Source: an optimization exercise on an open RTL-to-GDS flow (aim: small area, a short achievable clock period and few clock cycles). Production flows keep margins and buffers that such runs may drop.
At most, simulation tests tie the RTL to the original design; equivalence was not proved.
Not every run is shown, and edits may drop behaviour that the tests do not exercise.
For runs 3 to 5, only the layout was checked, not whether the RTL still works.

File: design/flow/constraint.sdc
create_clock -name core_clock -period 13.5 [get_ports {Clock}]
set_input_delay 2.7000 -clock core_clock [delete_from_list [all_inputs] [get_ports {Clock}]]
set_output_delay 2.7000 -clock core_clock [all_outputs]
set_load 0.01 [all_outputs]
File: design/flow/config.mk
export PLATFORM = sky130hd
export DESIGN_NAME = US_CSC
export DESIGN_NICKNAME = US_CSC
export VERILOG_FILES = /design/flow/design.v
export SDC_FILE = /design/flow/constraint.sdc
export NUM_CORES = 4
export LEC_CHECK = 0
export CAP_MARGIN = 20
export CORE_MARGIN = 2
export CORE_UTILIZATION = 40
export SLEW_MARGIN = 20
File: design/flow/run.sh
#!/bin/bash
# synth_recipe.tcl (not shown) runs the flow's synth.tcl, then flattens the netlist and writes it again
# the make line also repeats each setting of config.mk as NAME=value (left out here)
make -C /OpenROAD-flow-scripts/flow DESIGN_CONFIG=/design/flow/config.mk WORK_HOME=/design/flow/orfs CLKGATE_MAP_FILE= SYNTH_SCRIPT=/design/flow/synth_recipe.tcl finish
File: design/flow/design.v
`timescale 1ns/100ps
`default_nettype none
module US_CSC (
   input  logic            Clock,
   input  logic            Resetn,
   output logic            SRAM_we_n,
   output logic   [17:0]   SRAM_address,
   input  logic   [15:0]   SRAM_read_data,
   output logic   [15:0]   SRAM_write_data,
   input  logic            US_CSC_enable,
   output logic            US_CSC_complete
);
localparam logic [17:0] U_BASE = 18'd38402, V_BASE = 18'd57602, RGB_BASE = 18'd146944;
localparam logic [15:0] LAST_FR = 16'd19199;
logic        run;           
logic [3:0]  ph;            
logic [15:0] fr;            
logic [6:0]  col;           
logic [17:0] waddr;         
logic [7:0]  sr [0:12];
logic [7:0]  ys;            
logic [7:0]  yp, up, vp;    
logic [7:0]  ufr;           
logic [7:0]  bufb, bufg;    
logic [8:0]  sA, sB, sC;    
logic e0, o0, e79, o78, o79;
logic [7:0] ta, tb, tc, td, te, tf;
logic na, nb, nd, ne, nf;
assign na = ~(e0 | o0);
assign nb = ~e0;
assign nd = ~o79;
assign ne = ~(e79 | o79);
assign nf = ~(e79 | o78 | o79);
always_comb begin
   for (int k = 0; k < 8; k++) begin
      ta[k] = (na & sr[0][k]) | (e0 & sr[4][k]) | (o0 & sr[2][k]);
      tb[k] = (nb & sr[2][k]) | (e0 & sr[4][k]);
      tc[k] = sr[4][k];
      td[k] = (nd & sr[6][k]) | (o79 & sr[4][k]);
      te[k] = (ne & sr[8][k]) | (e79 & sr[6][k]) | (o79 & sr[4][k]);
      tf[k] = (nf & sr[10][k]) | (e79 & sr[6][k]) | (o78 & sr[8][k]) | (o79 & sr[4][k]);
   end
end
wire fs_w1 = sA[7] ^ sA[5];
wire fs_w2 = sA[7] & sA[5];
wire fs_w3 = sA[8] ^ sA[6];
wire fs_w4 = sA[8] & sA[6];
wire fs_w5 = sA[4] ^ sA[2];
wire fs_w6 = sA[4] & sA[2];
wire fs_w7 = sA[5] ^ sA[3] ^ sA[1];
wire fs_w8 = (sA[5] & sA[3]) | (sA[5] & sA[1]) | (sA[3] & sA[1]);
wire fs_w9 = ~sB[3] ^ ~sB[1] ^ ~sB[0];
wire fs_w10 = (~sB[3] & ~sB[1]) | (~sB[3] & ~sB[0]) | (~sB[1] & ~sB[0]);
wire fs_w11 = sA[6] ^ sA[4] ^ sA[2];
wire fs_w12 = (sA[6] & sA[4]) | (sA[6] & sA[2]) | (sA[4] & sA[2]);
wire fs_w13 = ~sB[4] ^ ~sB[2] ^ ~sB[1];
wire fs_w14 = (~sB[4] & ~sB[2]) | (~sB[4] & ~sB[1]) | (~sB[2] & ~sB[1]);
wire fs_w15 = sA[3] ^ ~sB[5] ^ ~sB[3];
wire fs_w16 = (sA[3] & ~sB[5]) | (sA[3] & ~sB[3]) | (~sB[5] & ~sB[3]);
wire fs_w17 = ~sB[2] ^ ~sC[7] ^ sC[2];
wire fs_w18 = (~sB[2] & ~sC[7]) | (~sB[2] & sC[2]) | (~sC[7] & sC[2]);
wire fs_w19 = sC[0] ^ 1'b1;
wire fs_w20 = sC[0] & 1'b1;
wire fs_w21 = sA[4] ^ ~sB[6] ^ ~sB[4];
wire fs_w22 = (sA[4] & ~sB[6]) | (sA[4] & ~sB[4]) | (~sB[6] & ~sB[4]);
wire fs_w23 = ~sB[3] ^ ~sC[8] ^ sC[3];
wire fs_w24 = (~sB[3] & ~sC[8]) | (~sB[3] & sC[3]) | (~sC[8] & sC[3]);
wire fs_w25 = sC[1] ^ fs_w3 ^ fs_w2;
wire fs_w26 = (sC[1] & fs_w3) | (sC[1] & fs_w2) | (fs_w3 & fs_w2);
wire fs_w27 = sA[7] ^ sA[5] ^ ~sB[7];
wire fs_w28 = (sA[7] & sA[5]) | (sA[7] & ~sB[7]) | (sA[5] & ~sB[7]);
wire fs_w29 = ~sB[5] ^ ~sB[4] ^ sC[4];
wire fs_w30 = (~sB[5] & ~sB[4]) | (~sB[5] & sC[4]) | (~sB[4] & sC[4]);
wire fs_w31 = sC[2] ^ 1'b1 ^ fs_w4;
wire fs_w32 = (sC[2] & 1'b1) | (sC[2] & fs_w4) | (1'b1 & fs_w4);
wire fs_w33 = sA[8] ^ sA[6] ^ ~sB[8];
wire fs_w34 = (sA[8] & sA[6]) | (sA[8] & ~sB[8]) | (sA[6] & ~sB[8]);
wire fs_w35 = ~sB[6] ^ ~sB[5] ^ sC[5];
wire fs_w36 = (~sB[6] & ~sB[5]) | (~sB[6] & sC[5]) | (~sB[5] & sC[5]);
wire fs_w37 = sC[3] ^ 1'b1;
wire fs_w38 = sC[3] & 1'b1;
wire fs_w39 = sA[7] ^ ~sB[7] ^ ~sB[6];
wire fs_w40 = (sA[7] & ~sB[7]) | (sA[7] & ~sB[6]) | (~sB[7] & ~sB[6]);
wire fs_w41 = sA[8] ^ ~sB[8];
wire fs_w42 = sA[8] & ~sB[8];
wire fs_w43 = sA[2] ^ sA[0];
wire fs_w44 = sA[2] & sA[0];
wire fs_w45 = sA[3] ^ sA[1];
wire fs_w46 = sA[3] & sA[1];
wire fs_w47 = sA[0] ^ ~sB[2] ^ ~sB[0];
wire fs_w48 = (sA[0] & ~sB[2]) | (sA[0] & ~sB[0]) | (~sB[2] & ~sB[0]);
wire fs_w49 = ~sC[4] ^ 1'b1;
wire fs_w50 = ~sC[4] & 1'b1;
wire fs_w51 = ~sC[5] ^ sC[0] ^ 1'b1;
wire fs_w52 = (~sC[5] & sC[0]) | (~sC[5] & 1'b1) | (sC[0] & 1'b1);
wire fs_w53 = fs_w7 ^ fs_w9 ^ fs_w6;
wire fs_w54 = (fs_w7 & fs_w9) | (fs_w7 & fs_w6) | (fs_w9 & fs_w6);
wire fs_w55 = ~sC[6] ^ sC[1] ^ fs_w11;
wire fs_w56 = (~sC[6] & sC[1]) | (~sC[6] & fs_w11) | (sC[1] & fs_w11);
wire fs_w57 = fs_w13 ^ fs_w8 ^ fs_w10;
wire fs_w58 = (fs_w13 & fs_w8) | (fs_w13 & fs_w10) | (fs_w8 & fs_w10);
wire fs_w59 = fs_w1 ^ fs_w15 ^ fs_w17;
wire fs_w60 = (fs_w1 & fs_w15) | (fs_w1 & fs_w17) | (fs_w15 & fs_w17);
wire fs_w61 = fs_w19 ^ fs_w12 ^ fs_w14;
wire fs_w62 = (fs_w19 & fs_w12) | (fs_w19 & fs_w14) | (fs_w12 & fs_w14);
wire fs_w63 = fs_w21 ^ fs_w23 ^ fs_w25;
wire fs_w64 = (fs_w21 & fs_w23) | (fs_w21 & fs_w25) | (fs_w23 & fs_w25);
wire fs_w65 = fs_w16 ^ fs_w18 ^ fs_w20;
wire fs_w66 = (fs_w16 & fs_w18) | (fs_w16 & fs_w20) | (fs_w18 & fs_w20);
wire fs_w67 = fs_w27 ^ fs_w29 ^ fs_w31;
wire fs_w68 = (fs_w27 & fs_w29) | (fs_w27 & fs_w31) | (fs_w29 & fs_w31);
wire fs_w69 = fs_w22 ^ fs_w24 ^ fs_w26;
wire fs_w70 = (fs_w22 & fs_w24) | (fs_w22 & fs_w26) | (fs_w24 & fs_w26);
wire fs_w71 = fs_w33 ^ fs_w35 ^ fs_w37;
wire fs_w72 = (fs_w33 & fs_w35) | (fs_w33 & fs_w37) | (fs_w35 & fs_w37);
wire fs_w73 = fs_w28 ^ fs_w30 ^ fs_w32;
wire fs_w74 = (fs_w28 & fs_w30) | (fs_w28 & fs_w32) | (fs_w30 & fs_w32);
wire fs_w75 = sC[6] ^ sC[4] ^ fs_w39;
wire fs_w76 = (sC[6] & sC[4]) | (sC[6] & fs_w39) | (sC[4] & fs_w39);
wire fs_w77 = fs_w34 ^ fs_w36 ^ fs_w38;
wire fs_w78 = (fs_w34 & fs_w36) | (fs_w34 & fs_w38) | (fs_w36 & fs_w38);
wire fs_w79 = ~sB[7] ^ sC[7] ^ sC[5];
wire fs_w80 = (~sB[7] & sC[7]) | (~sB[7] & sC[5]) | (sC[7] & sC[5]);
wire fs_w81 = 1'b1 ^ fs_w41 ^ fs_w40;
wire fs_w82 = (1'b1 & fs_w41) | (1'b1 & fs_w40) | (fs_w41 & fs_w40);
wire fs_w83 = ~sB[8] ^ sC[8] ^ sC[6];
wire fs_w84 = (~sB[8] & sC[8]) | (~sB[8] & sC[6]) | (sC[8] & sC[6]);
wire fs_w85 = ~sB[0] ^ ~sC[2];
wire fs_w86 = ~sB[0] & ~sC[2];
wire fs_w87 = ~sB[1] ^ ~sC[3] ^ fs_w45;
wire fs_w88 = (~sB[1] & ~sC[3]) | (~sB[1] & fs_w45) | (~sC[3] & fs_w45);
wire fs_w89 = fs_w5 ^ fs_w47 ^ fs_w49;
wire fs_w90 = (fs_w5 & fs_w47) | (fs_w5 & fs_w49) | (fs_w47 & fs_w49);
wire fs_w91 = fs_w51 ^ fs_w53 ^ fs_w48;
wire fs_w92 = (fs_w51 & fs_w53) | (fs_w51 & fs_w48) | (fs_w53 & fs_w48);
wire fs_w93 = fs_w55 ^ fs_w57 ^ fs_w52;
wire fs_w94 = (fs_w55 & fs_w57) | (fs_w55 & fs_w52) | (fs_w57 & fs_w52);
wire fs_w95 = fs_w59 ^ fs_w61 ^ fs_w56;
wire fs_w96 = (fs_w59 & fs_w61) | (fs_w59 & fs_w56) | (fs_w61 & fs_w56);
wire fs_w97 = fs_w63 ^ fs_w65 ^ fs_w60;
wire fs_w98 = (fs_w63 & fs_w65) | (fs_w63 & fs_w60) | (fs_w65 & fs_w60);
wire fs_w99 = fs_w67 ^ fs_w69 ^ fs_w64;
wire fs_w100 = (fs_w67 & fs_w69) | (fs_w67 & fs_w64) | (fs_w69 & fs_w64);
wire fs_w101 = fs_w71 ^ fs_w73 ^ fs_w68;
wire fs_w102 = (fs_w71 & fs_w73) | (fs_w71 & fs_w68) | (fs_w73 & fs_w68);
wire fs_w103 = fs_w75 ^ fs_w77 ^ fs_w72;
wire fs_w104 = (fs_w75 & fs_w77) | (fs_w75 & fs_w72) | (fs_w77 & fs_w72);
wire fs_w105 = fs_w79 ^ fs_w81 ^ fs_w76;
wire fs_w106 = (fs_w79 & fs_w81) | (fs_w79 & fs_w76) | (fs_w81 & fs_w76);
wire fs_w107 = fs_w42 ^ fs_w83 ^ fs_w80;
wire fs_w108 = (fs_w42 & fs_w83) | (fs_w42 & fs_w80) | (fs_w83 & fs_w80);
wire fs_w109 = sA[0] ^ ~sC[0];
wire fs_w110 = sA[0] & ~sC[0];
wire fs_w111 = sA[1] ^ ~sC[1];
wire fs_w112 = sA[1] & ~sC[1];
wire fs_w113 = 1'b1 ^ fs_w43 ^ fs_w85;
wire fs_w114 = (1'b1 & fs_w43) | (1'b1 & fs_w85) | (fs_w43 & fs_w85);
wire fs_w115 = fs_w44 ^ fs_w87 ^ fs_w86;
wire fs_w116 = (fs_w44 & fs_w87) | (fs_w44 & fs_w86) | (fs_w87 & fs_w86);
wire fs_w117 = fs_w46 ^ fs_w89 ^ fs_w88;
wire fs_w118 = (fs_w46 & fs_w89) | (fs_w46 & fs_w88) | (fs_w89 & fs_w88);
wire fs_w119 = fs_w50 ^ fs_w91 ^ fs_w90;
wire fs_w120 = (fs_w50 & fs_w91) | (fs_w50 & fs_w90) | (fs_w91 & fs_w90);
wire fs_w121 = fs_w54 ^ fs_w93 ^ fs_w92;
wire fs_w122 = (fs_w54 & fs_w93) | (fs_w54 & fs_w92) | (fs_w93 & fs_w92);
wire fs_w123 = fs_w58 ^ fs_w95 ^ fs_w94;
wire fs_w124 = (fs_w58 & fs_w95) | (fs_w58 & fs_w94) | (fs_w95 & fs_w94);
wire fs_w125 = fs_w62 ^ fs_w97 ^ fs_w96;
wire fs_w126 = (fs_w62 & fs_w97) | (fs_w62 & fs_w96) | (fs_w97 & fs_w96);
wire fs_w127 = fs_w66 ^ fs_w99 ^ fs_w98;
wire fs_w128 = (fs_w66 & fs_w99) | (fs_w66 & fs_w98) | (fs_w99 & fs_w98);
wire fs_w129 = fs_w70 ^ fs_w101 ^ fs_w100;
wire fs_w130 = (fs_w70 & fs_w101) | (fs_w70 & fs_w100) | (fs_w101 & fs_w100);
wire fs_w131 = fs_w74 ^ fs_w103 ^ fs_w102;
wire fs_w132 = (fs_w74 & fs_w103) | (fs_w74 & fs_w102) | (fs_w103 & fs_w102);
wire fs_w133 = fs_w78 ^ fs_w105 ^ fs_w104;
wire fs_w134 = (fs_w78 & fs_w105) | (fs_w78 & fs_w104) | (fs_w105 & fs_w104);
wire fs_w135 = fs_w82 ^ fs_w107 ^ fs_w106;
wire fs_w136 = (fs_w82 & fs_w107) | (fs_w82 & fs_w106) | (fs_w107 & fs_w106);
wire fs_w137 = sC[7] ^ fs_w84 ^ fs_w108;
wire fs_w138 = (sC[7] & fs_w84) | (sC[7] & fs_w108) | (fs_w84 & fs_w108);
wire fs_w139 = sC[8] ^ 1'b1;
wire fs_w140 = sC[8] & 1'b1;
wire fs_w141 = 1'b1 & fs_w109;
wire fs_w142 = 1'b1 ^ fs_w109;
wire fs_w143 = fs_w111 & fs_w110;
wire fs_w144 = fs_w111 ^ fs_w110;
wire fs_w145 = fs_w113 & fs_w112;
wire fs_w146 = fs_w113 ^ fs_w112;
wire fs_w147 = fs_w115 & fs_w114;
wire fs_w148 = fs_w115 ^ fs_w114;
wire fs_w149 = fs_w117 & fs_w116;
wire fs_w150 = fs_w117 ^ fs_w116;
wire fs_w151 = fs_w119 & fs_w118;
wire fs_w152 = fs_w119 ^ fs_w118;
wire fs_w153 = fs_w121 & fs_w120;
wire fs_w154 = fs_w121 ^ fs_w120;
wire fs_w155 = fs_w123 & fs_w122;
wire fs_w156 = fs_w123 ^ fs_w122;
wire fs_w157 = fs_w125 & fs_w124;
wire fs_w158 = fs_w125 ^ fs_w124;
wire fs_w159 = fs_w127 & fs_w126;
wire fs_w160 = fs_w127 ^ fs_w126;
wire fs_w161 = fs_w129 & fs_w128;
wire fs_w162 = fs_w129 ^ fs_w128;
wire fs_w163 = fs_w131 & fs_w130;
wire fs_w164 = fs_w131 ^ fs_w130;
wire fs_w165 = fs_w133 & fs_w132;
wire fs_w166 = fs_w133 ^ fs_w132;
wire fs_w167 = fs_w135 & fs_w134;
wire fs_w168 = fs_w135 ^ fs_w134;
wire fs_w169 = fs_w137 & fs_w136;
wire fs_w170 = fs_w137 ^ fs_w136;
wire fs_w171 = fs_w139 & fs_w138;
wire fs_w172 = fs_w139 ^ fs_w138;
wire fs_w173 = 1'b1 & fs_w140;
wire fs_w174 = 1'b1 ^ fs_w140;
wire fs_w175 = 1'b1 & 1'b0;
wire fs_w176 = 1'b1 ^ 1'b0;
wire fs_w177 = fs_w143 | (fs_w144 & fs_w141);
wire fs_w178 = fs_w144 & fs_w142;
wire fs_w179 = fs_w147 | (fs_w148 & fs_w145);
wire fs_w180 = fs_w148 & fs_w146;
wire fs_w181 = fs_w151 | (fs_w152 & fs_w149);
wire fs_w182 = fs_w152 & fs_w150;
wire fs_w183 = fs_w155 | (fs_w156 & fs_w153);
wire fs_w184 = fs_w156 & fs_w154;
wire fs_w185 = fs_w159 | (fs_w160 & fs_w157);
wire fs_w186 = fs_w160 & fs_w158;
wire fs_w187 = fs_w163 | (fs_w164 & fs_w161);
wire fs_w188 = fs_w164 & fs_w162;
wire fs_w189 = fs_w167 | (fs_w168 & fs_w165);
wire fs_w190 = fs_w168 & fs_w166;
wire fs_w191 = fs_w171 | (fs_w172 & fs_w169);
wire fs_w192 = fs_w172 & fs_w170;
wire fs_w193 = fs_w175 | (fs_w176 & fs_w173);
wire fs_w194 = fs_w176 & fs_w174;
wire fs_w195 = fs_w145 | (fs_w146 & fs_w177);
wire fs_w196 = fs_w146 & fs_w178;
wire fs_w197 = fs_w179 | (fs_w180 & fs_w177);
wire fs_w198 = fs_w180 & fs_w178;
wire fs_w199 = fs_w153 | (fs_w154 & fs_w181);
wire fs_w200 = fs_w154 & fs_w182;
wire fs_w201 = fs_w183 | (fs_w184 & fs_w181);
wire fs_w202 = fs_w184 & fs_w182;
wire fs_w203 = fs_w161 | (fs_w162 & fs_w185);
wire fs_w204 = fs_w162 & fs_w186;
wire fs_w205 = fs_w187 | (fs_w188 & fs_w185);
wire fs_w206 = fs_w188 & fs_w186;
wire fs_w207 = fs_w169 | (fs_w170 & fs_w189);
wire fs_w208 = fs_w170 & fs_w190;
wire fs_w209 = fs_w191 | (fs_w192 & fs_w189);
wire fs_w210 = fs_w192 & fs_w190;
wire fs_w211 = fs_w149 | (fs_w150 & fs_w197);
wire fs_w212 = fs_w150 & fs_w198;
wire fs_w213 = fs_w181 | (fs_w182 & fs_w197);
wire fs_w214 = fs_w182 & fs_w198;
wire fs_w215 = fs_w199 | (fs_w200 & fs_w197);
wire fs_w216 = fs_w200 & fs_w198;
wire fs_w217 = fs_w201 | (fs_w202 & fs_w197);
wire fs_w218 = fs_w202 & fs_w198;
wire fs_w219 = fs_w165 | (fs_w166 & fs_w205);
wire fs_w220 = fs_w166 & fs_w206;
wire fs_w221 = fs_w189 | (fs_w190 & fs_w205);
wire fs_w222 = fs_w190 & fs_w206;
wire fs_w223 = fs_w207 | (fs_w208 & fs_w205);
wire fs_w224 = fs_w208 & fs_w206;
wire fs_w225 = fs_w209 | (fs_w210 & fs_w205);
wire fs_w226 = fs_w210 & fs_w206;
wire fs_w227 = fs_w157 | (fs_w158 & fs_w217);
wire fs_w228 = fs_w158 & fs_w218;
wire fs_w229 = fs_w185 | (fs_w186 & fs_w217);
wire fs_w230 = fs_w186 & fs_w218;
wire fs_w231 = fs_w203 | (fs_w204 & fs_w217);
wire fs_w232 = fs_w204 & fs_w218;
wire fs_w233 = fs_w205 | (fs_w206 & fs_w217);
wire fs_w234 = fs_w206 & fs_w218;
wire fs_w235 = fs_w219 | (fs_w220 & fs_w217);
wire fs_w236 = fs_w220 & fs_w218;
wire fs_w237 = fs_w221 | (fs_w222 & fs_w217);
wire fs_w238 = fs_w222 & fs_w218;
wire fs_w239 = fs_w223 | (fs_w224 & fs_w217);
wire fs_w240 = fs_w224 & fs_w218;
wire fs_w241 = fs_w225 | (fs_w226 & fs_w217);
wire fs_w242 = fs_w226 & fs_w218;
wire fs_w243 = fs_w173 | (fs_w174 & fs_w241);
wire fs_w244 = fs_w174 & fs_w242;
wire fs_w245 = fs_w193 | (fs_w194 & fs_w241);
wire fs_w246 = fs_w194 & fs_w242;
wire [17:0] fs_s;
assign fs_s[8] = fs_w158 ^ fs_w217;
assign fs_s[9] = fs_w160 ^ fs_w227;
assign fs_s[10] = fs_w162 ^ fs_w229;
assign fs_s[11] = fs_w164 ^ fs_w231;
assign fs_s[12] = fs_w166 ^ fs_w233;
assign fs_s[13] = fs_w168 ^ fs_w235;
assign fs_s[14] = fs_w170 ^ fs_w237;
assign fs_s[15] = fs_w172 ^ fs_w239;
assign fs_s[16] = fs_w174 ^ fs_w241;
assign fs_s[17] = fs_w176 ^ fs_w243;
assign fs_s[7:0] = 8'd0;
logic [7:0] fout;
assign fout = fs_s[17] ? 8'd0 : (fs_s[16] ? 8'hff : fs_s[15:8]);
wire rs_w1 = yp[7] ^ yp[5] ^ yp[3];
wire rs_w2 = (yp[7] & yp[5]) | (yp[7] & yp[3]) | (yp[5] & yp[3]);
wire rs_w3 = yp[0] ^ vp[5];
wire rs_w4 = yp[0] & vp[5];
wire rs_w5 = yp[6] ^ yp[4] ^ yp[1];
wire rs_w6 = (yp[6] & yp[4]) | (yp[6] & yp[1]) | (yp[4] & yp[1]);
wire rs_w7 = vp[6] ^ vp[5];
wire rs_w8 = vp[6] & vp[5];
wire rs_w9 = yp[7] ^ yp[5] ^ yp[2];
wire rs_w10 = (yp[7] & yp[5]) | (yp[7] & yp[2]) | (yp[5] & yp[2]);
wire rs_w11 = vp[7] ^ vp[6];
wire rs_w12 = vp[7] & vp[6];
wire rs_w13 = yp[6] ^ yp[3];
wire rs_w14 = yp[6] & yp[3];
wire rs_w15 = ~yp[4] ^ vp[6];
wire rs_w16 = ~yp[4] & vp[6];
wire rs_w17 = ~yp[5] ^ vp[7] ^ vp[6];
wire rs_w18 = (~yp[5] & vp[7]) | (~yp[5] & vp[6]) | (vp[7] & vp[6]);
wire rs_w19 = vp[3] ^ vp[0];
wire rs_w20 = vp[3] & vp[0];
wire rs_w21 = ~yp[6] ^ vp[7] ^ vp[4];
wire rs_w22 = (~yp[6] & vp[7]) | (~yp[6] & vp[4]) | (vp[7] & vp[4]);
wire rs_w23 = ~yp[7] ^ yp[0] ^ vp[5];
wire rs_w24 = (~yp[7] & yp[0]) | (~yp[7] & vp[5]) | (yp[0] & vp[5]);
wire rs_w25 = yp[2] ^ yp[0];
wire rs_w26 = yp[2] & yp[0];
wire rs_w27 = yp[3] ^ yp[1] ^ vp[5];
wire rs_w28 = (yp[3] & yp[1]) | (yp[3] & vp[5]) | (yp[1] & vp[5]);
wire rs_w29 = vp[1] ^ vp[0];
wire rs_w30 = vp[1] & vp[0];
wire rs_w31 = yp[4] ^ yp[2] ^ yp[0];
wire rs_w32 = (yp[4] & yp[2]) | (yp[4] & yp[0]) | (yp[2] & yp[0]);
wire rs_w33 = vp[6] ^ vp[2] ^ vp[1];
wire rs_w34 = (vp[6] & vp[2]) | (vp[6] & vp[1]) | (vp[2] & vp[1]);
wire rs_w35 = yp[5] ^ yp[3] ^ yp[1];
wire rs_w36 = (yp[5] & yp[3]) | (yp[5] & yp[1]) | (yp[3] & yp[1]);
wire rs_w37 = vp[7] ^ vp[3] ^ vp[2];
wire rs_w38 = (vp[7] & vp[3]) | (vp[7] & vp[2]) | (vp[3] & vp[2]);
wire rs_w39 = yp[6] ^ yp[4] ^ yp[2];
wire rs_w40 = (yp[6] & yp[4]) | (yp[6] & yp[2]) | (yp[4] & yp[2]);
wire rs_w41 = vp[4] ^ vp[3] ^ vp[0];
wire rs_w42 = (vp[4] & vp[3]) | (vp[4] & vp[0]) | (vp[3] & vp[0]);
wire rs_w43 = vp[4] ^ vp[1] ^ vp[0];
wire rs_w44 = (vp[4] & vp[1]) | (vp[4] & vp[0]) | (vp[1] & vp[0]);
wire rs_w45 = 1'b1 ^ rs_w1 ^ rs_w3;
wire rs_w46 = (1'b1 & rs_w1) | (1'b1 & rs_w3) | (rs_w1 & rs_w3);
wire rs_w47 = vp[2] ^ vp[1] ^ rs_w5;
wire rs_w48 = (vp[2] & vp[1]) | (vp[2] & rs_w5) | (vp[1] & rs_w5);
wire rs_w49 = rs_w7 ^ rs_w2 ^ rs_w4;
wire rs_w50 = (rs_w7 & rs_w2) | (rs_w7 & rs_w4) | (rs_w2 & rs_w4);
wire rs_w51 = vp[3] ^ vp[2] ^ rs_w9;
wire rs_w52 = (vp[3] & vp[2]) | (vp[3] & rs_w9) | (vp[2] & rs_w9);
wire rs_w53 = rs_w11 ^ rs_w6 ^ rs_w8;
wire rs_w54 = (rs_w11 & rs_w6) | (rs_w11 & rs_w8) | (rs_w6 & rs_w8);
wire rs_w55 = vp[7] ^ vp[4] ^ vp[3];
wire rs_w56 = (vp[7] & vp[4]) | (vp[7] & vp[3]) | (vp[4] & vp[3]);
wire rs_w57 = rs_w13 ^ rs_w10 ^ rs_w12;
wire rs_w58 = (rs_w13 & rs_w10) | (rs_w13 & rs_w12) | (rs_w10 & rs_w12);
wire rs_w59 = yp[7] ^ yp[4] ^ vp[5];
wire rs_w60 = (yp[7] & yp[4]) | (yp[7] & vp[5]) | (yp[4] & vp[5]);
wire rs_w61 = vp[4] ^ rs_w14;
wire rs_w62 = vp[4] & rs_w14;
wire rs_w63 = yp[5] ^ vp[6] ^ vp[5];
wire rs_w64 = (yp[5] & vp[6]) | (yp[5] & vp[5]) | (vp[6] & vp[5]);
wire rs_w65 = ~yp[0] ^ vp[2];
wire rs_w66 = ~yp[0] & vp[2];
wire rs_w67 = ~yp[1] ^ vp[3];
wire rs_w68 = ~yp[1] & vp[3];
wire rs_w69 = ~yp[2] ^ vp[4] ^ vp[3];
wire rs_w70 = (~yp[2] & vp[4]) | (~yp[2] & vp[3]) | (vp[4] & vp[3]);
wire rs_w71 = ~yp[3] ^ vp[5] ^ vp[4];
wire rs_w72 = (~yp[3] & vp[5]) | (~yp[3] & vp[4]) | (vp[5] & vp[4]);
wire rs_w73 = vp[5] ^ vp[2] ^ 1'b1;
wire rs_w74 = (vp[5] & vp[2]) | (vp[5] & 1'b1) | (vp[2] & 1'b1);
wire rs_w75 = 1'b1 ^ rs_w17 ^ rs_w19;
wire rs_w76 = (1'b1 & rs_w17) | (1'b1 & rs_w19) | (rs_w17 & rs_w19);
wire rs_w77 = vp[1] ^ rs_w21 ^ rs_w18;
wire rs_w78 = (vp[1] & rs_w21) | (vp[1] & rs_w18) | (rs_w21 & rs_w18);
wire rs_w79 = vp[2] ^ 1'b1 ^ rs_w23;
wire rs_w80 = (vp[2] & 1'b1) | (vp[2] & rs_w23) | (1'b1 & rs_w23);
wire rs_w81 = yp[1] ^ vp[6] ^ vp[3];
wire rs_w82 = (yp[1] & vp[6]) | (yp[1] & vp[3]) | (vp[6] & vp[3]);
wire rs_w83 = vp[7] ^ vp[4] ^ vp[0];
wire rs_w84 = (vp[7] & vp[4]) | (vp[7] & vp[0]) | (vp[4] & vp[0]);
wire rs_w85 = 1'b1 ^ rs_w27 ^ rs_w29;
wire rs_w86 = (1'b1 & rs_w27) | (1'b1 & rs_w29) | (rs_w27 & rs_w29);
wire rs_w87 = rs_w31 ^ rs_w33 ^ rs_w28;
wire rs_w88 = (rs_w31 & rs_w33) | (rs_w31 & rs_w28) | (rs_w33 & rs_w28);
wire rs_w89 = rs_w35 ^ rs_w37 ^ rs_w32;
wire rs_w90 = (rs_w35 & rs_w37) | (rs_w35 & rs_w32) | (rs_w37 & rs_w32);
wire rs_w91 = rs_w39 ^ rs_w41 ^ rs_w36;
wire rs_w92 = (rs_w39 & rs_w41) | (rs_w39 & rs_w36) | (rs_w41 & rs_w36);
wire rs_w93 = rs_w43 ^ rs_w45 ^ rs_w40;
wire rs_w94 = (rs_w43 & rs_w45) | (rs_w43 & rs_w40) | (rs_w45 & rs_w40);
wire rs_w95 = rs_w47 ^ rs_w49 ^ rs_w44;
wire rs_w96 = (rs_w47 & rs_w49) | (rs_w47 & rs_w44) | (rs_w49 & rs_w44);
wire rs_w97 = rs_w51 ^ rs_w53 ^ rs_w48;
wire rs_w98 = (rs_w51 & rs_w53) | (rs_w51 & rs_w48) | (rs_w53 & rs_w48);
wire rs_w99 = rs_w55 ^ rs_w57 ^ rs_w52;
wire rs_w100 = (rs_w55 & rs_w57) | (rs_w55 & rs_w52) | (rs_w57 & rs_w52);
wire rs_w101 = rs_w59 ^ rs_w61 ^ rs_w56;
wire rs_w102 = (rs_w59 & rs_w61) | (rs_w59 & rs_w56) | (rs_w61 & rs_w56);
wire rs_w103 = 1'b1 ^ rs_w63 ^ rs_w60;
wire rs_w104 = (1'b1 & rs_w63) | (1'b1 & rs_w60) | (rs_w63 & rs_w60);
wire rs_w105 = yp[6] ^ vp[7] ^ vp[6];
wire rs_w106 = (yp[6] & vp[7]) | (yp[6] & vp[6]) | (vp[7] & vp[6]);
wire rs_w107 = vp[1] ^ 1'b1;
wire rs_w108 = vp[1] & 1'b1;
wire rs_w109 = vp[2] ^ rs_w67 ^ rs_w66;
wire rs_w110 = (vp[2] & rs_w67) | (vp[2] & rs_w66) | (rs_w67 & rs_w66);
wire rs_w111 = vp[0] ^ rs_w69 ^ rs_w68;
wire rs_w112 = (vp[0] & rs_w69) | (vp[0] & rs_w68) | (rs_w69 & rs_w68);
wire rs_w113 = vp[1] ^ rs_w71 ^ rs_w70;
wire rs_w114 = (vp[1] & rs_w71) | (vp[1] & rs_w70) | (rs_w71 & rs_w70);
wire rs_w115 = rs_w15 ^ rs_w73 ^ rs_w72;
wire rs_w116 = (rs_w15 & rs_w73) | (rs_w15 & rs_w72) | (rs_w73 & rs_w72);
wire rs_w117 = rs_w16 ^ rs_w75 ^ rs_w74;
wire rs_w118 = (rs_w16 & rs_w75) | (rs_w16 & rs_w74) | (rs_w75 & rs_w74);
wire rs_w119 = rs_w20 ^ rs_w77 ^ rs_w76;
wire rs_w120 = (rs_w20 & rs_w77) | (rs_w20 & rs_w76) | (rs_w77 & rs_w76);
wire rs_w121 = rs_w22 ^ rs_w79 ^ rs_w78;
wire rs_w122 = (rs_w22 & rs_w79) | (rs_w22 & rs_w78) | (rs_w79 & rs_w78);
wire rs_w123 = rs_w24 ^ rs_w81 ^ rs_w80;
wire rs_w124 = (rs_w24 & rs_w81) | (rs_w24 & rs_w80) | (rs_w81 & rs_w80);
wire rs_w125 = rs_w25 ^ rs_w83 ^ rs_w82;
wire rs_w126 = (rs_w25 & rs_w83) | (rs_w25 & rs_w82) | (rs_w83 & rs_w82);
wire rs_w127 = rs_w26 ^ rs_w85 ^ rs_w84;
wire rs_w128 = (rs_w26 & rs_w85) | (rs_w26 & rs_w84) | (rs_w85 & rs_w84);
wire rs_w129 = rs_w30 ^ rs_w87 ^ rs_w86;
wire rs_w130 = (rs_w30 & rs_w87) | (rs_w30 & rs_w86) | (rs_w87 & rs_w86);
wire rs_w131 = rs_w34 ^ rs_w89 ^ rs_w88;
wire rs_w132 = (rs_w34 & rs_w89) | (rs_w34 & rs_w88) | (rs_w89 & rs_w88);
wire rs_w133 = rs_w38 ^ rs_w91 ^ rs_w90;
wire rs_w134 = (rs_w38 & rs_w91) | (rs_w38 & rs_w90) | (rs_w91 & rs_w90);
wire rs_w135 = rs_w42 ^ rs_w93 ^ rs_w92;
wire rs_w136 = (rs_w42 & rs_w93) | (rs_w42 & rs_w92) | (rs_w93 & rs_w92);
wire rs_w137 = rs_w46 ^ rs_w95 ^ rs_w94;
wire rs_w138 = (rs_w46 & rs_w95) | (rs_w46 & rs_w94) | (rs_w95 & rs_w94);
wire rs_w139 = rs_w50 ^ rs_w97 ^ rs_w96;
wire rs_w140 = (rs_w50 & rs_w97) | (rs_w50 & rs_w96) | (rs_w97 & rs_w96);
wire rs_w141 = rs_w54 ^ rs_w99 ^ rs_w98;
wire rs_w142 = (rs_w54 & rs_w99) | (rs_w54 & rs_w98) | (rs_w99 & rs_w98);
wire rs_w143 = rs_w58 ^ rs_w101 ^ rs_w100;
wire rs_w144 = (rs_w58 & rs_w101) | (rs_w58 & rs_w100) | (rs_w101 & rs_w100);
wire rs_w145 = rs_w62 ^ rs_w103 ^ rs_w102;
wire rs_w146 = (rs_w62 & rs_w103) | (rs_w62 & rs_w102) | (rs_w103 & rs_w102);
wire rs_w147 = rs_w64 ^ rs_w105 ^ rs_w104;
wire rs_w148 = (rs_w64 & rs_w105) | (rs_w64 & rs_w104) | (rs_w105 & rs_w104);
wire rs_w149 = yp[7] ^ vp[7] ^ rs_w106;
wire rs_w150 = (yp[7] & vp[7]) | (yp[7] & rs_w106) | (vp[7] & rs_w106);
wire rs_w151 = vp[0] & 1'b0;
wire rs_w152 = vp[0] ^ 1'b0;
wire rs_w153 = vp[1] & vp[0];
wire rs_w154 = vp[1] ^ vp[0];
wire rs_w155 = rs_w65 & rs_w107;
wire rs_w156 = rs_w65 ^ rs_w107;
wire rs_w157 = rs_w109 & rs_w108;
wire rs_w158 = rs_w109 ^ rs_w108;
wire rs_w159 = rs_w111 & rs_w110;
wire rs_w160 = rs_w111 ^ rs_w110;
wire rs_w161 = rs_w113 & rs_w112;
wire rs_w162 = rs_w113 ^ rs_w112;
wire rs_w163 = rs_w115 & rs_w114;
wire rs_w164 = rs_w115 ^ rs_w114;
wire rs_w165 = rs_w117 & rs_w116;
wire rs_w166 = rs_w117 ^ rs_w116;
wire rs_w167 = rs_w119 & rs_w118;
wire rs_w168 = rs_w119 ^ rs_w118;
wire rs_w169 = rs_w121 & rs_w120;
wire rs_w170 = rs_w121 ^ rs_w120;
wire rs_w171 = rs_w123 & rs_w122;
wire rs_w172 = rs_w123 ^ rs_w122;
wire rs_w173 = rs_w125 & rs_w124;
wire rs_w174 = rs_w125 ^ rs_w124;
wire rs_w175 = rs_w127 & rs_w126;
wire rs_w176 = rs_w127 ^ rs_w126;
wire rs_w177 = rs_w129 & rs_w128;
wire rs_w178 = rs_w129 ^ rs_w128;
wire rs_w179 = rs_w131 & rs_w130;
wire rs_w180 = rs_w131 ^ rs_w130;
wire rs_w181 = rs_w133 & rs_w132;
wire rs_w182 = rs_w133 ^ rs_w132;
wire rs_w183 = rs_w135 & rs_w134;
wire rs_w184 = rs_w135 ^ rs_w134;
wire rs_w185 = rs_w137 & rs_w136;
wire rs_w186 = rs_w137 ^ rs_w136;
wire rs_w187 = rs_w139 & rs_w138;
wire rs_w188 = rs_w139 ^ rs_w138;
wire rs_w189 = rs_w141 & rs_w140;
wire rs_w190 = rs_w141 ^ rs_w140;
wire rs_w191 = rs_w143 & rs_w142;
wire rs_w192 = rs_w143 ^ rs_w142;
wire rs_w193 = rs_w145 & rs_w144;
wire rs_w194 = rs_w145 ^ rs_w144;
wire rs_w195 = rs_w147 & rs_w146;
wire rs_w196 = rs_w147 ^ rs_w146;
wire rs_w197 = rs_w149 & rs_w148;
wire rs_w198 = rs_w149 ^ rs_w148;
wire rs_w199 = 1'b1 & rs_w150;
wire rs_w200 = 1'b1 ^ rs_w150;
wire rs_w201 = 1'b1 & 1'b0;
wire rs_w202 = 1'b1 ^ 1'b0;
wire rs_w203 = 1'b1 & 1'b0;
wire rs_w204 = 1'b1 ^ 1'b0;
wire rs_w205 = rs_w153 | (rs_w154 & rs_w151);
wire rs_w206 = rs_w154 & rs_w152;
wire rs_w207 = rs_w157 | (rs_w158 & rs_w155);
wire rs_w208 = rs_w158 & rs_w156;
wire rs_w209 = rs_w161 | (rs_w162 & rs_w159);
wire rs_w210 = rs_w162 & rs_w160;
wire rs_w211 = rs_w165 | (rs_w166 & rs_w163);
wire rs_w212 = rs_w166 & rs_w164;
wire rs_w213 = rs_w169 | (rs_w170 & rs_w167);
wire rs_w214 = rs_w170 & rs_w168;
wire rs_w215 = rs_w173 | (rs_w174 & rs_w171);
wire rs_w216 = rs_w174 & rs_w172;
wire rs_w217 = rs_w177 | (rs_w178 & rs_w175);
wire rs_w218 = rs_w178 & rs_w176;
wire rs_w219 = rs_w181 | (rs_w182 & rs_w179);
wire rs_w220 = rs_w182 & rs_w180;
wire rs_w221 = rs_w185 | (rs_w186 & rs_w183);
wire rs_w222 = rs_w186 & rs_w184;
wire rs_w223 = rs_w189 | (rs_w190 & rs_w187);
wire rs_w224 = rs_w190 & rs_w188;
wire rs_w225 = rs_w193 | (rs_w194 & rs_w191);
wire rs_w226 = rs_w194 & rs_w192;
wire rs_w227 = rs_w197 | (rs_w198 & rs_w195);
wire rs_w228 = rs_w198 & rs_w196;
wire rs_w229 = rs_w201 | (rs_w202 & rs_w199);
wire rs_w230 = rs_w202 & rs_w200;
wire rs_w231 = rs_w155 | (rs_w156 & rs_w205);
wire rs_w232 = rs_w156 & rs_w206;
wire rs_w233 = rs_w207 | (rs_w208 & rs_w205);
wire rs_w234 = rs_w208 & rs_w206;
wire rs_w235 = rs_w163 | (rs_w164 & rs_w209);
wire rs_w236 = rs_w164 & rs_w210;
wire rs_w237 = rs_w211 | (rs_w212 & rs_w209);
wire rs_w238 = rs_w212 & rs_w210;
wire rs_w239 = rs_w171 | (rs_w172 & rs_w213);
wire rs_w240 = rs_w172 & rs_w214;
wire rs_w241 = rs_w215 | (rs_w216 & rs_w213);
wire rs_w242 = rs_w216 & rs_w214;
wire rs_w243 = rs_w179 | (rs_w180 & rs_w217);
wire rs_w244 = rs_w180 & rs_w218;
wire rs_w245 = rs_w219 | (rs_w220 & rs_w217);
wire rs_w246 = rs_w220 & rs_w218;
wire rs_w247 = rs_w187 | (rs_w188 & rs_w221);
wire rs_w248 = rs_w188 & rs_w222;
wire rs_w249 = rs_w223 | (rs_w224 & rs_w221);
wire rs_w250 = rs_w224 & rs_w222;
wire rs_w251 = rs_w195 | (rs_w196 & rs_w225);
wire rs_w252 = rs_w196 & rs_w226;
wire rs_w253 = rs_w227 | (rs_w228 & rs_w225);
wire rs_w254 = rs_w228 & rs_w226;
wire rs_w255 = rs_w203 | (rs_w204 & rs_w229);
wire rs_w256 = rs_w204 & rs_w230;
wire rs_w257 = rs_w159 | (rs_w160 & rs_w233);
wire rs_w258 = rs_w160 & rs_w234;
wire rs_w259 = rs_w209 | (rs_w210 & rs_w233);
wire rs_w260 = rs_w210 & rs_w234;
wire rs_w261 = rs_w235 | (rs_w236 & rs_w233);
wire rs_w262 = rs_w236 & rs_w234;
wire rs_w263 = rs_w237 | (rs_w238 & rs_w233);
wire rs_w264 = rs_w238 & rs_w234;
wire rs_w265 = rs_w175 | (rs_w176 & rs_w241);
wire rs_w266 = rs_w176 & rs_w242;
wire rs_w267 = rs_w217 | (rs_w218 & rs_w241);
wire rs_w268 = rs_w218 & rs_w242;
wire rs_w269 = rs_w243 | (rs_w244 & rs_w241);
wire rs_w270 = rs_w244 & rs_w242;
wire rs_w271 = rs_w245 | (rs_w246 & rs_w241);
wire rs_w272 = rs_w246 & rs_w242;
wire rs_w273 = rs_w191 | (rs_w192 & rs_w249);
wire rs_w274 = rs_w192 & rs_w250;
wire rs_w275 = rs_w225 | (rs_w226 & rs_w249);
wire rs_w276 = rs_w226 & rs_w250;
wire rs_w277 = rs_w251 | (rs_w252 & rs_w249);
wire rs_w278 = rs_w252 & rs_w250;
wire rs_w279 = rs_w253 | (rs_w254 & rs_w249);
wire rs_w280 = rs_w254 & rs_w250;
wire rs_w281 = rs_w167 | (rs_w168 & rs_w263);
wire rs_w282 = rs_w168 & rs_w264;
wire rs_w283 = rs_w213 | (rs_w214 & rs_w263);
wire rs_w284 = rs_w214 & rs_w264;
wire rs_w285 = rs_w239 | (rs_w240 & rs_w263);
wire rs_w286 = rs_w240 & rs_w264;
wire rs_w287 = rs_w241 | (rs_w242 & rs_w263);
wire rs_w288 = rs_w242 & rs_w264;
wire rs_w289 = rs_w265 | (rs_w266 & rs_w263);
wire rs_w290 = rs_w266 & rs_w264;
wire rs_w291 = rs_w267 | (rs_w268 & rs_w263);
wire rs_w292 = rs_w268 & rs_w264;
wire rs_w293 = rs_w269 | (rs_w270 & rs_w263);
wire rs_w294 = rs_w270 & rs_w264;
wire rs_w295 = rs_w271 | (rs_w272 & rs_w263);
wire rs_w296 = rs_w272 & rs_w264;
wire rs_w297 = rs_w199 | (rs_w200 & rs_w279);
wire rs_w298 = rs_w200 & rs_w280;
wire rs_w299 = rs_w229 | (rs_w230 & rs_w279);
wire rs_w300 = rs_w230 & rs_w280;
wire rs_w301 = rs_w255 | (rs_w256 & rs_w279);
wire rs_w302 = rs_w256 & rs_w280;
wire rs_w303 = rs_w183 | (rs_w184 & rs_w295);
wire rs_w304 = rs_w184 & rs_w296;
wire rs_w305 = rs_w221 | (rs_w222 & rs_w295);
wire rs_w306 = rs_w222 & rs_w296;
wire rs_w307 = rs_w247 | (rs_w248 & rs_w295);
wire rs_w308 = rs_w248 & rs_w296;
wire rs_w309 = rs_w249 | (rs_w250 & rs_w295);
wire rs_w310 = rs_w250 & rs_w296;
wire rs_w311 = rs_w273 | (rs_w274 & rs_w295);
wire rs_w312 = rs_w274 & rs_w296;
wire rs_w313 = rs_w275 | (rs_w276 & rs_w295);
wire rs_w314 = rs_w276 & rs_w296;
wire rs_w315 = rs_w277 | (rs_w278 & rs_w295);
wire rs_w316 = rs_w278 & rs_w296;
wire rs_w317 = rs_w279 | (rs_w280 & rs_w295);
wire rs_w318 = rs_w280 & rs_w296;
wire rs_w319 = rs_w297 | (rs_w298 & rs_w295);
wire rs_w320 = rs_w298 & rs_w296;
wire rs_w321 = rs_w299 | (rs_w300 & rs_w295);
wire rs_w322 = rs_w300 & rs_w296;
wire rs_w323 = rs_w301 | (rs_w302 & rs_w295);
wire rs_w324 = rs_w302 & rs_w296;
wire [26:0] rs_s;
assign rs_s[16] = rs_w184 ^ rs_w295;
assign rs_s[17] = rs_w186 ^ rs_w303;
assign rs_s[18] = rs_w188 ^ rs_w305;
assign rs_s[19] = rs_w190 ^ rs_w307;
assign rs_s[20] = rs_w192 ^ rs_w309;
assign rs_s[21] = rs_w194 ^ rs_w311;
assign rs_s[22] = rs_w196 ^ rs_w313;
assign rs_s[23] = rs_w198 ^ rs_w315;
assign rs_s[24] = rs_w200 ^ rs_w317;
assign rs_s[25] = rs_w202 ^ rs_w319;
assign rs_s[26] = rs_w204 ^ rs_w321;
assign rs_s[15:0] = 16'd0;
wire gs_w1 = yp[7] ^ yp[5];
wire gs_w2 = yp[7] & yp[5];
wire gs_w3 = yp[6] ^ yp[4];
wire gs_w4 = yp[6] & yp[4];
wire gs_w5 = yp[7] ^ yp[5];
wire gs_w6 = yp[7] & yp[5];
wire gs_w7 = yp[4] ^ yp[2];
wire gs_w8 = yp[4] & yp[2];
wire gs_w9 = yp[5] ^ yp[3] ^ yp[1];
wire gs_w10 = (yp[5] & yp[3]) | (yp[5] & yp[1]) | (yp[3] & yp[1]);
wire gs_w11 = ~up[4] ^ ~up[1] ^ ~up[0];
wire gs_w12 = (~up[4] & ~up[1]) | (~up[4] & ~up[0]) | (~up[1] & ~up[0]);
wire gs_w13 = yp[6] ^ yp[4] ^ yp[2];
wire gs_w14 = (yp[6] & yp[4]) | (yp[6] & yp[2]) | (yp[4] & yp[2]);
wire gs_w15 = ~up[5] ^ ~up[2] ^ ~up[1];
wire gs_w16 = (~up[5] & ~up[2]) | (~up[5] & ~up[1]) | (~up[2] & ~up[1]);
wire gs_w17 = ~vp[3] ^ ~vp[1];
wire gs_w18 = ~vp[3] & ~vp[1];
wire gs_w19 = yp[3] ^ yp[0] ^ ~up[6];
wire gs_w20 = (yp[3] & yp[0]) | (yp[3] & ~up[6]) | (yp[0] & ~up[6]);
wire gs_w21 = ~up[3] ^ ~up[2] ^ ~vp[4];
wire gs_w22 = (~up[3] & ~up[2]) | (~up[3] & ~vp[4]) | (~up[2] & ~vp[4]);
wire gs_w23 = ~vp[2] ^ ~vp[1] ^ gs_w1;
wire gs_w24 = (~vp[2] & ~vp[1]) | (~vp[2] & gs_w1) | (~vp[1] & gs_w1);
wire gs_w25 = yp[1] ^ ~up[7] ^ ~up[4];
wire gs_w26 = (yp[1] & ~up[7]) | (yp[1] & ~up[4]) | (~up[7] & ~up[4]);
wire gs_w27 = ~up[3] ^ ~vp[5] ^ ~vp[3];
wire gs_w28 = (~up[3] & ~vp[5]) | (~up[3] & ~vp[3]) | (~vp[5] & ~vp[3]);
wire gs_w29 = ~vp[2] ^ gs_w3 ^ gs_w2;
wire gs_w30 = (~vp[2] & gs_w3) | (~vp[2] & gs_w2) | (gs_w3 & gs_w2);
wire gs_w31 = yp[2] ^ ~up[5] ^ ~up[4];
wire gs_w32 = (yp[2] & ~up[5]) | (yp[2] & ~up[4]) | (~up[5] & ~up[4]);
wire gs_w33 = ~vp[6] ^ ~vp[4] ^ ~vp[3];
wire gs_w34 = (~vp[6] & ~vp[4]) | (~vp[6] & ~vp[3]) | (~vp[4] & ~vp[3]);
wire gs_w35 = 1'b1 ^ gs_w5 ^ gs_w4;
wire gs_w36 = (1'b1 & gs_w5) | (1'b1 & gs_w4) | (gs_w5 & gs_w4);
wire gs_w37 = yp[6] ^ yp[3] ^ ~up[6];
wire gs_w38 = (yp[6] & yp[3]) | (yp[6] & ~up[6]) | (yp[3] & ~up[6]);
wire gs_w39 = ~up[5] ^ ~vp[7] ^ ~vp[5];
wire gs_w40 = (~up[5] & ~vp[7]) | (~up[5] & ~vp[5]) | (~vp[7] & ~vp[5]);
wire gs_w41 = ~vp[4] ^ gs_w6;
wire gs_w42 = ~vp[4] & gs_w6;
wire gs_w43 = yp[7] ^ yp[4] ^ ~up[7];
wire gs_w44 = (yp[7] & yp[4]) | (yp[7] & ~up[7]) | (yp[4] & ~up[7]);
wire gs_w45 = ~up[6] ^ ~vp[6] ^ ~vp[5];
wire gs_w46 = (~up[6] & ~vp[6]) | (~up[6] & ~vp[5]) | (~vp[6] & ~vp[5]);
wire gs_w47 = ~yp[2] ^ ~up[1];
wire gs_w48 = ~yp[2] & ~up[1];
wire gs_w49 = ~yp[3] ^ ~up[2] ^ ~up[1];
wire gs_w50 = (~yp[3] & ~up[2]) | (~yp[3] & ~up[1]) | (~up[2] & ~up[1]);
wire gs_w51 = ~vp[5] ^ ~vp[0];
wire gs_w52 = ~vp[5] & ~vp[0];
wire gs_w53 = ~yp[4] ^ ~up[3] ^ ~up[2];
wire gs_w54 = (~yp[4] & ~up[3]) | (~yp[4] & ~up[2]) | (~up[3] & ~up[2]);
wire gs_w55 = ~vp[6] ^ ~vp[1] ^ 1'b1;
wire gs_w56 = (~vp[6] & ~vp[1]) | (~vp[6] & 1'b1) | (~vp[1] & 1'b1);
wire gs_w57 = ~yp[5] ^ ~up[4] ^ ~up[3];
wire gs_w58 = (~yp[5] & ~up[4]) | (~yp[5] & ~up[3]) | (~up[4] & ~up[3]);
wire gs_w59 = ~vp[7] ^ ~vp[2] ^ 1'b1;
wire gs_w60 = (~vp[7] & ~vp[2]) | (~vp[7] & 1'b1) | (~vp[2] & 1'b1);
wire gs_w61 = ~yp[6] ^ ~up[5] ^ ~up[4];
wire gs_w62 = (~yp[6] & ~up[5]) | (~yp[6] & ~up[4]) | (~up[5] & ~up[4]);
wire gs_w63 = ~vp[3] ^ 1'b1;
wire gs_w64 = ~vp[3] & 1'b1;
wire gs_w65 = ~yp[7] ^ yp[0] ^ ~up[6];
wire gs_w66 = (~yp[7] & yp[0]) | (~yp[7] & ~up[6]) | (yp[0] & ~up[6]);
wire gs_w67 = ~up[5] ^ ~vp[4] ^ 1'b1;
wire gs_w68 = (~up[5] & ~vp[4]) | (~up[5] & 1'b1) | (~vp[4] & 1'b1);
wire gs_w69 = yp[1] ^ ~up[7] ^ ~up[6];
wire gs_w70 = (yp[1] & ~up[7]) | (yp[1] & ~up[6]) | (~up[7] & ~up[6]);
wire gs_w71 = ~up[0] ^ ~vp[5];
wire gs_w72 = ~up[0] & ~vp[5];
wire gs_w73 = yp[2] ^ yp[0] ^ ~up[7];
wire gs_w74 = (yp[2] & yp[0]) | (yp[2] & ~up[7]) | (yp[0] & ~up[7]);
wire gs_w75 = ~up[1] ^ ~vp[6];
wire gs_w76 = ~up[1] & ~vp[6];
wire gs_w77 = yp[3] ^ yp[1] ^ ~up[2];
wire gs_w78 = (yp[3] & yp[1]) | (yp[3] & ~up[2]) | (yp[1] & ~up[2]);
wire gs_w79 = ~vp[7] ^ ~vp[0] ^ 1'b1;
wire gs_w80 = (~vp[7] & ~vp[0]) | (~vp[7] & 1'b1) | (~vp[0] & 1'b1);
wire gs_w81 = yp[0] ^ ~up[3] ^ ~up[0];
wire gs_w82 = (yp[0] & ~up[3]) | (yp[0] & ~up[0]) | (~up[3] & ~up[0]);
wire gs_w83 = ~vp[1] ^ 1'b1 ^ gs_w7;
wire gs_w84 = (~vp[1] & 1'b1) | (~vp[1] & gs_w7) | (1'b1 & gs_w7);
wire gs_w85 = ~vp[2] ^ ~vp[0] ^ 1'b1;
wire gs_w86 = (~vp[2] & ~vp[0]) | (~vp[2] & 1'b1) | (~vp[0] & 1'b1);
wire gs_w87 = gs_w9 ^ gs_w11 ^ gs_w8;
wire gs_w88 = (gs_w9 & gs_w11) | (gs_w9 & gs_w8) | (gs_w11 & gs_w8);
wire gs_w89 = ~vp[0] ^ gs_w13 ^ gs_w15;
wire gs_w90 = (~vp[0] & gs_w13) | (~vp[0] & gs_w15) | (gs_w13 & gs_w15);
wire gs_w91 = gs_w17 ^ gs_w10 ^ gs_w12;
wire gs_w92 = (gs_w17 & gs_w10) | (gs_w17 & gs_w12) | (gs_w10 & gs_w12);
wire gs_w93 = gs_w19 ^ gs_w21 ^ gs_w23;
wire gs_w94 = (gs_w19 & gs_w21) | (gs_w19 & gs_w23) | (gs_w21 & gs_w23);
wire gs_w95 = gs_w14 ^ gs_w16 ^ gs_w18;
wire gs_w96 = (gs_w14 & gs_w16) | (gs_w14 & gs_w18) | (gs_w16 & gs_w18);
wire gs_w97 = gs_w25 ^ gs_w27 ^ gs_w29;
wire gs_w98 = (gs_w25 & gs_w27) | (gs_w25 & gs_w29) | (gs_w27 & gs_w29);
wire gs_w99 = gs_w20 ^ gs_w22 ^ gs_w24;
wire gs_w100 = (gs_w20 & gs_w22) | (gs_w20 & gs_w24) | (gs_w22 & gs_w24);
wire gs_w101 = gs_w31 ^ gs_w33 ^ gs_w35;
wire gs_w102 = (gs_w31 & gs_w33) | (gs_w31 & gs_w35) | (gs_w33 & gs_w35);
wire gs_w103 = gs_w26 ^ gs_w28 ^ gs_w30;
wire gs_w104 = (gs_w26 & gs_w28) | (gs_w26 & gs_w30) | (gs_w28 & gs_w30);
wire gs_w105 = gs_w37 ^ gs_w39 ^ gs_w41;
wire gs_w106 = (gs_w37 & gs_w39) | (gs_w37 & gs_w41) | (gs_w39 & gs_w41);
wire gs_w107 = gs_w32 ^ gs_w34 ^ gs_w36;
wire gs_w108 = (gs_w32 & gs_w34) | (gs_w32 & gs_w36) | (gs_w34 & gs_w36);
wire gs_w109 = 1'b1 ^ gs_w43 ^ gs_w45;
wire gs_w110 = (1'b1 & gs_w43) | (1'b1 & gs_w45) | (gs_w43 & gs_w45);
wire gs_w111 = gs_w38 ^ gs_w40 ^ gs_w42;
wire gs_w112 = (gs_w38 & gs_w40) | (gs_w38 & gs_w42) | (gs_w40 & gs_w42);
wire gs_w113 = yp[5] ^ ~up[7] ^ ~vp[7];
wire gs_w114 = (yp[5] & ~up[7]) | (yp[5] & ~vp[7]) | (~up[7] & ~vp[7]);
wire gs_w115 = ~vp[6] ^ gs_w44 ^ gs_w46;
wire gs_w116 = (~vp[6] & gs_w44) | (~vp[6] & gs_w46) | (gs_w44 & gs_w46);
wire gs_w117 = yp[6] ^ ~vp[7];
wire gs_w118 = yp[6] & ~vp[7];
wire gs_w119 = ~yp[1] ^ ~up[0];
wire gs_w120 = ~yp[1] & ~up[0];
wire gs_w121 = ~up[0] ^ ~vp[4] ^ 1'b1;
wire gs_w122 = (~up[0] & ~vp[4]) | (~up[0] & 1'b1) | (~vp[4] & 1'b1);
wire gs_w123 = 1'b1 ^ gs_w49 ^ gs_w51;
wire gs_w124 = (1'b1 & gs_w49) | (1'b1 & gs_w51) | (gs_w49 & gs_w51);
wire gs_w125 = gs_w53 ^ gs_w55 ^ gs_w50;
wire gs_w126 = (gs_w53 & gs_w55) | (gs_w53 & gs_w50) | (gs_w55 & gs_w50);
wire gs_w127 = gs_w57 ^ gs_w59 ^ gs_w54;
wire gs_w128 = (gs_w57 & gs_w59) | (gs_w57 & gs_w54) | (gs_w59 & gs_w54);
wire gs_w129 = gs_w61 ^ gs_w63 ^ gs_w58;
wire gs_w130 = (gs_w61 & gs_w63) | (gs_w61 & gs_w58) | (gs_w63 & gs_w58);
wire gs_w131 = gs_w65 ^ gs_w67 ^ gs_w62;
wire gs_w132 = (gs_w65 & gs_w67) | (gs_w65 & gs_w62) | (gs_w67 & gs_w62);
wire gs_w133 = gs_w69 ^ gs_w71 ^ gs_w66;
wire gs_w134 = (gs_w69 & gs_w71) | (gs_w69 & gs_w66) | (gs_w71 & gs_w66);
wire gs_w135 = gs_w73 ^ gs_w75 ^ gs_w70;
wire gs_w136 = (gs_w73 & gs_w75) | (gs_w73 & gs_w70) | (gs_w75 & gs_w70);
wire gs_w137 = gs_w77 ^ gs_w79 ^ gs_w74;
wire gs_w138 = (gs_w77 & gs_w79) | (gs_w77 & gs_w74) | (gs_w79 & gs_w74);
wire gs_w139 = gs_w81 ^ gs_w83 ^ gs_w78;
wire gs_w140 = (gs_w81 & gs_w83) | (gs_w81 & gs_w78) | (gs_w83 & gs_w78);
wire gs_w141 = gs_w85 ^ gs_w87 ^ gs_w82;
wire gs_w142 = (gs_w85 & gs_w87) | (gs_w85 & gs_w82) | (gs_w87 & gs_w82);
wire gs_w143 = gs_w89 ^ gs_w91 ^ gs_w86;
wire gs_w144 = (gs_w89 & gs_w91) | (gs_w89 & gs_w86) | (gs_w91 & gs_w86);
wire gs_w145 = gs_w93 ^ gs_w95 ^ gs_w90;
wire gs_w146 = (gs_w93 & gs_w95) | (gs_w93 & gs_w90) | (gs_w95 & gs_w90);
wire gs_w147 = gs_w97 ^ gs_w99 ^ gs_w94;
wire gs_w148 = (gs_w97 & gs_w99) | (gs_w97 & gs_w94) | (gs_w99 & gs_w94);
wire gs_w149 = gs_w101 ^ gs_w103 ^ gs_w98;
wire gs_w150 = (gs_w101 & gs_w103) | (gs_w101 & gs_w98) | (gs_w103 & gs_w98);
wire gs_w151 = gs_w105 ^ gs_w107 ^ gs_w102;
wire gs_w152 = (gs_w105 & gs_w107) | (gs_w105 & gs_w102) | (gs_w107 & gs_w102);
wire gs_w153 = gs_w109 ^ gs_w111 ^ gs_w106;
wire gs_w154 = (gs_w109 & gs_w111) | (gs_w109 & gs_w106) | (gs_w111 & gs_w106);
wire gs_w155 = gs_w113 ^ gs_w115 ^ gs_w110;
wire gs_w156 = (gs_w113 & gs_w115) | (gs_w113 & gs_w110) | (gs_w115 & gs_w110);
wire gs_w157 = 1'b1 ^ gs_w117 ^ gs_w114;
wire gs_w158 = (1'b1 & gs_w117) | (1'b1 & gs_w114) | (gs_w117 & gs_w114);
wire gs_w159 = ~yp[0] ^ ~vp[2];
wire gs_w160 = ~yp[0] & ~vp[2];
wire gs_w161 = ~vp[3] ^ 1'b1 ^ gs_w119;
wire gs_w162 = (~vp[3] & 1'b1) | (~vp[3] & gs_w119) | (1'b1 & gs_w119);
wire gs_w163 = gs_w47 ^ gs_w121 ^ gs_w120;
wire gs_w164 = (gs_w47 & gs_w121) | (gs_w47 & gs_w120) | (gs_w121 & gs_w120);
wire gs_w165 = gs_w48 ^ gs_w123 ^ gs_w122;
wire gs_w166 = (gs_w48 & gs_w123) | (gs_w48 & gs_w122) | (gs_w123 & gs_w122);
wire gs_w167 = gs_w52 ^ gs_w125 ^ gs_w124;
wire gs_w168 = (gs_w52 & gs_w125) | (gs_w52 & gs_w124) | (gs_w125 & gs_w124);
wire gs_w169 = gs_w56 ^ gs_w127 ^ gs_w126;
wire gs_w170 = (gs_w56 & gs_w127) | (gs_w56 & gs_w126) | (gs_w127 & gs_w126);
wire gs_w171 = gs_w60 ^ gs_w129 ^ gs_w128;
wire gs_w172 = (gs_w60 & gs_w129) | (gs_w60 & gs_w128) | (gs_w129 & gs_w128);
wire gs_w173 = gs_w64 ^ gs_w131 ^ gs_w130;
wire gs_w174 = (gs_w64 & gs_w131) | (gs_w64 & gs_w130) | (gs_w131 & gs_w130);
wire gs_w175 = gs_w68 ^ gs_w133 ^ gs_w132;
wire gs_w176 = (gs_w68 & gs_w133) | (gs_w68 & gs_w132) | (gs_w133 & gs_w132);
wire gs_w177 = gs_w72 ^ gs_w135 ^ gs_w134;
wire gs_w178 = (gs_w72 & gs_w135) | (gs_w72 & gs_w134) | (gs_w135 & gs_w134);
wire gs_w179 = gs_w76 ^ gs_w137 ^ gs_w136;
wire gs_w180 = (gs_w76 & gs_w137) | (gs_w76 & gs_w136) | (gs_w137 & gs_w136);
wire gs_w181 = gs_w80 ^ gs_w139 ^ gs_w138;
wire gs_w182 = (gs_w80 & gs_w139) | (gs_w80 & gs_w138) | (gs_w139 & gs_w138);
wire gs_w183 = gs_w84 ^ gs_w141 ^ gs_w140;
wire gs_w184 = (gs_w84 & gs_w141) | (gs_w84 & gs_w140) | (gs_w141 & gs_w140);
wire gs_w185 = gs_w88 ^ gs_w143 ^ gs_w142;
wire gs_w186 = (gs_w88 & gs_w143) | (gs_w88 & gs_w142) | (gs_w143 & gs_w142);
wire gs_w187 = gs_w92 ^ gs_w145 ^ gs_w144;
wire gs_w188 = (gs_w92 & gs_w145) | (gs_w92 & gs_w144) | (gs_w145 & gs_w144);
wire gs_w189 = gs_w96 ^ gs_w147 ^ gs_w146;
wire gs_w190 = (gs_w96 & gs_w147) | (gs_w96 & gs_w146) | (gs_w147 & gs_w146);
wire gs_w191 = gs_w100 ^ gs_w149 ^ gs_w148;
wire gs_w192 = (gs_w100 & gs_w149) | (gs_w100 & gs_w148) | (gs_w149 & gs_w148);
wire gs_w193 = gs_w104 ^ gs_w151 ^ gs_w150;
wire gs_w194 = (gs_w104 & gs_w151) | (gs_w104 & gs_w150) | (gs_w151 & gs_w150);
wire gs_w195 = gs_w108 ^ gs_w153 ^ gs_w152;
wire gs_w196 = (gs_w108 & gs_w153) | (gs_w108 & gs_w152) | (gs_w153 & gs_w152);
wire gs_w197 = gs_w112 ^ gs_w155 ^ gs_w154;
wire gs_w198 = (gs_w112 & gs_w155) | (gs_w112 & gs_w154) | (gs_w155 & gs_w154);
wire gs_w199 = gs_w116 ^ gs_w157 ^ gs_w156;
wire gs_w200 = (gs_w116 & gs_w157) | (gs_w116 & gs_w156) | (gs_w157 & gs_w156);
wire gs_w201 = yp[7] ^ gs_w118 ^ gs_w158;
wire gs_w202 = (yp[7] & gs_w118) | (yp[7] & gs_w158) | (gs_w118 & gs_w158);
wire gs_w203 = ~vp[0] & 1'b1;
wire gs_w204 = ~vp[0] ^ 1'b1;
wire gs_w205 = ~vp[1] & 1'b0;
wire gs_w206 = ~vp[1] ^ 1'b0;
wire gs_w207 = 1'b1 & gs_w159;
wire gs_w208 = 1'b1 ^ gs_w159;
wire gs_w209 = gs_w161 & gs_w160;
wire gs_w210 = gs_w161 ^ gs_w160;
wire gs_w211 = gs_w163 & gs_w162;
wire gs_w212 = gs_w163 ^ gs_w162;
wire gs_w213 = gs_w165 & gs_w164;
wire gs_w214 = gs_w165 ^ gs_w164;
wire gs_w215 = gs_w167 & gs_w166;
wire gs_w216 = gs_w167 ^ gs_w166;
wire gs_w217 = gs_w169 & gs_w168;
wire gs_w218 = gs_w169 ^ gs_w168;
wire gs_w219 = gs_w171 & gs_w170;
wire gs_w220 = gs_w171 ^ gs_w170;
wire gs_w221 = gs_w173 & gs_w172;
wire gs_w222 = gs_w173 ^ gs_w172;
wire gs_w223 = gs_w175 & gs_w174;
wire gs_w224 = gs_w175 ^ gs_w174;
wire gs_w225 = gs_w177 & gs_w176;
wire gs_w226 = gs_w177 ^ gs_w176;
wire gs_w227 = gs_w179 & gs_w178;
wire gs_w228 = gs_w179 ^ gs_w178;
wire gs_w229 = gs_w181 & gs_w180;
wire gs_w230 = gs_w181 ^ gs_w180;
wire gs_w231 = gs_w183 & gs_w182;
wire gs_w232 = gs_w183 ^ gs_w182;
wire gs_w233 = gs_w185 & gs_w184;
wire gs_w234 = gs_w185 ^ gs_w184;
wire gs_w235 = gs_w187 & gs_w186;
wire gs_w236 = gs_w187 ^ gs_w186;
wire gs_w237 = gs_w189 & gs_w188;
wire gs_w238 = gs_w189 ^ gs_w188;
wire gs_w239 = gs_w191 & gs_w190;
wire gs_w240 = gs_w191 ^ gs_w190;
wire gs_w241 = gs_w193 & gs_w192;
wire gs_w242 = gs_w193 ^ gs_w192;
wire gs_w243 = gs_w195 & gs_w194;
wire gs_w244 = gs_w195 ^ gs_w194;
wire gs_w245 = gs_w197 & gs_w196;
wire gs_w246 = gs_w197 ^ gs_w196;
wire gs_w247 = gs_w199 & gs_w198;
wire gs_w248 = gs_w199 ^ gs_w198;
wire gs_w249 = gs_w201 & gs_w200;
wire gs_w250 = gs_w201 ^ gs_w200;
wire gs_w251 = 1'b1 & gs_w202;
wire gs_w252 = 1'b1 ^ gs_w202;
wire gs_w253 = 1'b1 & 1'b0;
wire gs_w254 = 1'b1 ^ 1'b0;
wire gs_w255 = 1'b1 & 1'b0;
wire gs_w256 = 1'b1 ^ 1'b0;
wire gs_w257 = gs_w205 | (gs_w206 & gs_w203);
wire gs_w258 = gs_w206 & gs_w204;
wire gs_w259 = gs_w209 | (gs_w210 & gs_w207);
wire gs_w260 = gs_w210 & gs_w208;
wire gs_w261 = gs_w213 | (gs_w214 & gs_w211);
wire gs_w262 = gs_w214 & gs_w212;
wire gs_w263 = gs_w217 | (gs_w218 & gs_w215);
wire gs_w264 = gs_w218 & gs_w216;
wire gs_w265 = gs_w221 | (gs_w222 & gs_w219);
wire gs_w266 = gs_w222 & gs_w220;
wire gs_w267 = gs_w225 | (gs_w226 & gs_w223);
wire gs_w268 = gs_w226 & gs_w224;
wire gs_w269 = gs_w229 | (gs_w230 & gs_w227);
wire gs_w270 = gs_w230 & gs_w228;
wire gs_w271 = gs_w233 | (gs_w234 & gs_w231);
wire gs_w272 = gs_w234 & gs_w232;
wire gs_w273 = gs_w237 | (gs_w238 & gs_w235);
wire gs_w274 = gs_w238 & gs_w236;
wire gs_w275 = gs_w241 | (gs_w242 & gs_w239);
wire gs_w276 = gs_w242 & gs_w240;
wire gs_w277 = gs_w245 | (gs_w246 & gs_w243);
wire gs_w278 = gs_w246 & gs_w244;
wire gs_w279 = gs_w249 | (gs_w250 & gs_w247);
wire gs_w280 = gs_w250 & gs_w248;
wire gs_w281 = gs_w253 | (gs_w254 & gs_w251);
wire gs_w282 = gs_w254 & gs_w252;
wire gs_w283 = gs_w207 | (gs_w208 & gs_w257);
wire gs_w284 = gs_w208 & gs_w258;
wire gs_w285 = gs_w259 | (gs_w260 & gs_w257);
wire gs_w286 = gs_w260 & gs_w258;
wire gs_w287 = gs_w215 | (gs_w216 & gs_w261);
wire gs_w288 = gs_w216 & gs_w262;
wire gs_w289 = gs_w263 | (gs_w264 & gs_w261);
wire gs_w290 = gs_w264 & gs_w262;
wire gs_w291 = gs_w223 | (gs_w224 & gs_w265);
wire gs_w292 = gs_w224 & gs_w266;
wire gs_w293 = gs_w267 | (gs_w268 & gs_w265);
wire gs_w294 = gs_w268 & gs_w266;
wire gs_w295 = gs_w231 | (gs_w232 & gs_w269);
wire gs_w296 = gs_w232 & gs_w270;
wire gs_w297 = gs_w271 | (gs_w272 & gs_w269);
wire gs_w298 = gs_w272 & gs_w270;
wire gs_w299 = gs_w239 | (gs_w240 & gs_w273);
wire gs_w300 = gs_w240 & gs_w274;
wire gs_w301 = gs_w275 | (gs_w276 & gs_w273);
wire gs_w302 = gs_w276 & gs_w274;
wire gs_w303 = gs_w247 | (gs_w248 & gs_w277);
wire gs_w304 = gs_w248 & gs_w278;
wire gs_w305 = gs_w279 | (gs_w280 & gs_w277);
wire gs_w306 = gs_w280 & gs_w278;
wire gs_w307 = gs_w255 | (gs_w256 & gs_w281);
wire gs_w308 = gs_w256 & gs_w282;
wire gs_w309 = gs_w211 | (gs_w212 & gs_w285);
wire gs_w310 = gs_w212 & gs_w286;
wire gs_w311 = gs_w261 | (gs_w262 & gs_w285);
wire gs_w312 = gs_w262 & gs_w286;
wire gs_w313 = gs_w287 | (gs_w288 & gs_w285);
wire gs_w314 = gs_w288 & gs_w286;
wire gs_w315 = gs_w289 | (gs_w290 & gs_w285);
wire gs_w316 = gs_w290 & gs_w286;
wire gs_w317 = gs_w227 | (gs_w228 & gs_w293);
wire gs_w318 = gs_w228 & gs_w294;
wire gs_w319 = gs_w269 | (gs_w270 & gs_w293);
wire gs_w320 = gs_w270 & gs_w294;
wire gs_w321 = gs_w295 | (gs_w296 & gs_w293);
wire gs_w322 = gs_w296 & gs_w294;
wire gs_w323 = gs_w297 | (gs_w298 & gs_w293);
wire gs_w324 = gs_w298 & gs_w294;
wire gs_w325 = gs_w243 | (gs_w244 & gs_w301);
wire gs_w326 = gs_w244 & gs_w302;
wire gs_w327 = gs_w277 | (gs_w278 & gs_w301);
wire gs_w328 = gs_w278 & gs_w302;
wire gs_w329 = gs_w303 | (gs_w304 & gs_w301);
wire gs_w330 = gs_w304 & gs_w302;
wire gs_w331 = gs_w305 | (gs_w306 & gs_w301);
wire gs_w332 = gs_w306 & gs_w302;
wire gs_w333 = gs_w219 | (gs_w220 & gs_w315);
wire gs_w334 = gs_w220 & gs_w316;
wire gs_w335 = gs_w265 | (gs_w266 & gs_w315);
wire gs_w336 = gs_w266 & gs_w316;
wire gs_w337 = gs_w291 | (gs_w292 & gs_w315);
wire gs_w338 = gs_w292 & gs_w316;
wire gs_w339 = gs_w293 | (gs_w294 & gs_w315);
wire gs_w340 = gs_w294 & gs_w316;
wire gs_w341 = gs_w317 | (gs_w318 & gs_w315);
wire gs_w342 = gs_w318 & gs_w316;
wire gs_w343 = gs_w319 | (gs_w320 & gs_w315);
wire gs_w344 = gs_w320 & gs_w316;
wire gs_w345 = gs_w321 | (gs_w322 & gs_w315);
wire gs_w346 = gs_w322 & gs_w316;
wire gs_w347 = gs_w323 | (gs_w324 & gs_w315);
wire gs_w348 = gs_w324 & gs_w316;
wire gs_w349 = gs_w251 | (gs_w252 & gs_w331);
wire gs_w350 = gs_w252 & gs_w332;
wire gs_w351 = gs_w281 | (gs_w282 & gs_w331);
wire gs_w352 = gs_w282 & gs_w332;
wire gs_w353 = gs_w307 | (gs_w308 & gs_w331);
wire gs_w354 = gs_w308 & gs_w332;
wire gs_w355 = gs_w235 | (gs_w236 & gs_w347);
wire gs_w356 = gs_w236 & gs_w348;
wire gs_w357 = gs_w273 | (gs_w274 & gs_w347);
wire gs_w358 = gs_w274 & gs_w348;
wire gs_w359 = gs_w299 | (gs_w300 & gs_w347);
wire gs_w360 = gs_w300 & gs_w348;
wire gs_w361 = gs_w301 | (gs_w302 & gs_w347);
wire gs_w362 = gs_w302 & gs_w348;
wire gs_w363 = gs_w325 | (gs_w326 & gs_w347);
wire gs_w364 = gs_w326 & gs_w348;
wire gs_w365 = gs_w327 | (gs_w328 & gs_w347);
wire gs_w366 = gs_w328 & gs_w348;
wire gs_w367 = gs_w329 | (gs_w330 & gs_w347);
wire gs_w368 = gs_w330 & gs_w348;
wire gs_w369 = gs_w331 | (gs_w332 & gs_w347);
wire gs_w370 = gs_w332 & gs_w348;
wire gs_w371 = gs_w349 | (gs_w350 & gs_w347);
wire gs_w372 = gs_w350 & gs_w348;
wire gs_w373 = gs_w351 | (gs_w352 & gs_w347);
wire gs_w374 = gs_w352 & gs_w348;
wire gs_w375 = gs_w353 | (gs_w354 & gs_w347);
wire gs_w376 = gs_w354 & gs_w348;
wire [26:0] gs_s;
assign gs_s[16] = gs_w236 ^ gs_w347;
assign gs_s[17] = gs_w238 ^ gs_w355;
assign gs_s[18] = gs_w240 ^ gs_w357;
assign gs_s[19] = gs_w242 ^ gs_w359;
assign gs_s[20] = gs_w244 ^ gs_w361;
assign gs_s[21] = gs_w246 ^ gs_w363;
assign gs_s[22] = gs_w248 ^ gs_w365;
assign gs_s[23] = gs_w250 ^ gs_w367;
assign gs_s[24] = gs_w252 ^ gs_w369;
assign gs_s[25] = gs_w254 ^ gs_w371;
assign gs_s[26] = gs_w256 ^ gs_w373;
assign gs_s[15:0] = 16'd0;
wire bs_w1 = ~yp[4] ^ ~up[6];
wire bs_w2 = ~yp[4] & ~up[6];
wire bs_w3 = ~yp[5] ^ ~up[7] ^ ~up[5];
wire bs_w4 = (~yp[5] & ~up[7]) | (~yp[5] & ~up[5]) | (~up[7] & ~up[5]);
wire bs_w5 = up[2] ^ up[0];
wire bs_w6 = up[2] & up[0];
wire bs_w7 = ~yp[6] ^ ~up[6] ^ up[3];
wire bs_w8 = (~yp[6] & ~up[6]) | (~yp[6] & up[3]) | (~up[6] & up[3]);
wire bs_w9 = up[1] ^ 1'b1;
wire bs_w10 = up[1] & 1'b1;
wire bs_w11 = ~yp[7] ^ yp[0] ^ ~up[7];
wire bs_w12 = (~yp[7] & yp[0]) | (~yp[7] & ~up[7]) | (yp[0] & ~up[7]);
wire bs_w13 = up[4] ^ up[2];
wire bs_w14 = up[4] & up[2];
wire bs_w15 = yp[1] ^ up[5] ^ up[3];
wire bs_w16 = (yp[1] & up[5]) | (yp[1] & up[3]) | (up[5] & up[3]);
wire bs_w17 = yp[2] ^ yp[0] ^ up[6];
wire bs_w18 = (yp[2] & yp[0]) | (yp[2] & up[6]) | (yp[0] & up[6]);
wire bs_w19 = up[4] ^ up[1];
wire bs_w20 = up[4] & up[1];
wire bs_w21 = yp[3] ^ yp[1] ^ up[7];
wire bs_w22 = (yp[3] & yp[1]) | (yp[3] & up[7]) | (yp[1] & up[7]);
wire bs_w23 = up[5] ^ up[2];
wire bs_w24 = up[5] & up[2];
wire bs_w25 = yp[4] ^ yp[2] ^ yp[0];
wire bs_w26 = (yp[4] & yp[2]) | (yp[4] & yp[0]) | (yp[2] & yp[0]);
wire bs_w27 = up[6] ^ up[3];
wire bs_w28 = up[6] & up[3];
wire bs_w29 = yp[5] ^ yp[3] ^ yp[1];
wire bs_w30 = (yp[5] & yp[3]) | (yp[5] & yp[1]) | (yp[3] & yp[1]);
wire bs_w31 = up[7] ^ up[4];
wire bs_w32 = up[7] & up[4];
wire bs_w33 = yp[6] ^ yp[4] ^ yp[2];
wire bs_w34 = (yp[6] & yp[4]) | (yp[6] & yp[2]) | (yp[4] & yp[2]);
wire bs_w35 = yp[7] ^ yp[5] ^ yp[3];
wire bs_w36 = (yp[7] & yp[5]) | (yp[7] & yp[3]) | (yp[5] & yp[3]);
wire bs_w37 = yp[0] ^ up[6];
wire bs_w38 = yp[0] & up[6];
wire bs_w39 = yp[6] ^ yp[4] ^ yp[1];
wire bs_w40 = (yp[6] & yp[4]) | (yp[6] & yp[1]) | (yp[4] & yp[1]);
wire bs_w41 = up[7] ^ up[0] ^ 1'b1;
wire bs_w42 = (up[7] & up[0]) | (up[7] & 1'b1) | (up[0] & 1'b1);
wire bs_w43 = yp[7] ^ yp[5] ^ yp[2];
wire bs_w44 = (yp[7] & yp[5]) | (yp[7] & yp[2]) | (yp[5] & yp[2]);
wire bs_w45 = yp[6] ^ yp[3];
wire bs_w46 = yp[6] & yp[3];
wire bs_w47 = ~yp[1] ^ ~up[3];
wire bs_w48 = ~yp[1] & ~up[3];
wire bs_w49 = ~yp[2] ^ ~up[4];
wire bs_w50 = ~yp[2] & ~up[4];
wire bs_w51 = ~yp[3] ^ ~up[5] ^ ~up[3];
wire bs_w52 = (~yp[3] & ~up[5]) | (~yp[3] & ~up[3]) | (~up[5] & ~up[3]);
wire bs_w53 = ~up[4] ^ up[1] ^ 1'b1;
wire bs_w54 = (~up[4] & up[1]) | (~up[4] & 1'b1) | (up[1] & 1'b1);
wire bs_w55 = 1'b1 ^ bs_w3 ^ bs_w5;
wire bs_w56 = (1'b1 & bs_w3) | (1'b1 & bs_w5) | (bs_w3 & bs_w5);
wire bs_w57 = bs_w7 ^ bs_w9 ^ bs_w4;
wire bs_w58 = (bs_w7 & bs_w9) | (bs_w7 & bs_w4) | (bs_w9 & bs_w4);
wire bs_w59 = bs_w11 ^ bs_w13 ^ bs_w8;
wire bs_w60 = (bs_w11 & bs_w13) | (bs_w11 & bs_w8) | (bs_w13 & bs_w8);
wire bs_w61 = up[0] ^ bs_w15 ^ bs_w12;
wire bs_w62 = (up[0] & bs_w15) | (up[0] & bs_w12) | (bs_w15 & bs_w12);
wire bs_w63 = 1'b1 ^ bs_w17 ^ bs_w19;
wire bs_w64 = (1'b1 & bs_w17) | (1'b1 & bs_w19) | (bs_w17 & bs_w19);
wire bs_w65 = bs_w21 ^ bs_w23 ^ bs_w18;
wire bs_w66 = (bs_w21 & bs_w23) | (bs_w21 & bs_w18) | (bs_w23 & bs_w18);
wire bs_w67 = bs_w25 ^ bs_w27 ^ bs_w22;
wire bs_w68 = (bs_w25 & bs_w27) | (bs_w25 & bs_w22) | (bs_w27 & bs_w22);
wire bs_w69 = bs_w29 ^ bs_w31 ^ bs_w26;
wire bs_w70 = (bs_w29 & bs_w31) | (bs_w29 & bs_w26) | (bs_w31 & bs_w26);
wire bs_w71 = up[5] ^ bs_w33 ^ bs_w30;
wire bs_w72 = (up[5] & bs_w33) | (up[5] & bs_w30) | (bs_w33 & bs_w30);
wire bs_w73 = 1'b1 ^ bs_w35 ^ bs_w37;
wire bs_w74 = (1'b1 & bs_w35) | (1'b1 & bs_w37) | (bs_w35 & bs_w37);
wire bs_w75 = bs_w39 ^ bs_w41 ^ bs_w36;
wire bs_w76 = (bs_w39 & bs_w41) | (bs_w39 & bs_w36) | (bs_w41 & bs_w36);
wire bs_w77 = up[1] ^ bs_w43 ^ bs_w40;
wire bs_w78 = (up[1] & bs_w43) | (up[1] & bs_w40) | (bs_w43 & bs_w40);
wire bs_w79 = up[2] ^ 1'b1 ^ bs_w45;
wire bs_w80 = (up[2] & 1'b1) | (up[2] & bs_w45) | (1'b1 & bs_w45);
wire bs_w81 = yp[7] ^ yp[4] ^ up[3];
wire bs_w82 = (yp[7] & yp[4]) | (yp[7] & up[3]) | (yp[4] & up[3]);
wire bs_w83 = yp[5] ^ up[4];
wire bs_w84 = yp[5] & up[4];
wire bs_w85 = yp[6] ^ up[5];
wire bs_w86 = yp[6] & up[5];
wire bs_w87 = yp[7] ^ up[6];
wire bs_w88 = yp[7] & up[6];
wire bs_w89 = ~yp[0] ^ ~up[2];
wire bs_w90 = ~yp[0] & ~up[2];
wire bs_w91 = ~up[1] ^ 1'b1 ^ bs_w47;
wire bs_w92 = (~up[1] & 1'b1) | (~up[1] & bs_w47) | (1'b1 & bs_w47);
wire bs_w93 = ~up[2] ^ bs_w49 ^ bs_w48;
wire bs_w94 = (~up[2] & bs_w49) | (~up[2] & bs_w48) | (bs_w49 & bs_w48);
wire bs_w95 = up[0] ^ bs_w51 ^ bs_w50;
wire bs_w96 = (up[0] & bs_w51) | (up[0] & bs_w50) | (bs_w51 & bs_w50);
wire bs_w97 = bs_w1 ^ bs_w53 ^ bs_w52;
wire bs_w98 = (bs_w1 & bs_w53) | (bs_w1 & bs_w52) | (bs_w53 & bs_w52);
wire bs_w99 = bs_w2 ^ bs_w55 ^ bs_w54;
wire bs_w100 = (bs_w2 & bs_w55) | (bs_w2 & bs_w54) | (bs_w55 & bs_w54);
wire bs_w101 = bs_w6 ^ bs_w57 ^ bs_w56;
wire bs_w102 = (bs_w6 & bs_w57) | (bs_w6 & bs_w56) | (bs_w57 & bs_w56);
wire bs_w103 = bs_w10 ^ bs_w59 ^ bs_w58;
wire bs_w104 = (bs_w10 & bs_w59) | (bs_w10 & bs_w58) | (bs_w59 & bs_w58);
wire bs_w105 = bs_w14 ^ bs_w61 ^ bs_w60;
wire bs_w106 = (bs_w14 & bs_w61) | (bs_w14 & bs_w60) | (bs_w61 & bs_w60);
wire bs_w107 = bs_w16 ^ bs_w63 ^ bs_w62;
wire bs_w108 = (bs_w16 & bs_w63) | (bs_w16 & bs_w62) | (bs_w63 & bs_w62);
wire bs_w109 = bs_w20 ^ bs_w65 ^ bs_w64;
wire bs_w110 = (bs_w20 & bs_w65) | (bs_w20 & bs_w64) | (bs_w65 & bs_w64);
wire bs_w111 = bs_w24 ^ bs_w67 ^ bs_w66;
wire bs_w112 = (bs_w24 & bs_w67) | (bs_w24 & bs_w66) | (bs_w67 & bs_w66);
wire bs_w113 = bs_w28 ^ bs_w69 ^ bs_w68;
wire bs_w114 = (bs_w28 & bs_w69) | (bs_w28 & bs_w68) | (bs_w69 & bs_w68);
wire bs_w115 = bs_w32 ^ bs_w71 ^ bs_w70;
wire bs_w116 = (bs_w32 & bs_w71) | (bs_w32 & bs_w70) | (bs_w71 & bs_w70);
wire bs_w117 = bs_w34 ^ bs_w73 ^ bs_w72;
wire bs_w118 = (bs_w34 & bs_w73) | (bs_w34 & bs_w72) | (bs_w73 & bs_w72);
wire bs_w119 = bs_w38 ^ bs_w75 ^ bs_w74;
wire bs_w120 = (bs_w38 & bs_w75) | (bs_w38 & bs_w74) | (bs_w75 & bs_w74);
wire bs_w121 = bs_w42 ^ bs_w77 ^ bs_w76;
wire bs_w122 = (bs_w42 & bs_w77) | (bs_w42 & bs_w76) | (bs_w77 & bs_w76);
wire bs_w123 = bs_w44 ^ bs_w79 ^ bs_w78;
wire bs_w124 = (bs_w44 & bs_w79) | (bs_w44 & bs_w78) | (bs_w79 & bs_w78);
wire bs_w125 = bs_w46 ^ bs_w81 ^ bs_w80;
wire bs_w126 = (bs_w46 & bs_w81) | (bs_w46 & bs_w80) | (bs_w81 & bs_w80);
wire bs_w127 = 1'b1 ^ bs_w83 ^ bs_w82;
wire bs_w128 = (1'b1 & bs_w83) | (1'b1 & bs_w82) | (bs_w83 & bs_w82);
wire bs_w129 = 1'b1 ^ bs_w85 ^ bs_w84;
wire bs_w130 = (1'b1 & bs_w85) | (1'b1 & bs_w84) | (bs_w85 & bs_w84);
wire bs_w131 = 1'b1 ^ bs_w87 ^ bs_w86;
wire bs_w132 = (1'b1 & bs_w87) | (1'b1 & bs_w86) | (bs_w87 & bs_w86);
wire bs_w133 = up[7] ^ bs_w88;
wire bs_w134 = up[7] & bs_w88;
wire bs_w135 = ~up[0] & 1'b1;
wire bs_w136 = ~up[0] ^ 1'b1;
wire bs_w137 = ~up[1] & 1'b0;
wire bs_w138 = ~up[1] ^ 1'b0;
wire bs_w139 = ~up[0] & bs_w89;
wire bs_w140 = ~up[0] ^ bs_w89;
wire bs_w141 = bs_w91 & bs_w90;
wire bs_w142 = bs_w91 ^ bs_w90;
wire bs_w143 = bs_w93 & bs_w92;
wire bs_w144 = bs_w93 ^ bs_w92;
wire bs_w145 = bs_w95 & bs_w94;
wire bs_w146 = bs_w95 ^ bs_w94;
wire bs_w147 = bs_w97 & bs_w96;
wire bs_w148 = bs_w97 ^ bs_w96;
wire bs_w149 = bs_w99 & bs_w98;
wire bs_w150 = bs_w99 ^ bs_w98;
wire bs_w151 = bs_w101 & bs_w100;
wire bs_w152 = bs_w101 ^ bs_w100;
wire bs_w153 = bs_w103 & bs_w102;
wire bs_w154 = bs_w103 ^ bs_w102;
wire bs_w155 = bs_w105 & bs_w104;
wire bs_w156 = bs_w105 ^ bs_w104;
wire bs_w157 = bs_w107 & bs_w106;
wire bs_w158 = bs_w107 ^ bs_w106;
wire bs_w159 = bs_w109 & bs_w108;
wire bs_w160 = bs_w109 ^ bs_w108;
wire bs_w161 = bs_w111 & bs_w110;
wire bs_w162 = bs_w111 ^ bs_w110;
wire bs_w163 = bs_w113 & bs_w112;
wire bs_w164 = bs_w113 ^ bs_w112;
wire bs_w165 = bs_w115 & bs_w114;
wire bs_w166 = bs_w115 ^ bs_w114;
wire bs_w167 = bs_w117 & bs_w116;
wire bs_w168 = bs_w117 ^ bs_w116;
wire bs_w169 = bs_w119 & bs_w118;
wire bs_w170 = bs_w119 ^ bs_w118;
wire bs_w171 = bs_w121 & bs_w120;
wire bs_w172 = bs_w121 ^ bs_w120;
wire bs_w173 = bs_w123 & bs_w122;
wire bs_w174 = bs_w123 ^ bs_w122;
wire bs_w175 = bs_w125 & bs_w124;
wire bs_w176 = bs_w125 ^ bs_w124;
wire bs_w177 = bs_w127 & bs_w126;
wire bs_w178 = bs_w127 ^ bs_w126;
wire bs_w179 = bs_w129 & bs_w128;
wire bs_w180 = bs_w129 ^ bs_w128;
wire bs_w181 = bs_w131 & bs_w130;
wire bs_w182 = bs_w131 ^ bs_w130;
wire bs_w183 = bs_w133 & bs_w132;
wire bs_w184 = bs_w133 ^ bs_w132;
wire bs_w185 = 1'b1 & bs_w134;
wire bs_w186 = 1'b1 ^ bs_w134;
wire bs_w187 = 1'b1 & 1'b0;
wire bs_w188 = 1'b1 ^ 1'b0;
wire bs_w189 = bs_w137 | (bs_w138 & bs_w135);
wire bs_w190 = bs_w138 & bs_w136;
wire bs_w191 = bs_w141 | (bs_w142 & bs_w139);
wire bs_w192 = bs_w142 & bs_w140;
wire bs_w193 = bs_w145 | (bs_w146 & bs_w143);
wire bs_w194 = bs_w146 & bs_w144;
wire bs_w195 = bs_w149 | (bs_w150 & bs_w147);
wire bs_w196 = bs_w150 & bs_w148;
wire bs_w197 = bs_w153 | (bs_w154 & bs_w151);
wire bs_w198 = bs_w154 & bs_w152;
wire bs_w199 = bs_w157 | (bs_w158 & bs_w155);
wire bs_w200 = bs_w158 & bs_w156;
wire bs_w201 = bs_w161 | (bs_w162 & bs_w159);
wire bs_w202 = bs_w162 & bs_w160;
wire bs_w203 = bs_w165 | (bs_w166 & bs_w163);
wire bs_w204 = bs_w166 & bs_w164;
wire bs_w205 = bs_w169 | (bs_w170 & bs_w167);
wire bs_w206 = bs_w170 & bs_w168;
wire bs_w207 = bs_w173 | (bs_w174 & bs_w171);
wire bs_w208 = bs_w174 & bs_w172;
wire bs_w209 = bs_w177 | (bs_w178 & bs_w175);
wire bs_w210 = bs_w178 & bs_w176;
wire bs_w211 = bs_w181 | (bs_w182 & bs_w179);
wire bs_w212 = bs_w182 & bs_w180;
wire bs_w213 = bs_w185 | (bs_w186 & bs_w183);
wire bs_w214 = bs_w186 & bs_w184;
wire bs_w215 = bs_w139 | (bs_w140 & bs_w189);
wire bs_w216 = bs_w140 & bs_w190;
wire bs_w217 = bs_w191 | (bs_w192 & bs_w189);
wire bs_w218 = bs_w192 & bs_w190;
wire bs_w219 = bs_w147 | (bs_w148 & bs_w193);
wire bs_w220 = bs_w148 & bs_w194;
wire bs_w221 = bs_w195 | (bs_w196 & bs_w193);
wire bs_w222 = bs_w196 & bs_w194;
wire bs_w223 = bs_w155 | (bs_w156 & bs_w197);
wire bs_w224 = bs_w156 & bs_w198;
wire bs_w225 = bs_w199 | (bs_w200 & bs_w197);
wire bs_w226 = bs_w200 & bs_w198;
wire bs_w227 = bs_w163 | (bs_w164 & bs_w201);
wire bs_w228 = bs_w164 & bs_w202;
wire bs_w229 = bs_w203 | (bs_w204 & bs_w201);
wire bs_w230 = bs_w204 & bs_w202;
wire bs_w231 = bs_w171 | (bs_w172 & bs_w205);
wire bs_w232 = bs_w172 & bs_w206;
wire bs_w233 = bs_w207 | (bs_w208 & bs_w205);
wire bs_w234 = bs_w208 & bs_w206;
wire bs_w235 = bs_w179 | (bs_w180 & bs_w209);
wire bs_w236 = bs_w180 & bs_w210;
wire bs_w237 = bs_w211 | (bs_w212 & bs_w209);
wire bs_w238 = bs_w212 & bs_w210;
wire bs_w239 = bs_w187 | (bs_w188 & bs_w213);
wire bs_w240 = bs_w188 & bs_w214;
wire bs_w241 = bs_w143 | (bs_w144 & bs_w217);
wire bs_w242 = bs_w144 & bs_w218;
wire bs_w243 = bs_w193 | (bs_w194 & bs_w217);
wire bs_w244 = bs_w194 & bs_w218;
wire bs_w245 = bs_w219 | (bs_w220 & bs_w217);
wire bs_w246 = bs_w220 & bs_w218;
wire bs_w247 = bs_w221 | (bs_w222 & bs_w217);
wire bs_w248 = bs_w222 & bs_w218;
wire bs_w249 = bs_w159 | (bs_w160 & bs_w225);
wire bs_w250 = bs_w160 & bs_w226;
wire bs_w251 = bs_w201 | (bs_w202 & bs_w225);
wire bs_w252 = bs_w202 & bs_w226;
wire bs_w253 = bs_w227 | (bs_w228 & bs_w225);
wire bs_w254 = bs_w228 & bs_w226;
wire bs_w255 = bs_w229 | (bs_w230 & bs_w225);
wire bs_w256 = bs_w230 & bs_w226;
wire bs_w257 = bs_w175 | (bs_w176 & bs_w233);
wire bs_w258 = bs_w176 & bs_w234;
wire bs_w259 = bs_w209 | (bs_w210 & bs_w233);
wire bs_w260 = bs_w210 & bs_w234;
wire bs_w261 = bs_w235 | (bs_w236 & bs_w233);
wire bs_w262 = bs_w236 & bs_w234;
wire bs_w263 = bs_w237 | (bs_w238 & bs_w233);
wire bs_w264 = bs_w238 & bs_w234;
wire bs_w265 = bs_w151 | (bs_w152 & bs_w247);
wire bs_w266 = bs_w152 & bs_w248;
wire bs_w267 = bs_w197 | (bs_w198 & bs_w247);
wire bs_w268 = bs_w198 & bs_w248;
wire bs_w269 = bs_w223 | (bs_w224 & bs_w247);
wire bs_w270 = bs_w224 & bs_w248;
wire bs_w271 = bs_w225 | (bs_w226 & bs_w247);
wire bs_w272 = bs_w226 & bs_w248;
wire bs_w273 = bs_w249 | (bs_w250 & bs_w247);
wire bs_w274 = bs_w250 & bs_w248;
wire bs_w275 = bs_w251 | (bs_w252 & bs_w247);
wire bs_w276 = bs_w252 & bs_w248;
wire bs_w277 = bs_w253 | (bs_w254 & bs_w247);
wire bs_w278 = bs_w254 & bs_w248;
wire bs_w279 = bs_w255 | (bs_w256 & bs_w247);
wire bs_w280 = bs_w256 & bs_w248;
wire bs_w281 = bs_w183 | (bs_w184 & bs_w263);
wire bs_w282 = bs_w184 & bs_w264;
wire bs_w283 = bs_w213 | (bs_w214 & bs_w263);
wire bs_w284 = bs_w214 & bs_w264;
wire bs_w285 = bs_w239 | (bs_w240 & bs_w263);
wire bs_w286 = bs_w240 & bs_w264;
wire bs_w287 = bs_w167 | (bs_w168 & bs_w279);
wire bs_w288 = bs_w168 & bs_w280;
wire bs_w289 = bs_w205 | (bs_w206 & bs_w279);
wire bs_w290 = bs_w206 & bs_w280;
wire bs_w291 = bs_w231 | (bs_w232 & bs_w279);
wire bs_w292 = bs_w232 & bs_w280;
wire bs_w293 = bs_w233 | (bs_w234 & bs_w279);
wire bs_w294 = bs_w234 & bs_w280;
wire bs_w295 = bs_w257 | (bs_w258 & bs_w279);
wire bs_w296 = bs_w258 & bs_w280;
wire bs_w297 = bs_w259 | (bs_w260 & bs_w279);
wire bs_w298 = bs_w260 & bs_w280;
wire bs_w299 = bs_w261 | (bs_w262 & bs_w279);
wire bs_w300 = bs_w262 & bs_w280;
wire bs_w301 = bs_w263 | (bs_w264 & bs_w279);
wire bs_w302 = bs_w264 & bs_w280;
wire bs_w303 = bs_w281 | (bs_w282 & bs_w279);
wire bs_w304 = bs_w282 & bs_w280;
wire bs_w305 = bs_w283 | (bs_w284 & bs_w279);
wire bs_w306 = bs_w284 & bs_w280;
wire bs_w307 = bs_w285 | (bs_w286 & bs_w279);
wire bs_w308 = bs_w286 & bs_w280;
wire [26:0] bs_s;
assign bs_s[16] = bs_w168 ^ bs_w279;
assign bs_s[17] = bs_w170 ^ bs_w287;
assign bs_s[18] = bs_w172 ^ bs_w289;
assign bs_s[19] = bs_w174 ^ bs_w291;
assign bs_s[20] = bs_w176 ^ bs_w293;
assign bs_s[21] = bs_w178 ^ bs_w295;
assign bs_s[22] = bs_w180 ^ bs_w297;
assign bs_s[23] = bs_w182 ^ bs_w299;
assign bs_s[24] = bs_w184 ^ bs_w301;
assign bs_s[25] = bs_w186 ^ bs_w303;
assign bs_s[26] = bs_w188 ^ bs_w305;
assign bs_s[15:0] = 16'd0;
logic [7:0] rr, gg, bb;
assign rr = rs_s[26] ? 8'd0 : (rs_s[25:24] != 2'd0 ? 8'hff : rs_s[23:16]);
assign gg = gs_s[26] ? 8'd0 : (gs_s[25:24] != 2'd0 ? 8'hff : gs_s[23:16]);
assign bb = bs_s[26] ? 8'd0 : (bs_s[25:24] != 2'd0 ? 8'hff : bs_s[23:16]);
integer i;
always_ff @(posedge Clock) begin
   e0  <= (col == 7'd0)  && (ph == 4'd0 || ph == 4'd1);
   e79 <= (col == 7'd79) && (ph == 4'd0 || ph == 4'd1);
   o0  <= (col == 7'd0)  && (ph == 4'd3 || ph == 4'd4);
   o78 <= (col == 7'd78) && (ph == 4'd3 || ph == 4'd4);
   o79 <= (col == 7'd79) && (ph == 4'd3 || ph == 4'd4);
   sA <= {1'b0, ta} + {1'b0, tf};
   sB <= {1'b0, tb} + {1'b0, te};
   sC <= {1'b0, tc} + {1'b0, td};
   ufr <= fout;
   if (ph == 4'd2 || ph == 4'd5) yp <= SRAM_read_data[15:8];
   else                          yp <= ys;
   if (ph == 4'd3 || ph == 4'd6) begin up <= ufr;   vp <= fout;  end
   else                          begin up <= sr[3]; vp <= sr[4]; end
   if (ph == 4'd2 || ph == 4'd5) ys <= SRAM_read_data[7:0];
   if (ph == 4'd1 || ph == 4'd2 || ph == 4'd4 || ph == 4'd5) begin
      for (i = 0; i < 12; i = i + 1) sr[i] <= sr[i+1];
   end
   if (ph == 4'd3 || ph == 4'd4) begin
      sr[10] <= SRAM_read_data[15:8];
      sr[12] <= SRAM_read_data[7:0];
   end
   case (ph)
      4'd3, 4'd6: begin SRAM_write_data <= {rr, gg}; bufb <= bb; end
      4'd4, 4'd7: begin SRAM_write_data <= {bufb, rr}; bufg <= gg; bufb <= bb; end
      default:    SRAM_write_data <= {bufg, bufb};
   endcase
end
always_ff @(posedge Clock or negedge Resetn) begin
   if (!Resetn) begin
      run <= 1'b0;
      ph <= 4'd0;
      fr <= 16'hfffe;
      col <= 7'd78;
      waddr <= RGB_BASE;
      SRAM_we_n <= 1'b1;
      SRAM_address <= 18'd0;
      US_CSC_complete <= 1'b0;
   end else if (!run) begin
      SRAM_we_n <= 1'b1;
      if (US_CSC_enable && !US_CSC_complete) begin
         run <= 1'b1;
         ph <= 4'd1;
         SRAM_address <= U_BASE - 18'd2;    
      end
   end else begin
      ph <= (ph == 4'd9) ? 4'd0 : ph + 4'd1;
      if (ph == 4'd9) begin
         fr <= fr + 16'd1;
         col <= (col == 7'd79) ? 7'd0 : col + 7'd1;
      end
      case (ph)
         4'd0: SRAM_address <= U_BASE + {{2{fr[15]}}, fr};
         4'd1: SRAM_address <= V_BASE + {{2{fr[15]}}, fr};
         4'd2: SRAM_address <= {1'b0, fr, 1'b1};
         4'd9: SRAM_address <= {1'b0, fr + 16'd1, 1'b0};
         default: SRAM_address <= waddr;
      endcase
      if (ph >= 4'd3 && ph <= 4'd8 && !fr[15]) begin
         SRAM_we_n <= 1'b0;
         waddr <= waddr + 18'd1;
      end else
         SRAM_we_n <= 1'b1;
      if (ph == 4'd9 && fr == LAST_FR) begin
         run <= 1'b0;
         US_CSC_complete <= 1'b1;
      end
   end
end
endmodule
Fig. 1: run 1, supply network
Bar = 50 um. Pins as bars on the die edge.
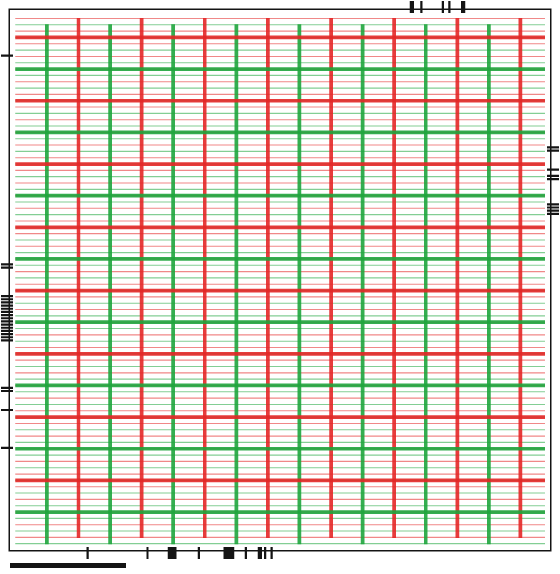
Green stands for VSS. Red stands for VDD.
16 straps on met4. The core has 83 rows. 55 signal pins sit on the boundary.
Die Y: 232 um
chip width: 232 um
Placeable Area: 0.0514 mm2

Fig. 2: run 1, cell classes on the final placement
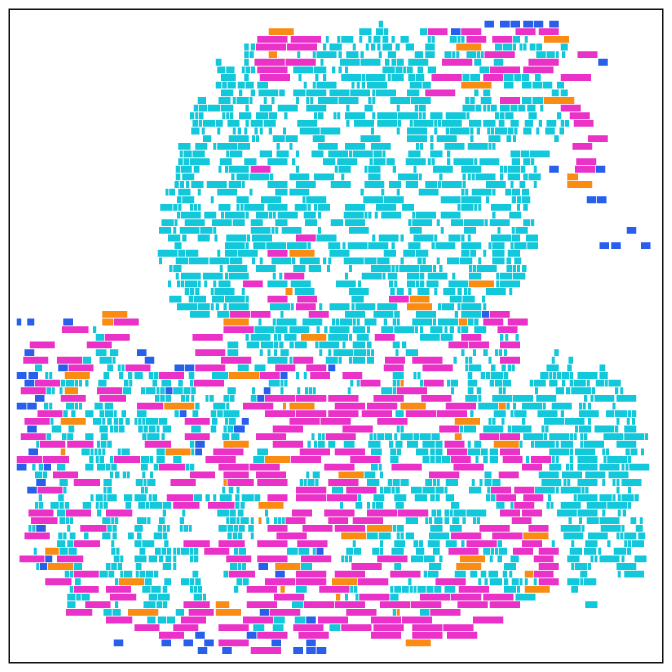
Blue stands for remaining buffers and delay cells, cells 69. Magenta stands for registers, cells 274. Cyan stands for remaining logic cells, cells 1631. Orange stands for clock drivers and dummy loads, cells 58.
Final Util: 45.4%
num rows: 83
Seq/total area: 30.6%

==> metrics.md, run 1 <==
| Metric | Value |
|---|---|
| Status | `finished clean` |
| Area of the multi-input gates | `0.0120 mm2` |
| GRT busiest layer | `met2` |
| Cell depth of the worst setup path | `18` |
| Worst hold margin | `0.412 ns` |
| Remaining Overflow, GRT | `0` |
| Cts hold-fix bufs | `0` |
| WHS Path Cells | `0` |
| DR WL met2 | `22500 um` |
| Non-Clock Buffer Count | `69` |
| Clk cell area share | `4.90%` |
| Die footprint | `0.0539 mm2` |
| Post-CTS Setup Inserts | `0` |
| Initial Utilization | `40.5%` |
| Vias per inst | `5.03` |
| Setup WS post-layout | `7.58 ns` |
| Total I/O pin count | `55` |
| Clock skew | `0.0194 ns` |
| Residual DRC | `0` |
| R2r setup slk | `7.58 ns` |
| GR Util met3 | `3.28%` |
| Fin nets | `2459` |
| Synth Warn # | `2` |
| Vias in the first global route | `14.2k` |
| Setup crit end kind | `flop` |
| Worst Setup EP | `SRAM_write_data[2]` |
| Final setup viols | `0` |
| Top sig layer | `met5` |
| Fraction of area in multi-input gates | `51.5%` |
| Cell area after layout | `0.0233 mm2` |
| DRT iter0 DRCs | `1110` |
| Post-Synth Adder-Cell Area | `34.7%` |
| CTS tree | `yes` |
| Critical Path Start Type | `flop` |
| Crit Path Category | `flop to flop` |
| CP bufs+invs | `4` |
| Grt met2 use | `30.4%` |
| CTS Buf Count | `31` |
| Mux contribution to synthesized area | `2.10%` |
| Hold Startpoint | `sr[7][5]` |
| Slew @ Worst Pin | `0.971 ns` |
| Critical Path Slowest Stage Cell | `dfxtp_1` |
| Max Cap Violations | `0` |
| CTS Buffer Depth | `3` |
| Vias | `13.6k` |
| RR Startpoint | `yp[0]` |
| Seq/Total Area, Yosys | `34.2%` |
| Synth top area cells | `fa_1, edfxtp_1, ha_1` |
| Signal buf overhead | `2.79%` |
| Placed Area | `0.0222 mm2` |
| Final Max Tran Viols | `0` |
| Layout Cells excl Fill | `2712` |
| Avg Cell Area, Syn | `10.7 um2` |
| Clock buffer count | `40` |
| Largest net degree at the start of global routing | `89` |
| Routing usage on met1 | `27.4%` |
| First drt pass iteration count | `6` |
| Dominant kind of cell | `multi-input combinational cells` |
| Class of the worst hold path | `flop to flop` |
| Max-slew headroom | `35.2%` |
| Yosys cell types | `71` |
| Wire per inst | `18.3 um` |
| Final Critical Period | `5.92 ns` |
| Clk root buf | `clkbuf_16` |
| Flip-flop and latch count | `274` |
| Multi-In Gates | `1222` |
| Cell breakdown of the critical path | `inv_1 > fa_1 > inv_1 > fa_1 > inv_1 > fa_1 > inv_1 > fa_1 > ha_1 > a21o_1 > a21o_1 > a21o_1 > nor3_1 > o21ai_1 > a41o_1 > maj3_1 > a22oi_1 > o21ai_0` |
| Post-Syn Instances | `1948` |
| Placement Setup Slack | `7.62 ns` |
| Setup TNS | `0 ns` |
| Asr flop ratio synth | `24.1%` |
| Total GRT Usage | `19.2%` |
| Total Routed Length | `49700 um` |
| Synthesis-to-layout area growth | `12.1%` |
| IO buf count | `54` |
| Slowest stage delay, CP | `0.77 ns` |
| Wire length on met3 | `2580 um` |
| Well tap count | `680` |
Testbench counts for the RTL of run 1, summed over its fixed seeds: cycles 1,536,168.
Fig. 3: run 1, routed clock nets over the placement
Bar = 50 um.
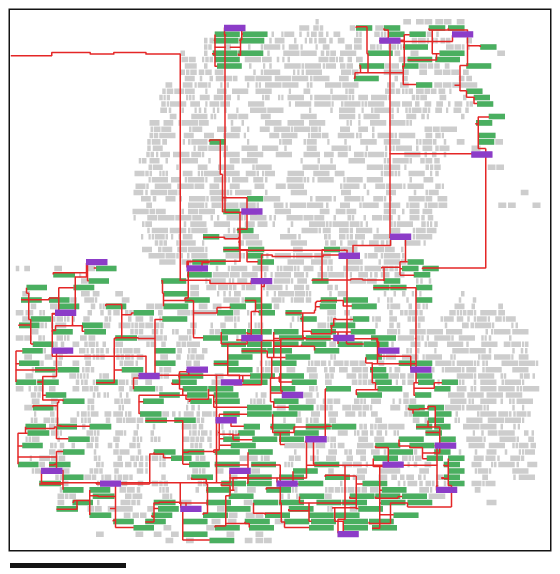
Red stands for clock wires, length 3860 um. Purple stands for clock-net drivers, count 31. Green stands for flip-flops, count 274.
There are 32 routed clock nets.

Fig. 4: run 1, the routed nets
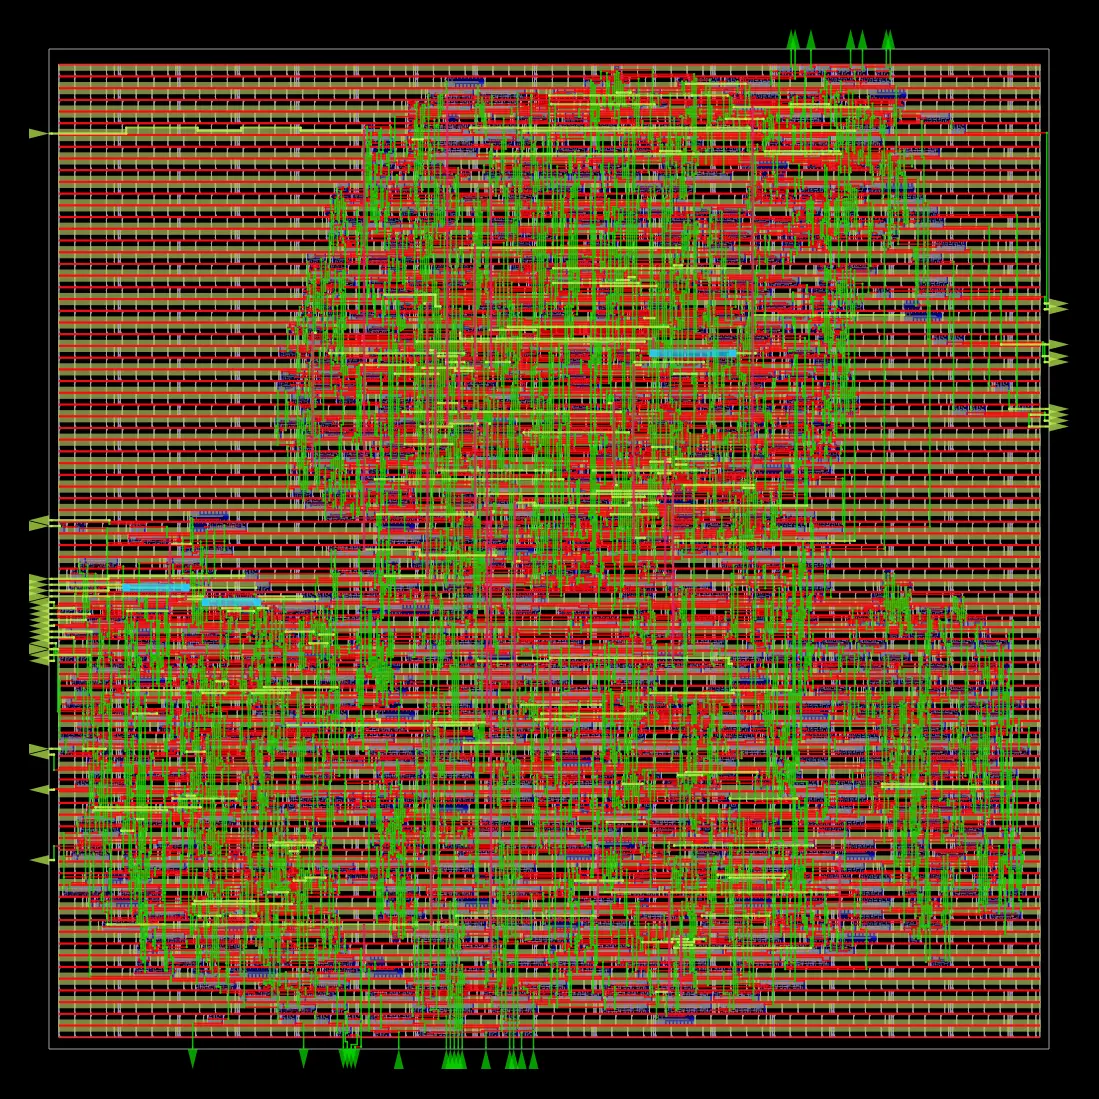

==> run 2: changes to the inputs <==
==> design/flow/flow/run.sh (new file) <==
#!/bin/bash
# Standard ORFS layout at the design's clock period and constraints; repair_timing
# is asked to keep 9 ns of setup slack, so it works on every path over 4.5 ns.
bash standard.sh SETUP_SLACK_MARGIN=9 finish > standard_run.log 2>&1
==> design/flow/standard.sh (new file) <==
#!/bin/bash
# synth_recipe.tcl (not shown) runs the flow's synth.tcl, then flattens the netlist and writes it again
# the make line also repeats each setting of config.mk as NAME=value (left out here)
make -C /OpenROAD-flow-scripts/flow DESIGN_CONFIG=/design/flow/config.mk WORK_HOME=/design/flow/orfs CLKGATE_MAP_FILE= SYNTH_SCRIPT=/design/flow/synth_recipe.tcl "${@:-finish}"
removed: design/flow/run.sh
Fig. 5: run 2, the routed nets
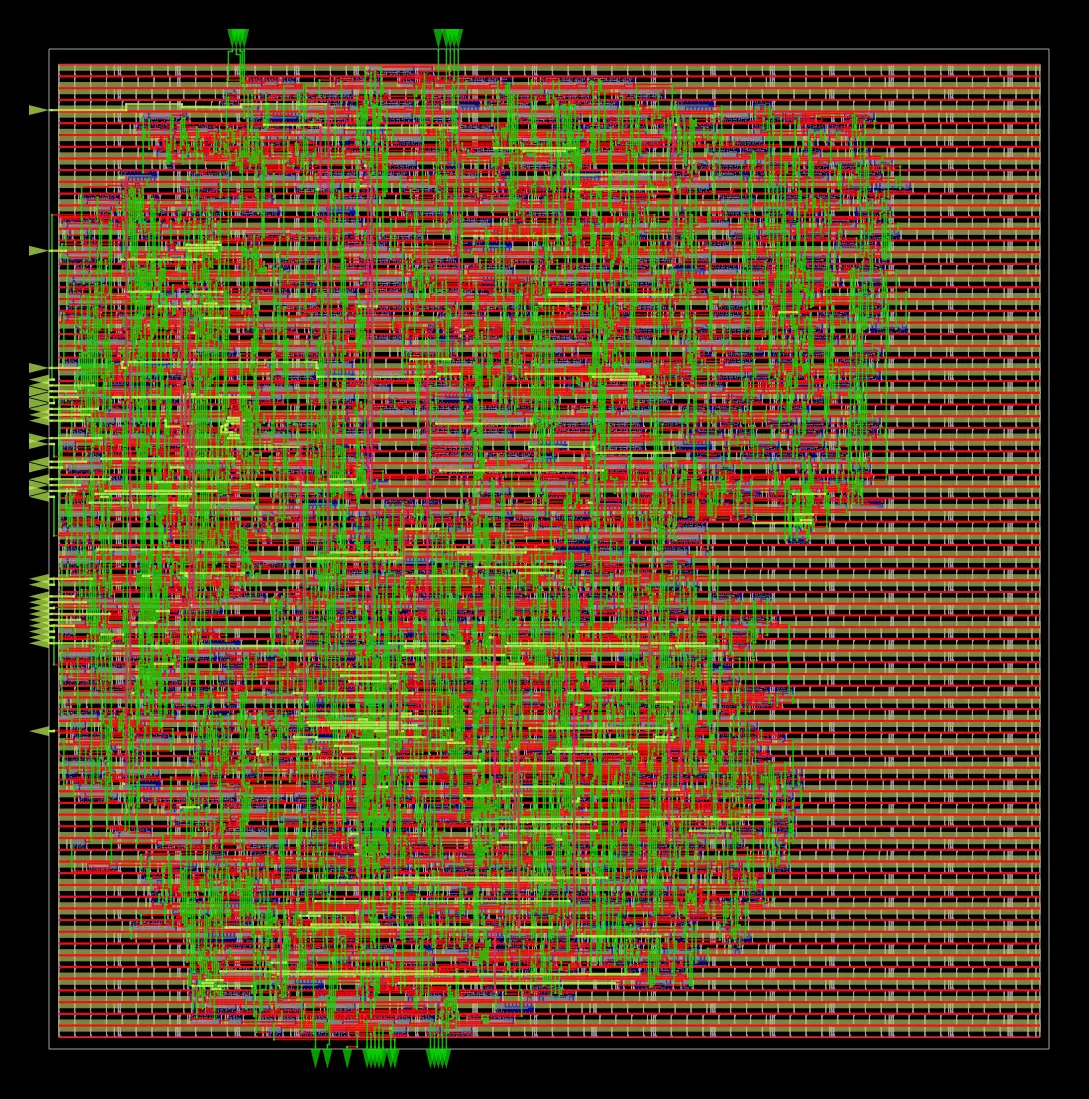
wire length on met3: 2710 um
DR WL met2: 24500 um
vias: 14.1k
wl on met1: 22300 um

Fig. 6: run 2, cell classes on the final placement
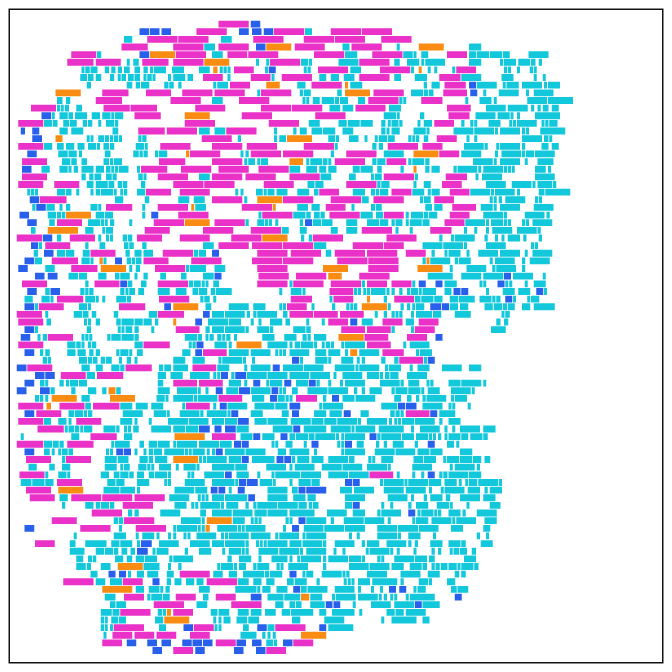
Blue stands for remaining buffers and delay cells, cells 153. Cyan stands for remaining logic cells, cells 1631. Orange stands for clock drivers and dummy loads, cells 52. Magenta stands for registers, cells 274.

Fig. 7: run 2, supply network
Bar = 50 um. Pins as bars on the die edge.
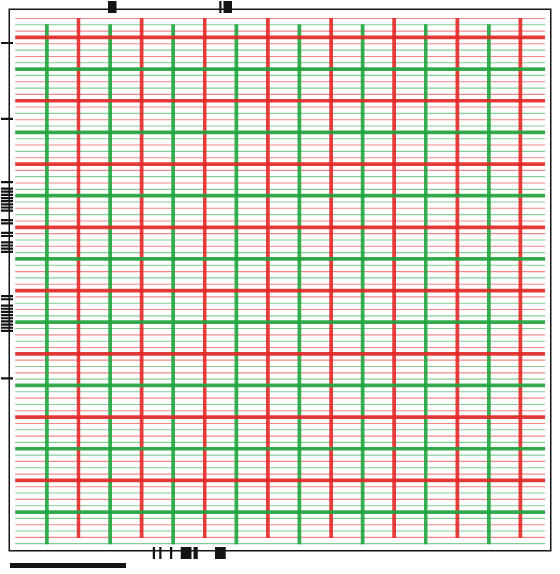
Red stands for VDD. Green stands for VSS.
16 straps on met5. 55 signal pins sit on the boundary. The core has 83 rows.

==> run 2 against run 1 <==
Still clean; critical path depth down 2.
==> metrics.md, run 2 <==
| Metric | Value |
|---|---|
| Synth Warn # | `2` |
| CTS H-Tree Depth | `1` |
| Routing usage on met1 | `26.1%` |
| Reg-to-Reg End | `SRAM_write_data[6]` |
| Area of the multi-input gates | `0.0125 mm2` |
| Setup WS post-layout | `8.57 ns` |
| Most numerous cell in the Yosys netlist | `inv_1` |
| DP HPWL | `38700 um` |
| GR Util met3 | `2.98%` |
| Slowest stage delay, CP | `0.65 ns` |
| Total I/O pin count | `55` |
| Yosys cell types | `71` |
| Resized cells post-CTS | `103` |
| Class of the worst hold path | `flop to flop` |
| Post-Syn Instances | `1948` |
| Placed Area | `0.0223 mm2` |
| Syn nets | `2400` |
| R2r setup slk | `8.57 ns` |
| Clock buffer count | `39` |
| Fin nets | `2540` |
| Num rows | `83` |
| First drt pass iteration count | `5` |
| Final setup viols | `0` |
| CTS tree | `yes` |
| RR Startpoint | `yp[6]` |
| Cell breakdown of the critical path | `buf_6 > fa_2 > fa_1 > inv_1 > fa_1 > fa_1 > inv_2 > ha_4 > a21o_1 > a21oi_2 > o221ai_1 > or2_4 > a211o_1 > xor2_1 > maj3_2 > a221o_1` |
| Grt met2 use | `32.2%` |
| RSZ-0062 raised after global routing | `yes` |
| Residual DRC | `0` |
| DRT iter0 DRCs | `795` |
| Layout Cells excl Fill | `2790` |
| Clock skew | `0.0156 ns` |
| Most frequent cells in the layout | `inv_1, fa_1, ha_1` |
| Well tap count | `680` |
| Final Max Tran Viols | `0` |
| Share of the synthesized area in the top cell type | `21.4%` |
| Final Util | `47.6%` |
| Status | `finished clean` |
| Placement Setup Slack | `8.05 ns` |
| Post-CTS Setup Inserts | `64` |
| WHS Path Cells | `0` |
| Vias per inst | `5.05` |
| Top sig layer | `met4` |
| Setup crit end kind | `flop` |
| CP bufs+invs | `3` |
| Wire per inst | `18.2 um` |
| Critical Path Slowest Stage Cell | `fa_2` |
| Dpl cells | `2651` |
| Clk root buf | `clkbuf_16` |
| Slew @ Worst Pin | `1.04 ns` |
| Clk cell area share | `3.77%` |
| Synthesis-to-layout area growth | `17.5%` |
| Synthesized cell area | `0.0208 mm2` |
| Synth top area cells | `fa_1, edfxtp_1, ha_1` |
| Dominant kind of cell | `multi-input combinational cells` |
| Final Critical Period | `4.93 ns` |
| Critical Path Start Type | `flop` |
| Post-Synth Adder-Cell Area | `34.7%` |
| Vias in the first global route | `14.8k` |
| Non-Clock Buffer Count | `153` |
| Asr flop ratio synth | `24.1%` |
| Max-slew headroom | `30.4%` |
| Die footprint | `0.0539 mm2` |
| CTS Buffer Depth | `3` |
| Layout cells sized above 1 | `17.5%` |
| Biggest regs | `sr: 104 flops, SRAM_address: 18 flops, waddr: 18 flops` |
| Cell area after layout | `0.0245 mm2` |
| Multi-In Gates | `1222` |
| Cts hold-fix bufs | `0` |
| IO buf count | `54` |
| GRT busiest layer | `met2` |
| Total GRT Usage | `19.3%` |
| Initial Utilization | `40.5%` |
| Crit Path Category | `flop to flop` |
| Cell depth of the worst setup path | `16` |
| Signal buf overhead | `5.46%` |
| Largest net degree at the start of global routing | `67` |
| Flip-flop and latch count | `274` |
| Final hold violations | `0` |
| Seq/Total Area, Yosys | `34.2%` |
| Total Routed Length | `50800 um` |
| Hold Startpoint | `sr[12][2]` |
| Max Cap Violations | `0` |
| Worst Setup EP | `SRAM_write_data[6]` |
| Mux contribution to synthesized area | `2.10%` |
| Worst hold margin | `0.417 ns` |
| Die Y | `232 um` |
| Chip width | `232 um` |
| Placeable Area | `0.0514 mm2` |
| Setup TNS | `0 ns` |
| Avg Cell Area, Syn | `10.7 um2` |
| Most flops, register | `sr` |
| Remaining Overflow, GRT | `0` |
| CTS Buf Count | `28` |
| Seq/total area | `29.5%` |
| Critical Path RT | `13.96 ns` |
| Fraction of area in multi-input gates | `51.3%` |
Fig. 8: run 2, routed clock nets over the placement
Bar = 50 um.
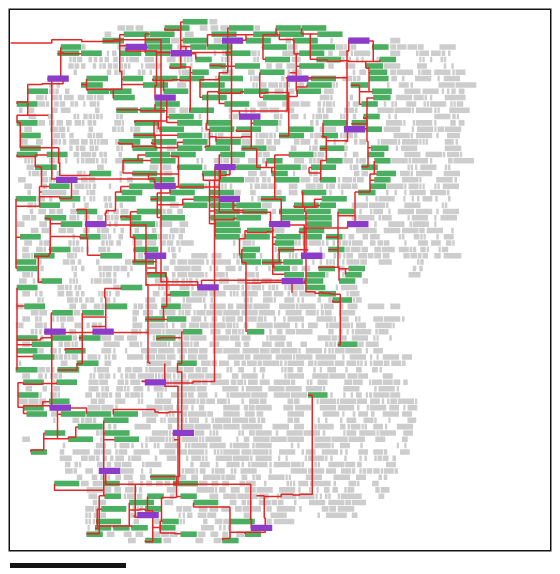

==> run 3: changes to the inputs <==
--- a/design/flow/design.v
+++ b/design/flow/design.v
@@ -1369,3 +1369,3 @@
    else                          begin up <= sr[3]; vp <= sr[4]; end
-   if (ph == 4'd2 || ph == 4'd5) ys <= SRAM_read_data[7:0];
+   ys <= SRAM_read_data[7:0];    
    if (ph == 4'd1 || ph == 4'd2 || ph == 4'd4 || ph == 4'd5) begin
@@ -1377,5 +1377,7 @@
    end
+   bufb <= bb;
+   bufg <= gg;
    case (ph)
-      4'd3, 4'd6: begin SRAM_write_data <= {rr, gg}; bufb <= bb; end
-      4'd4, 4'd7: begin SRAM_write_data <= {bufb, rr}; bufg <= gg; bufb <= bb; end
+      4'd3, 4'd6: SRAM_write_data <= {rr, gg};
+      4'd4, 4'd7: SRAM_write_data <= {bufb, rr};
       default:    SRAM_write_data <= {bufg, bufb};
Fig. 9: run 3, routed clock nets over the placement
Bar = 50 um.
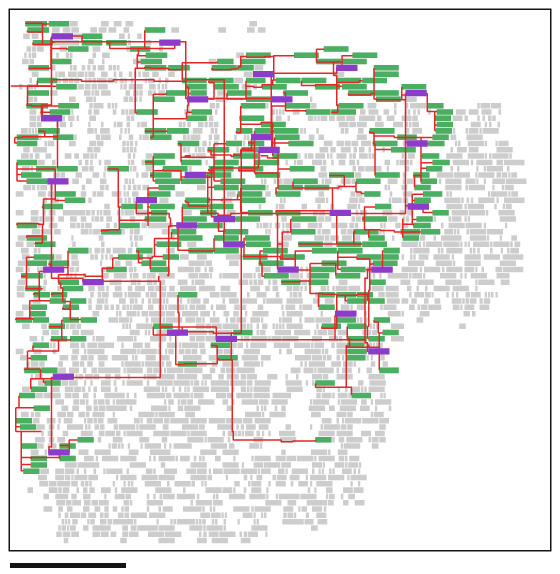
Purple stands for clock-net drivers, count 29. Green stands for flip-flops, count 274. Red stands for clock wires, length 3660 um.
There are 30 routed clock nets.

Fig. 10: run 3, routed metal, one colour a layer
Two of the layers only.
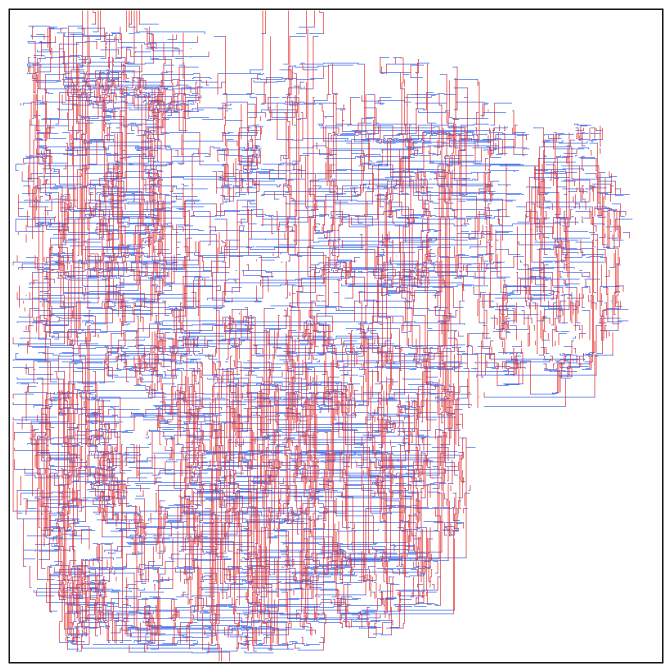
Blue stands for M1, wire length 24.4 mm. Red stands for M2, wire length 25.4 mm.

==> run 3 against run 2 <==
Register-to-register slack gained 0.03 ns; worst setup slack better by 0.029 ns; non-clock buffer count is 24 higher; utilization rose by 0.84 points; first-iteration DRC count increased by 8.3%; synthesized area grew 0.81%; highest routed layer unchanged.
==> metrics.md, run 3 <==
| Metric | Value |
|---|---|
| Non-Clock Buffer Count | `177` |
| Setup TNS | `0 ns` |
| Largest net degree at the start of global routing | `87` |
| Most frequent cells in the layout | `inv_1, fa_1, ha_1` |
| Dpl cells | `2693` |
| Synthesis-to-layout area growth | `19.1%` |
| Resized cells post-CTS | `107` |
| Clk root buf | `clkbuf_16` |
| Critical Path RT | `13.97 ns` |
| Seq/total area | `28.0%` |
| CP bufs+invs | `4` |
| Multi-In Gates | `1273` |
| Final Util | `48.4%` |
| Well tap count | `680` |
| GRT busiest layer | `met2` |
| WHS Path Cells | `0` |
| IO buf count | `54` |
| Placeable Area | `0.0516 mm2` |
| Clock buffer count | `36` |
| Area of the multi-input gates | `0.0131 mm2` |
| Post-CTS Setup Inserts | `85` |
| Cell area after layout | `0.0250 mm2` |
| Hold Startpoint | `sr[5][4]` |
| Flip-flop and latch count | `274` |
| Fraction of area in multi-input gates | `52.4%` |
| Vias | `14.5k` |
| Final hold violations | `0` |
| Cell breakdown of the critical path | `ha_4 > inv_2 > fa_1 > inv_1 > fa_2 > inv_2 > fa_2 > inv_2 > fa_2 > ha_4 > a21o_1 > a21o_1 > a21oi_2 > nor2_2 > or3_4 > xor2_2 > maj3_2 > a221o_1` |
| Clock skew | `0.0179 ns` |
| Reg-to-Reg End | `SRAM_write_data[5]` |
| First drt pass iteration count | `7` |
| DRT iter0 DRCs | `861` |
| Layout cells sized above 1 | `20.3%` |
| Final Max Tran Viols | `0` |
| Avg Cell Area, Syn | `10.5 um2` |
| Placed Area | `0.0224 mm2` |
| Dominant kind of cell | `multi-input combinational cells` |
| DP HPWL | `40000 um` |
| CTS H-Tree Depth | `1` |
| Critical Path Start Type | `flop` |
| Status | `finished clean` |
| Setup crit end kind | `flop` |
| Cts hold-fix bufs | `0` |
| Biggest regs | `sr: 104 flops, SRAM_address: 18 flops, waddr: 18 flops` |
| Yosys cell types | `84` |
| Layout Cells excl Fill | `2861` |
| Wire per inst | `18.8 um` |
| Most numerous cell in the Yosys netlist | `inv_1` |
| Synth Warn # | `2` |
| Total I/O pin count | `55` |
| Top sig layer | `met4` |
| CTS Buffer Depth | `3` |
| Final Critical Period | `4.90 ns` |
| Crit Path Category | `flop to flop` |
| Die Y | `233 um` |
| Synthesized cell area | `0.0210 mm2` |
| Grt met2 use | `33.1%` |
| Share of the synthesized area in the top cell type | `21.3%` |
| Post-Synth Adder-Cell Area | `34.4%` |
| Final setup viols | `0` |
| Placement Setup Slack | `8.35 ns` |
Fig. 11: run 3, the routed nets
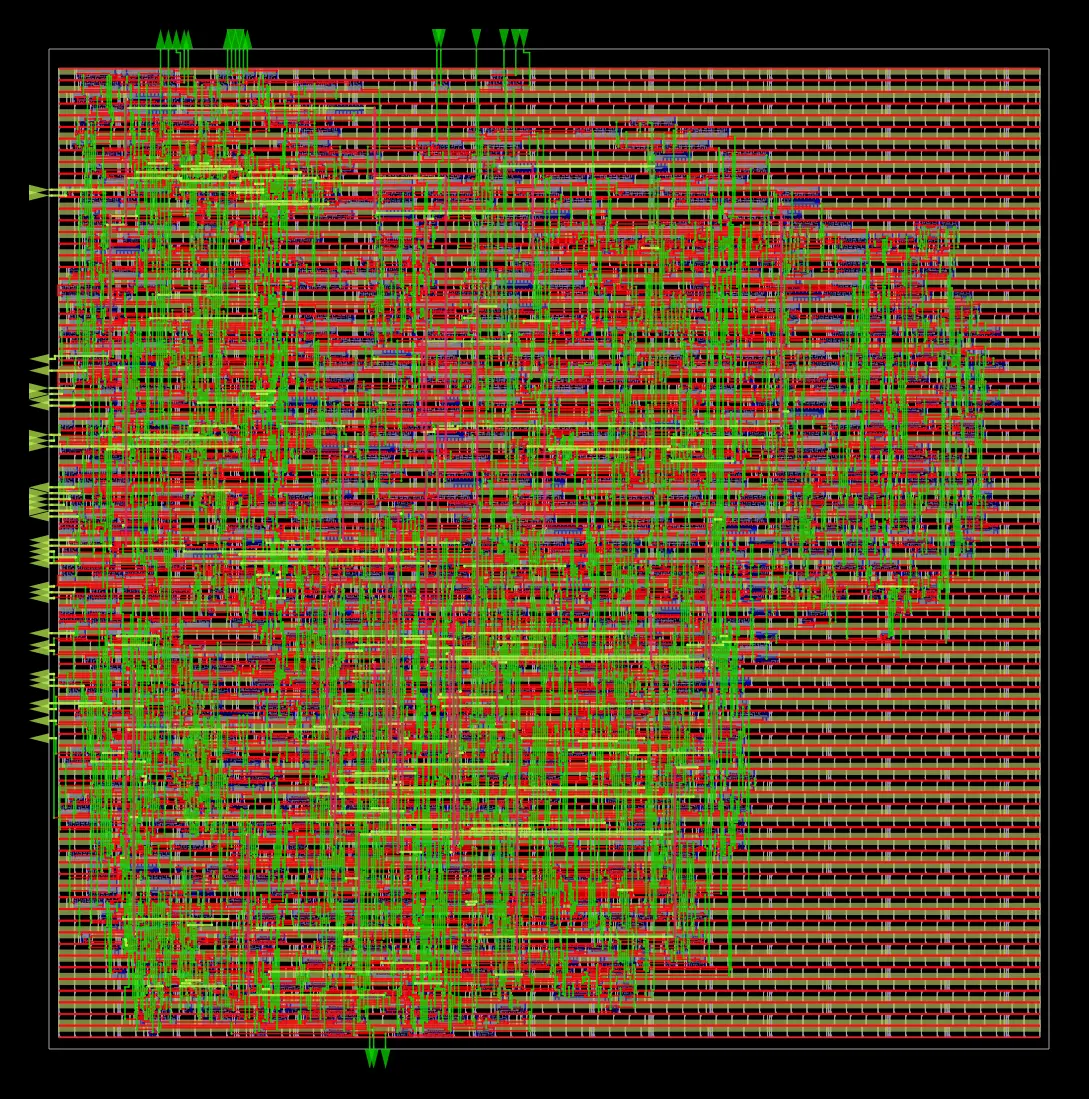
DR WL met2: 25400 um
Total Routed Length: 53800 um

Fig. 12: run 3, supply network
Bar = 50 um. Pins as bars on the die edge.
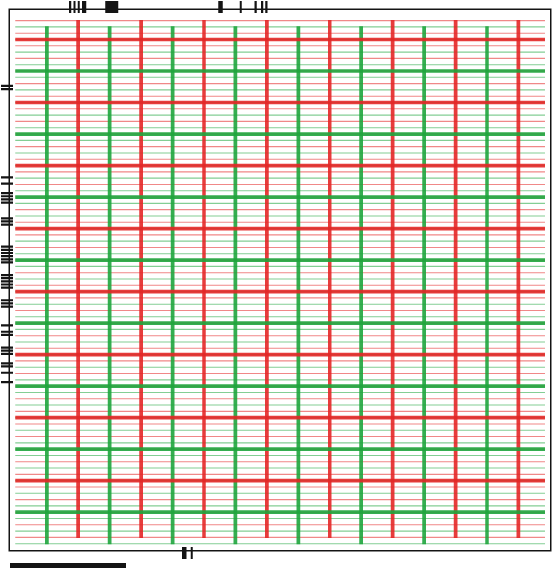

==> run 4: changes to the inputs <==
==> design/flow/flow/run.sh (replaced) <==
#!/bin/bash
# Standard ORFS layout at the design's clock period and constraints; repair_timing
# is asked to keep 9 ns of setup slack, so it works on every path over 4.5 ns.
bash standard.sh SETUP_SLACK_MARGIN=9 CORE_UTILIZATION=60 finish > standard_run.log 2>&1
Fig. 13: run 4, supply network
Bar = 50 um. Pins as bars on the die edge.
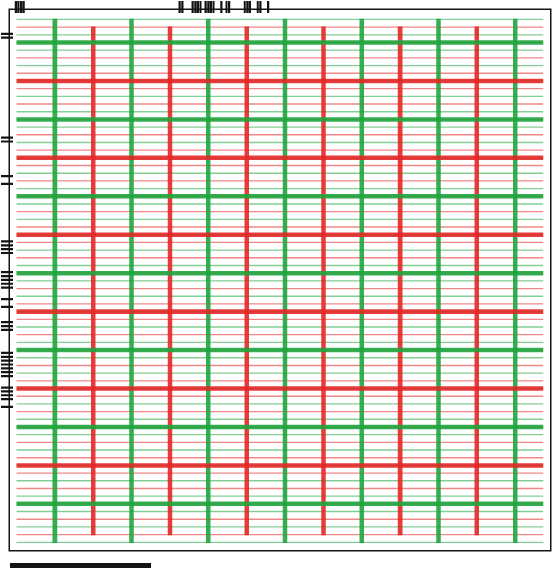
Green stands for VSS. Red stands for VDD.
13 straps on met5. The core has 68 rows. 13 straps on met4. 55 signal pins sit on the boundary. 69 met1 rails follow the rows.

Fig. 14: run 4, routed metal, one colour a layer
Two of the layers only.
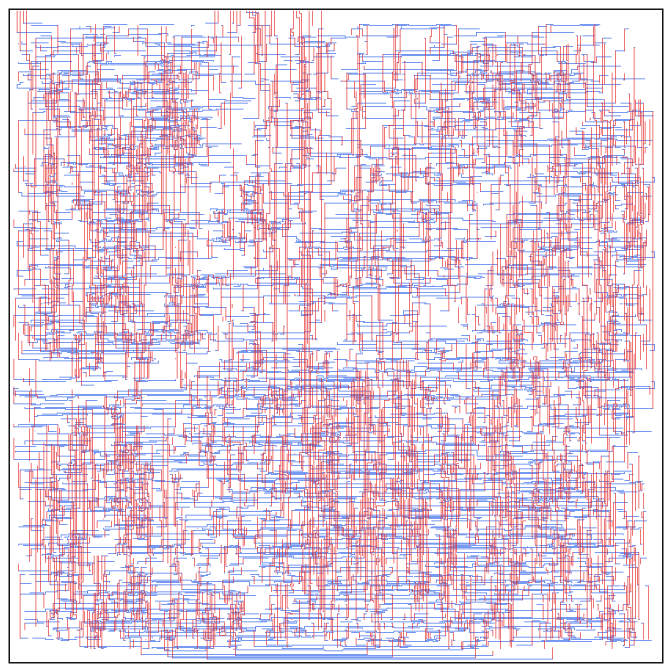
Blue stands for M1, wire length 23.8 mm. Red stands for M2, wire length 23.9 mm.

Fig. 15: run 4, routed clock nets over the placement
Bar = 50 um.
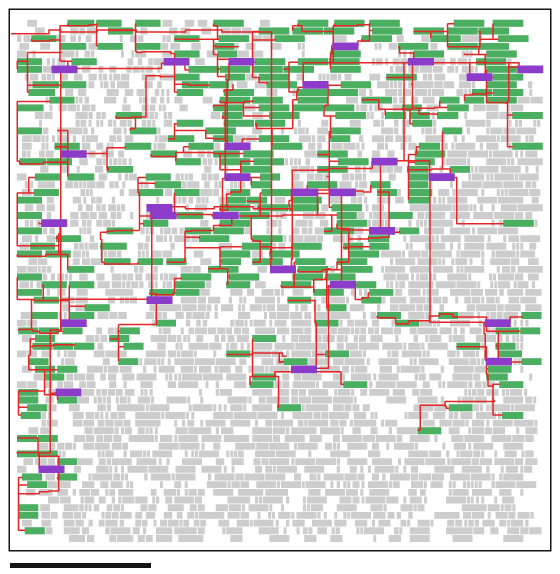
Purple stands for clock-net drivers, count 29. Green stands for flip-flops, count 274. Red stands for clock wires, length 3380 um.
There are 30 routed clock nets.

==> run 4 against run 3 <==
Flip-flop and latch count is the same; clock-buffer cell count grew 8; critical path depth shrank 4; hold slack lost 0.010 ns; highest routed layer is now met5; still clean; global-route usage grew 9.2 points; cell count shrank 8.2%; sequential share of layout area grew 0.38 points; synthesized area is the same; maximum frequency grew 0.80%; register-to-register slack gained 0.04 ns; utilization grew 23 points.
==> metrics.md, run 4 <==
| Metric | Value |
|---|---|
| Status | `finished clean` |
| Mux contribution to synthesized area | `2.19%` |
| Share of the synthesized area in the top cell type | `21.3%` |
| Synth top area cells | `fa_1, edfxtp_1, ha_1` |
| First drt pass iteration count | `5` |
| Placeable Area | `0.0345 mm2` |
| GRT busiest layer | `met2` |
| Critical Path RT | `13.93 ns` |
| Fraction of area in multi-input gates | `53.3%` |
| Total I/O pin count | `55` |
| Fin nets | `2600` |
| Routing usage on met1 | `41.8%` |
| Post-CTS Setup Inserts | `66` |
| Initial Utilization | `60.9%` |
| DRT iter0 DRCs | `909` |
| Critical Path Start Type | `flop` |
| Non-Clock Buffer Count | `167` |
| CTS Buf Count | `29` |
| Yosys cell types | `84` |
| Grt met2 use | `45.8%` |
| Cell depth of the worst setup path | `14` |
| Clock skew | `0.0135 ns` |
| Most frequent cells in the layout | `inv_1, fa_1, ha_1` |
| Asr flop ratio synth | `24.1%` |
| Crit Path Category | `flop to flop` |
| Total GRT Usage | `29.3%` |
| Hold Startpoint | `ufr[5]` |
| Num rows | `68` |
| Final setup viols | `0` |
| Area of the multi-input gates | `0.0131 mm2` |
| Seq/Total Area, Yosys | `32.8%` |
| Cts hold-fix bufs | `0` |
| CTS Buffer Depth | `3` |
| Setup TNS | `0 ns` |
| Largest net degree at the start of global routing | `72` |
| GR Util met3 | `5.98%` |
| CTS H-Tree Depth | `1` |
| Post-synth EDFFs | `104` |
| Slowest stage delay, CP | `0.59 ns` |
| CTS tree | `yes` |
| Die Y | `191 um` |
| Placement Setup Slack | `8.36 ns` |
| Chip width | `191 um` |
| Layout Cells excl Fill | `2626` |
| Routed Antenna Nets | `0` |
| Dpl cells | `2469` |
| RSZ-0062 raised after global routing | `yes` |
| Setup WS post-layout | `8.64 ns` |
| Synthesized cell area | `0.0210 mm2` |
| Clock buffer count | `44` |
| Worst Setup EP | `SRAM_write_data[2]` |
| Max-slew headroom | `27.8%` |
| Post-Synth Adder-Cell Area | `34.4%` |
| CP bufs+invs | `2` |
| Vias per inst | `5.58` |
| Clk cell area share | `3.77%` |
| Residual DRC | `0` |
| WHS Path Cells | `2` |
| IO buf count | `54` |
| Multi-In Gates | `1273` |
| Final Util | `71.6%` |
| Dominant kind of cell | `multi-input combinational cells` |
| RR Startpoint | `yp[1]` |
| Wire length on met3 | `3100 um` |
| Final Max Tran Viols | `0` |
| Critical Path Slowest Stage Cell | `fa_2` |
| Class of the worst hold path | `flop to flop` |
| DR WL met2 | `23900 um` |
| Cell breakdown of the critical path | `buf_4 > buf_12 > fa_1 > fa_1 > fa_1 > fa_2 > ha_4 > a21o_1 > a21o_1 > a21o_1 > a211o_1 > o21a_4 > maj3_2 > a221o_1` |
| Syn nets | `2451` |
| Post-Syn Instances | `1999` |
| Worst hold margin | `0.406 ns` |
| Avg Cell Area, Syn | `10.5 um2` |
| Total Routed Length | `52300 um` |
| Vias in the first global route | `15.1k` |
| Clk root buf | `clkbuf_16` |
| Slew @ Worst Pin | `1.08 ns` |
| Seq/total area | `28.4%` |
| Wl on met1 | `23800 um` |
| Well tap count | `455` |
| Flip-flop and latch count | `274` |
| Top sig layer | `met5` |
| Max Cap Violations | `0` |
| Synthesis-to-layout area growth | `17.5%` |
| Biggest regs | `sr: 104 flops, SRAM_address: 18 flops, waddr: 18 flops` |
| Final Critical Period | `4.86 ns` |
| Vias | `14.7k` |
| Final hold violations | `0` |
Fig. 16: run 4, cell classes on the final placement
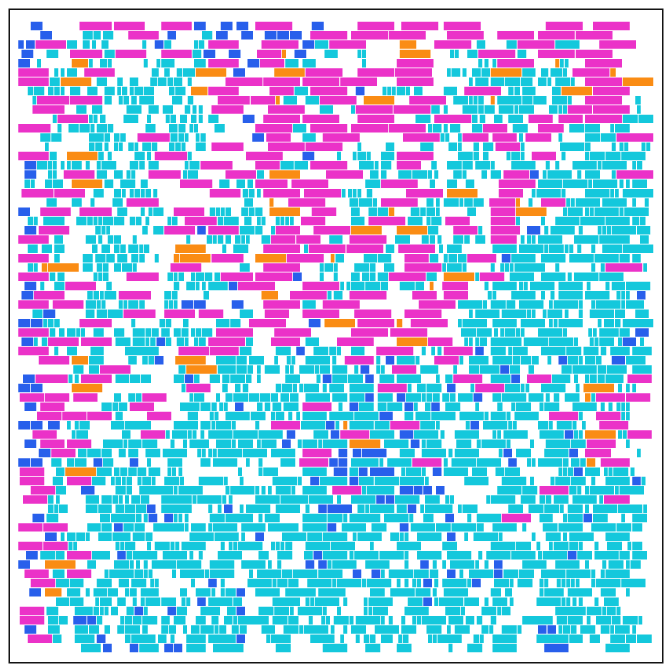

--- run 5: outline of the changes from run 4 ---
design/flow/design.v: 1427 -> 1394 lines; modules unchanged: 0
  US_CSC: edited, 1425 -> 1392 lines
Fig. 17: run 5, cell classes on the final placement
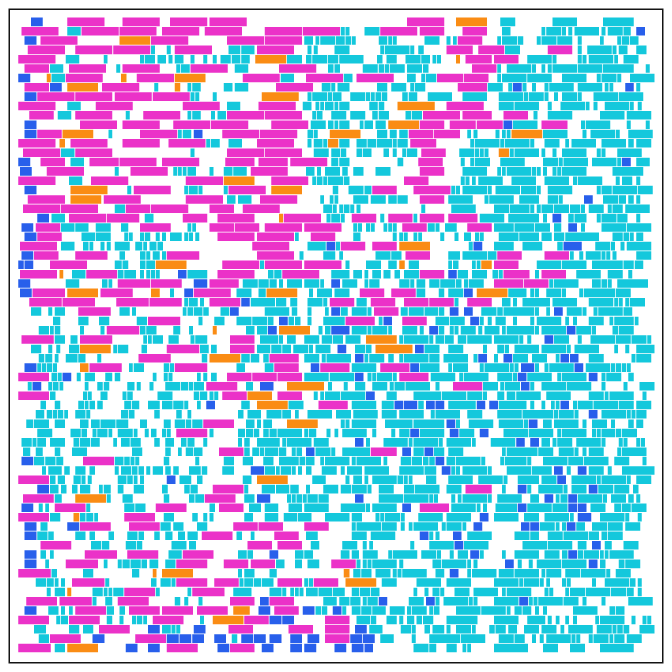
Magenta stands for registers, cells 283. Orange stands for clock drivers and dummy loads, cells 54. Blue stands for remaining buffers and delay cells, cells 165. Cyan stands for remaining logic cells, cells 1663.

Fig. 18: run 5, the routed nets
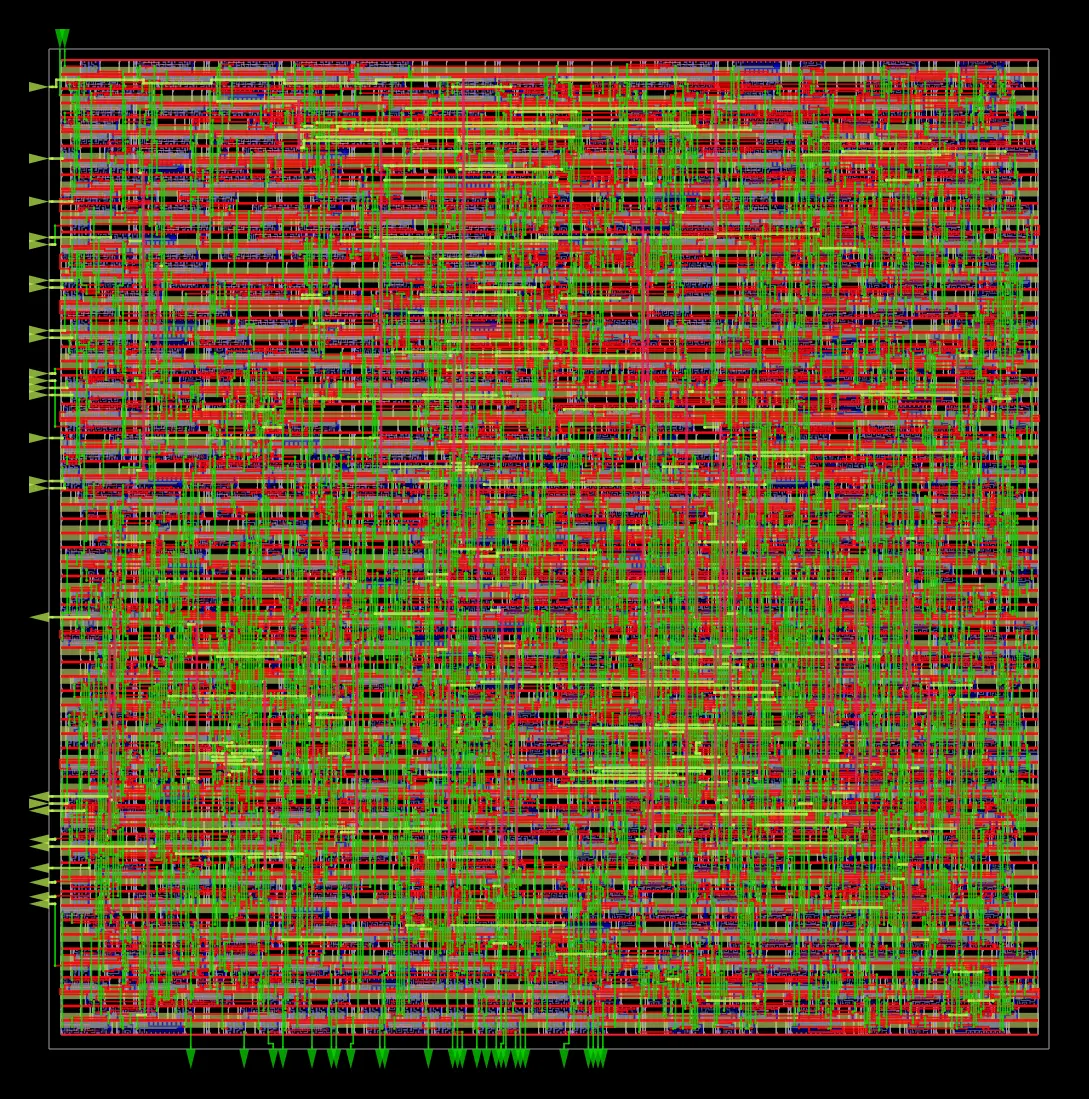
wire length on met3: 2470 um
DR WL met2: 24600 um

==> run 5 against run 4 <==
Design area down 1.4%; cell count is 0.23% lower; register-to-register slack lost 0.05 ns; maximum frequency is 1.1% lower; synthesized cell count shrank 0.30%; synthesized area decreased by 1.3%; largest cell class unchanged; worst setup slack worse by 0.054 ns; sequential share of layout area rose by 1.0 points; non-clock buffer count fell by 2.
==> metrics.md, run 5 <==
| Metric | Value |
|---|---|
| Critical Path Slowest Stage Cell | `fa_2` |
| Num rows | `68` |
| Die Y | `190 um` |
| GRT busiest layer | `met2` |
| Routed Antenna Nets | `0` |
| Most numerous cell in the Yosys netlist | `inv_1` |
| Resized cells post-CTS | `87` |
| Max-slew headroom | `36.2%` |
| Post-synth EDFFs | `104` |
| Clk root buf | `clkbuf_16` |
| Post-Synth Adder-Cell Area | `32.7%` |
| Total Routed Length | `51400 um` |
| Yosys cell types | `75` |
| CTS H-Tree Depth | `1` |
| Synth top area cells | `fa_1, edfxtp_1, ha_1` |
| Initial Utilization | `60.4%` |
| Setup crit end kind | `flop` |
| Dominant kind of cell | `multi-input combinational cells` |
| Worst Setup EP | `SRAM_write_data[0]` |
| R2r setup slk | `8.59 ns` |
| DP HPWL | `38700 um` |
| Most frequent cells in the layout | `inv_1, ha_1, fa_1` |
| Final Max Tran Viols | `0` |
| Largest net degree at the start of global routing | `89` |
| CTS Buffer Depth | `3` |
| Critical Path RT | `13.95 ns` |
| Seq/Total Area, Yosys | `34.1%` |
| Class of the worst hold path | `flop to flop` |
| Total GRT Usage | `29.0%` |
| CTS Buf Count | `29` |
| Well tap count | `455` |
| Synthesis-to-layout area growth | `17.4%` |
| Non-Clock Buffer Count | `165` |
| Asr flop ratio synth | `23.3%` |
| Wire per inst | `19.6 um` |
| Cell depth of the worst setup path | `18` |
| Post-CTS Setup Inserts | `52` |
| Slew @ Worst Pin | `0.953 ns` |
| Top sig layer | `met4` |
| Post-Syn Instances | `1993` |
| Final hold violations | `0` |
| Routing usage on met1 | `40.9%` |
| Setup WS post-layout | `8.59 ns` |
| Setup TNS | `0 ns` |
| Clock buffer count | `36` |
| Synth Warn # | `2` |
| Total I/O pin count | `55` |
| CP bufs+invs | `6` |
| Max Cap Violations | `0` |
| Status | `finished clean` |
| First drt pass iteration count | `5` |
| Vias in the first global route | `14.8k` |
| Grt met2 use | `47.8%` |
| Seq/total area | `29.4%` |
| Share of the synthesized area in the top cell type | `19.2%` |
| Dpl cells | `2466` |
| XOR/XNOR Fraction of Synth Area | `4.53%` |
| Avg Cell Area, Syn | `10.4 um2` |
| Layout cells sized above 1 | `17.3%` |
| Cell breakdown of the critical path | `inv_8 > fa_2 > inv_2 > fa_1 > inv_1 > fa_1 > inv_2 > fa_1 > ha_4 > nand3_4 > nor2_4 > o2111ai_4 > buf_4 > buf_4 > nand3_4 > fa_2 > maj3_2 > a221o_1` |
| Final Util | `70.9%` |
| CTS tree | `yes` |
| Vias | `14.6k` |
| Multi-In Gates | `1269` |
| Synthesized cell area | `0.0207 mm2` |
| Cts hold-fix bufs | `0` |
| Area of the multi-input gates | `0.0127 mm2` |
| GR Util met3 | `3.15%` |
| Slowest stage delay, CP | `0.58 ns` |
| Final Critical Period | `4.91 ns` |
| DRT iter0 DRCs | `1021` |
| Placeable Area | `0.0343 mm2` |
| Placed Area | `0.0219 mm2` |
| Mux contribution to synthesized area | `1.93%` |
| Fin nets | `2570` |
| First-pass GRT wire length | `81100 um` |
| Reg-to-Reg End | `SRAM_write_data[0]` |
| Fraction of area in multi-input gates | `52.0%` |
| Chip width | `190 um` |
| Syn nets | `2421` |
| Biggest regs | `sr: 104 flops, SRAM_address: 18 flops, waddr: 18 flops` |
| Flip-flop and latch count | `283` |
| Critical Path Start Type | `flop` |
| Worst hold margin | `0.416 ns` |
| Most flops, register | `sr` |
| Die footprint | `0.0360 mm2` |
| Cell area after layout | `0.0243 mm2` |
| GP Congestion | `0.933` |
| IO buf count | `54` |
| Hold Startpoint | `sr[1][2]` |
| Final setup viols | `0` |
| Crit Path Category | `flop to flop` |
| Layout Cells excl Fill | `2620` |
| Residual DRC | `0` |
| Clk cell area share | `4.14%` |
| Signal buf overhead | `5.80%` |
| Wl on met1 | `22700 um` |
| Remaining Overflow, GRT | `0` |
Fig. 19: run 5, routed clock nets over the placement
Bar = 50 um.
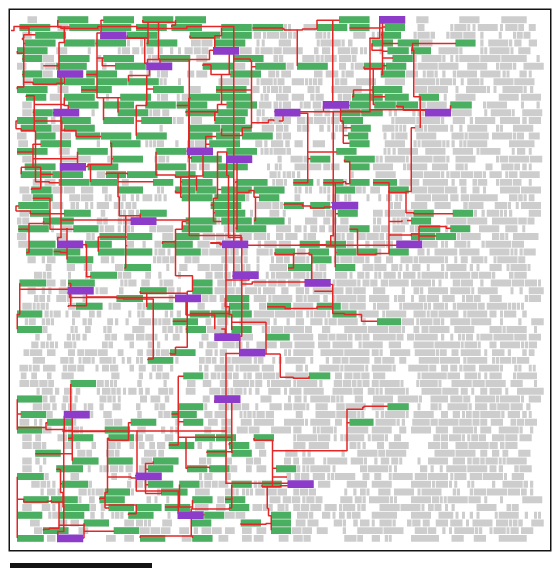
Purple stands for clock-net drivers, count 29. Red stands for clock wires, length 3570 um. Green stands for flip-flops, count 283.
There are 30 routed clock nets.
clock skew: 0.0191 ns
Clock Latency Late Sink: 0.57 ns

Fig. 20: run 5, routed metal, one colour a layer
Two of the layers only.
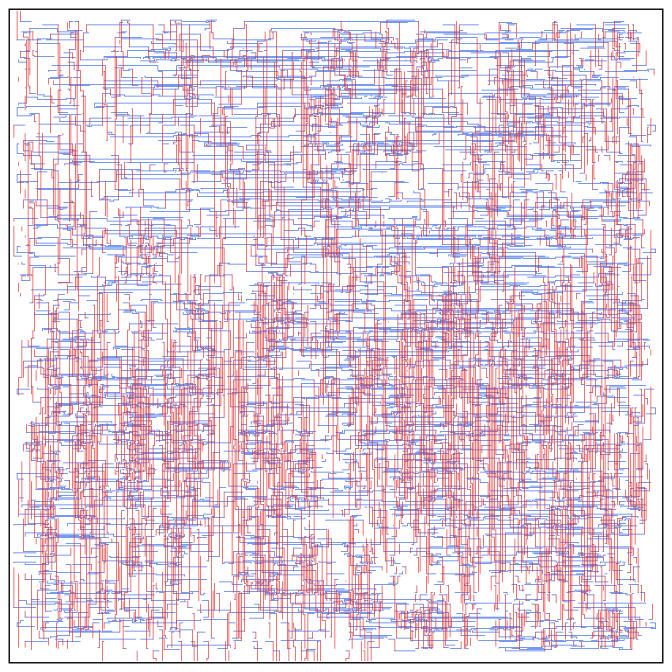

==> run 6: changes to the inputs <==
--- a/design/flow/design.v
+++ b/design/flow/design.v
@@ -26,2 +26,4 @@
 logic [7:0]  bufb, bufg;    
+logic [7:0]  rreg, greg, breg;   
+logic        osel1, osel2;       
 logic [8:0]  sA, sB, sC;    
@@ -46,2 +48,3 @@
 assign usel = (ph == 4'd3 || ph == 4'd6) ? ufr : sr[3];
+assign SRAM_write_data = osel1 ? {bufb, rreg} : (osel2 ? {bufg, bufb} : {rreg, greg});
 wire fs_w1 = sA[7] ^ sA[5];
@@ -1344,9 +1347,17 @@
    end
-   bufb <= bb;
-   bufg <= gg;
-   case (ph)
-      4'd3, 4'd6: SRAM_write_data <= {rr, gg};
-      4'd4, 4'd7: SRAM_write_data <= {bufb, rr};
-      default:    SRAM_write_data <= {bufg, bufb};
+   if (!run) SRAM_address <= U_BASE - 18'd2;    
+   else case (ph)
+      4'd0: SRAM_address <= U_BASE + {{2{fr[15]}}, fr};
+      4'd1: SRAM_address <= V_BASE + {{2{fr[15]}}, fr};
+      4'd2: SRAM_address <= {1'b0, fr, 1'b1};
+      4'd9: SRAM_address <= {1'b0, fr + 16'd1, 1'b0};
+      default: SRAM_address <= waddr;
    endcase
+   rreg <= rr;
+   greg <= gg;
+   breg <= bb;
+   bufb <= breg;
+   bufg <= greg;
+   osel1 <= (ph == 4'd4 || ph == 4'd7);
+   osel2 <= (ph == 4'd5 || ph == 4'd8);
 end
@@ -1360,3 +1371,2 @@
       SRAM_we_n <= 1'b1;
-      SRAM_address <= 18'd0;
       US_CSC_complete <= 1'b0;
@@ -1367,3 +1377,2 @@
          ph <= 4'd1;
-         SRAM_address <= U_BASE - 18'd2;    
       end
@@ -1375,9 +1384,2 @@
       end
-      case (ph)
-         4'd0: SRAM_address <= U_BASE + {{2{fr[15]}}, fr};
-         4'd1: SRAM_address <= V_BASE + {{2{fr[15]}}, fr};
-         4'd2: SRAM_address <= {1'b0, fr, 1'b1};
-         4'd9: SRAM_address <= {1'b0, fr + 16'd1, 1'b0};
-         default: SRAM_address <= waddr;
-      endcase
       if (ph >= 4'd3 && ph <= 4'd8 && !fr[15]) begin
Fig. 21: run 6, routed metal, one colour a layer
Two of the layers only.
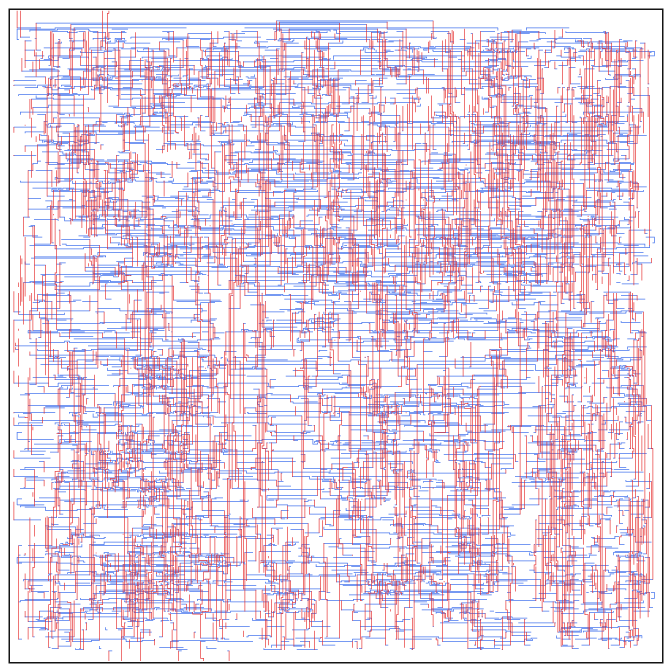
Red stands for M2, wire length 22.1 mm. Blue stands for M1, wire length 23.3 mm.

Fig. 22: run 6, routed clock nets over the placement
Bar = 50 um.
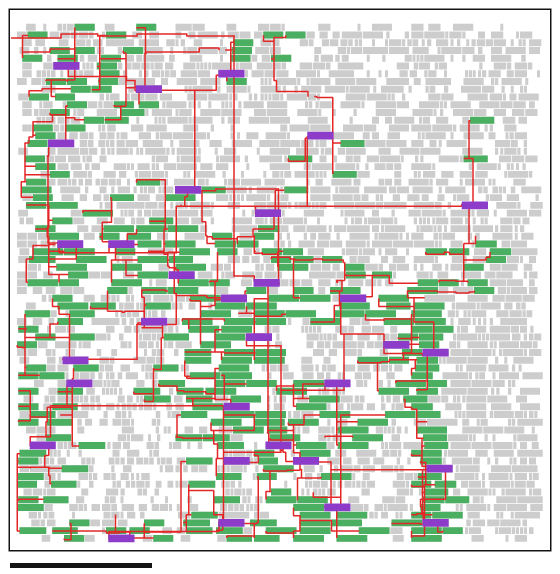
Red stands for clock wires, length 3760 um. Green stands for flip-flops, count 293. Purple stands for clock-net drivers, count 31.
There are 32 routed clock nets.
clock skew: 0.0135 ns
Clock Latency Late Sink: 0.58 ns

Fig. 23: run 6, supply network
Bar = 50 um. Pins as bars on the die edge.
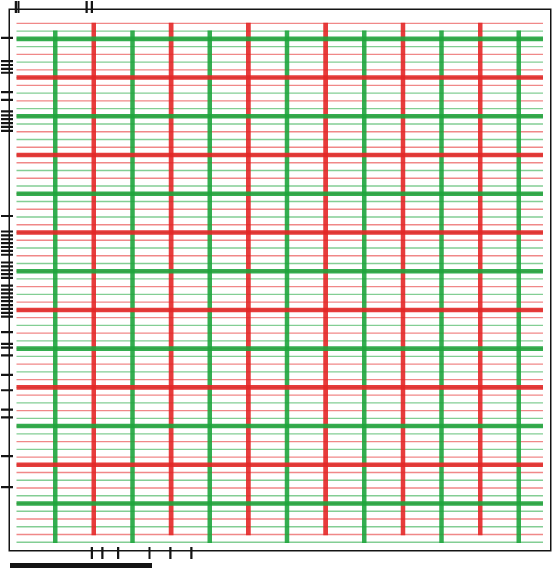
Red stands for VDD. Green stands for VSS.
68 met1 rails follow the rows. The core has 67 rows. 55 signal pins sit on the boundary. 13 straps on met5. 13 straps on met4.

==> run 6 against run 5 <==
Wire length fell by 3.6%; via count is 4.6% lower; critical endpoint is now SRAM_write_data[6]; critical path type is now flop to output pin; sequential share of layout area rose by 0.79 points; synthesized area fell by 0.12%; cell count fell by 3.2%; hold slack worse by 0.091 ns; design area decreased by 0.62%; synthesized cell count decreased by 2.6%; flip-flop and latch count is 10 higher; largest cell class unchanged; global-route usage fell by 0.33 points.
==> metrics.md, run 6 <==
| Metric | Value |
|---|---|
| Worst Setup EP | `SRAM_write_data[6]` |
| Post-Synth Adder-Cell Area | `33.0%` |
| Biggest regs | `sr: 104 flops, SRAM_address: 18 flops, waddr: 18 flops` |
| CTS H-Tree Depth | `1` |
| Residual DRC | `0` |
| CTS Buffer Depth | `3` |
| First drt pass iteration count | `7` |
| Remaining Overflow, GRT | `0` |
| Well tap count | `448` |
| RR Startpoint | `sB[2]` |
| Clock buffer count | `41` |
| Tcrit/Tclk final | `34.8%` |
| DP HPWL | `37800 um` |
| CTS Buf Count | `31` |
| First-pass GRT wire length | `79200 um` |
| Avg Cell Area, Syn | `10.6 um2` |
| Dpl cells | `2404` |
| Final Max Tran Viols | `0` |
| Flip-flop and latch count | `293` |
| Wl on met1 | `23300 um` |
| Asr flop ratio synth | `16.4%` |
| Post-synth EDFFs | `104` |
| Die Y | `190 um` |
| Layout Cells excl Fill | `2535` |
| Mux contribution to synthesized area | `3.50%` |
| RSZ-0062 raised after global routing | `yes` |
| GP Congestion | `0.923` |
| # fillers | `2458` |
| Slowest stage delay, CP | `0.58 ns` |
| Worst hold margin | `0.325 ns` |
| Max-slew headroom | `33.9%` |
| Syn nets | `2376` |
| Crit Path Category | `flop to output pin` |
| DRT iter0 DRCs | `990` |
| Vias | `13.9k` |
| Top sig layer | `met4` |
| Critical Path Start Type | `flop` |
| CP bufs+invs | `2` |
| Resized cells post-CTS | `115` |
| Final Critical Period | `4.70 ns` |
| Initial Utilization | `61.4%` |
| Layout cells sized above 1 | `17.9%` |
| Dominant kind of cell | `multi-input combinational cells` |
| CTS tree | `yes` |
| Critical Path RT | `10.80 ns` |
| Num rows | `67` |
| Vias in the first global route | `14.4k` |
| Yosys cell types | `74` |
| Leading area contributor after synthesis | `fa_1` |
| Total Routed Length | `49600 um` |
| Setup TNS | `0 ns` |
| Non-Clock Buffer Count | `133` |
| Cts hold-fix bufs | `0` |
| Class of the worst hold path | `flop to flop` |
| Most numerous cell in the Yosys netlist | `inv_1` |
| Worst Path Max Fanout | `13` |
| Placeable Area | `0.0337 mm2` |
| Final setup viols | `0` |
| Multi-In Gates | `1195` |
| Routed Antenna Nets | `0` |
| Clk cell area share | `4.66%` |
| IO buf count | `54` |
| Synthesized cell area | `0.0207 mm2` |
| Routing usage on met1 | `42.6%` |
| Synth top area cells | `fa_1, edfxtp_1, dfxtp_1` |
| Placement Setup Slack | `8.19 ns` |
| Slew @ Worst Pin | `0.991 ns` |
| Hold Startpoint | `breg[3]` |
| Cell breakdown of the critical path | `buf_12 > mux2i_1 > o21ai_0 > clkdlybuf4s50_1` |
| Critical Path Slowest Stage Cell | `clkdlybuf4s50_1` |
| Post-CTS Setup Inserts | `46` |
| Fin nets | `2496` |
| Share of the synthesized area in the top cell type | `19.9%` |
| Wire length on met3 | `3230 um` |
| Total I/O pin count | `55` |
| Clk root buf | `clkbuf_16` |
| Grt met2 use | `44.3%` |
| Placed Area | `0.0217 mm2` |
| Final hold violations | `0` |
| GRT busiest layer | `met2` |
| Cell area after layout | `0.0242 mm2` |
| GR Util met3 | `5.04%` |
| Signal buf overhead | `4.87%` |
| Seq/Total Area, Yosys | `34.7%` |
| Status | `finished clean` |
| Reg-to-Reg End | `vp[6]` |
| Cell depth of the worst setup path | `4` |
| WHS Path Cells | `0` |
| R2r setup slk | `8.85 ns` |
| Wire per inst | `19.6 um` |
| Most flops, register | `sr` |
| Synth Warn # | `2` |
| DR WL met2 | `22100 um` |
| Chip width | `190 um` |
| CTS sink count | `293` |
| Area of the multi-input gates | `0.0124 mm2` |
| Setup crit end kind | `output pin` |
| XOR/XNOR Fraction of Synth Area | `4.11%` |
| Final Util | `71.7%` |
| Seq/total area | `30.2%` |
| Fraction of area in multi-input gates | `51.5%` |
| ANT cells | `0` |
| Vias per inst | `5.48` |
| Post-Syn Instances | `1942` |
| Synthesis-to-layout area growth | `16.8%` |
| Largest net degree at the start of global routing | `81` |
| Total GRT Usage | `28.7%` |
| Max Cap Violations | `0` |
| Die footprint | `0.0360 mm2` |
| Most frequent cells in the layout | `inv_1, fa_1, ha_1` |
| Setup WS post-layout | `8.80 ns` |
Testbench counts for the RTL of run 6, summed over its fixed seeds: cycles 1,536,168.
Fig. 24: run 6, the routed nets
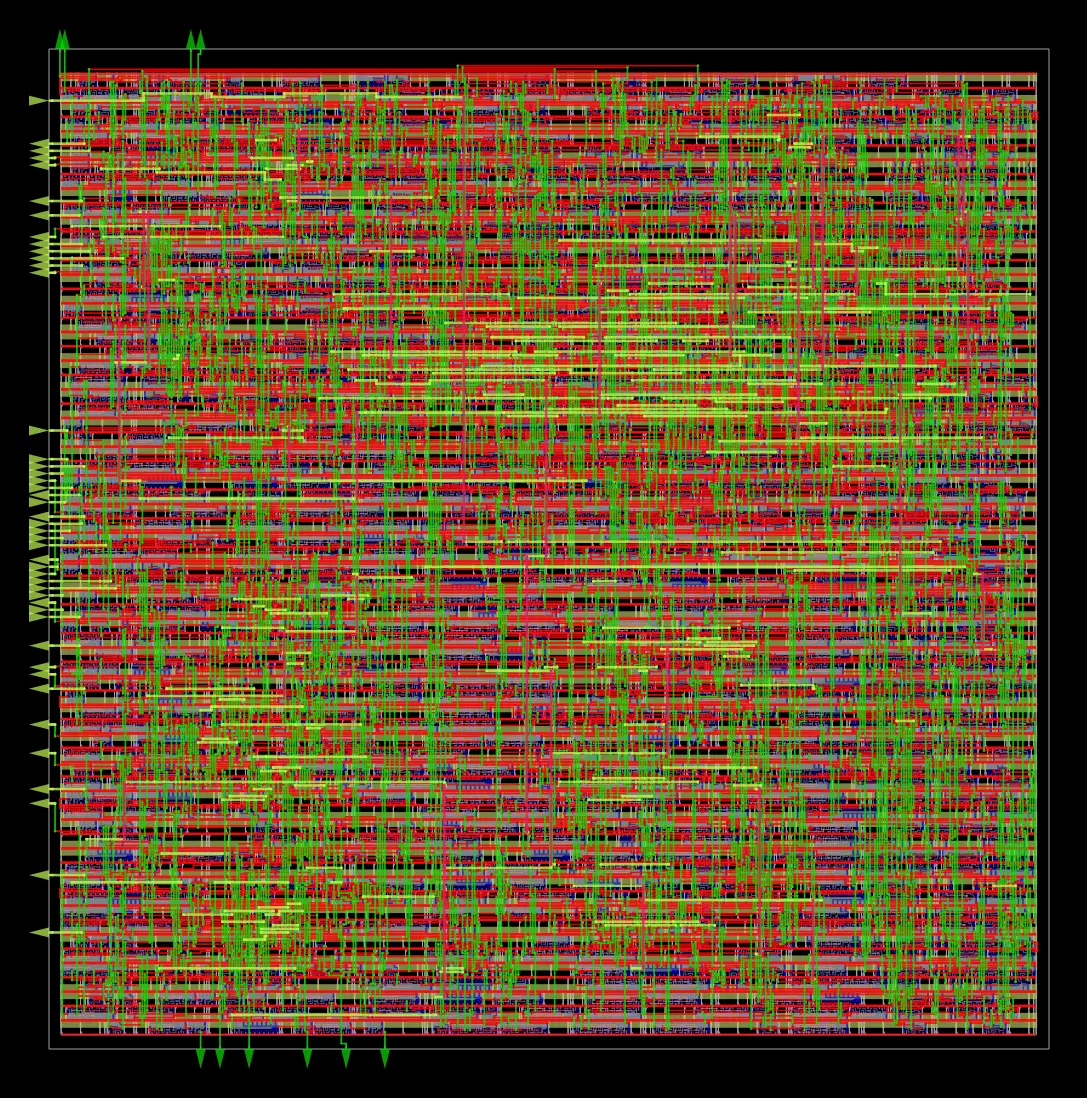

==> run 7: changes to the inputs <==
==> design/flow/flow/run.sh (replaced) <==
#!/bin/bash
# Standard ORFS layout at the design's clock period and constraints; repair_timing
# is asked to keep extra setup slack so it works on the longest paths.
bash standard.sh SETUP_SLACK_MARGIN=9 CORE_UTILIZATION=60 CTS_BUF_LIST=sky130_fd_sc_hd__clkbuf_4 finish > standard_run.log 2>&1
Fig. 25: run 7, the routed nets
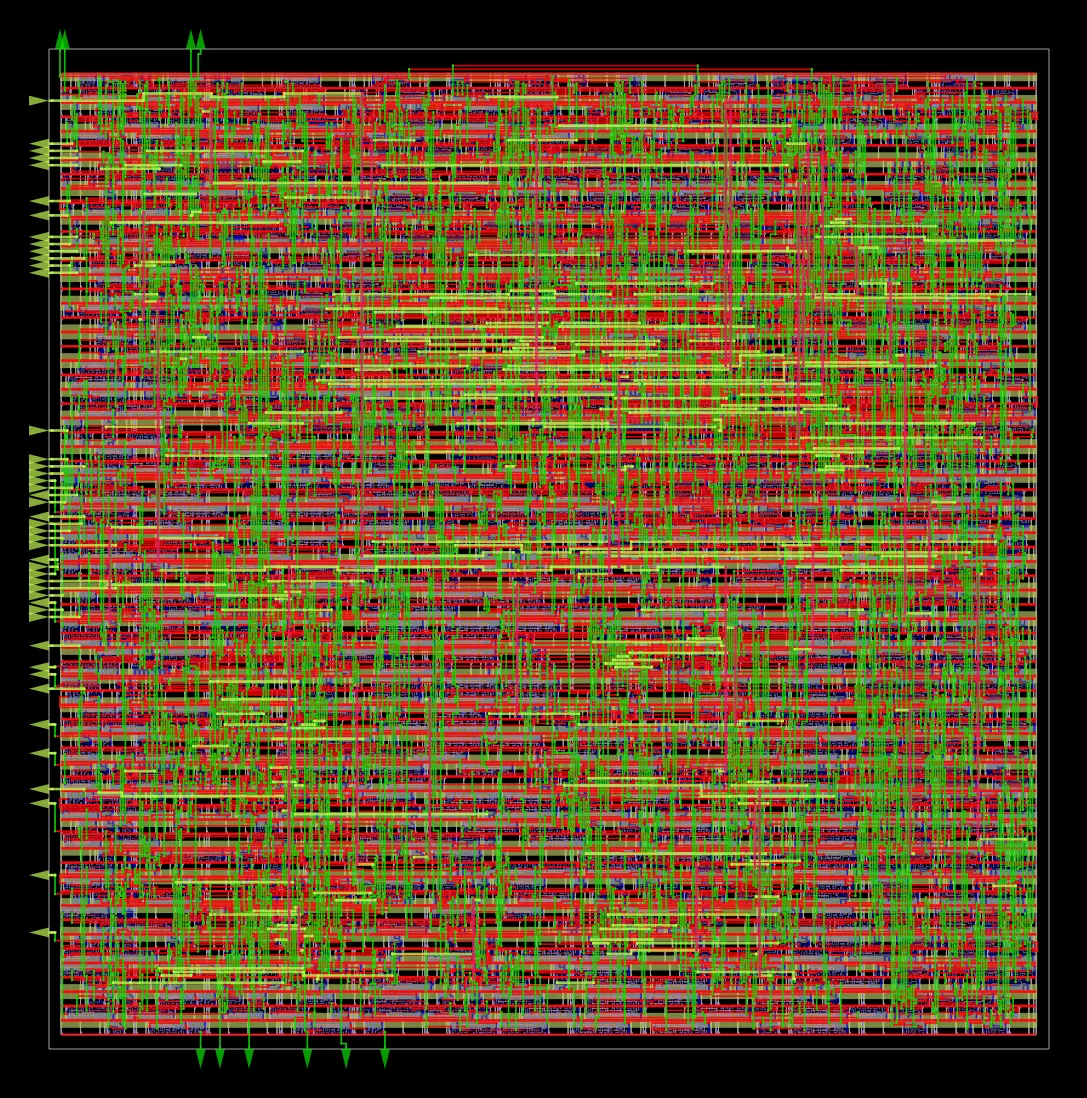
vias: 14.2k
wire per inst: 19.1 um

Fig. 26: run 7, cell classes on the final placement
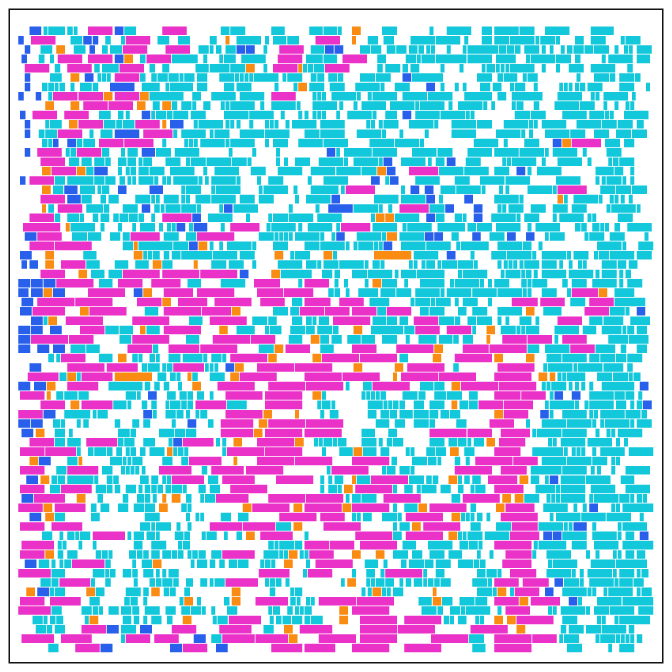
Blue stands for remaining buffers and delay cells, cells 131. Orange stands for clock drivers and dummy loads, cells 145. Magenta stands for registers, cells 293. Cyan stands for remaining logic cells, cells 1603.
Seq/total area: 30.3%
Placeable Area: 0.0337 mm2
cell area after layout: 0.0240 mm2
num rows: 67

==> run 7 against run 6 <==
Die area did not move; cell count up 3.4%; flip-flop and latch count unchanged; critical path depth grew 13; largest cell class unchanged; highest routed layer unchanged.
==> metrics.md, run 7 <==
| Metric | Value |
|---|---|
| Wire length on met3 | `3620 um` |
| Crit Path Category | `flop to flop` |
| Most flops, register | `sr` |
| Most numerous cell in the Yosys netlist | `inv_1` |
| Vias in the first global route | `14.9k` |
| Critical Path Slowest Stage Cell | `fa_1` |
| CP bufs+invs | `3` |
| Share of the synthesized area in the top cell type | `19.9%` |
| Post-synth EDFFs | `104` |
| DR WL met2 | `22200 um` |
| Fin nets | `2541` |
| IO buf count | `54` |
| Cell breakdown of the critical path | `fa_1 > inv_1 > fa_1 > inv_1 > fa_1 > fa_1 > inv_1 > ha_4 > a21oi_2 > o211ai_1 > a21oi_2 > o311ai_4 > a31oi_2 > o21ba_4 > ha_4 > a21oi_4 > mux2_4` |
| Total Routed Length | `50200 um` |
| Worst hold margin | `0.326 ns` |
| Status | `finished clean` |
| Wl on met1 | `23300 um` |
| # fillers | `2554` |
| CTS Buffer Depth | `3` |
| Final Critical Period | `4.70 ns` |
| Remaining Overflow, GRT | `0` |
| GP Congestion | `0.923` |
| Tcrit/Tclk final | `34.8%` |
| Final Util | `71.3%` |
| Fraction of area in multi-input gates | `51.8%` |
| CTS Buf Count | `78` |
| DP HPWL | `37800 um` |
| Slowest stage delay, CP | `0.52 ns` |
| Most frequent cells in the layout | `inv_1, fa_1, ha_1` |
| Seq/Total Area, Yosys | `34.7%` |
| Multi-In Gates | `1195` |
| Final hold violations | `0` |
| XOR/XNOR Fraction of Synth Area | `4.11%` |
| Largest net degree at the start of global routing | `81` |
| DRT iter0 DRCs | `887` |
| First drt pass iteration count | `5` |
| Dominant kind of cell | `multi-input combinational cells` |
| R2r setup slk | `8.80 ns` |
| Synthesized cell area | `0.0207 mm2` |
| Cts hold-fix bufs | `0` |
| First-pass GRT wire length | `79600 um` |
| Resized cells post-CTS | `186` |
| Syn nets | `2376` |
| Critical Path RT | `14.12 ns` |
| GR Util met3 | `6.53%` |
| Leading area contributor after synthesis | `fa_1` |
| Biggest regs | `sr: 104 flops, SRAM_address: 18 flops, waddr: 18 flops` |
| CTS sink count | `293` |
| Layout cells sized above 1 | `21.2%` |
| Area of the multi-input gates | `0.0124 mm2` |
| Die footprint | `0.0360 mm2` |
| Yosys cell types | `74` |
| Critical Path Start Type | `flop` |
| Setup TNS | `0 ns` |
| Total GRT Usage | `29.0%` |
| Synth top area cells | `fa_1, edfxtp_1, dfxtp_1` |
| Signal buf overhead | `4.60%` |
| GRT busiest layer | `met2` |
| Flip-flop and latch count | `293` |
| Final setup viols | `0` |
| Asr flop ratio synth | `16.4%` |
| Initial Utilization | `61.4%` |
| Die Y | `190 um` |
| Routed Antenna Nets | `0` |
| Post-CTS Setup Inserts | `43` |
| CTS tree | `yes` |
| Clock skew | `0.0709 ns` |
Fig. 27: run 7, routed metal, one colour a layer
Two of the layers only.
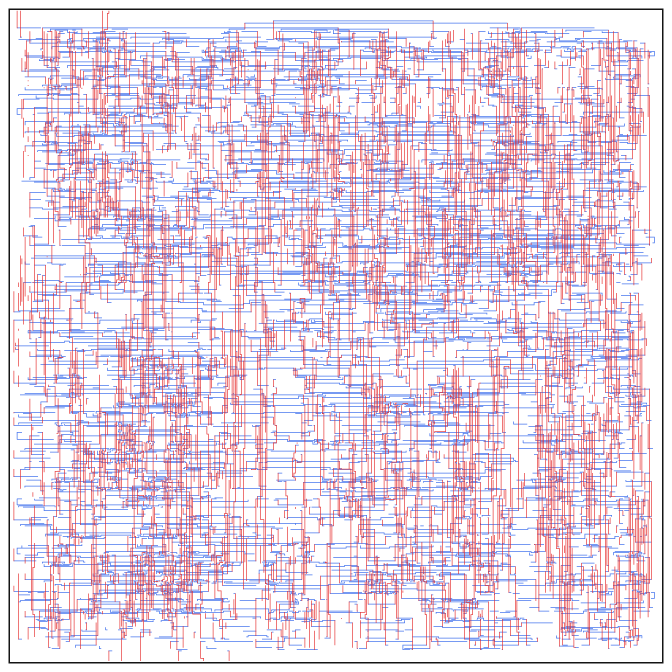
Blue stands for M1, wire length 23.3 mm. Red stands for M2, wire length 22.2 mm.

Fig. 28: run 7, routed clock nets over the placement
Bar = 50 um.
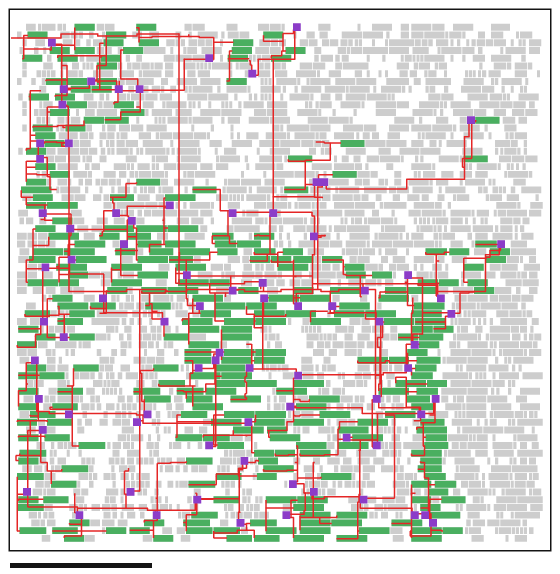

==> run 8: changes to the inputs <==
==> design/flow/flow/run.sh (replaced) <==
#!/bin/bash
# Standard ORFS layout at the design's clock period and constraints; repair_timing
# is asked to keep extra setup slack so it works on the longest paths.
bash standard.sh SETUP_SLACK_MARGIN=9 CORE_UTILIZATION=70 finish > standard_run.log 2>&1
Fig. 29: run 8, routed clock nets over the placement
Bar = 50 um.
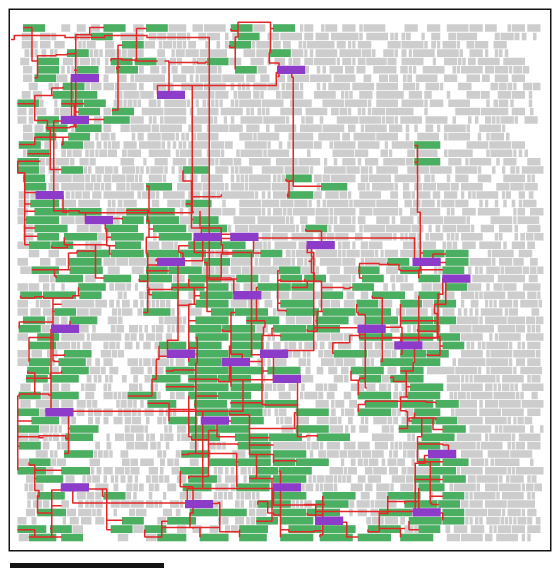
Green stands for flip-flops, count 293. Red stands for clock wires, length 3430 um. Purple stands for clock-net drivers, count 28.
Position of the flops: spread over the die. There are 29 routed clock nets.
clock skew: 0.0291 ns

Fig. 30: run 8, supply network
Bar = 50 um. Pins as bars on the die edge.
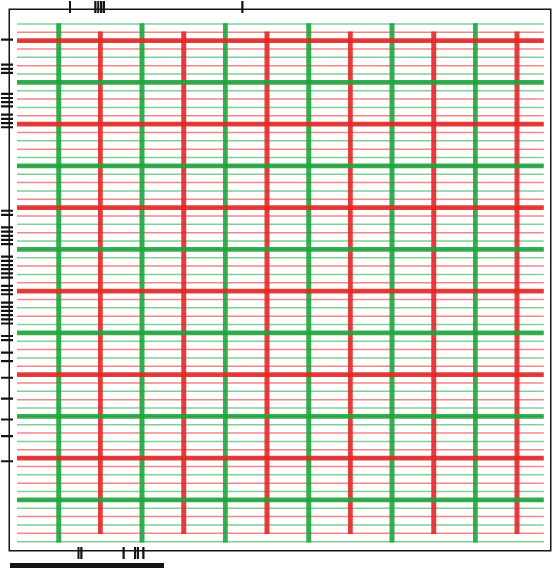
Red stands for VDD. Green stands for VSS.
12 straps on met4. 55 signal pins sit on the boundary.
Placeable Area: 0.0289 mm2
Die Y: 176 um
chip width: 176 um

Fig. 31: run 8, the routed nets
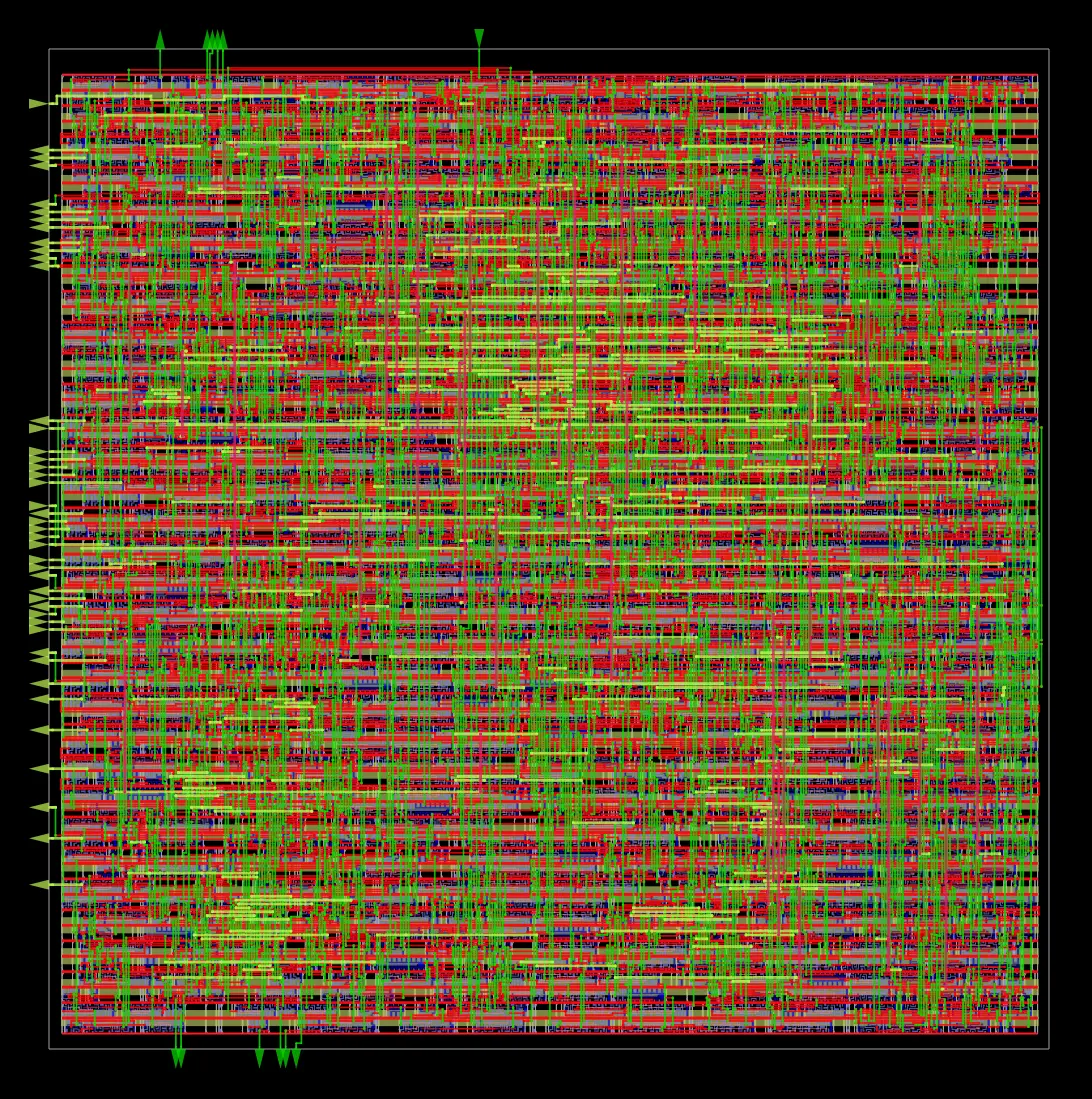
top sig layer: met4
DR WL met2: 23200 um
wire length on met3: 3830 um
wl on met1: 21600 um

==> run 8 against run 7 <==
Die area is 14% lower; global-route usage is 3.7 points higher; clock-buffer cell count is 87 lower; maximum frequency is 2.4% lower; register-to-register slack worse by 0.12 ns; critical endpoint is now vp[5]; largest cell class unchanged.
==> metrics.md, run 8 <==
| Metric | Value |
|---|---|
| Leading area contributor after synthesis | `fa_1` |
| Fin nets | `2478` |
| Mux contribution to synthesized area | `3.50%` |
| RSZ-0062 raised after global routing | `yes` |
| Most used DFF post-synth | `dfxtp_1` |
| Clk cell area share | `4.16%` |
| Resized cells post-CTS | `124` |
| GRT busiest layer | `met2` |
| Cell area after layout | `0.0238 mm2` |
| Initial Utilization | `71.5%` |
| Most common cell after layout, fill and taps aside | `inv_1` |
| Avg Cell Area, Syn | `10.6 um2` |
| ANT cells | `0` |
| Max reg flops | `104` |
| Critical Path RT | `13.94 ns` |
| Synth Warn # | `2` |
| Worst Setup SP | `sB[1]` |
| Largest net degree at the start of global routing | `81` |
| Cell breakdown of the critical path | `inv_2 > fa_2 > fa_1 > inv_2 > fa_1 > fa_1 > inv_1 > ha_1 > nand2_2 > nor2_1 > a21oi_2 > buf_4 > buf_4 > o31ai_2 > a21oi_2 > xor2_1 > a21oi_4 > mux2_4` |
| Fraction of area in multi-input gates | `52.3%` |
| CTS Buffer Depth | `3` |
| Class of the worst hold path | `flop to flop` |
| Grt met2 use | `52.5%` |
| Vias | `14.3k` |
| GP Congestion | `0.922` |
| #FFs+latches synth | `293` |
| R2R depth | `18` |
| Vias in the first global route | `14.8k` |
| Slew @ Worst Pin | `0.979 ns` |
| Final Util | `82.1%` |
| Clock Latency Late Sink | `0.58 ns` |
| Final setup viols | `0` |
| Worst hold margin | `0.324 ns` |
| Post-Synth Adder-Cell Area | `33.0%` |
| Multi-In Gates | `1195` |
| CTS tree | `yes` |
| Placement Setup Slack | `8.20 ns` |
| Setup crit end kind | `flop` |
| Yosys cell types | `74` |
| Clock buffer count | `31` |
| CTS clock-pin slew for the worst setup and hold paths | `0.07 ns` |
| Final Max Tran Viols | `0` |
| CTS Buf Count | `28` |
| Post-synth EDFFs | `104` |
| Layout cells sized above 1 | `17.5%` |
| Num rows | `62` |
| Final Critical Period | `4.82 ns` |
| Dominant cell type by count on the critical path | `fa_1` |
| Flip-flop and latch count | `293` |
| Non-Clock Buffer Count | `118` |
| Cell family with most CP delay | `adder cells` |
| Cell depth of the worst setup path | `18` |
| Hold Startpoint | `breg[7]` |
| Data arrival time of the critical path | `5.26 ns` |
| Total I/O pin count | `55` |
| Synthesized cell area | `0.0207 mm2` |
| Vias per inst | `5.82` |
| DP HPWL | `36200 um` |
| Well tap count | `384` |
| Share of the synthesized area in the top cell type | `19.9%` |
| Residual DRC | `0` |
| Reg-to-Reg End | `vp[5]` |
| Asr flop ratio synth | `16.4%` |
| Largest family of logic cells by synthesized area | `adder cells` |
| Worst Setup EP | `vp[5]` |
| WHS Path Cells | `0` |
| Seq/Total Area, Yosys | `34.7%` |
| Max-slew headroom | `34.5%` |
| Seq/total area | `30.6%` |
| Synth Area in Compound Gates | `9.39%` |
| Initial antenna violation count | `0` |
| R2r setup slk | `8.68 ns` |
| First drt pass iteration count | `5` |
| Setup TNS | `0 ns` |
| CTS sink count | `293` |
| Top cells by count, synth | `inv_1, ha_1, fa_1, dfxtp_1, nand2_1` |
| Clk root buf | `clkbuf_16` |
| Dominant kind of cell | `multi-input combinational cells` |
| Synth top area cells | `fa_1, edfxtp_1, dfxtp_1` |
| Min-Delay Endpoint | `bufb[7]` |
| CP bufs+invs | `5` |
| First-pass GRT wire length | `78400 um` |
| Synthesis-to-layout area growth | `14.9%` |
| Tcrit/Tclk final | `35.7%` |
| Inverters | `408` |
| Worst Path Max Fanout | `3` |
| Max Cap Violations | `0` |
| Status | `finished clean` |
| Routed Antenna Nets | `0` |
| Biggest regs | `sr: 104 flops, SRAM_address: 18 flops, waddr: 18 flops` |
| Cts hold-fix bufs | `0` |
| # fillers | `1661` |
| Setup WS post-layout | `8.68 ns` |
| GR Util met3 | `4.63%` |
| Signal buf overhead | `4.37%` |
| Critical Path Slowest Stage Cell | `fa_1` |
| Most flops, register | `sr` |
| Syn nets | `2376` |
| Register area | `0.00728 mm2` |
| Most numerous cell in the Yosys netlist | `inv_1` |
| IO buf count | `54` |
| Total GRT Usage | `32.7%` |
| Routing usage on met1 | `47.6%` |
| Layout Cells excl Fill | `2450` |
| DRT iter0 DRCs | `1147` |
| Total Routed Length | `49800 um` |
| Simple-Gate Fraction of Synth Area | `6.96%` |
| Area of the multi-input gates | `0.0124 mm2` |
| Die footprint | `0.0309 mm2` |
| Final hold violations | `0` |
| RR Startpoint | `sB[1]` |
| Wire per inst | `20.3 um` |
| CTS H-Tree Depth | `1` |
| Post-Syn Instances | `1942` |
| Dpl cells | `2339` |
| Most frequent cells in the layout | `inv_1, fa_1, ha_1` |
| Critical Path Start Type | `flop` |
| Remaining Overflow, GRT | `0` |
| Fmax | `207 MHz` |
| Crit Path Category | `flop to flop` |
| Slowest stage delay, CP | `0.51 ns` |
| Placed Area | `0.0216 mm2` |
| Post-CTS Setup Inserts | `42` |
| XOR/XNOR Fraction of Synth Area | `4.11%` |
Fig. 32: run 8, cell classes on the final placement
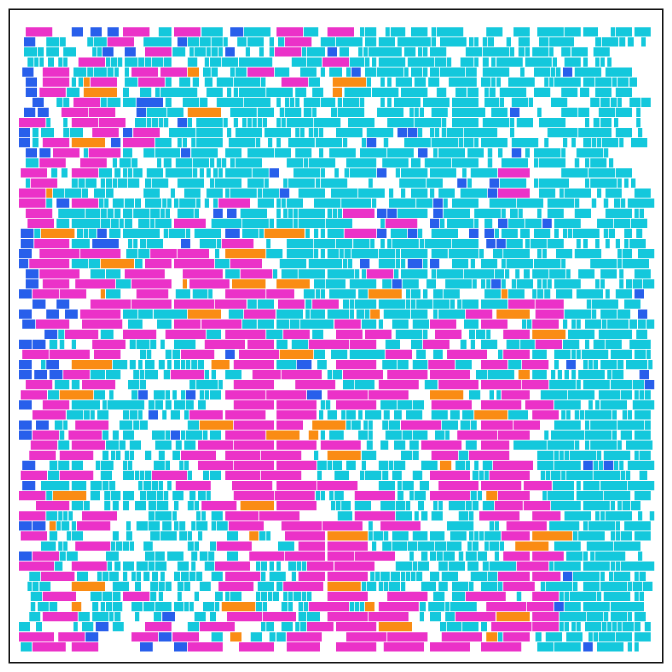

==> run 9: changes to the inputs <==
==> design/flow/flow/run.sh (replaced) <==
#!/bin/bash
# Standard ORFS layout at the design's clock period and constraints; repair_timing
# is asked to keep extra setup slack so it works on the longest paths.
bash standard.sh SETUP_SLACK_MARGIN=9 CORE_UTILIZATION=60 CTS_BUF_LIST=sky130_fd_sc_hd__clkbuf_8 CTS_CLUSTER_SIZE=20 CTS_CLUSTER_DIAMETER=60 finish > standard_run.log 2>&1
Fig. 33: run 9, cell classes on the final placement
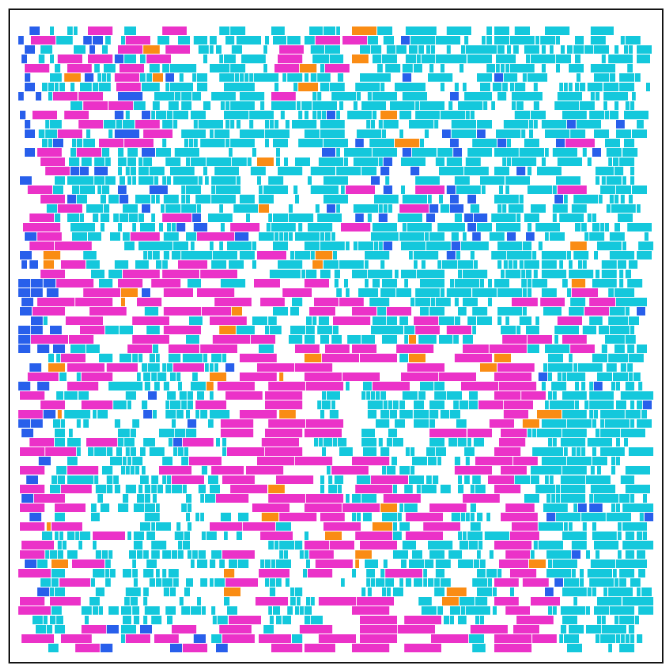
Magenta stands for registers, cells 293. Cyan stands for remaining logic cells, cells 1603. Blue stands for remaining buffers and delay cells, cells 135. Orange stands for clock drivers and dummy loads, cells 48.
Placeable Area: 0.0337 mm2
Seq/total area: 30.9%

Fig. 34: run 9, routed clock nets over the placement
Bar = 50 um.
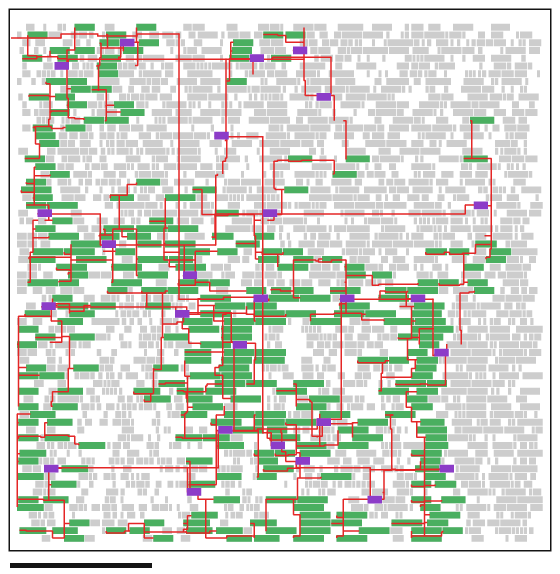
Purple stands for clock-net drivers, count 26. Green stands for flip-flops, count 293. Red stands for clock wires, length 3580 um.
There are 27 routed clock nets.
Clock Latency Late Sink: 0.64 ns
clock skew: 0.0293 ns

Fig. 35: run 9, the routed nets
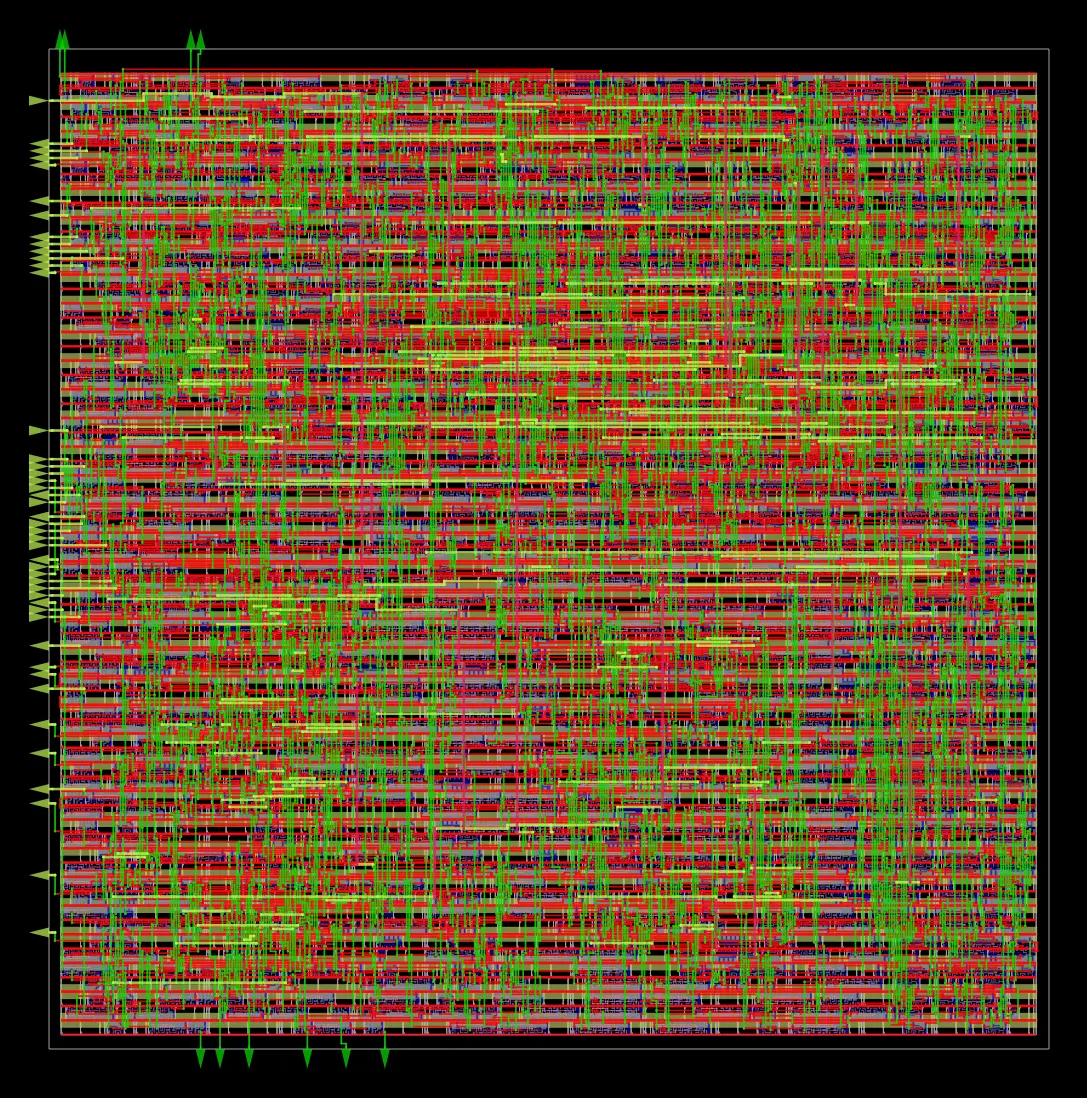
DR WL met2: 21700 um
wire per inst: 19.4 um
Total GRT Usage: 28.2%

==> run 9 against run 8 <==
Cell count grew 3.1%; register-to-register slack gained 0.12 ns; via count shrank 3.2%; worst setup slack gained 0.12 ns; non-clock buffer count grew 17; wire length shrank 1.7%; maximum frequency grew 2.5%; highest routed layer unchanged; utilization shrank 12 points; critical path depth shrank 4; die area grew 16%.
==> metrics.md, run 9 <==
| Metric | Value |
|---|---|
| Status | `finished clean` |
| Initial Utilization | `61.4%` |
| Setup TNS | `0 ns` |
| CTS sink count | `293` |
| Dpl cells | `2404` |
| Data arrival time of the critical path | `5.21 ns` |
| Multi-In Gates | `1195` |
| Clk root buf | `clkbuf_8` |
| Initial antenna violation count | `1` |
| CTS Buffer Depth | `3` |
| GP Congestion | `0.923` |
| R2R depth | `14` |
| Area of the multi-input gates | `0.0124 mm2` |
| ANT cells | `0` |
| Final setup viols | `0` |
| Routing usage on met1 | `41.9%` |
| Final Critical Period | `4.71 ns` |
| Most numerous cell in the Yosys netlist | `inv_1` |
| First-pass GRT wire length | `78000 um` |
| Wl on met1 | `23400 um` |
| Final Max Tran Viols | `0` |
| Final Util | `70.0%` |
| Max reg flops | `104` |
| # fillers | `2572` |
| Largest net degree at the start of global routing | `81` |
| Crit Path Category | `flop to flop` |
| Fraction of area in multi-input gates | `52.7%` |
| Setup crit end kind | `flop` |
| Cell breakdown of the critical path | `buf_6 > fa_2 > fa_1 > fa_1 > fa_1 > ha_4 > and3_4 > nor2b_2 > o211ai_1 > a31oi_2 > o21a_1 > o21ai_2 > nand2b_4 > maj3_1` |
| Critical Path Slowest Stage Cell | `fa_1` |
| Cell family with most CP delay | `adder cells` |
| Die footprint | `0.0360 mm2` |
| Syn nets | `2376` |
| Worst Setup EP | `greg[0]` |
| RR Startpoint | `yp[4]` |
| Synth Area in Compound Gates | `9.39%` |
| Synth Warn # | `2` |
| Resized cells post-CTS | `144` |
| Asr flop ratio synth | `16.4%` |
| Post-synth EDFFs | `104` |
| Most common cell after layout, fill and taps aside | `inv_1` |
| GR Util met3 | `5.39%` |
| Post-CTS Setup Inserts | `38` |
| CTS H-Tree Depth | `1` |
| Layout Cells excl Fill | `2527` |
| Well tap count | `448` |
| Min-Delay Endpoint | `bufb[3]` |
| CP bufs+invs | `1` |
| Routed Antenna Nets | `0` |
| WHS Path Cells | `0` |
| Chip width | `190 um` |
| Max Cap Violations | `0` |
| Synth top area cells | `fa_1, edfxtp_1, dfxtp_1` |
| Most frequent cells in the layout | `inv_1, fa_1, ha_1` |
| Critical Path RT | `14.00 ns` |
| Worst Path Max Fanout | `7` |
| Post-Synth Adder-Cell Area | `33.0%` |
| Non-Clock Buffer Count | `135` |
| First drt pass iteration count | `7` |
| Biggest regs | `sr: 104 flops, SRAM_address: 18 flops, waddr: 18 flops` |
| Vias per inst | `5.46` |
| Top sig layer | `met4` |
| XOR/XNOR Fraction of Synth Area | `4.11%` |
| Grt met2 use | `43.2%` |
| Hold Startpoint | `breg[3]` |
| Die Y | `190 um` |
| Num rows | `67` |
| Remaining Overflow, GRT | `0` |
| Simple-Gate Fraction of Synth Area | `6.96%` |
| Vias in the first global route | `14.3k` |
| Total Routed Length | `49000 um` |
| Leading area contributor after synthesis | `fa_1` |
| Most used DFF post-synth | `dfxtp_1` |
| Dominant kind of cell | `multi-input combinational cells` |
| Flip-flop and latch count | `293` |
| Reg-to-Reg End | `greg[0]` |
| Post-Syn Instances | `1942` |
| Clock buffer count | `28` |
| CTS Buf Count | `26` |
| Yosys cell types | `74` |
| Setup WS post-layout | `8.80 ns` |
| Mux contribution to synthesized area | `3.50%` |
| Max-slew headroom | `33.9%` |
| Top cells by count, synth | `inv_1, ha_1, fa_1, dfxtp_1, nand2_1` |
| Fin nets | `2493` |
| Register area | `0.00728 mm2` |
| Residual DRC | `0` |
| Largest family of logic cells by synthesized area | `adder cells` |
| Final hold violations | `0` |
| #FFs+latches synth | `293` |
| Cell area after layout | `0.0236 mm2` |
| Cell depth of the worst setup path | `14` |
| Fmax | `213 MHz` |
| CTS tree | `yes` |
| Class of the worst hold path | `flop to flop` |
| Cts hold-fix bufs | `0` |
| Clk cell area share | `2.50%` |
| Slowest stage delay, CP | `0.58 ns` |
| Share of the synthesized area in the top cell type | `19.9%` |
| Vias | `13.8k` |
| GRT busiest layer | `met2` |
| RSZ-0062 raised after global routing | `yes` |
| Slew @ Worst Pin | `0.991 ns` |
| Synthesized cell area | `0.0207 mm2` |
| Most flops, register | `sr` |
| DP HPWL | `37800 um` |
| Placement Setup Slack | `8.19 ns` |
| Tcrit/Tclk final | `34.9%` |
| Worst hold margin | `0.338 ns` |
| Placed Area | `0.0217 mm2` |
| Synthesis-to-layout area growth | `14.0%` |
| Total I/O pin count | `55` |
| R2r setup slk | `8.80 ns` |
| Wire length on met3 | `3060 um` |
| Avg Cell Area, Syn | `10.6 um2` |
| Dominant cell type by count on the critical path | `fa_1` |
| Worst Setup SP | `yp[4]` |
| IO buf count | `54` |
| Critical Path Start Type | `flop` |
| CTS clock-pin slew for the worst setup and hold paths | `0.11 ns` |
| DRT iter0 DRCs | `1009` |
| Seq/Total Area, Yosys | `34.7%` |
| Inverters | `408` |
| Layout cells sized above 1 | `18.0%` |
| Signal buf overhead | `4.91%` |
Fig. 36: run 9, routed metal, one colour a layer
Two of the layers only.
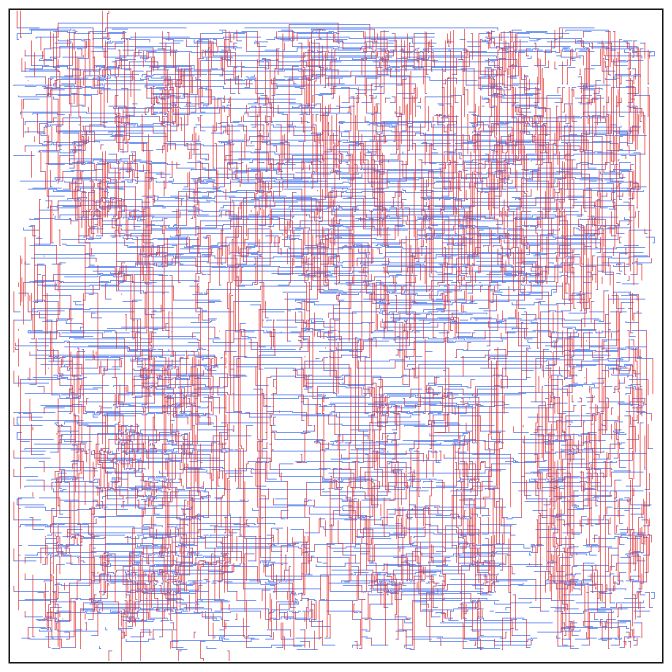

==> run 10: changes to the inputs <==
==> design/flow/flow/run.sh (replaced) <==
#!/bin/bash
# Standard ORFS layout at the design's clock period and constraints; repair_timing
# is asked to keep extra setup slack so it works on the longest paths.
bash standard.sh SETUP_SLACK_MARGIN=9 CORE_UTILIZATION=60 CTS_BUF_LIST=sky130_fd_sc_hd__clkbuf_16 CTS_CLUSTER_SIZE=24 CTS_CLUSTER_DIAMETER=60 finish > standard_run.log 2>&1
Fig. 37: run 10, routed metal, one colour a layer
Two of the layers only.
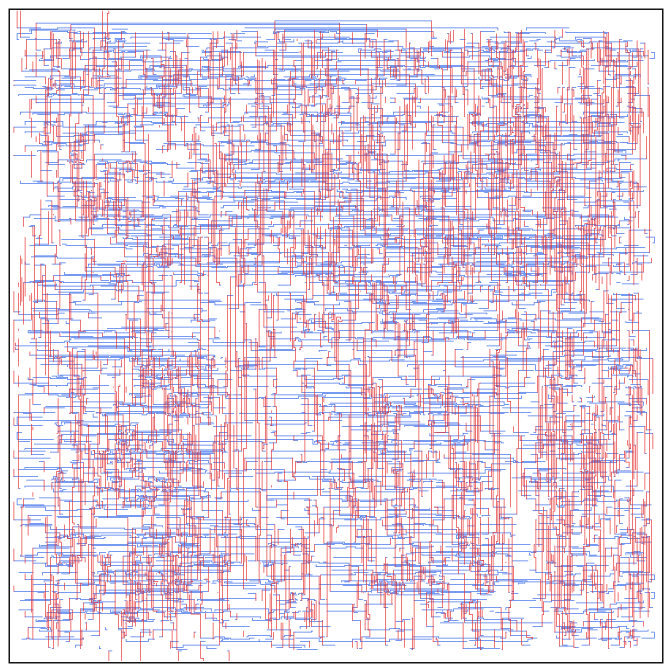
Blue stands for M1, wire length 23.4 mm. Red stands for M2, wire length 21.3 mm.
Total GRT Usage: 28.4%
vias: 13.7k

Fig. 38: run 10, the routed nets
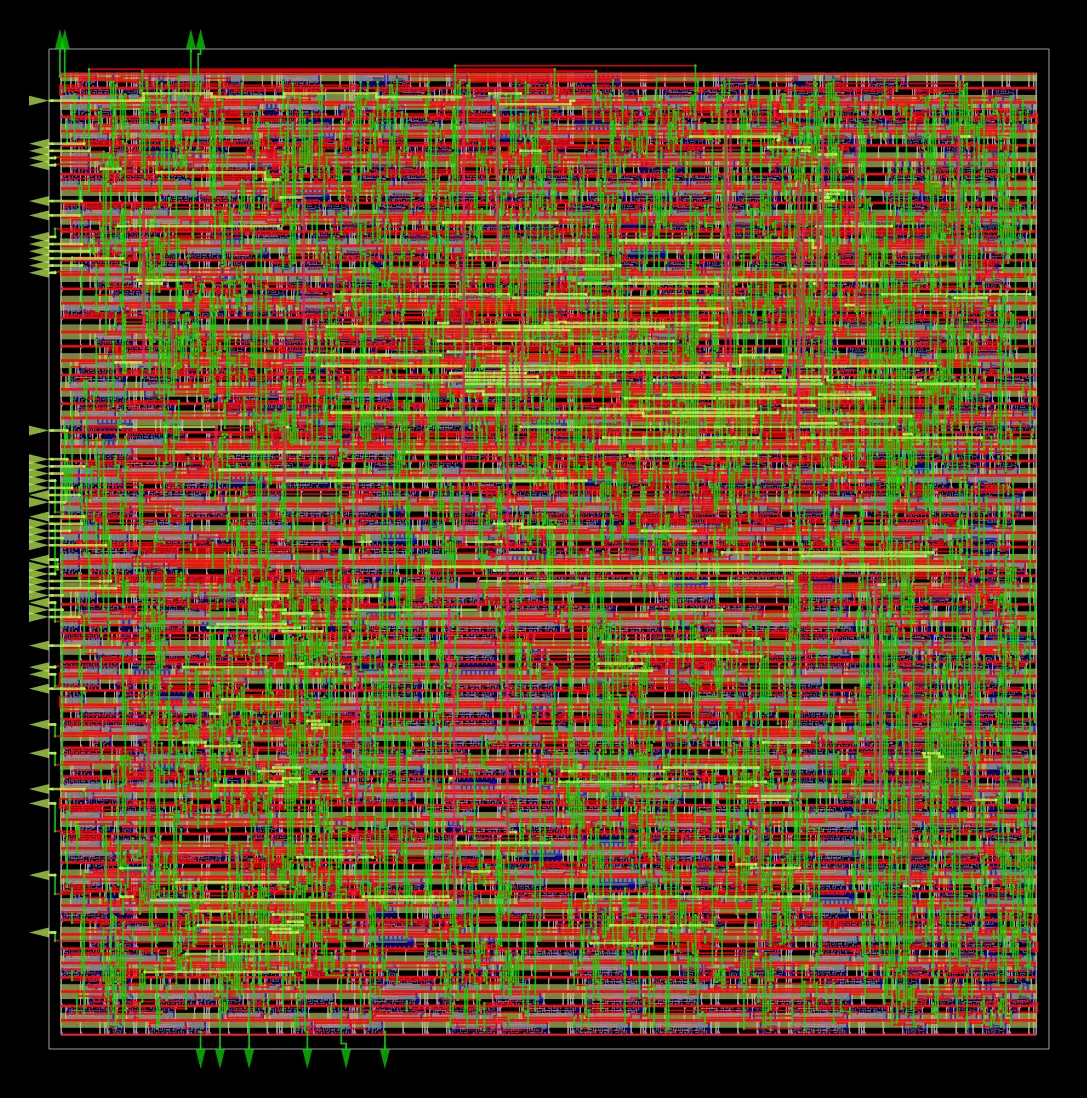
wire length on met3: 3000 um
wl on met1: 23400 um
wire per inst: 19.4 um

==> run 10 against run 9 <==
Still clean; clock skew decreased by 0.012 ns; register-to-register slack about the same; critical path type unchanged.
==> metrics.md, run 10 <==
| Metric | Value |
|---|---|
| Dpl cells | `2404` |
| Synth top area cells | `fa_1, edfxtp_1, dfxtp_1` |
| Non-Clock Buffer Count | `115` |
| Status | `finished clean` |
| CTS Buffer Depth | `3` |
| Asr flop ratio synth | `16.4%` |
| Seq/Total Area, Yosys | `34.7%` |
| Setup TNS | `0 ns` |
| Min-Delay Endpoint | `bufb[3]` |
| Grt met2 use | `43.6%` |
| # fillers | `2564` |
| R2R depth | `17` |
| Total I/O pin count | `55` |
| Synthesis-to-layout area growth | `14.1%` |
| Setup WS post-layout | `8.80 ns` |
| Worst Path Max Fanout | `8` |
| IO buf count | `54` |
| Post-synth EDFFs | `104` |
| Dominant kind of cell | `multi-input combinational cells` |
| Biggest regs | `sr: 104 flops, SRAM_address: 18 flops, waddr: 18 flops` |
| CTS clock-pin slew for the worst setup and hold paths | `0.08 ns` |
| Clock skew | `0.0173 ns` |
| Multi-In Gates | `1195` |
| Clock buffer count | `25` |
| Class of the worst hold path | `flop to flop` |
| Max-slew headroom | `33.9%` |
| GP Congestion | `0.923` |
| Placed Area | `0.0217 mm2` |
| Seq/total area | `30.9%` |
| Largest family of logic cells by synthesized area | `adder cells` |
| Final hold violations | `0` |
| Most numerous cell in the Yosys netlist | `inv_1` |
| Num rows | `67` |
| Final Max Tran Viols | `0` |
| Worst Setup SP | `sB[5]` |
| Mux contribution to synthesized area | `3.50%` |
| Layout cells sized above 1 | `15.8%` |
| CTS H-Tree Depth | `1` |
| Area of the multi-input gates | `0.0123 mm2` |
| CTS tree | `yes` |
| DR WL met2 | `21300 um` |
| GRT busiest layer | `met2` |
| Die Y | `190 um` |
| Setup crit end kind | `flop` |
| Critical Path RT | `13.95 ns` |
| Most frequent cells in the layout | `inv_1, fa_1, ha_1` |
| Post-Synth Adder-Cell Area | `33.0%` |
| Max Cap Violations | `0` |
| ANT cells | `0` |
| Post-Syn Instances | `1942` |
| Data arrival time of the critical path | `5.15 ns` |
| Fmax | `213 MHz` |
| Routing usage on met1 | `41.9%` |
| RR Startpoint | `sB[5]` |
| Worst hold margin | `0.329 ns` |
| Inverters | `408` |
| Leading area contributor after synthesis | `fa_1` |
| DP HPWL | `37800 um` |
| Total Routed Length | `48600 um` |
| First drt pass iteration count | `5` |
Fig. 39: run 10, cell classes on the final placement
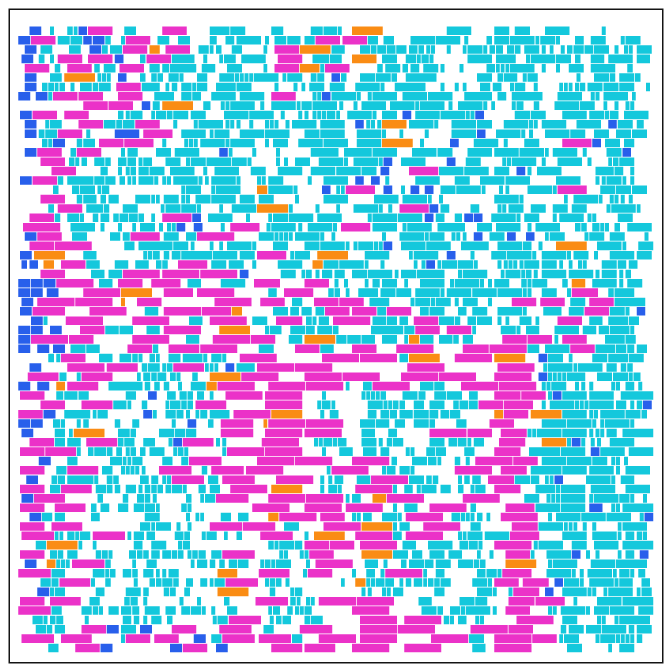
Orange stands for clock drivers and dummy loads, cells 46. Magenta stands for registers, cells 293. Cyan stands for remaining logic cells, cells 1603. Blue stands for remaining buffers and delay cells, cells 115.

Fig. 40: run 10, routed clock nets over the placement
Bar = 50 um.
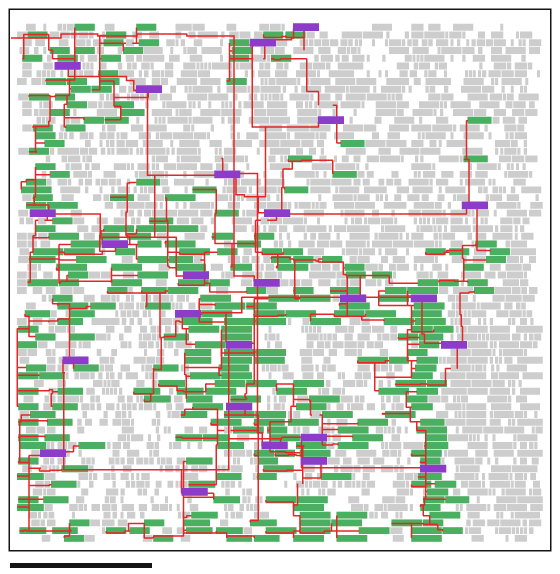

==> run 11: changes to the inputs <==
==> design/flow/flow/run.sh (replaced) <==
#!/bin/bash
# Standard ORFS layout at the design's clock period and constraints; repair_timing
# is asked to keep extra setup slack so it works on the longest paths.
bash standard.sh SETUP_SLACK_MARGIN=9 TNS_END_PERCENT=10 CORE_UTILIZATION=60 CTS_BUF_LIST=sky130_fd_sc_hd__clkbuf_8 finish > standard_run.log 2>&1
Fig. 41: run 11, routed clock nets over the placement
Bar = 50 um.
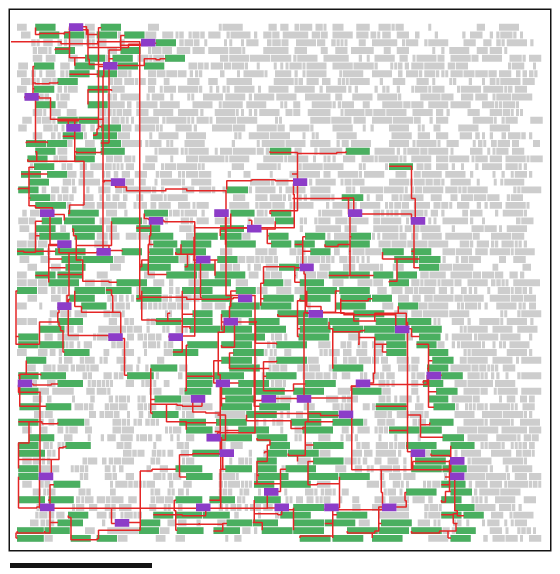
Purple stands for clock-net drivers, count 45. Red stands for clock wires, length 3730 um. Green stands for flip-flops, count 293.
Position of the flops: spread over the die.

Fig. 42: run 11, the routed nets
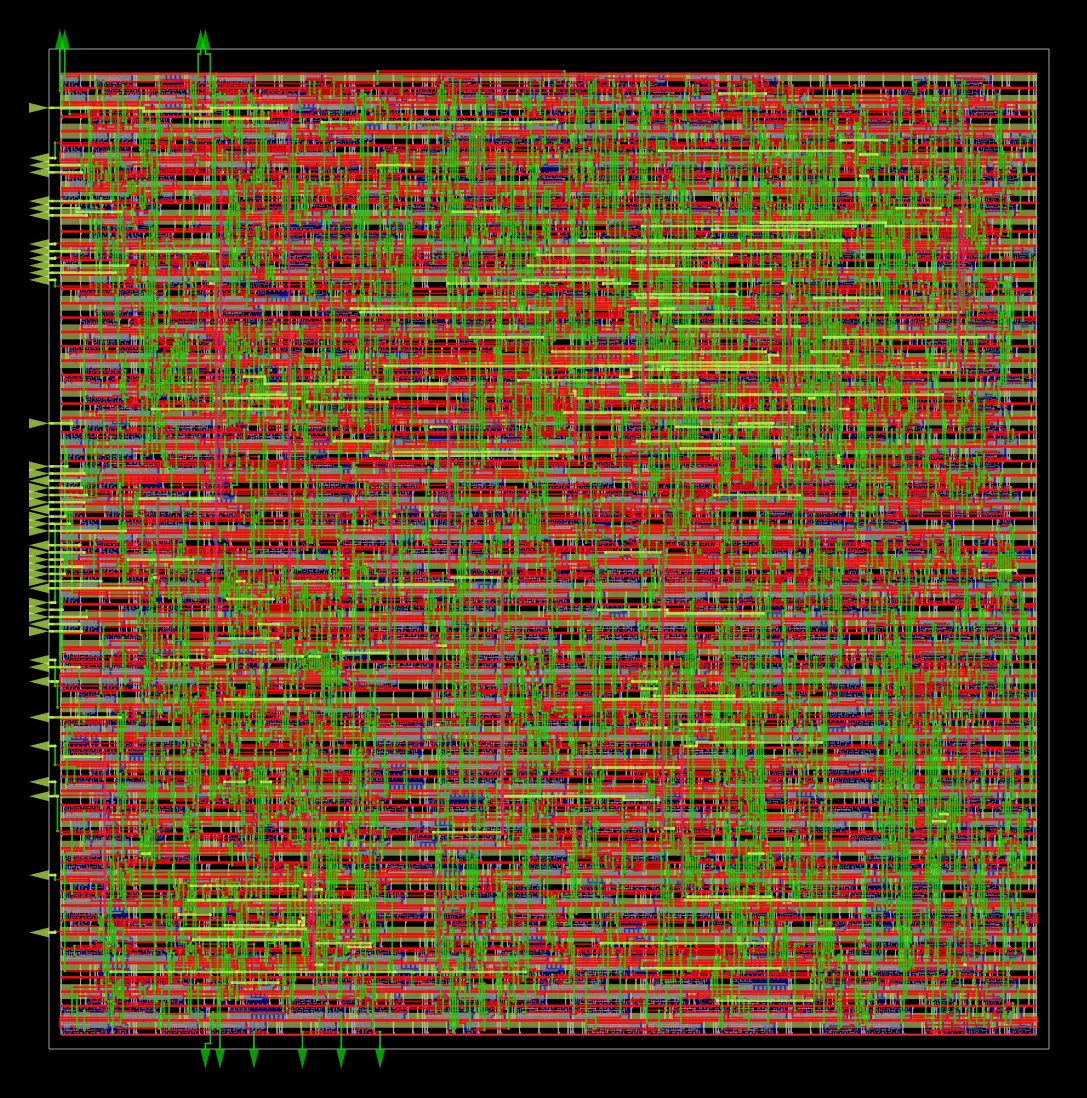
wire length on met3: 2390 um
Total Routed Length: 47800 um
wire per inst: 18.8 um
Total GRT Usage: 27.8%

==> run 11 against run 10 <==
Still clean on timing, DRC and antenna; via count up 0.31%; first-iteration DRC count rose by 7.2%; register-to-register slack worse by 0.03 ns; utilization rose by 0.61 points; critical path depth shrank 1; worst setup slack worse by 0.025 ns; maximum frequency fell by 0.54%; flip-flop and latch count is the same; clock-buffer cell count rose by 28; die area is the same; critical endpoint is now vp[7].
==> metrics.md, run 11 <==
| Metric | Value |
|---|---|
| Critical Path RT | `13.95 ns` |
| Most common cell after layout, fill and taps aside | `inv_1` |
| Non-Clock Buffer Count | `114` |
| R2R depth | `16` |
| Total I/O pin count | `55` |
| Leading area contributor after synthesis | `fa_1` |
| Dominant cell type by count on the critical path | `fa_1` |
| Final setup viols | `0` |
| Critical Path Start Type | `flop` |
| Avg Cell Area, Syn | `10.6 um2` |
| Syn nets | `2376` |
| GP Congestion | `0.914` |
| Worst hold margin | `0.326 ns` |
| Fraction of area in multi-input gates | `51.9%` |
| Well tap count | `448` |
| Data arrival time of the critical path | `5.17 ns` |
| Placement Setup Slack | `8.09 ns` |
| IO buf count | `54` |
| Clk root buf | `clkbuf_8` |
| R2r setup slk | `8.78 ns` |
| Synth Warn # | `2` |
| CTS H-Tree Depth | `2` |
| Setup crit end kind | `flop` |
| Cell depth of the worst setup path | `16` |
| Max-slew headroom | `34.1%` |
| Routing usage on met1 | `41.9%` |
| Cell breakdown of the critical path | `fa_1 > inv_1 > fa_1 > fa_1 > fa_1 > inv_1 > ha_1 > nand2_2 > o211ai_1 > a21oi_2 > o311ai_4 > a31oi_4 > o21ba_4 > ha_4 > a21oi_4 > mux2_4` |
| RR Startpoint | `sA[2]` |
| Worst Setup EP | `vp[7]` |
| Vias per inst | `5.39` |
| Layout cells sized above 1 | `17.0%` |
| Fmax | `212 MHz` |
| Die footprint | `0.0360 mm2` |
| Hold Startpoint | `breg[6]` |
| Dominant kind of cell | `multi-input combinational cells` |
| Initial antenna violation count | `0` |
| First drt pass iteration count | `5` |
| Top sig layer | `met4` |
| Placed Area | `0.0217 mm2` |
| GRT busiest layer | `met2` |
| Clock buffer count | `53` |
| Synth top area cells | `fa_1, edfxtp_1, dfxtp_1` |
| Num rows | `67` |
| Cell family with most CP delay | `adder cells` |
| XOR/XNOR Fraction of Synth Area | `4.11%` |
| Post-synth EDFFs | `104` |
| Area of the multi-input gates | `0.0124 mm2` |
| Die Y | `190 um` |
| Simple-Gate Fraction of Synth Area | `6.96%` |
| Cts hold-fix bufs | `0` |
| Flip-flop and latch count | `293` |
| Signal buf overhead | `4.37%` |
| Placeable Area | `0.0337 mm2` |
| Most frequent cells in the layout | `inv_1, fa_1, ha_1` |
| Status | `finished clean` |
| CP bufs+invs | `2` |
| CTS Buf Count | `45` |
| Reg-to-Reg End | `vp[7]` |
| Max Cap Violations | `0` |
| Setup TNS | `0 ns` |
| DP HPWL | `36800 um` |
| Slowest stage delay, CP | `0.53 ns` |
| WHS Path Cells | `0` |
| Top cells by count, synth | `inv_1, ha_1, fa_1, dfxtp_1, nand2_1` |
| Grt met2 use | `42.9%` |
| Multi-In Gates | `1195` |
| Largest family of logic cells by synthesized area | `adder cells` |
| Post-CTS Setup Inserts | `33` |
| Residual DRC | `0` |
| Share of the synthesized area in the top cell type | `19.9%` |
| Most used DFF post-synth | `dfxtp_1` |
| Post-Syn Instances | `1942` |
| Clk cell area share | `4.22%` |
Fig. 43: run 11, routed metal, one colour a layer
Two of the layers only.
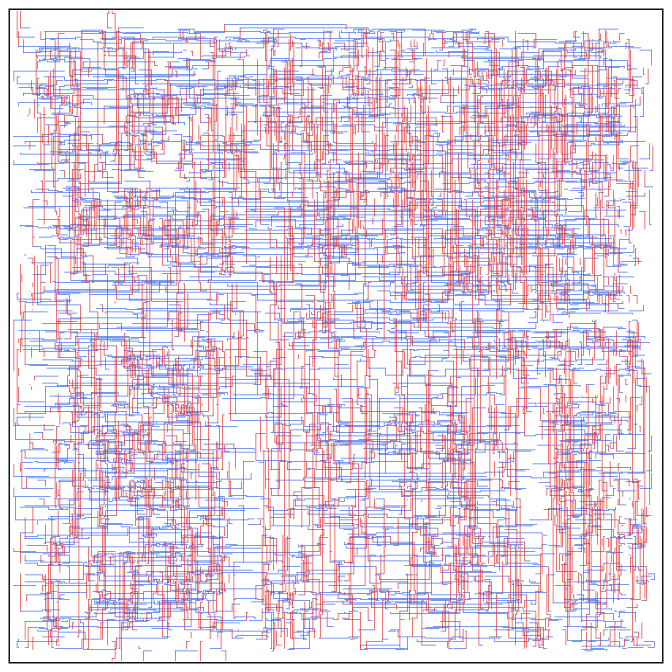
Blue stands for M1, wire length 23.5 mm. Red stands for M2, wire length 21.2 mm.
vias: 13.7k

Fig. 44: run 11, supply network
Bar = 50 um. Pins as bars on the die edge.
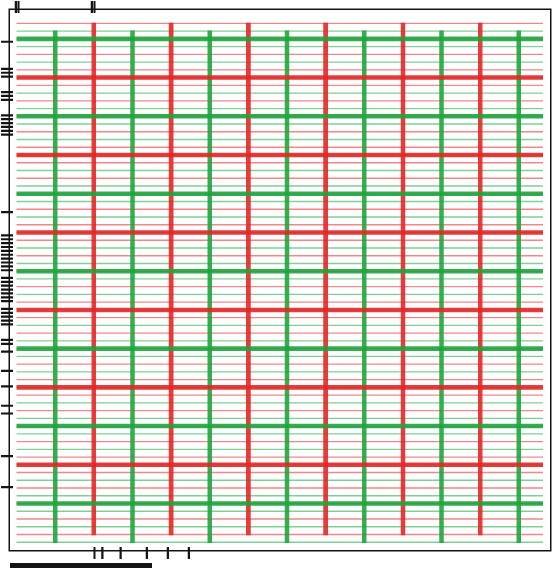

==> run 12: changes to the inputs <==
==> design/flow/flow/run.sh (replaced) <==
#!/bin/bash
# Standard ORFS layout at the design's clock period and constraints; repair_timing
# is asked to keep extra setup slack so it works on the longest paths.
bash standard.sh SETUP_SLACK_MARGIN=8.8 CORE_UTILIZATION=60 CTS_BUF_LIST=sky130_fd_sc_hd__clkbuf_8 finish > standard_run.log 2>&1
Fig. 45: run 12, supply network
Bar = 50 um. Pins as bars on the die edge.
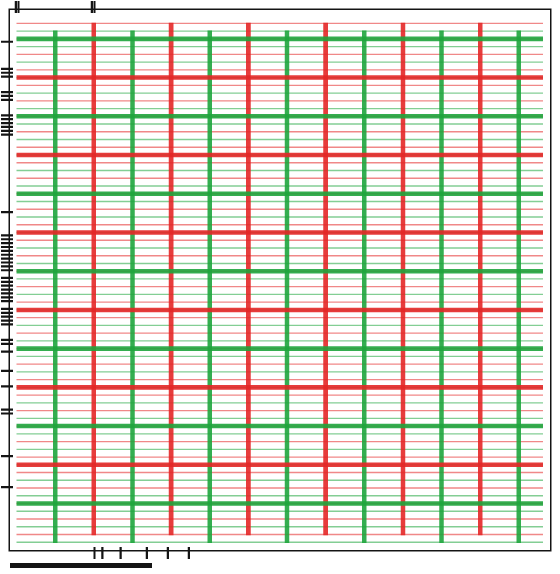
Green stands for VSS. Red stands for VDD.
68 met1 rails follow the rows. 55 signal pins sit on the boundary. The core has 67 rows. 13 straps on met4. 13 straps on met5.
chip width: 190 um
Die Y: 190 um

Fig. 46: run 12, routed metal, one colour a layer
Two of the layers only.
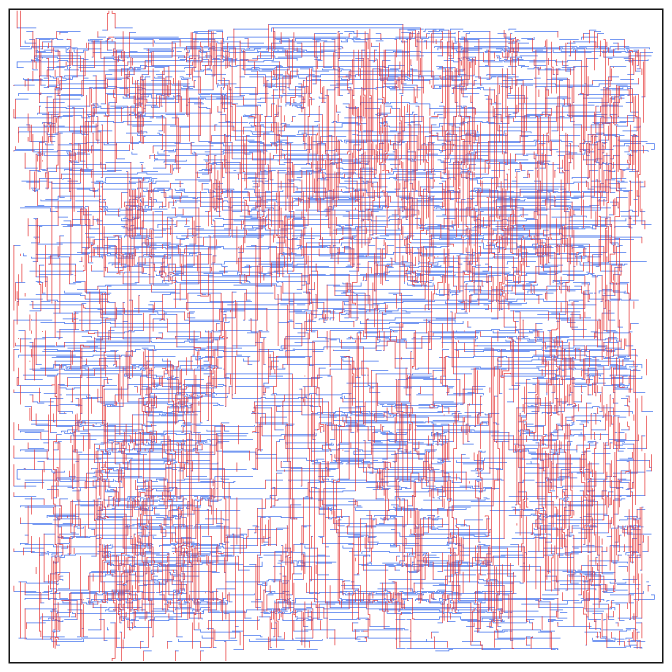
Blue stands for M1, wire length 22.9 mm. Red stands for M2, wire length 21.7 mm.
Total GRT Usage: 28.6%
wire per inst: 19.2 um
Total Routed Length: 49100 um
vias: 13.9k

==> run 12 against run 11 <==
Global-route usage is 0.84 points higher; critical path type unchanged; still clean on timing, DRC and antenna; worst setup slack better by 0.023 ns; clock skew is 0.015 ns lower; critical endpoint is now vp[3].
==> metrics.md, run 12 <==
| Metric | Value |
|---|---|
| Status | `finished clean` |
| Tcrit/Tclk final | `34.8%` |
| #FFs+latches synth | `293` |
| Grt met2 use | `42.8%` |
| DP HPWL | `37100 um` |
| Worst hold margin | `0.334 ns` |
| R2R depth | `17` |
| RR Startpoint | `sB[1]` |
| Final Util | `70.1%` |
| RSZ-0062 raised after global routing | `yes` |
| Most common cell after layout, fill and taps aside | `inv_1` |
| Signal buf overhead | `4.37%` |
| Max reg flops | `104` |
| Area of the multi-input gates | `0.0122 mm2` |
| Cell breakdown of the critical path | `inv_2 > fa_1 > fa_1 > inv_1 > fa_1 > fa_1 > inv_1 > ha_1 > nand2_2 > o211ai_1 > a21oi_2 > o311ai_4 > a31oi_4 > o21ba_4 > ha_4 > a21oi_1 > mux2_4` |
| GR Util met3 | `6.14%` |
| Total I/O pin count | `55` |
| Top cells by count, synth | `inv_1, ha_1, fa_1, dfxtp_1, nand2_1` |
| Multi-In Gates | `1195` |
| Post-Syn Instances | `1942` |
| Synth top area cells | `fa_1, edfxtp_1, dfxtp_1` |
| Min-Delay Endpoint | `bufb[4]` |
| CTS Buffer Depth | `3` |
| # fillers | `2607` |
| Placed Area | `0.0217 mm2` |
| Simple-Gate Fraction of Synth Area | `6.96%` |
| Most numerous cell in the Yosys netlist | `inv_1` |
| Clock Latency Late Sink | `0.62 ns` |
| Vias in the first global route | `14.4k` |
| Syn nets | `2376` |
| Largest family of logic cells by synthesized area | `adder cells` |
| Asr flop ratio synth | `16.4%` |
| Die footprint | `0.0360 mm2` |
| Clk root buf | `clkbuf_8` |
| Share of the synthesized area in the top cell type | `19.9%` |
| Hold Startpoint | `breg[4]` |
| Register area | `0.00727 mm2` |
| Seq/Total Area, Yosys | `34.7%` |
| DR WL met2 | `21700 um` |
| Post-Synth Adder-Cell Area | `33.0%` |
| Initial Utilization | `61.4%` |
| Max Cap Violations | `0` |
| Initial antenna violation count | `1` |
| CTS tree | `yes` |
| WHS Path Cells | `0` |
| Dominant kind of cell | `multi-input combinational cells` |
| Most used DFF post-synth | `dfxtp_1` |
| First drt pass iteration count | `5` |
| Worst Setup EP | `vp[3]` |
| Synth Area in Compound Gates | `9.39%` |
| Final setup viols | `0` |
| Seq/total area | `30.8%` |
| Synthesized cell area | `0.0207 mm2` |
| Flip-flop and latch count | `293` |
| Yosys cell types | `74` |
| Cts hold-fix bufs | `0` |
| Fin nets | `2500` |
| Mux contribution to synthesized area | `3.50%` |
| XOR/XNOR Fraction of Synth Area | `4.11%` |
| Fmax | `213 MHz` |
| Slowest stage delay, CP | `0.57 ns` |
| Well tap count | `448` |
| Final Max Tran Viols | `0` |
| GRT busiest layer | `met2` |
| Non-Clock Buffer Count | `119` |
| Cell area after layout | `0.0236 mm2` |
| Vias per inst | `5.44` |
| Dominant cell type by count on the critical path | `fa_1` |
| Leading area contributor after synthesis | `fa_1` |
| DRT iter0 DRCs | `863` |
| Reg-to-Reg End | `vp[3]` |
| Critical Path RT | `14.01 ns` |
| Residual DRC | `0` |
| Dpl cells | `2407` |
| CTS Buf Count | `49` |
| Biggest regs | `sr: 104 flops, SRAM_address: 18 flops, waddr: 18 flops` |
| Synth Warn # | `2` |
| GP Congestion | `0.951` |
| CTS sink count | `293` |
| Placement Setup Slack | `8.16 ns` |
| R2r setup slk | `8.80 ns` |
| Worst Setup SP | `sB[1]` |
| Post-synth EDFFs | `104` |
| Most frequent cells in the layout | `inv_1, fa_1, ha_1` |
| CTS clock-pin slew for the worst setup and hold paths | `0.07 ns` |
| Max-slew headroom | `32.5%` |
| Layout Cells excl Fill | `2554` |
| Wl on met1 | `22900 um` |
| Resized cells post-CTS | `80` |
| Class of the worst hold path | `flop to flop` |
| Largest net degree at the start of global routing | `82` |
| ANT cells | `0` |
| IO buf count | `54` |
| Slew @ Worst Pin | `1.01 ns` |
| CTS H-Tree Depth | `2` |
| Final hold violations | `0` |
| Wire length on met3 | `3260 um` |
| Setup TNS | `0 ns` |
| Post-CTS Setup Inserts | `28` |
| Routed Antenna Nets | `0` |
| Critical Path Slowest Stage Cell | `fa_1` |
| CP bufs+invs | `3` |
| Cell family with most CP delay | `adder cells` |
| Top sig layer | `met4` |
| Data arrival time of the critical path | `5.21 ns` |
| Setup WS post-layout | `8.80 ns` |
| First-pass GRT wire length | `78700 um` |
| Most flops, register | `sr` |
| Cell depth of the worst setup path | `17` |
| Inverters | `408` |
| Worst Path Max Fanout | `8` |
| Setup crit end kind | `flop` |
| Avg Cell Area, Syn | `10.6 um2` |
| Fraction of area in multi-input gates | `51.6%` |
| Num rows | `67` |
| Synthesis-to-layout area growth | `14.2%` |
| Final Critical Period | `4.70 ns` |
| Clk cell area share | `4.22%` |
| Remaining Overflow, GRT | `0` |
| Critical Path Start Type | `flop` |
| Crit Path Category | `flop to flop` |
| Layout cells sized above 1 | `16.1%` |
| Routing usage on met1 | `42.2%` |
| Placeable Area | `0.0337 mm2` |
| Clock buffer count | `52` |
Fig. 47: run 12, routed clock nets over the placement
Bar = 50 um.
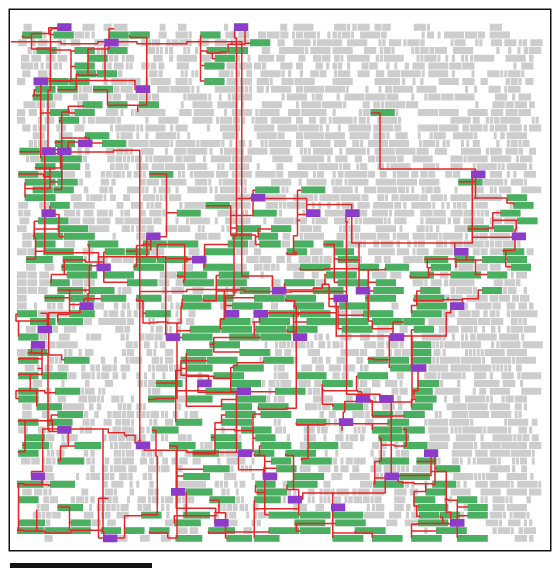
Red stands for clock wires, length 4140 um. Green stands for flip-flops, count 293. Purple stands for clock-net drivers, count 49.
There are 50 routed clock nets.
clock skew: 0.0165 ns

Fig. 48: run 12, cell classes on the final placement
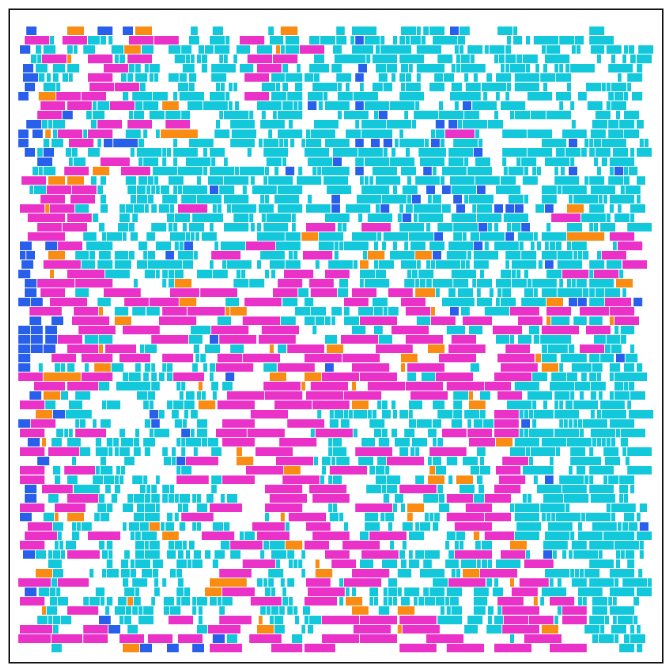

==> run 13: changes to the inputs <==
==> design/flow/flow/run.sh (replaced) <==
#!/bin/bash
# Standard ORFS layout at the design's clock period and constraints; repair_timing
# is asked to keep extra setup slack so it works on the longest paths.
bash standard.sh SETUP_SLACK_MARGIN=9 CORE_UTILIZATION=60 CTS_BUF_LIST=sky130_fd_sc_hd__clkbuf_8 finish > standard_run.log 2>&1
Fig. 49: run 13, cell classes on the final placement
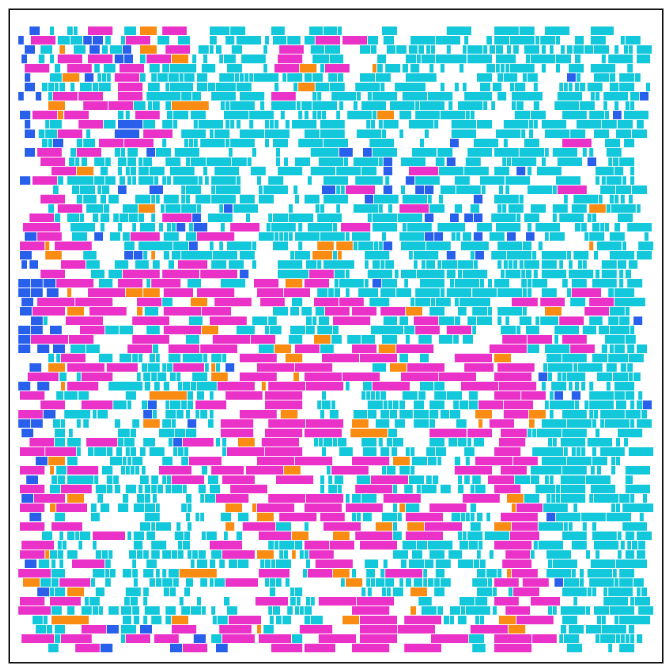
Magenta stands for registers, cells 293. Cyan stands for remaining logic cells, cells 1603. Blue stands for remaining buffers and delay cells, cells 117. Orange stands for clock drivers and dummy loads, cells 90.
Final Util: 70.8%
cell area after layout: 0.0239 mm2
Seq/total area: 30.5%

Fig. 50: run 13, the routed nets
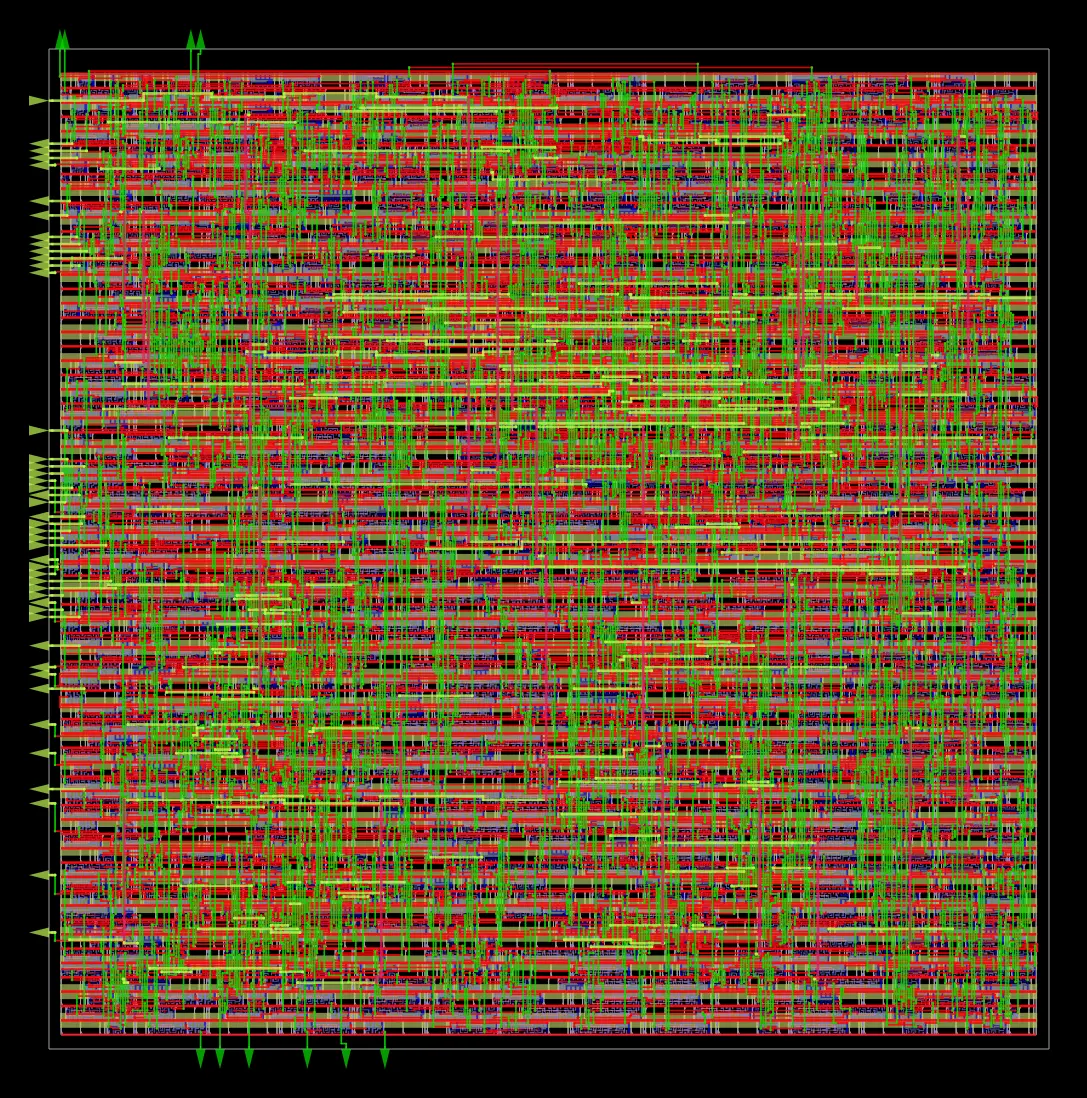
wire length on met3: 3280 um
Total Routed Length: 49300 um
DR WL met2: 21900 um
Total GRT Usage: 28.7%
wire per inst: 19.3 um

==> run 13 against run 12 <==
Clock-buffer cell count rose by 6; maximum frequency up 0.78%; worst setup slack better by 0.036 ns; hold slack worse by 0.012 ns; first-iteration DRC count is 1.3% higher; cell count shrank 0.12%; clock skew up 0.0038 ns; design area grew 1.0%; via count about the same; non-clock buffer count decreased by 2; critical endpoint is now vp[7]; largest cell class unchanged.
==> metrics.md, run 13 <==
| Metric | Value |
|---|---|
| Status | `finished clean` |
| R2r setup slk | `8.83 ns` |
| Post-Syn Instances | `1942` |
| Chip width | `190 um` |
| Area of the multi-input gates | `0.0124 mm2` |
| Min-Delay Endpoint | `bufb[6]` |
| Post-CTS Setup Inserts | `42` |
| Vias per inst | `5.44` |
| Final setup viols | `0` |
| DP HPWL | `37800 um` |
| Top cells by count, synth | `inv_1, ha_1, fa_1, dfxtp_1, nand2_1` |
| Most flops, register | `sr` |
| Vias in the first global route | `14.6k` |
| Biggest regs | `sr: 104 flops, SRAM_address: 18 flops, waddr: 18 flops` |
| Grt met2 use | `43.9%` |
| Yosys cell types | `74` |
| Well tap count | `448` |
| Routed Antenna Nets | `0` |
| Dominant kind of cell | `multi-input combinational cells` |
| Simple-Gate Fraction of Synth Area | `6.96%` |
| Most numerous cell in the Yosys netlist | `inv_1` |
| First-pass GRT wire length | `79300 um` |
| Slowest stage delay, CP | `0.53 ns` |
| Clock buffer count | `58` |
| Initial antenna violation count | `0` |
| GR Util met3 | `5.66%` |
| # fillers | `2545` |
| Final Max Tran Viols | `0` |
| First drt pass iteration count | `6` |
| Multi-In Gates | `1195` |
| Dominant cell type by count on the critical path | `fa_1` |
| Layout cells sized above 1 | `17.9%` |
| Reg-to-Reg End | `vp[7]` |
| Worst Path Max Fanout | `8` |
| Layout Cells excl Fill | `2551` |
| Synth Warn # | `2` |
| Crit Path Category | `flop to flop` |
| Placeable Area | `0.0337 mm2` |
| Largest net degree at the start of global routing | `81` |
| RR Startpoint | `sC[7]` |
| CTS sink count | `293` |
| CTS Buffer Depth | `3` |
| Resized cells post-CTS | `147` |
| Data arrival time of the critical path | `5.14 ns` |
| Seq/Total Area, Yosys | `34.7%` |
| Worst Setup SP | `sC[7]` |
| ANT cells | `0` |
| Asr flop ratio synth | `16.4%` |
| Num rows | `67` |
| Most used DFF post-synth | `dfxtp_1` |
| Residual DRC | `0` |
| Max-slew headroom | `34.2%` |
| Cell breakdown of the critical path | `inv_2 > fa_1 > fa_1 > inv_1 > fa_1 > fa_1 > inv_2 > ha_4 > nand2_4 > o211ai_1 > a21oi_2 > o311ai_2 > a31oi_2 > o21ba_4 > ha_4 > a21oi_2 > mux2_2` |
| Inverters | `408` |
| WHS Path Cells | `0` |
| DRT iter0 DRCs | `874` |
| CTS H-Tree Depth | `2` |
| Cell depth of the worst setup path | `17` |
| Top sig layer | `met4` |
| Die footprint | `0.0360 mm2` |
| Avg Cell Area, Syn | `10.6 um2` |
| Setup WS post-layout | `8.83 ns` |
| Class of the worst hold path | `flop to flop` |
| Fin nets | `2498` |
| Flip-flop and latch count | `293` |
| Setup TNS | `0 ns` |
| Placement Setup Slack | `8.19 ns` |
| Most frequent cells in the layout | `inv_1, fa_1, ha_1` |
| Final Critical Period | `4.67 ns` |
| R2R depth | `17` |
| Signal buf overhead | `4.22%` |
| Placed Area | `0.0217 mm2` |
| XOR/XNOR Fraction of Synth Area | `4.11%` |
| RSZ-0062 raised after global routing | `yes` |
| Wl on met1 | `23100 um` |
| Tcrit/Tclk final | `34.6%` |
| CP bufs+invs | `3` |
| Initial Utilization | `61.4%` |
| Cell family with most CP delay | `adder cells` |
| Clock Latency Late Sink | `0.59 ns` |
| Max Cap Violations | `0` |
| Non-Clock Buffer Count | `117` |
| Mux contribution to synthesized area | `3.50%` |
| GP Congestion | `0.923` |
| Leading area contributor after synthesis | `fa_1` |
| Routing usage on met1 | `42.1%` |
| CTS clock-pin slew for the worst setup and hold paths | `0.06 ns` |
| GRT busiest layer | `met2` |
| Clk root buf | `clkbuf_8` |
| Fmax | `214 MHz` |
| Synth Area in Compound Gates | `9.39%` |
| Worst hold margin | `0.322 ns` |
| Fraction of area in multi-input gates | `51.9%` |
Fig. 51: run 13, routed metal, one colour a layer
Two of the layers only.
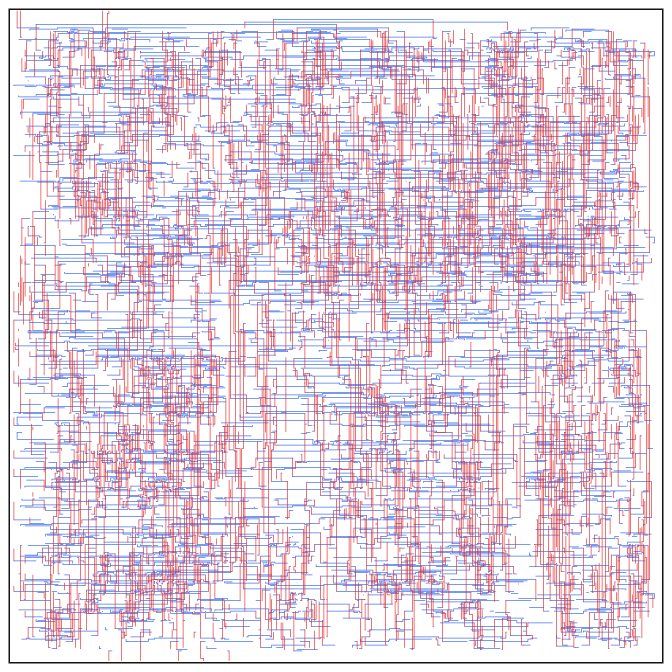
Red stands for M2, wire length 21.9 mm. Blue stands for M1, wire length 23.1 mm.
vias: 13.9k

Fig. 52: run 13, routed clock nets over the placement
Bar = 50 um.
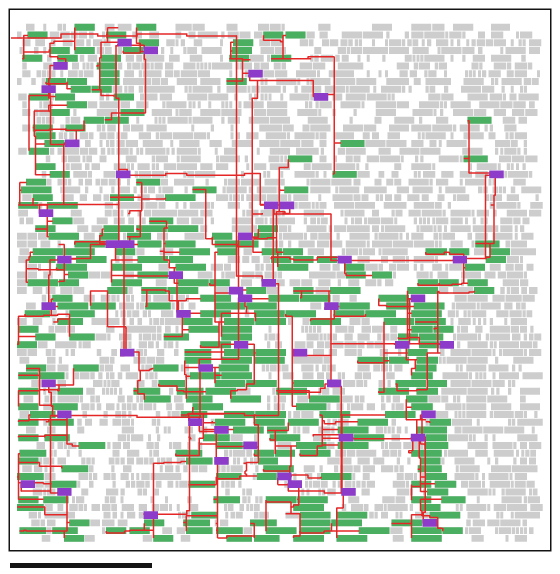

==> run 14: too many edits to list; what changed since run 13 <==
design/flow/design.v: 1396 -> 1406 lines; modules unchanged: 0
  US_CSC: edited, 1394 -> 1404 lines
==> design/flow/flow/run.sh (replaced) <==
#!/bin/bash
# Standard ORFS layout at the design's clock period and constraints; repair_timing
# is asked to keep extra setup slack so it works on the longest paths.
bash standard.sh SETUP_SLACK_MARGIN=9 CORE_UTILIZATION=60 CTS_BUF_LIST=sky130_fd_sc_hd__clkbuf_16 CTS_CLUSTER_SIZE=24 CTS_CLUSTER_DIAMETER=60 finish > standard_run.log 2>&1
Fig. 53: run 14, routed clock nets over the placement
Bar = 50 um.
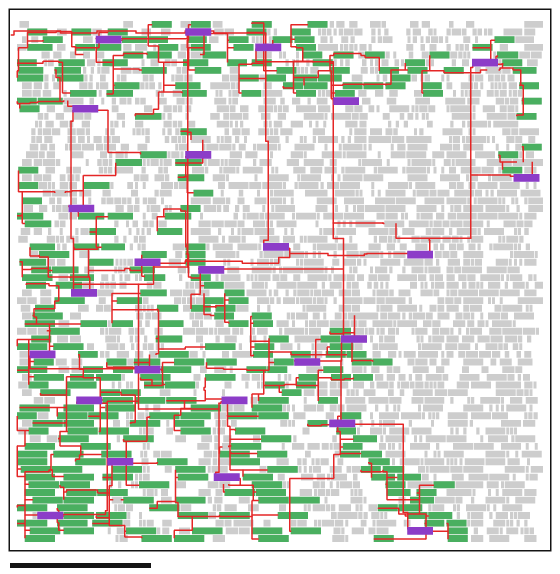
Red stands for clock wires, length 3550 um. Purple stands for clock-net drivers, count 25. Green stands for flip-flops, count 304.
There are 26 routed clock nets. Position of the flops: spread over the die.

Fig. 54: run 14, the routed nets
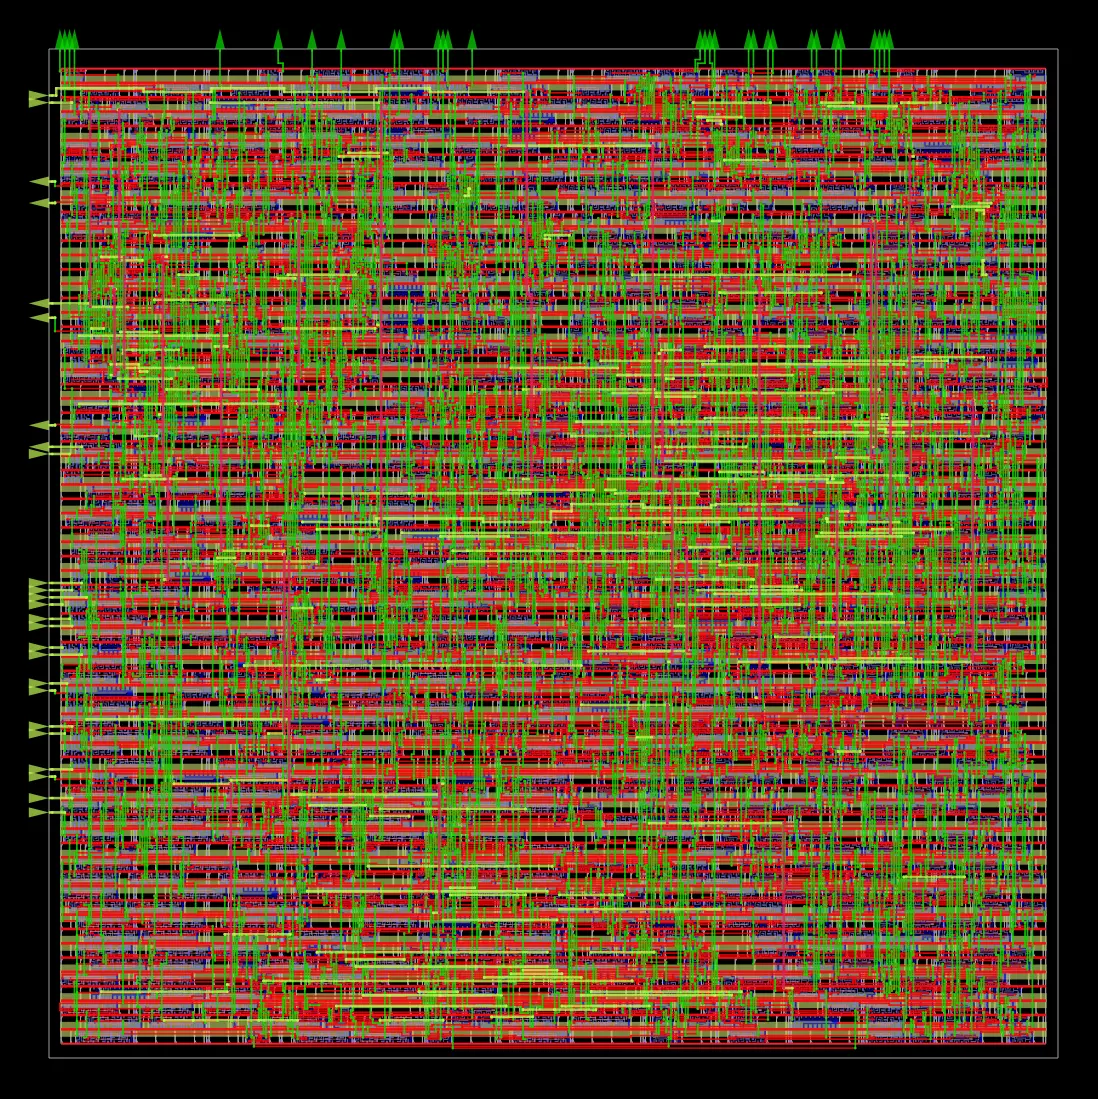
wire per inst: 18.5 um
Total GRT Usage: 27.3%
wire length on met3: 2850 um

Fig. 55: run 14, supply network
Bar = 50 um. Pins as bars on the die edge.
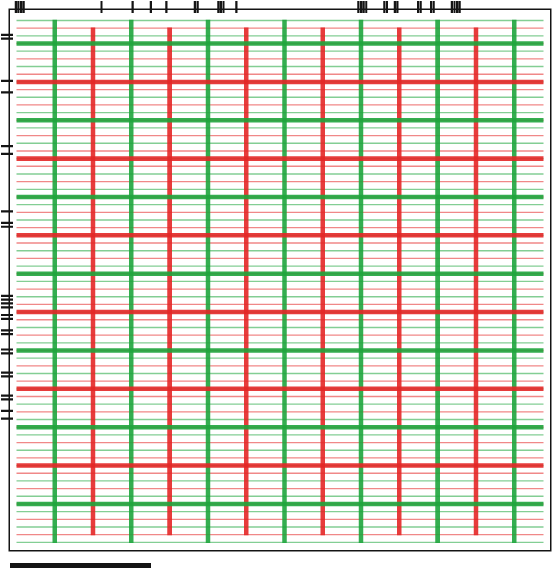
Green stands for VSS. Red stands for VDD.
69 met1 rails follow the rows. 13 straps on met4.
chip width: 191 um
Placeable Area: 0.0345 mm2

==> run 14 against run 13 <==
Still clean; via count is 3.4% higher; flip-flop and latch count is 11 higher; synthesized area up 1.9%; hold slack improved by 0.095 ns; global-route usage fell by 1.5 points; highest routed layer unchanged.
==> metrics.md, run 14 <==
| Metric | Value |
|---|---|
| Status | `finished clean` |
| Total Routed Length | `48100 um` |
| Most frequent cells in the layout | `inv_1, ha_1, fa_1` |
| Placed Area | `0.0221 mm2` |
| Post-Syn Instances | `2033` |
| CTS clock-pin slew for the worst setup and hold paths | `0.08 ns` |
| Max-slew headroom | `32.2%` |
| DP HPWL | `37200 um` |
| Routing usage on met1 | `38.4%` |
| Die footprint | `0.0366 mm2` |
| Data arrival time of the critical path | `5.12 ns` |
| Wl on met1 | `22100 um` |
| Fraction of area in multi-input gates | `52.0%` |
| Post-Synth Adder-Cell Area | `31.3%` |
| Mux contribution to synthesized area | `2.23%` |
| Most flops, register | `sr` |
| CTS Buf Count | `25` |
| Synthesis-to-layout area growth | `13.2%` |
| Final Max Tran Viols | `0` |
| GRT busiest layer | `met2` |
| XOR/XNOR Fraction of Synth Area | `4.99%` |
| Layout Cells excl Fill | `2603` |
| Syn nets | `2461` |
| Inverters | `375` |
| Well tap count | `455` |
| Largest net degree at the start of global routing | `84` |
| Reg-to-Reg End | `vp[9]` |
| Residual DRC | `0` |
| WHS Path Cells | `0` |
| Remaining Overflow, GRT | `0` |
| CP bufs+invs | `3` |
| Synth Area in Compound Gates | `9.96%` |
| Seq/Total Area, Yosys | `35.1%` |
| Cell family with most CP delay | `adder cells` |
| ANT cells | `0` |
| Asr flop ratio synth | `15.8%` |
| Critical Path RT | `14.02 ns` |
| Resized cells post-CTS | `77` |
| Max Cap Violations | `0` |
| Top sig layer | `met4` |
| #FFs+latches synth | `304` |
| Most common cell after layout, fill and taps aside | `inv_1` |
| Clk root buf | `clkbuf_16` |
| Cell depth of the worst setup path | `19` |
| CTS H-Tree Depth | `1` |
| Tcrit/Tclk final | `34.1%` |
| Setup WS post-layout | `8.90 ns` |
| Vias per inst | `5.51` |
| GP Congestion | `0.936` |
| RR Startpoint | `sA[6]` |
| RSZ-0062 raised after global routing | `yes` |
| Fmax | `217 MHz` |
| Slew @ Worst Pin | `1.02 ns` |
| Hold Startpoint | `sr[5][2]` |
| Worst hold margin | `0.417 ns` |
| Worst Path Max Fanout | `3` |
| Worst Setup EP | `vp[9]` |
| Critical Path Slowest Stage Cell | `fa_1` |
| Seq/total area | `31.3%` |
| Layout cells sized above 1 | `13.7%` |
| Most numerous cell in the Yosys netlist | `inv_1` |
| Max reg flops | `104` |
| Critical Path Start Type | `flop` |
| Initial Utilization | `61.0%` |
| Num rows | `68` |
| Initial antenna violation count | `0` |
| Worst Setup SP | `sA[6]` |
| Leading area contributor after synthesis | `fa_1` |
| First drt pass iteration count | `5` |
| # fillers | `2725` |
| Final Critical Period | `4.60 ns` |
| Non-Clock Buffer Count | `123` |
| Area of the multi-input gates | `0.0124 mm2` |
| Final setup viols | `0` |
| Slowest stage delay, CP | `0.50 ns` |
| Top cells by count, synth | `inv_1, ha_1, fa_1, dfxtp_1, nand2_1` |
| Post-synth EDFFs | `104` |
Testbench counts for the RTL of run 14, summed over its fixed seeds: cycles 1,536,168.

==> notes/layouts.md <==
Pictures saved along the way, in no particular order.

Routed metal, one colour a layer.
Two of the layers only.
(a)
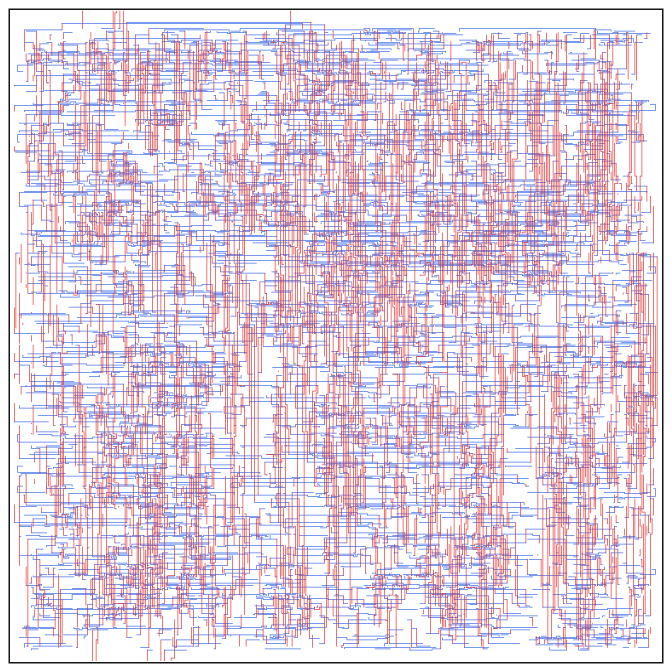
(b)
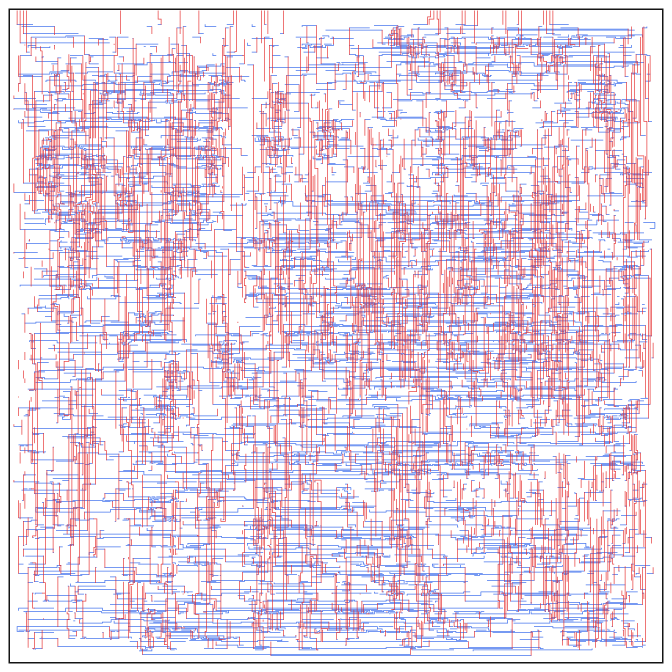
(c)
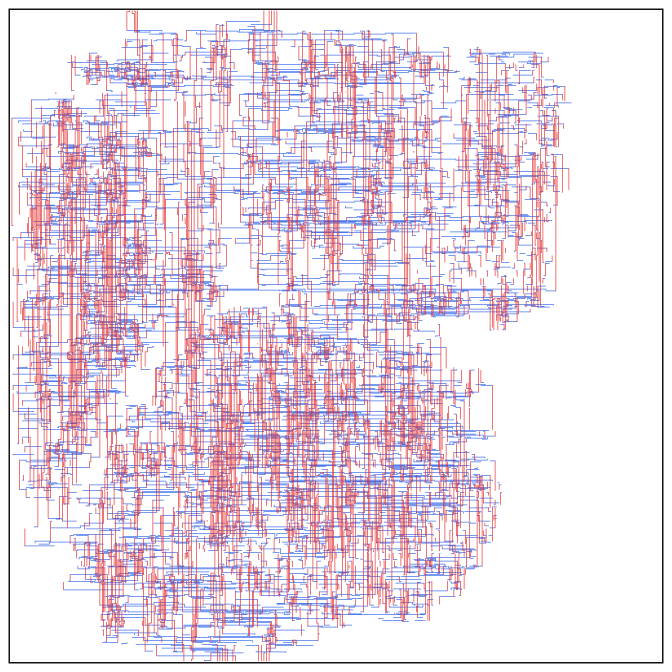
(d)
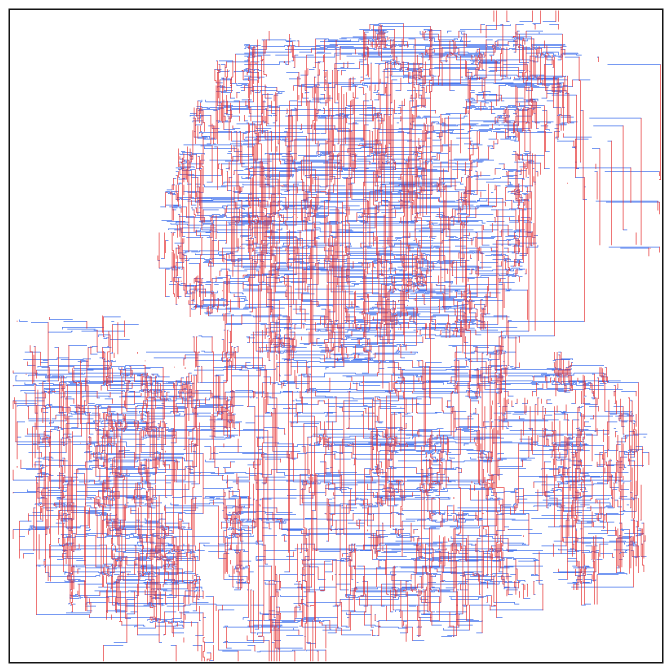
(c) -> run 2
(b) -> run 14
(a) -> run 8
(d) -> run 1


==> layout pictures side by side <==
Cell classes on the final placement.
shot_01.png
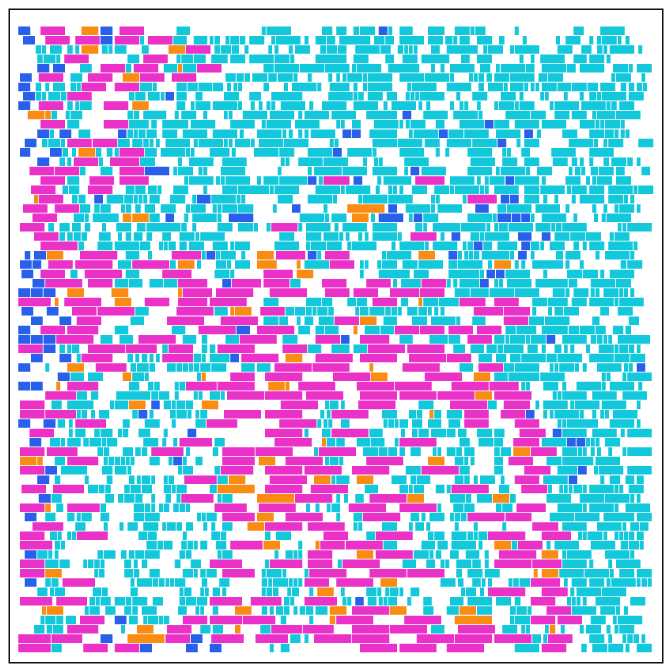
shot_02.png
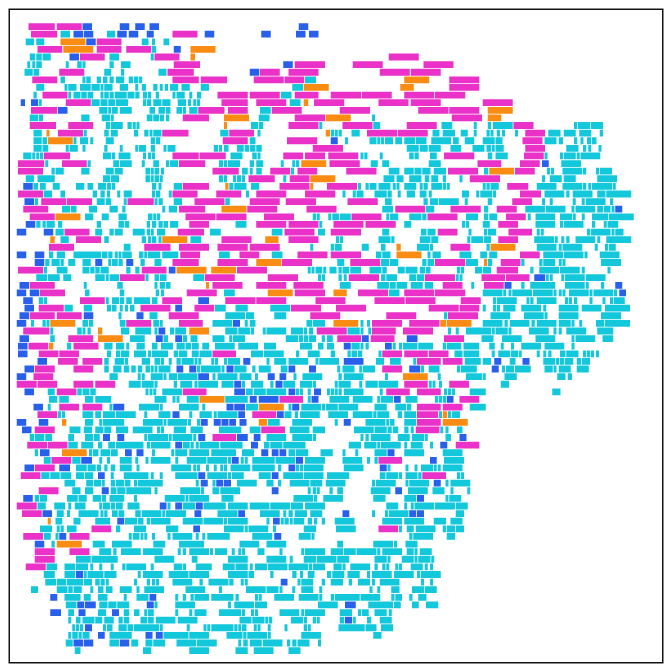
shot_03.png
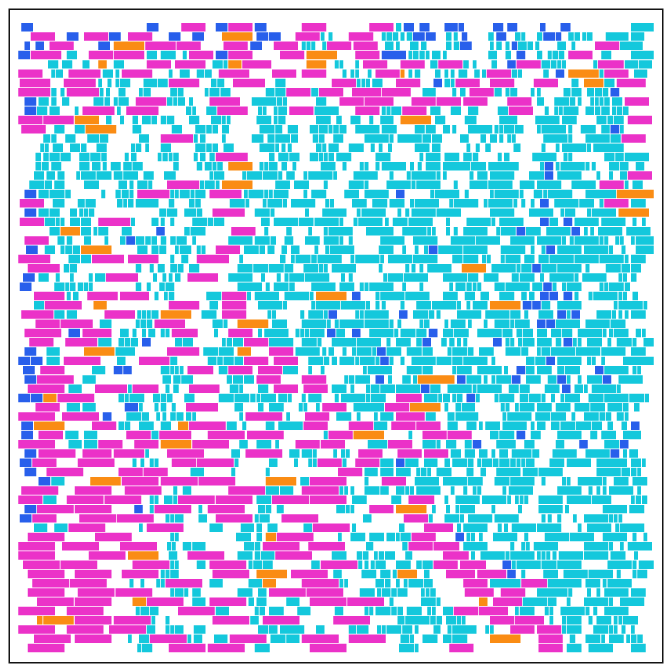
shot_01.png is run 11.
shot_02.png is run 3.
shot_03.png is run 14.
The one with the lowest utilization is shot_02.png.

Key to shot_01.png:
Orange stands for clock drivers and dummy loads, cells 84. Magenta stands for registers, cells 293. Blue stands for remaining buffers and delay cells, cells 114. Cyan stands for remaining logic cells, cells 1603.

[re-timing with driven ports]
The results above use ideal ports. As a check the final layouts listed here were re-extracted and re-timed, cells and wires unchanged. Step 1, drivers: a clkbuf_16 drives Clock and a buf_2 each remaining input, both assumed. Step 2, shift: input delay + t, output delay - t, t = (earliest + latest rising clock arrival at the registers) / 2. This alone moves slack from input paths to output paths. Three values: no drivers, after step 1, after step 2; two values: the first two.
run | t, ns | setup slack, ns | worst register clock-pin slew, ns | worst slew at a driven data input, ns
run 1 | 0.643 | 7.585 / 7.585 / 7.585 | 0.07 / 0.07 | 0.09
run 2 | 0.630 | 8.574 / 8.574 / 8.574 | 0.07 / 0.07 | 0.04
run 3 | 0.631 | 8.603 / 8.603 / 8.603 | 0.07 / 0.07 | 0.05
run 4 | 0.601 | 8.642 / 8.642 / 8.642 | 0.06 / 0.06 | 0.08
run 5 | 0.615 | 8.588 / 8.588 / 8.588 | 0.07 / 0.07 | 0.04
run 6 | 0.629 | 8.803 / 8.750 / 8.854 | 0.07 / 0.07 | 0.04
run 7 | 0.795 | 8.797 / 8.797 / 8.797 | 0.08 / 0.08 | 0.04
run 8 | 0.615 | 8.680 / 8.680 / 8.680 | 0.07 / 0.07 | 0.04
run 9 | 0.674 | 8.795 / 8.795 / 8.795 | 0.12 / 0.12 | 0.04
run 10 | 0.607 | 8.801 / 8.763 / 8.801 | 0.08 / 0.08 | 0.04
run 11 | 0.613 | 8.775 / 8.752 / 8.775 | 0.07 / 0.07 | 0.04
run 12 | 0.665 | 8.798 / 8.798 / 8.798 | 0.07 / 0.07 | 0.04
run 13 | 0.633 | 8.834 / 8.834 / 8.834 | 0.07 / 0.07 | 0.04
run 14 | 0.629 | 8.897 / 8.897 / 8.897 | 0.09 / 0.09 | 0.04
After both steps every run listed still meets setup and hold.
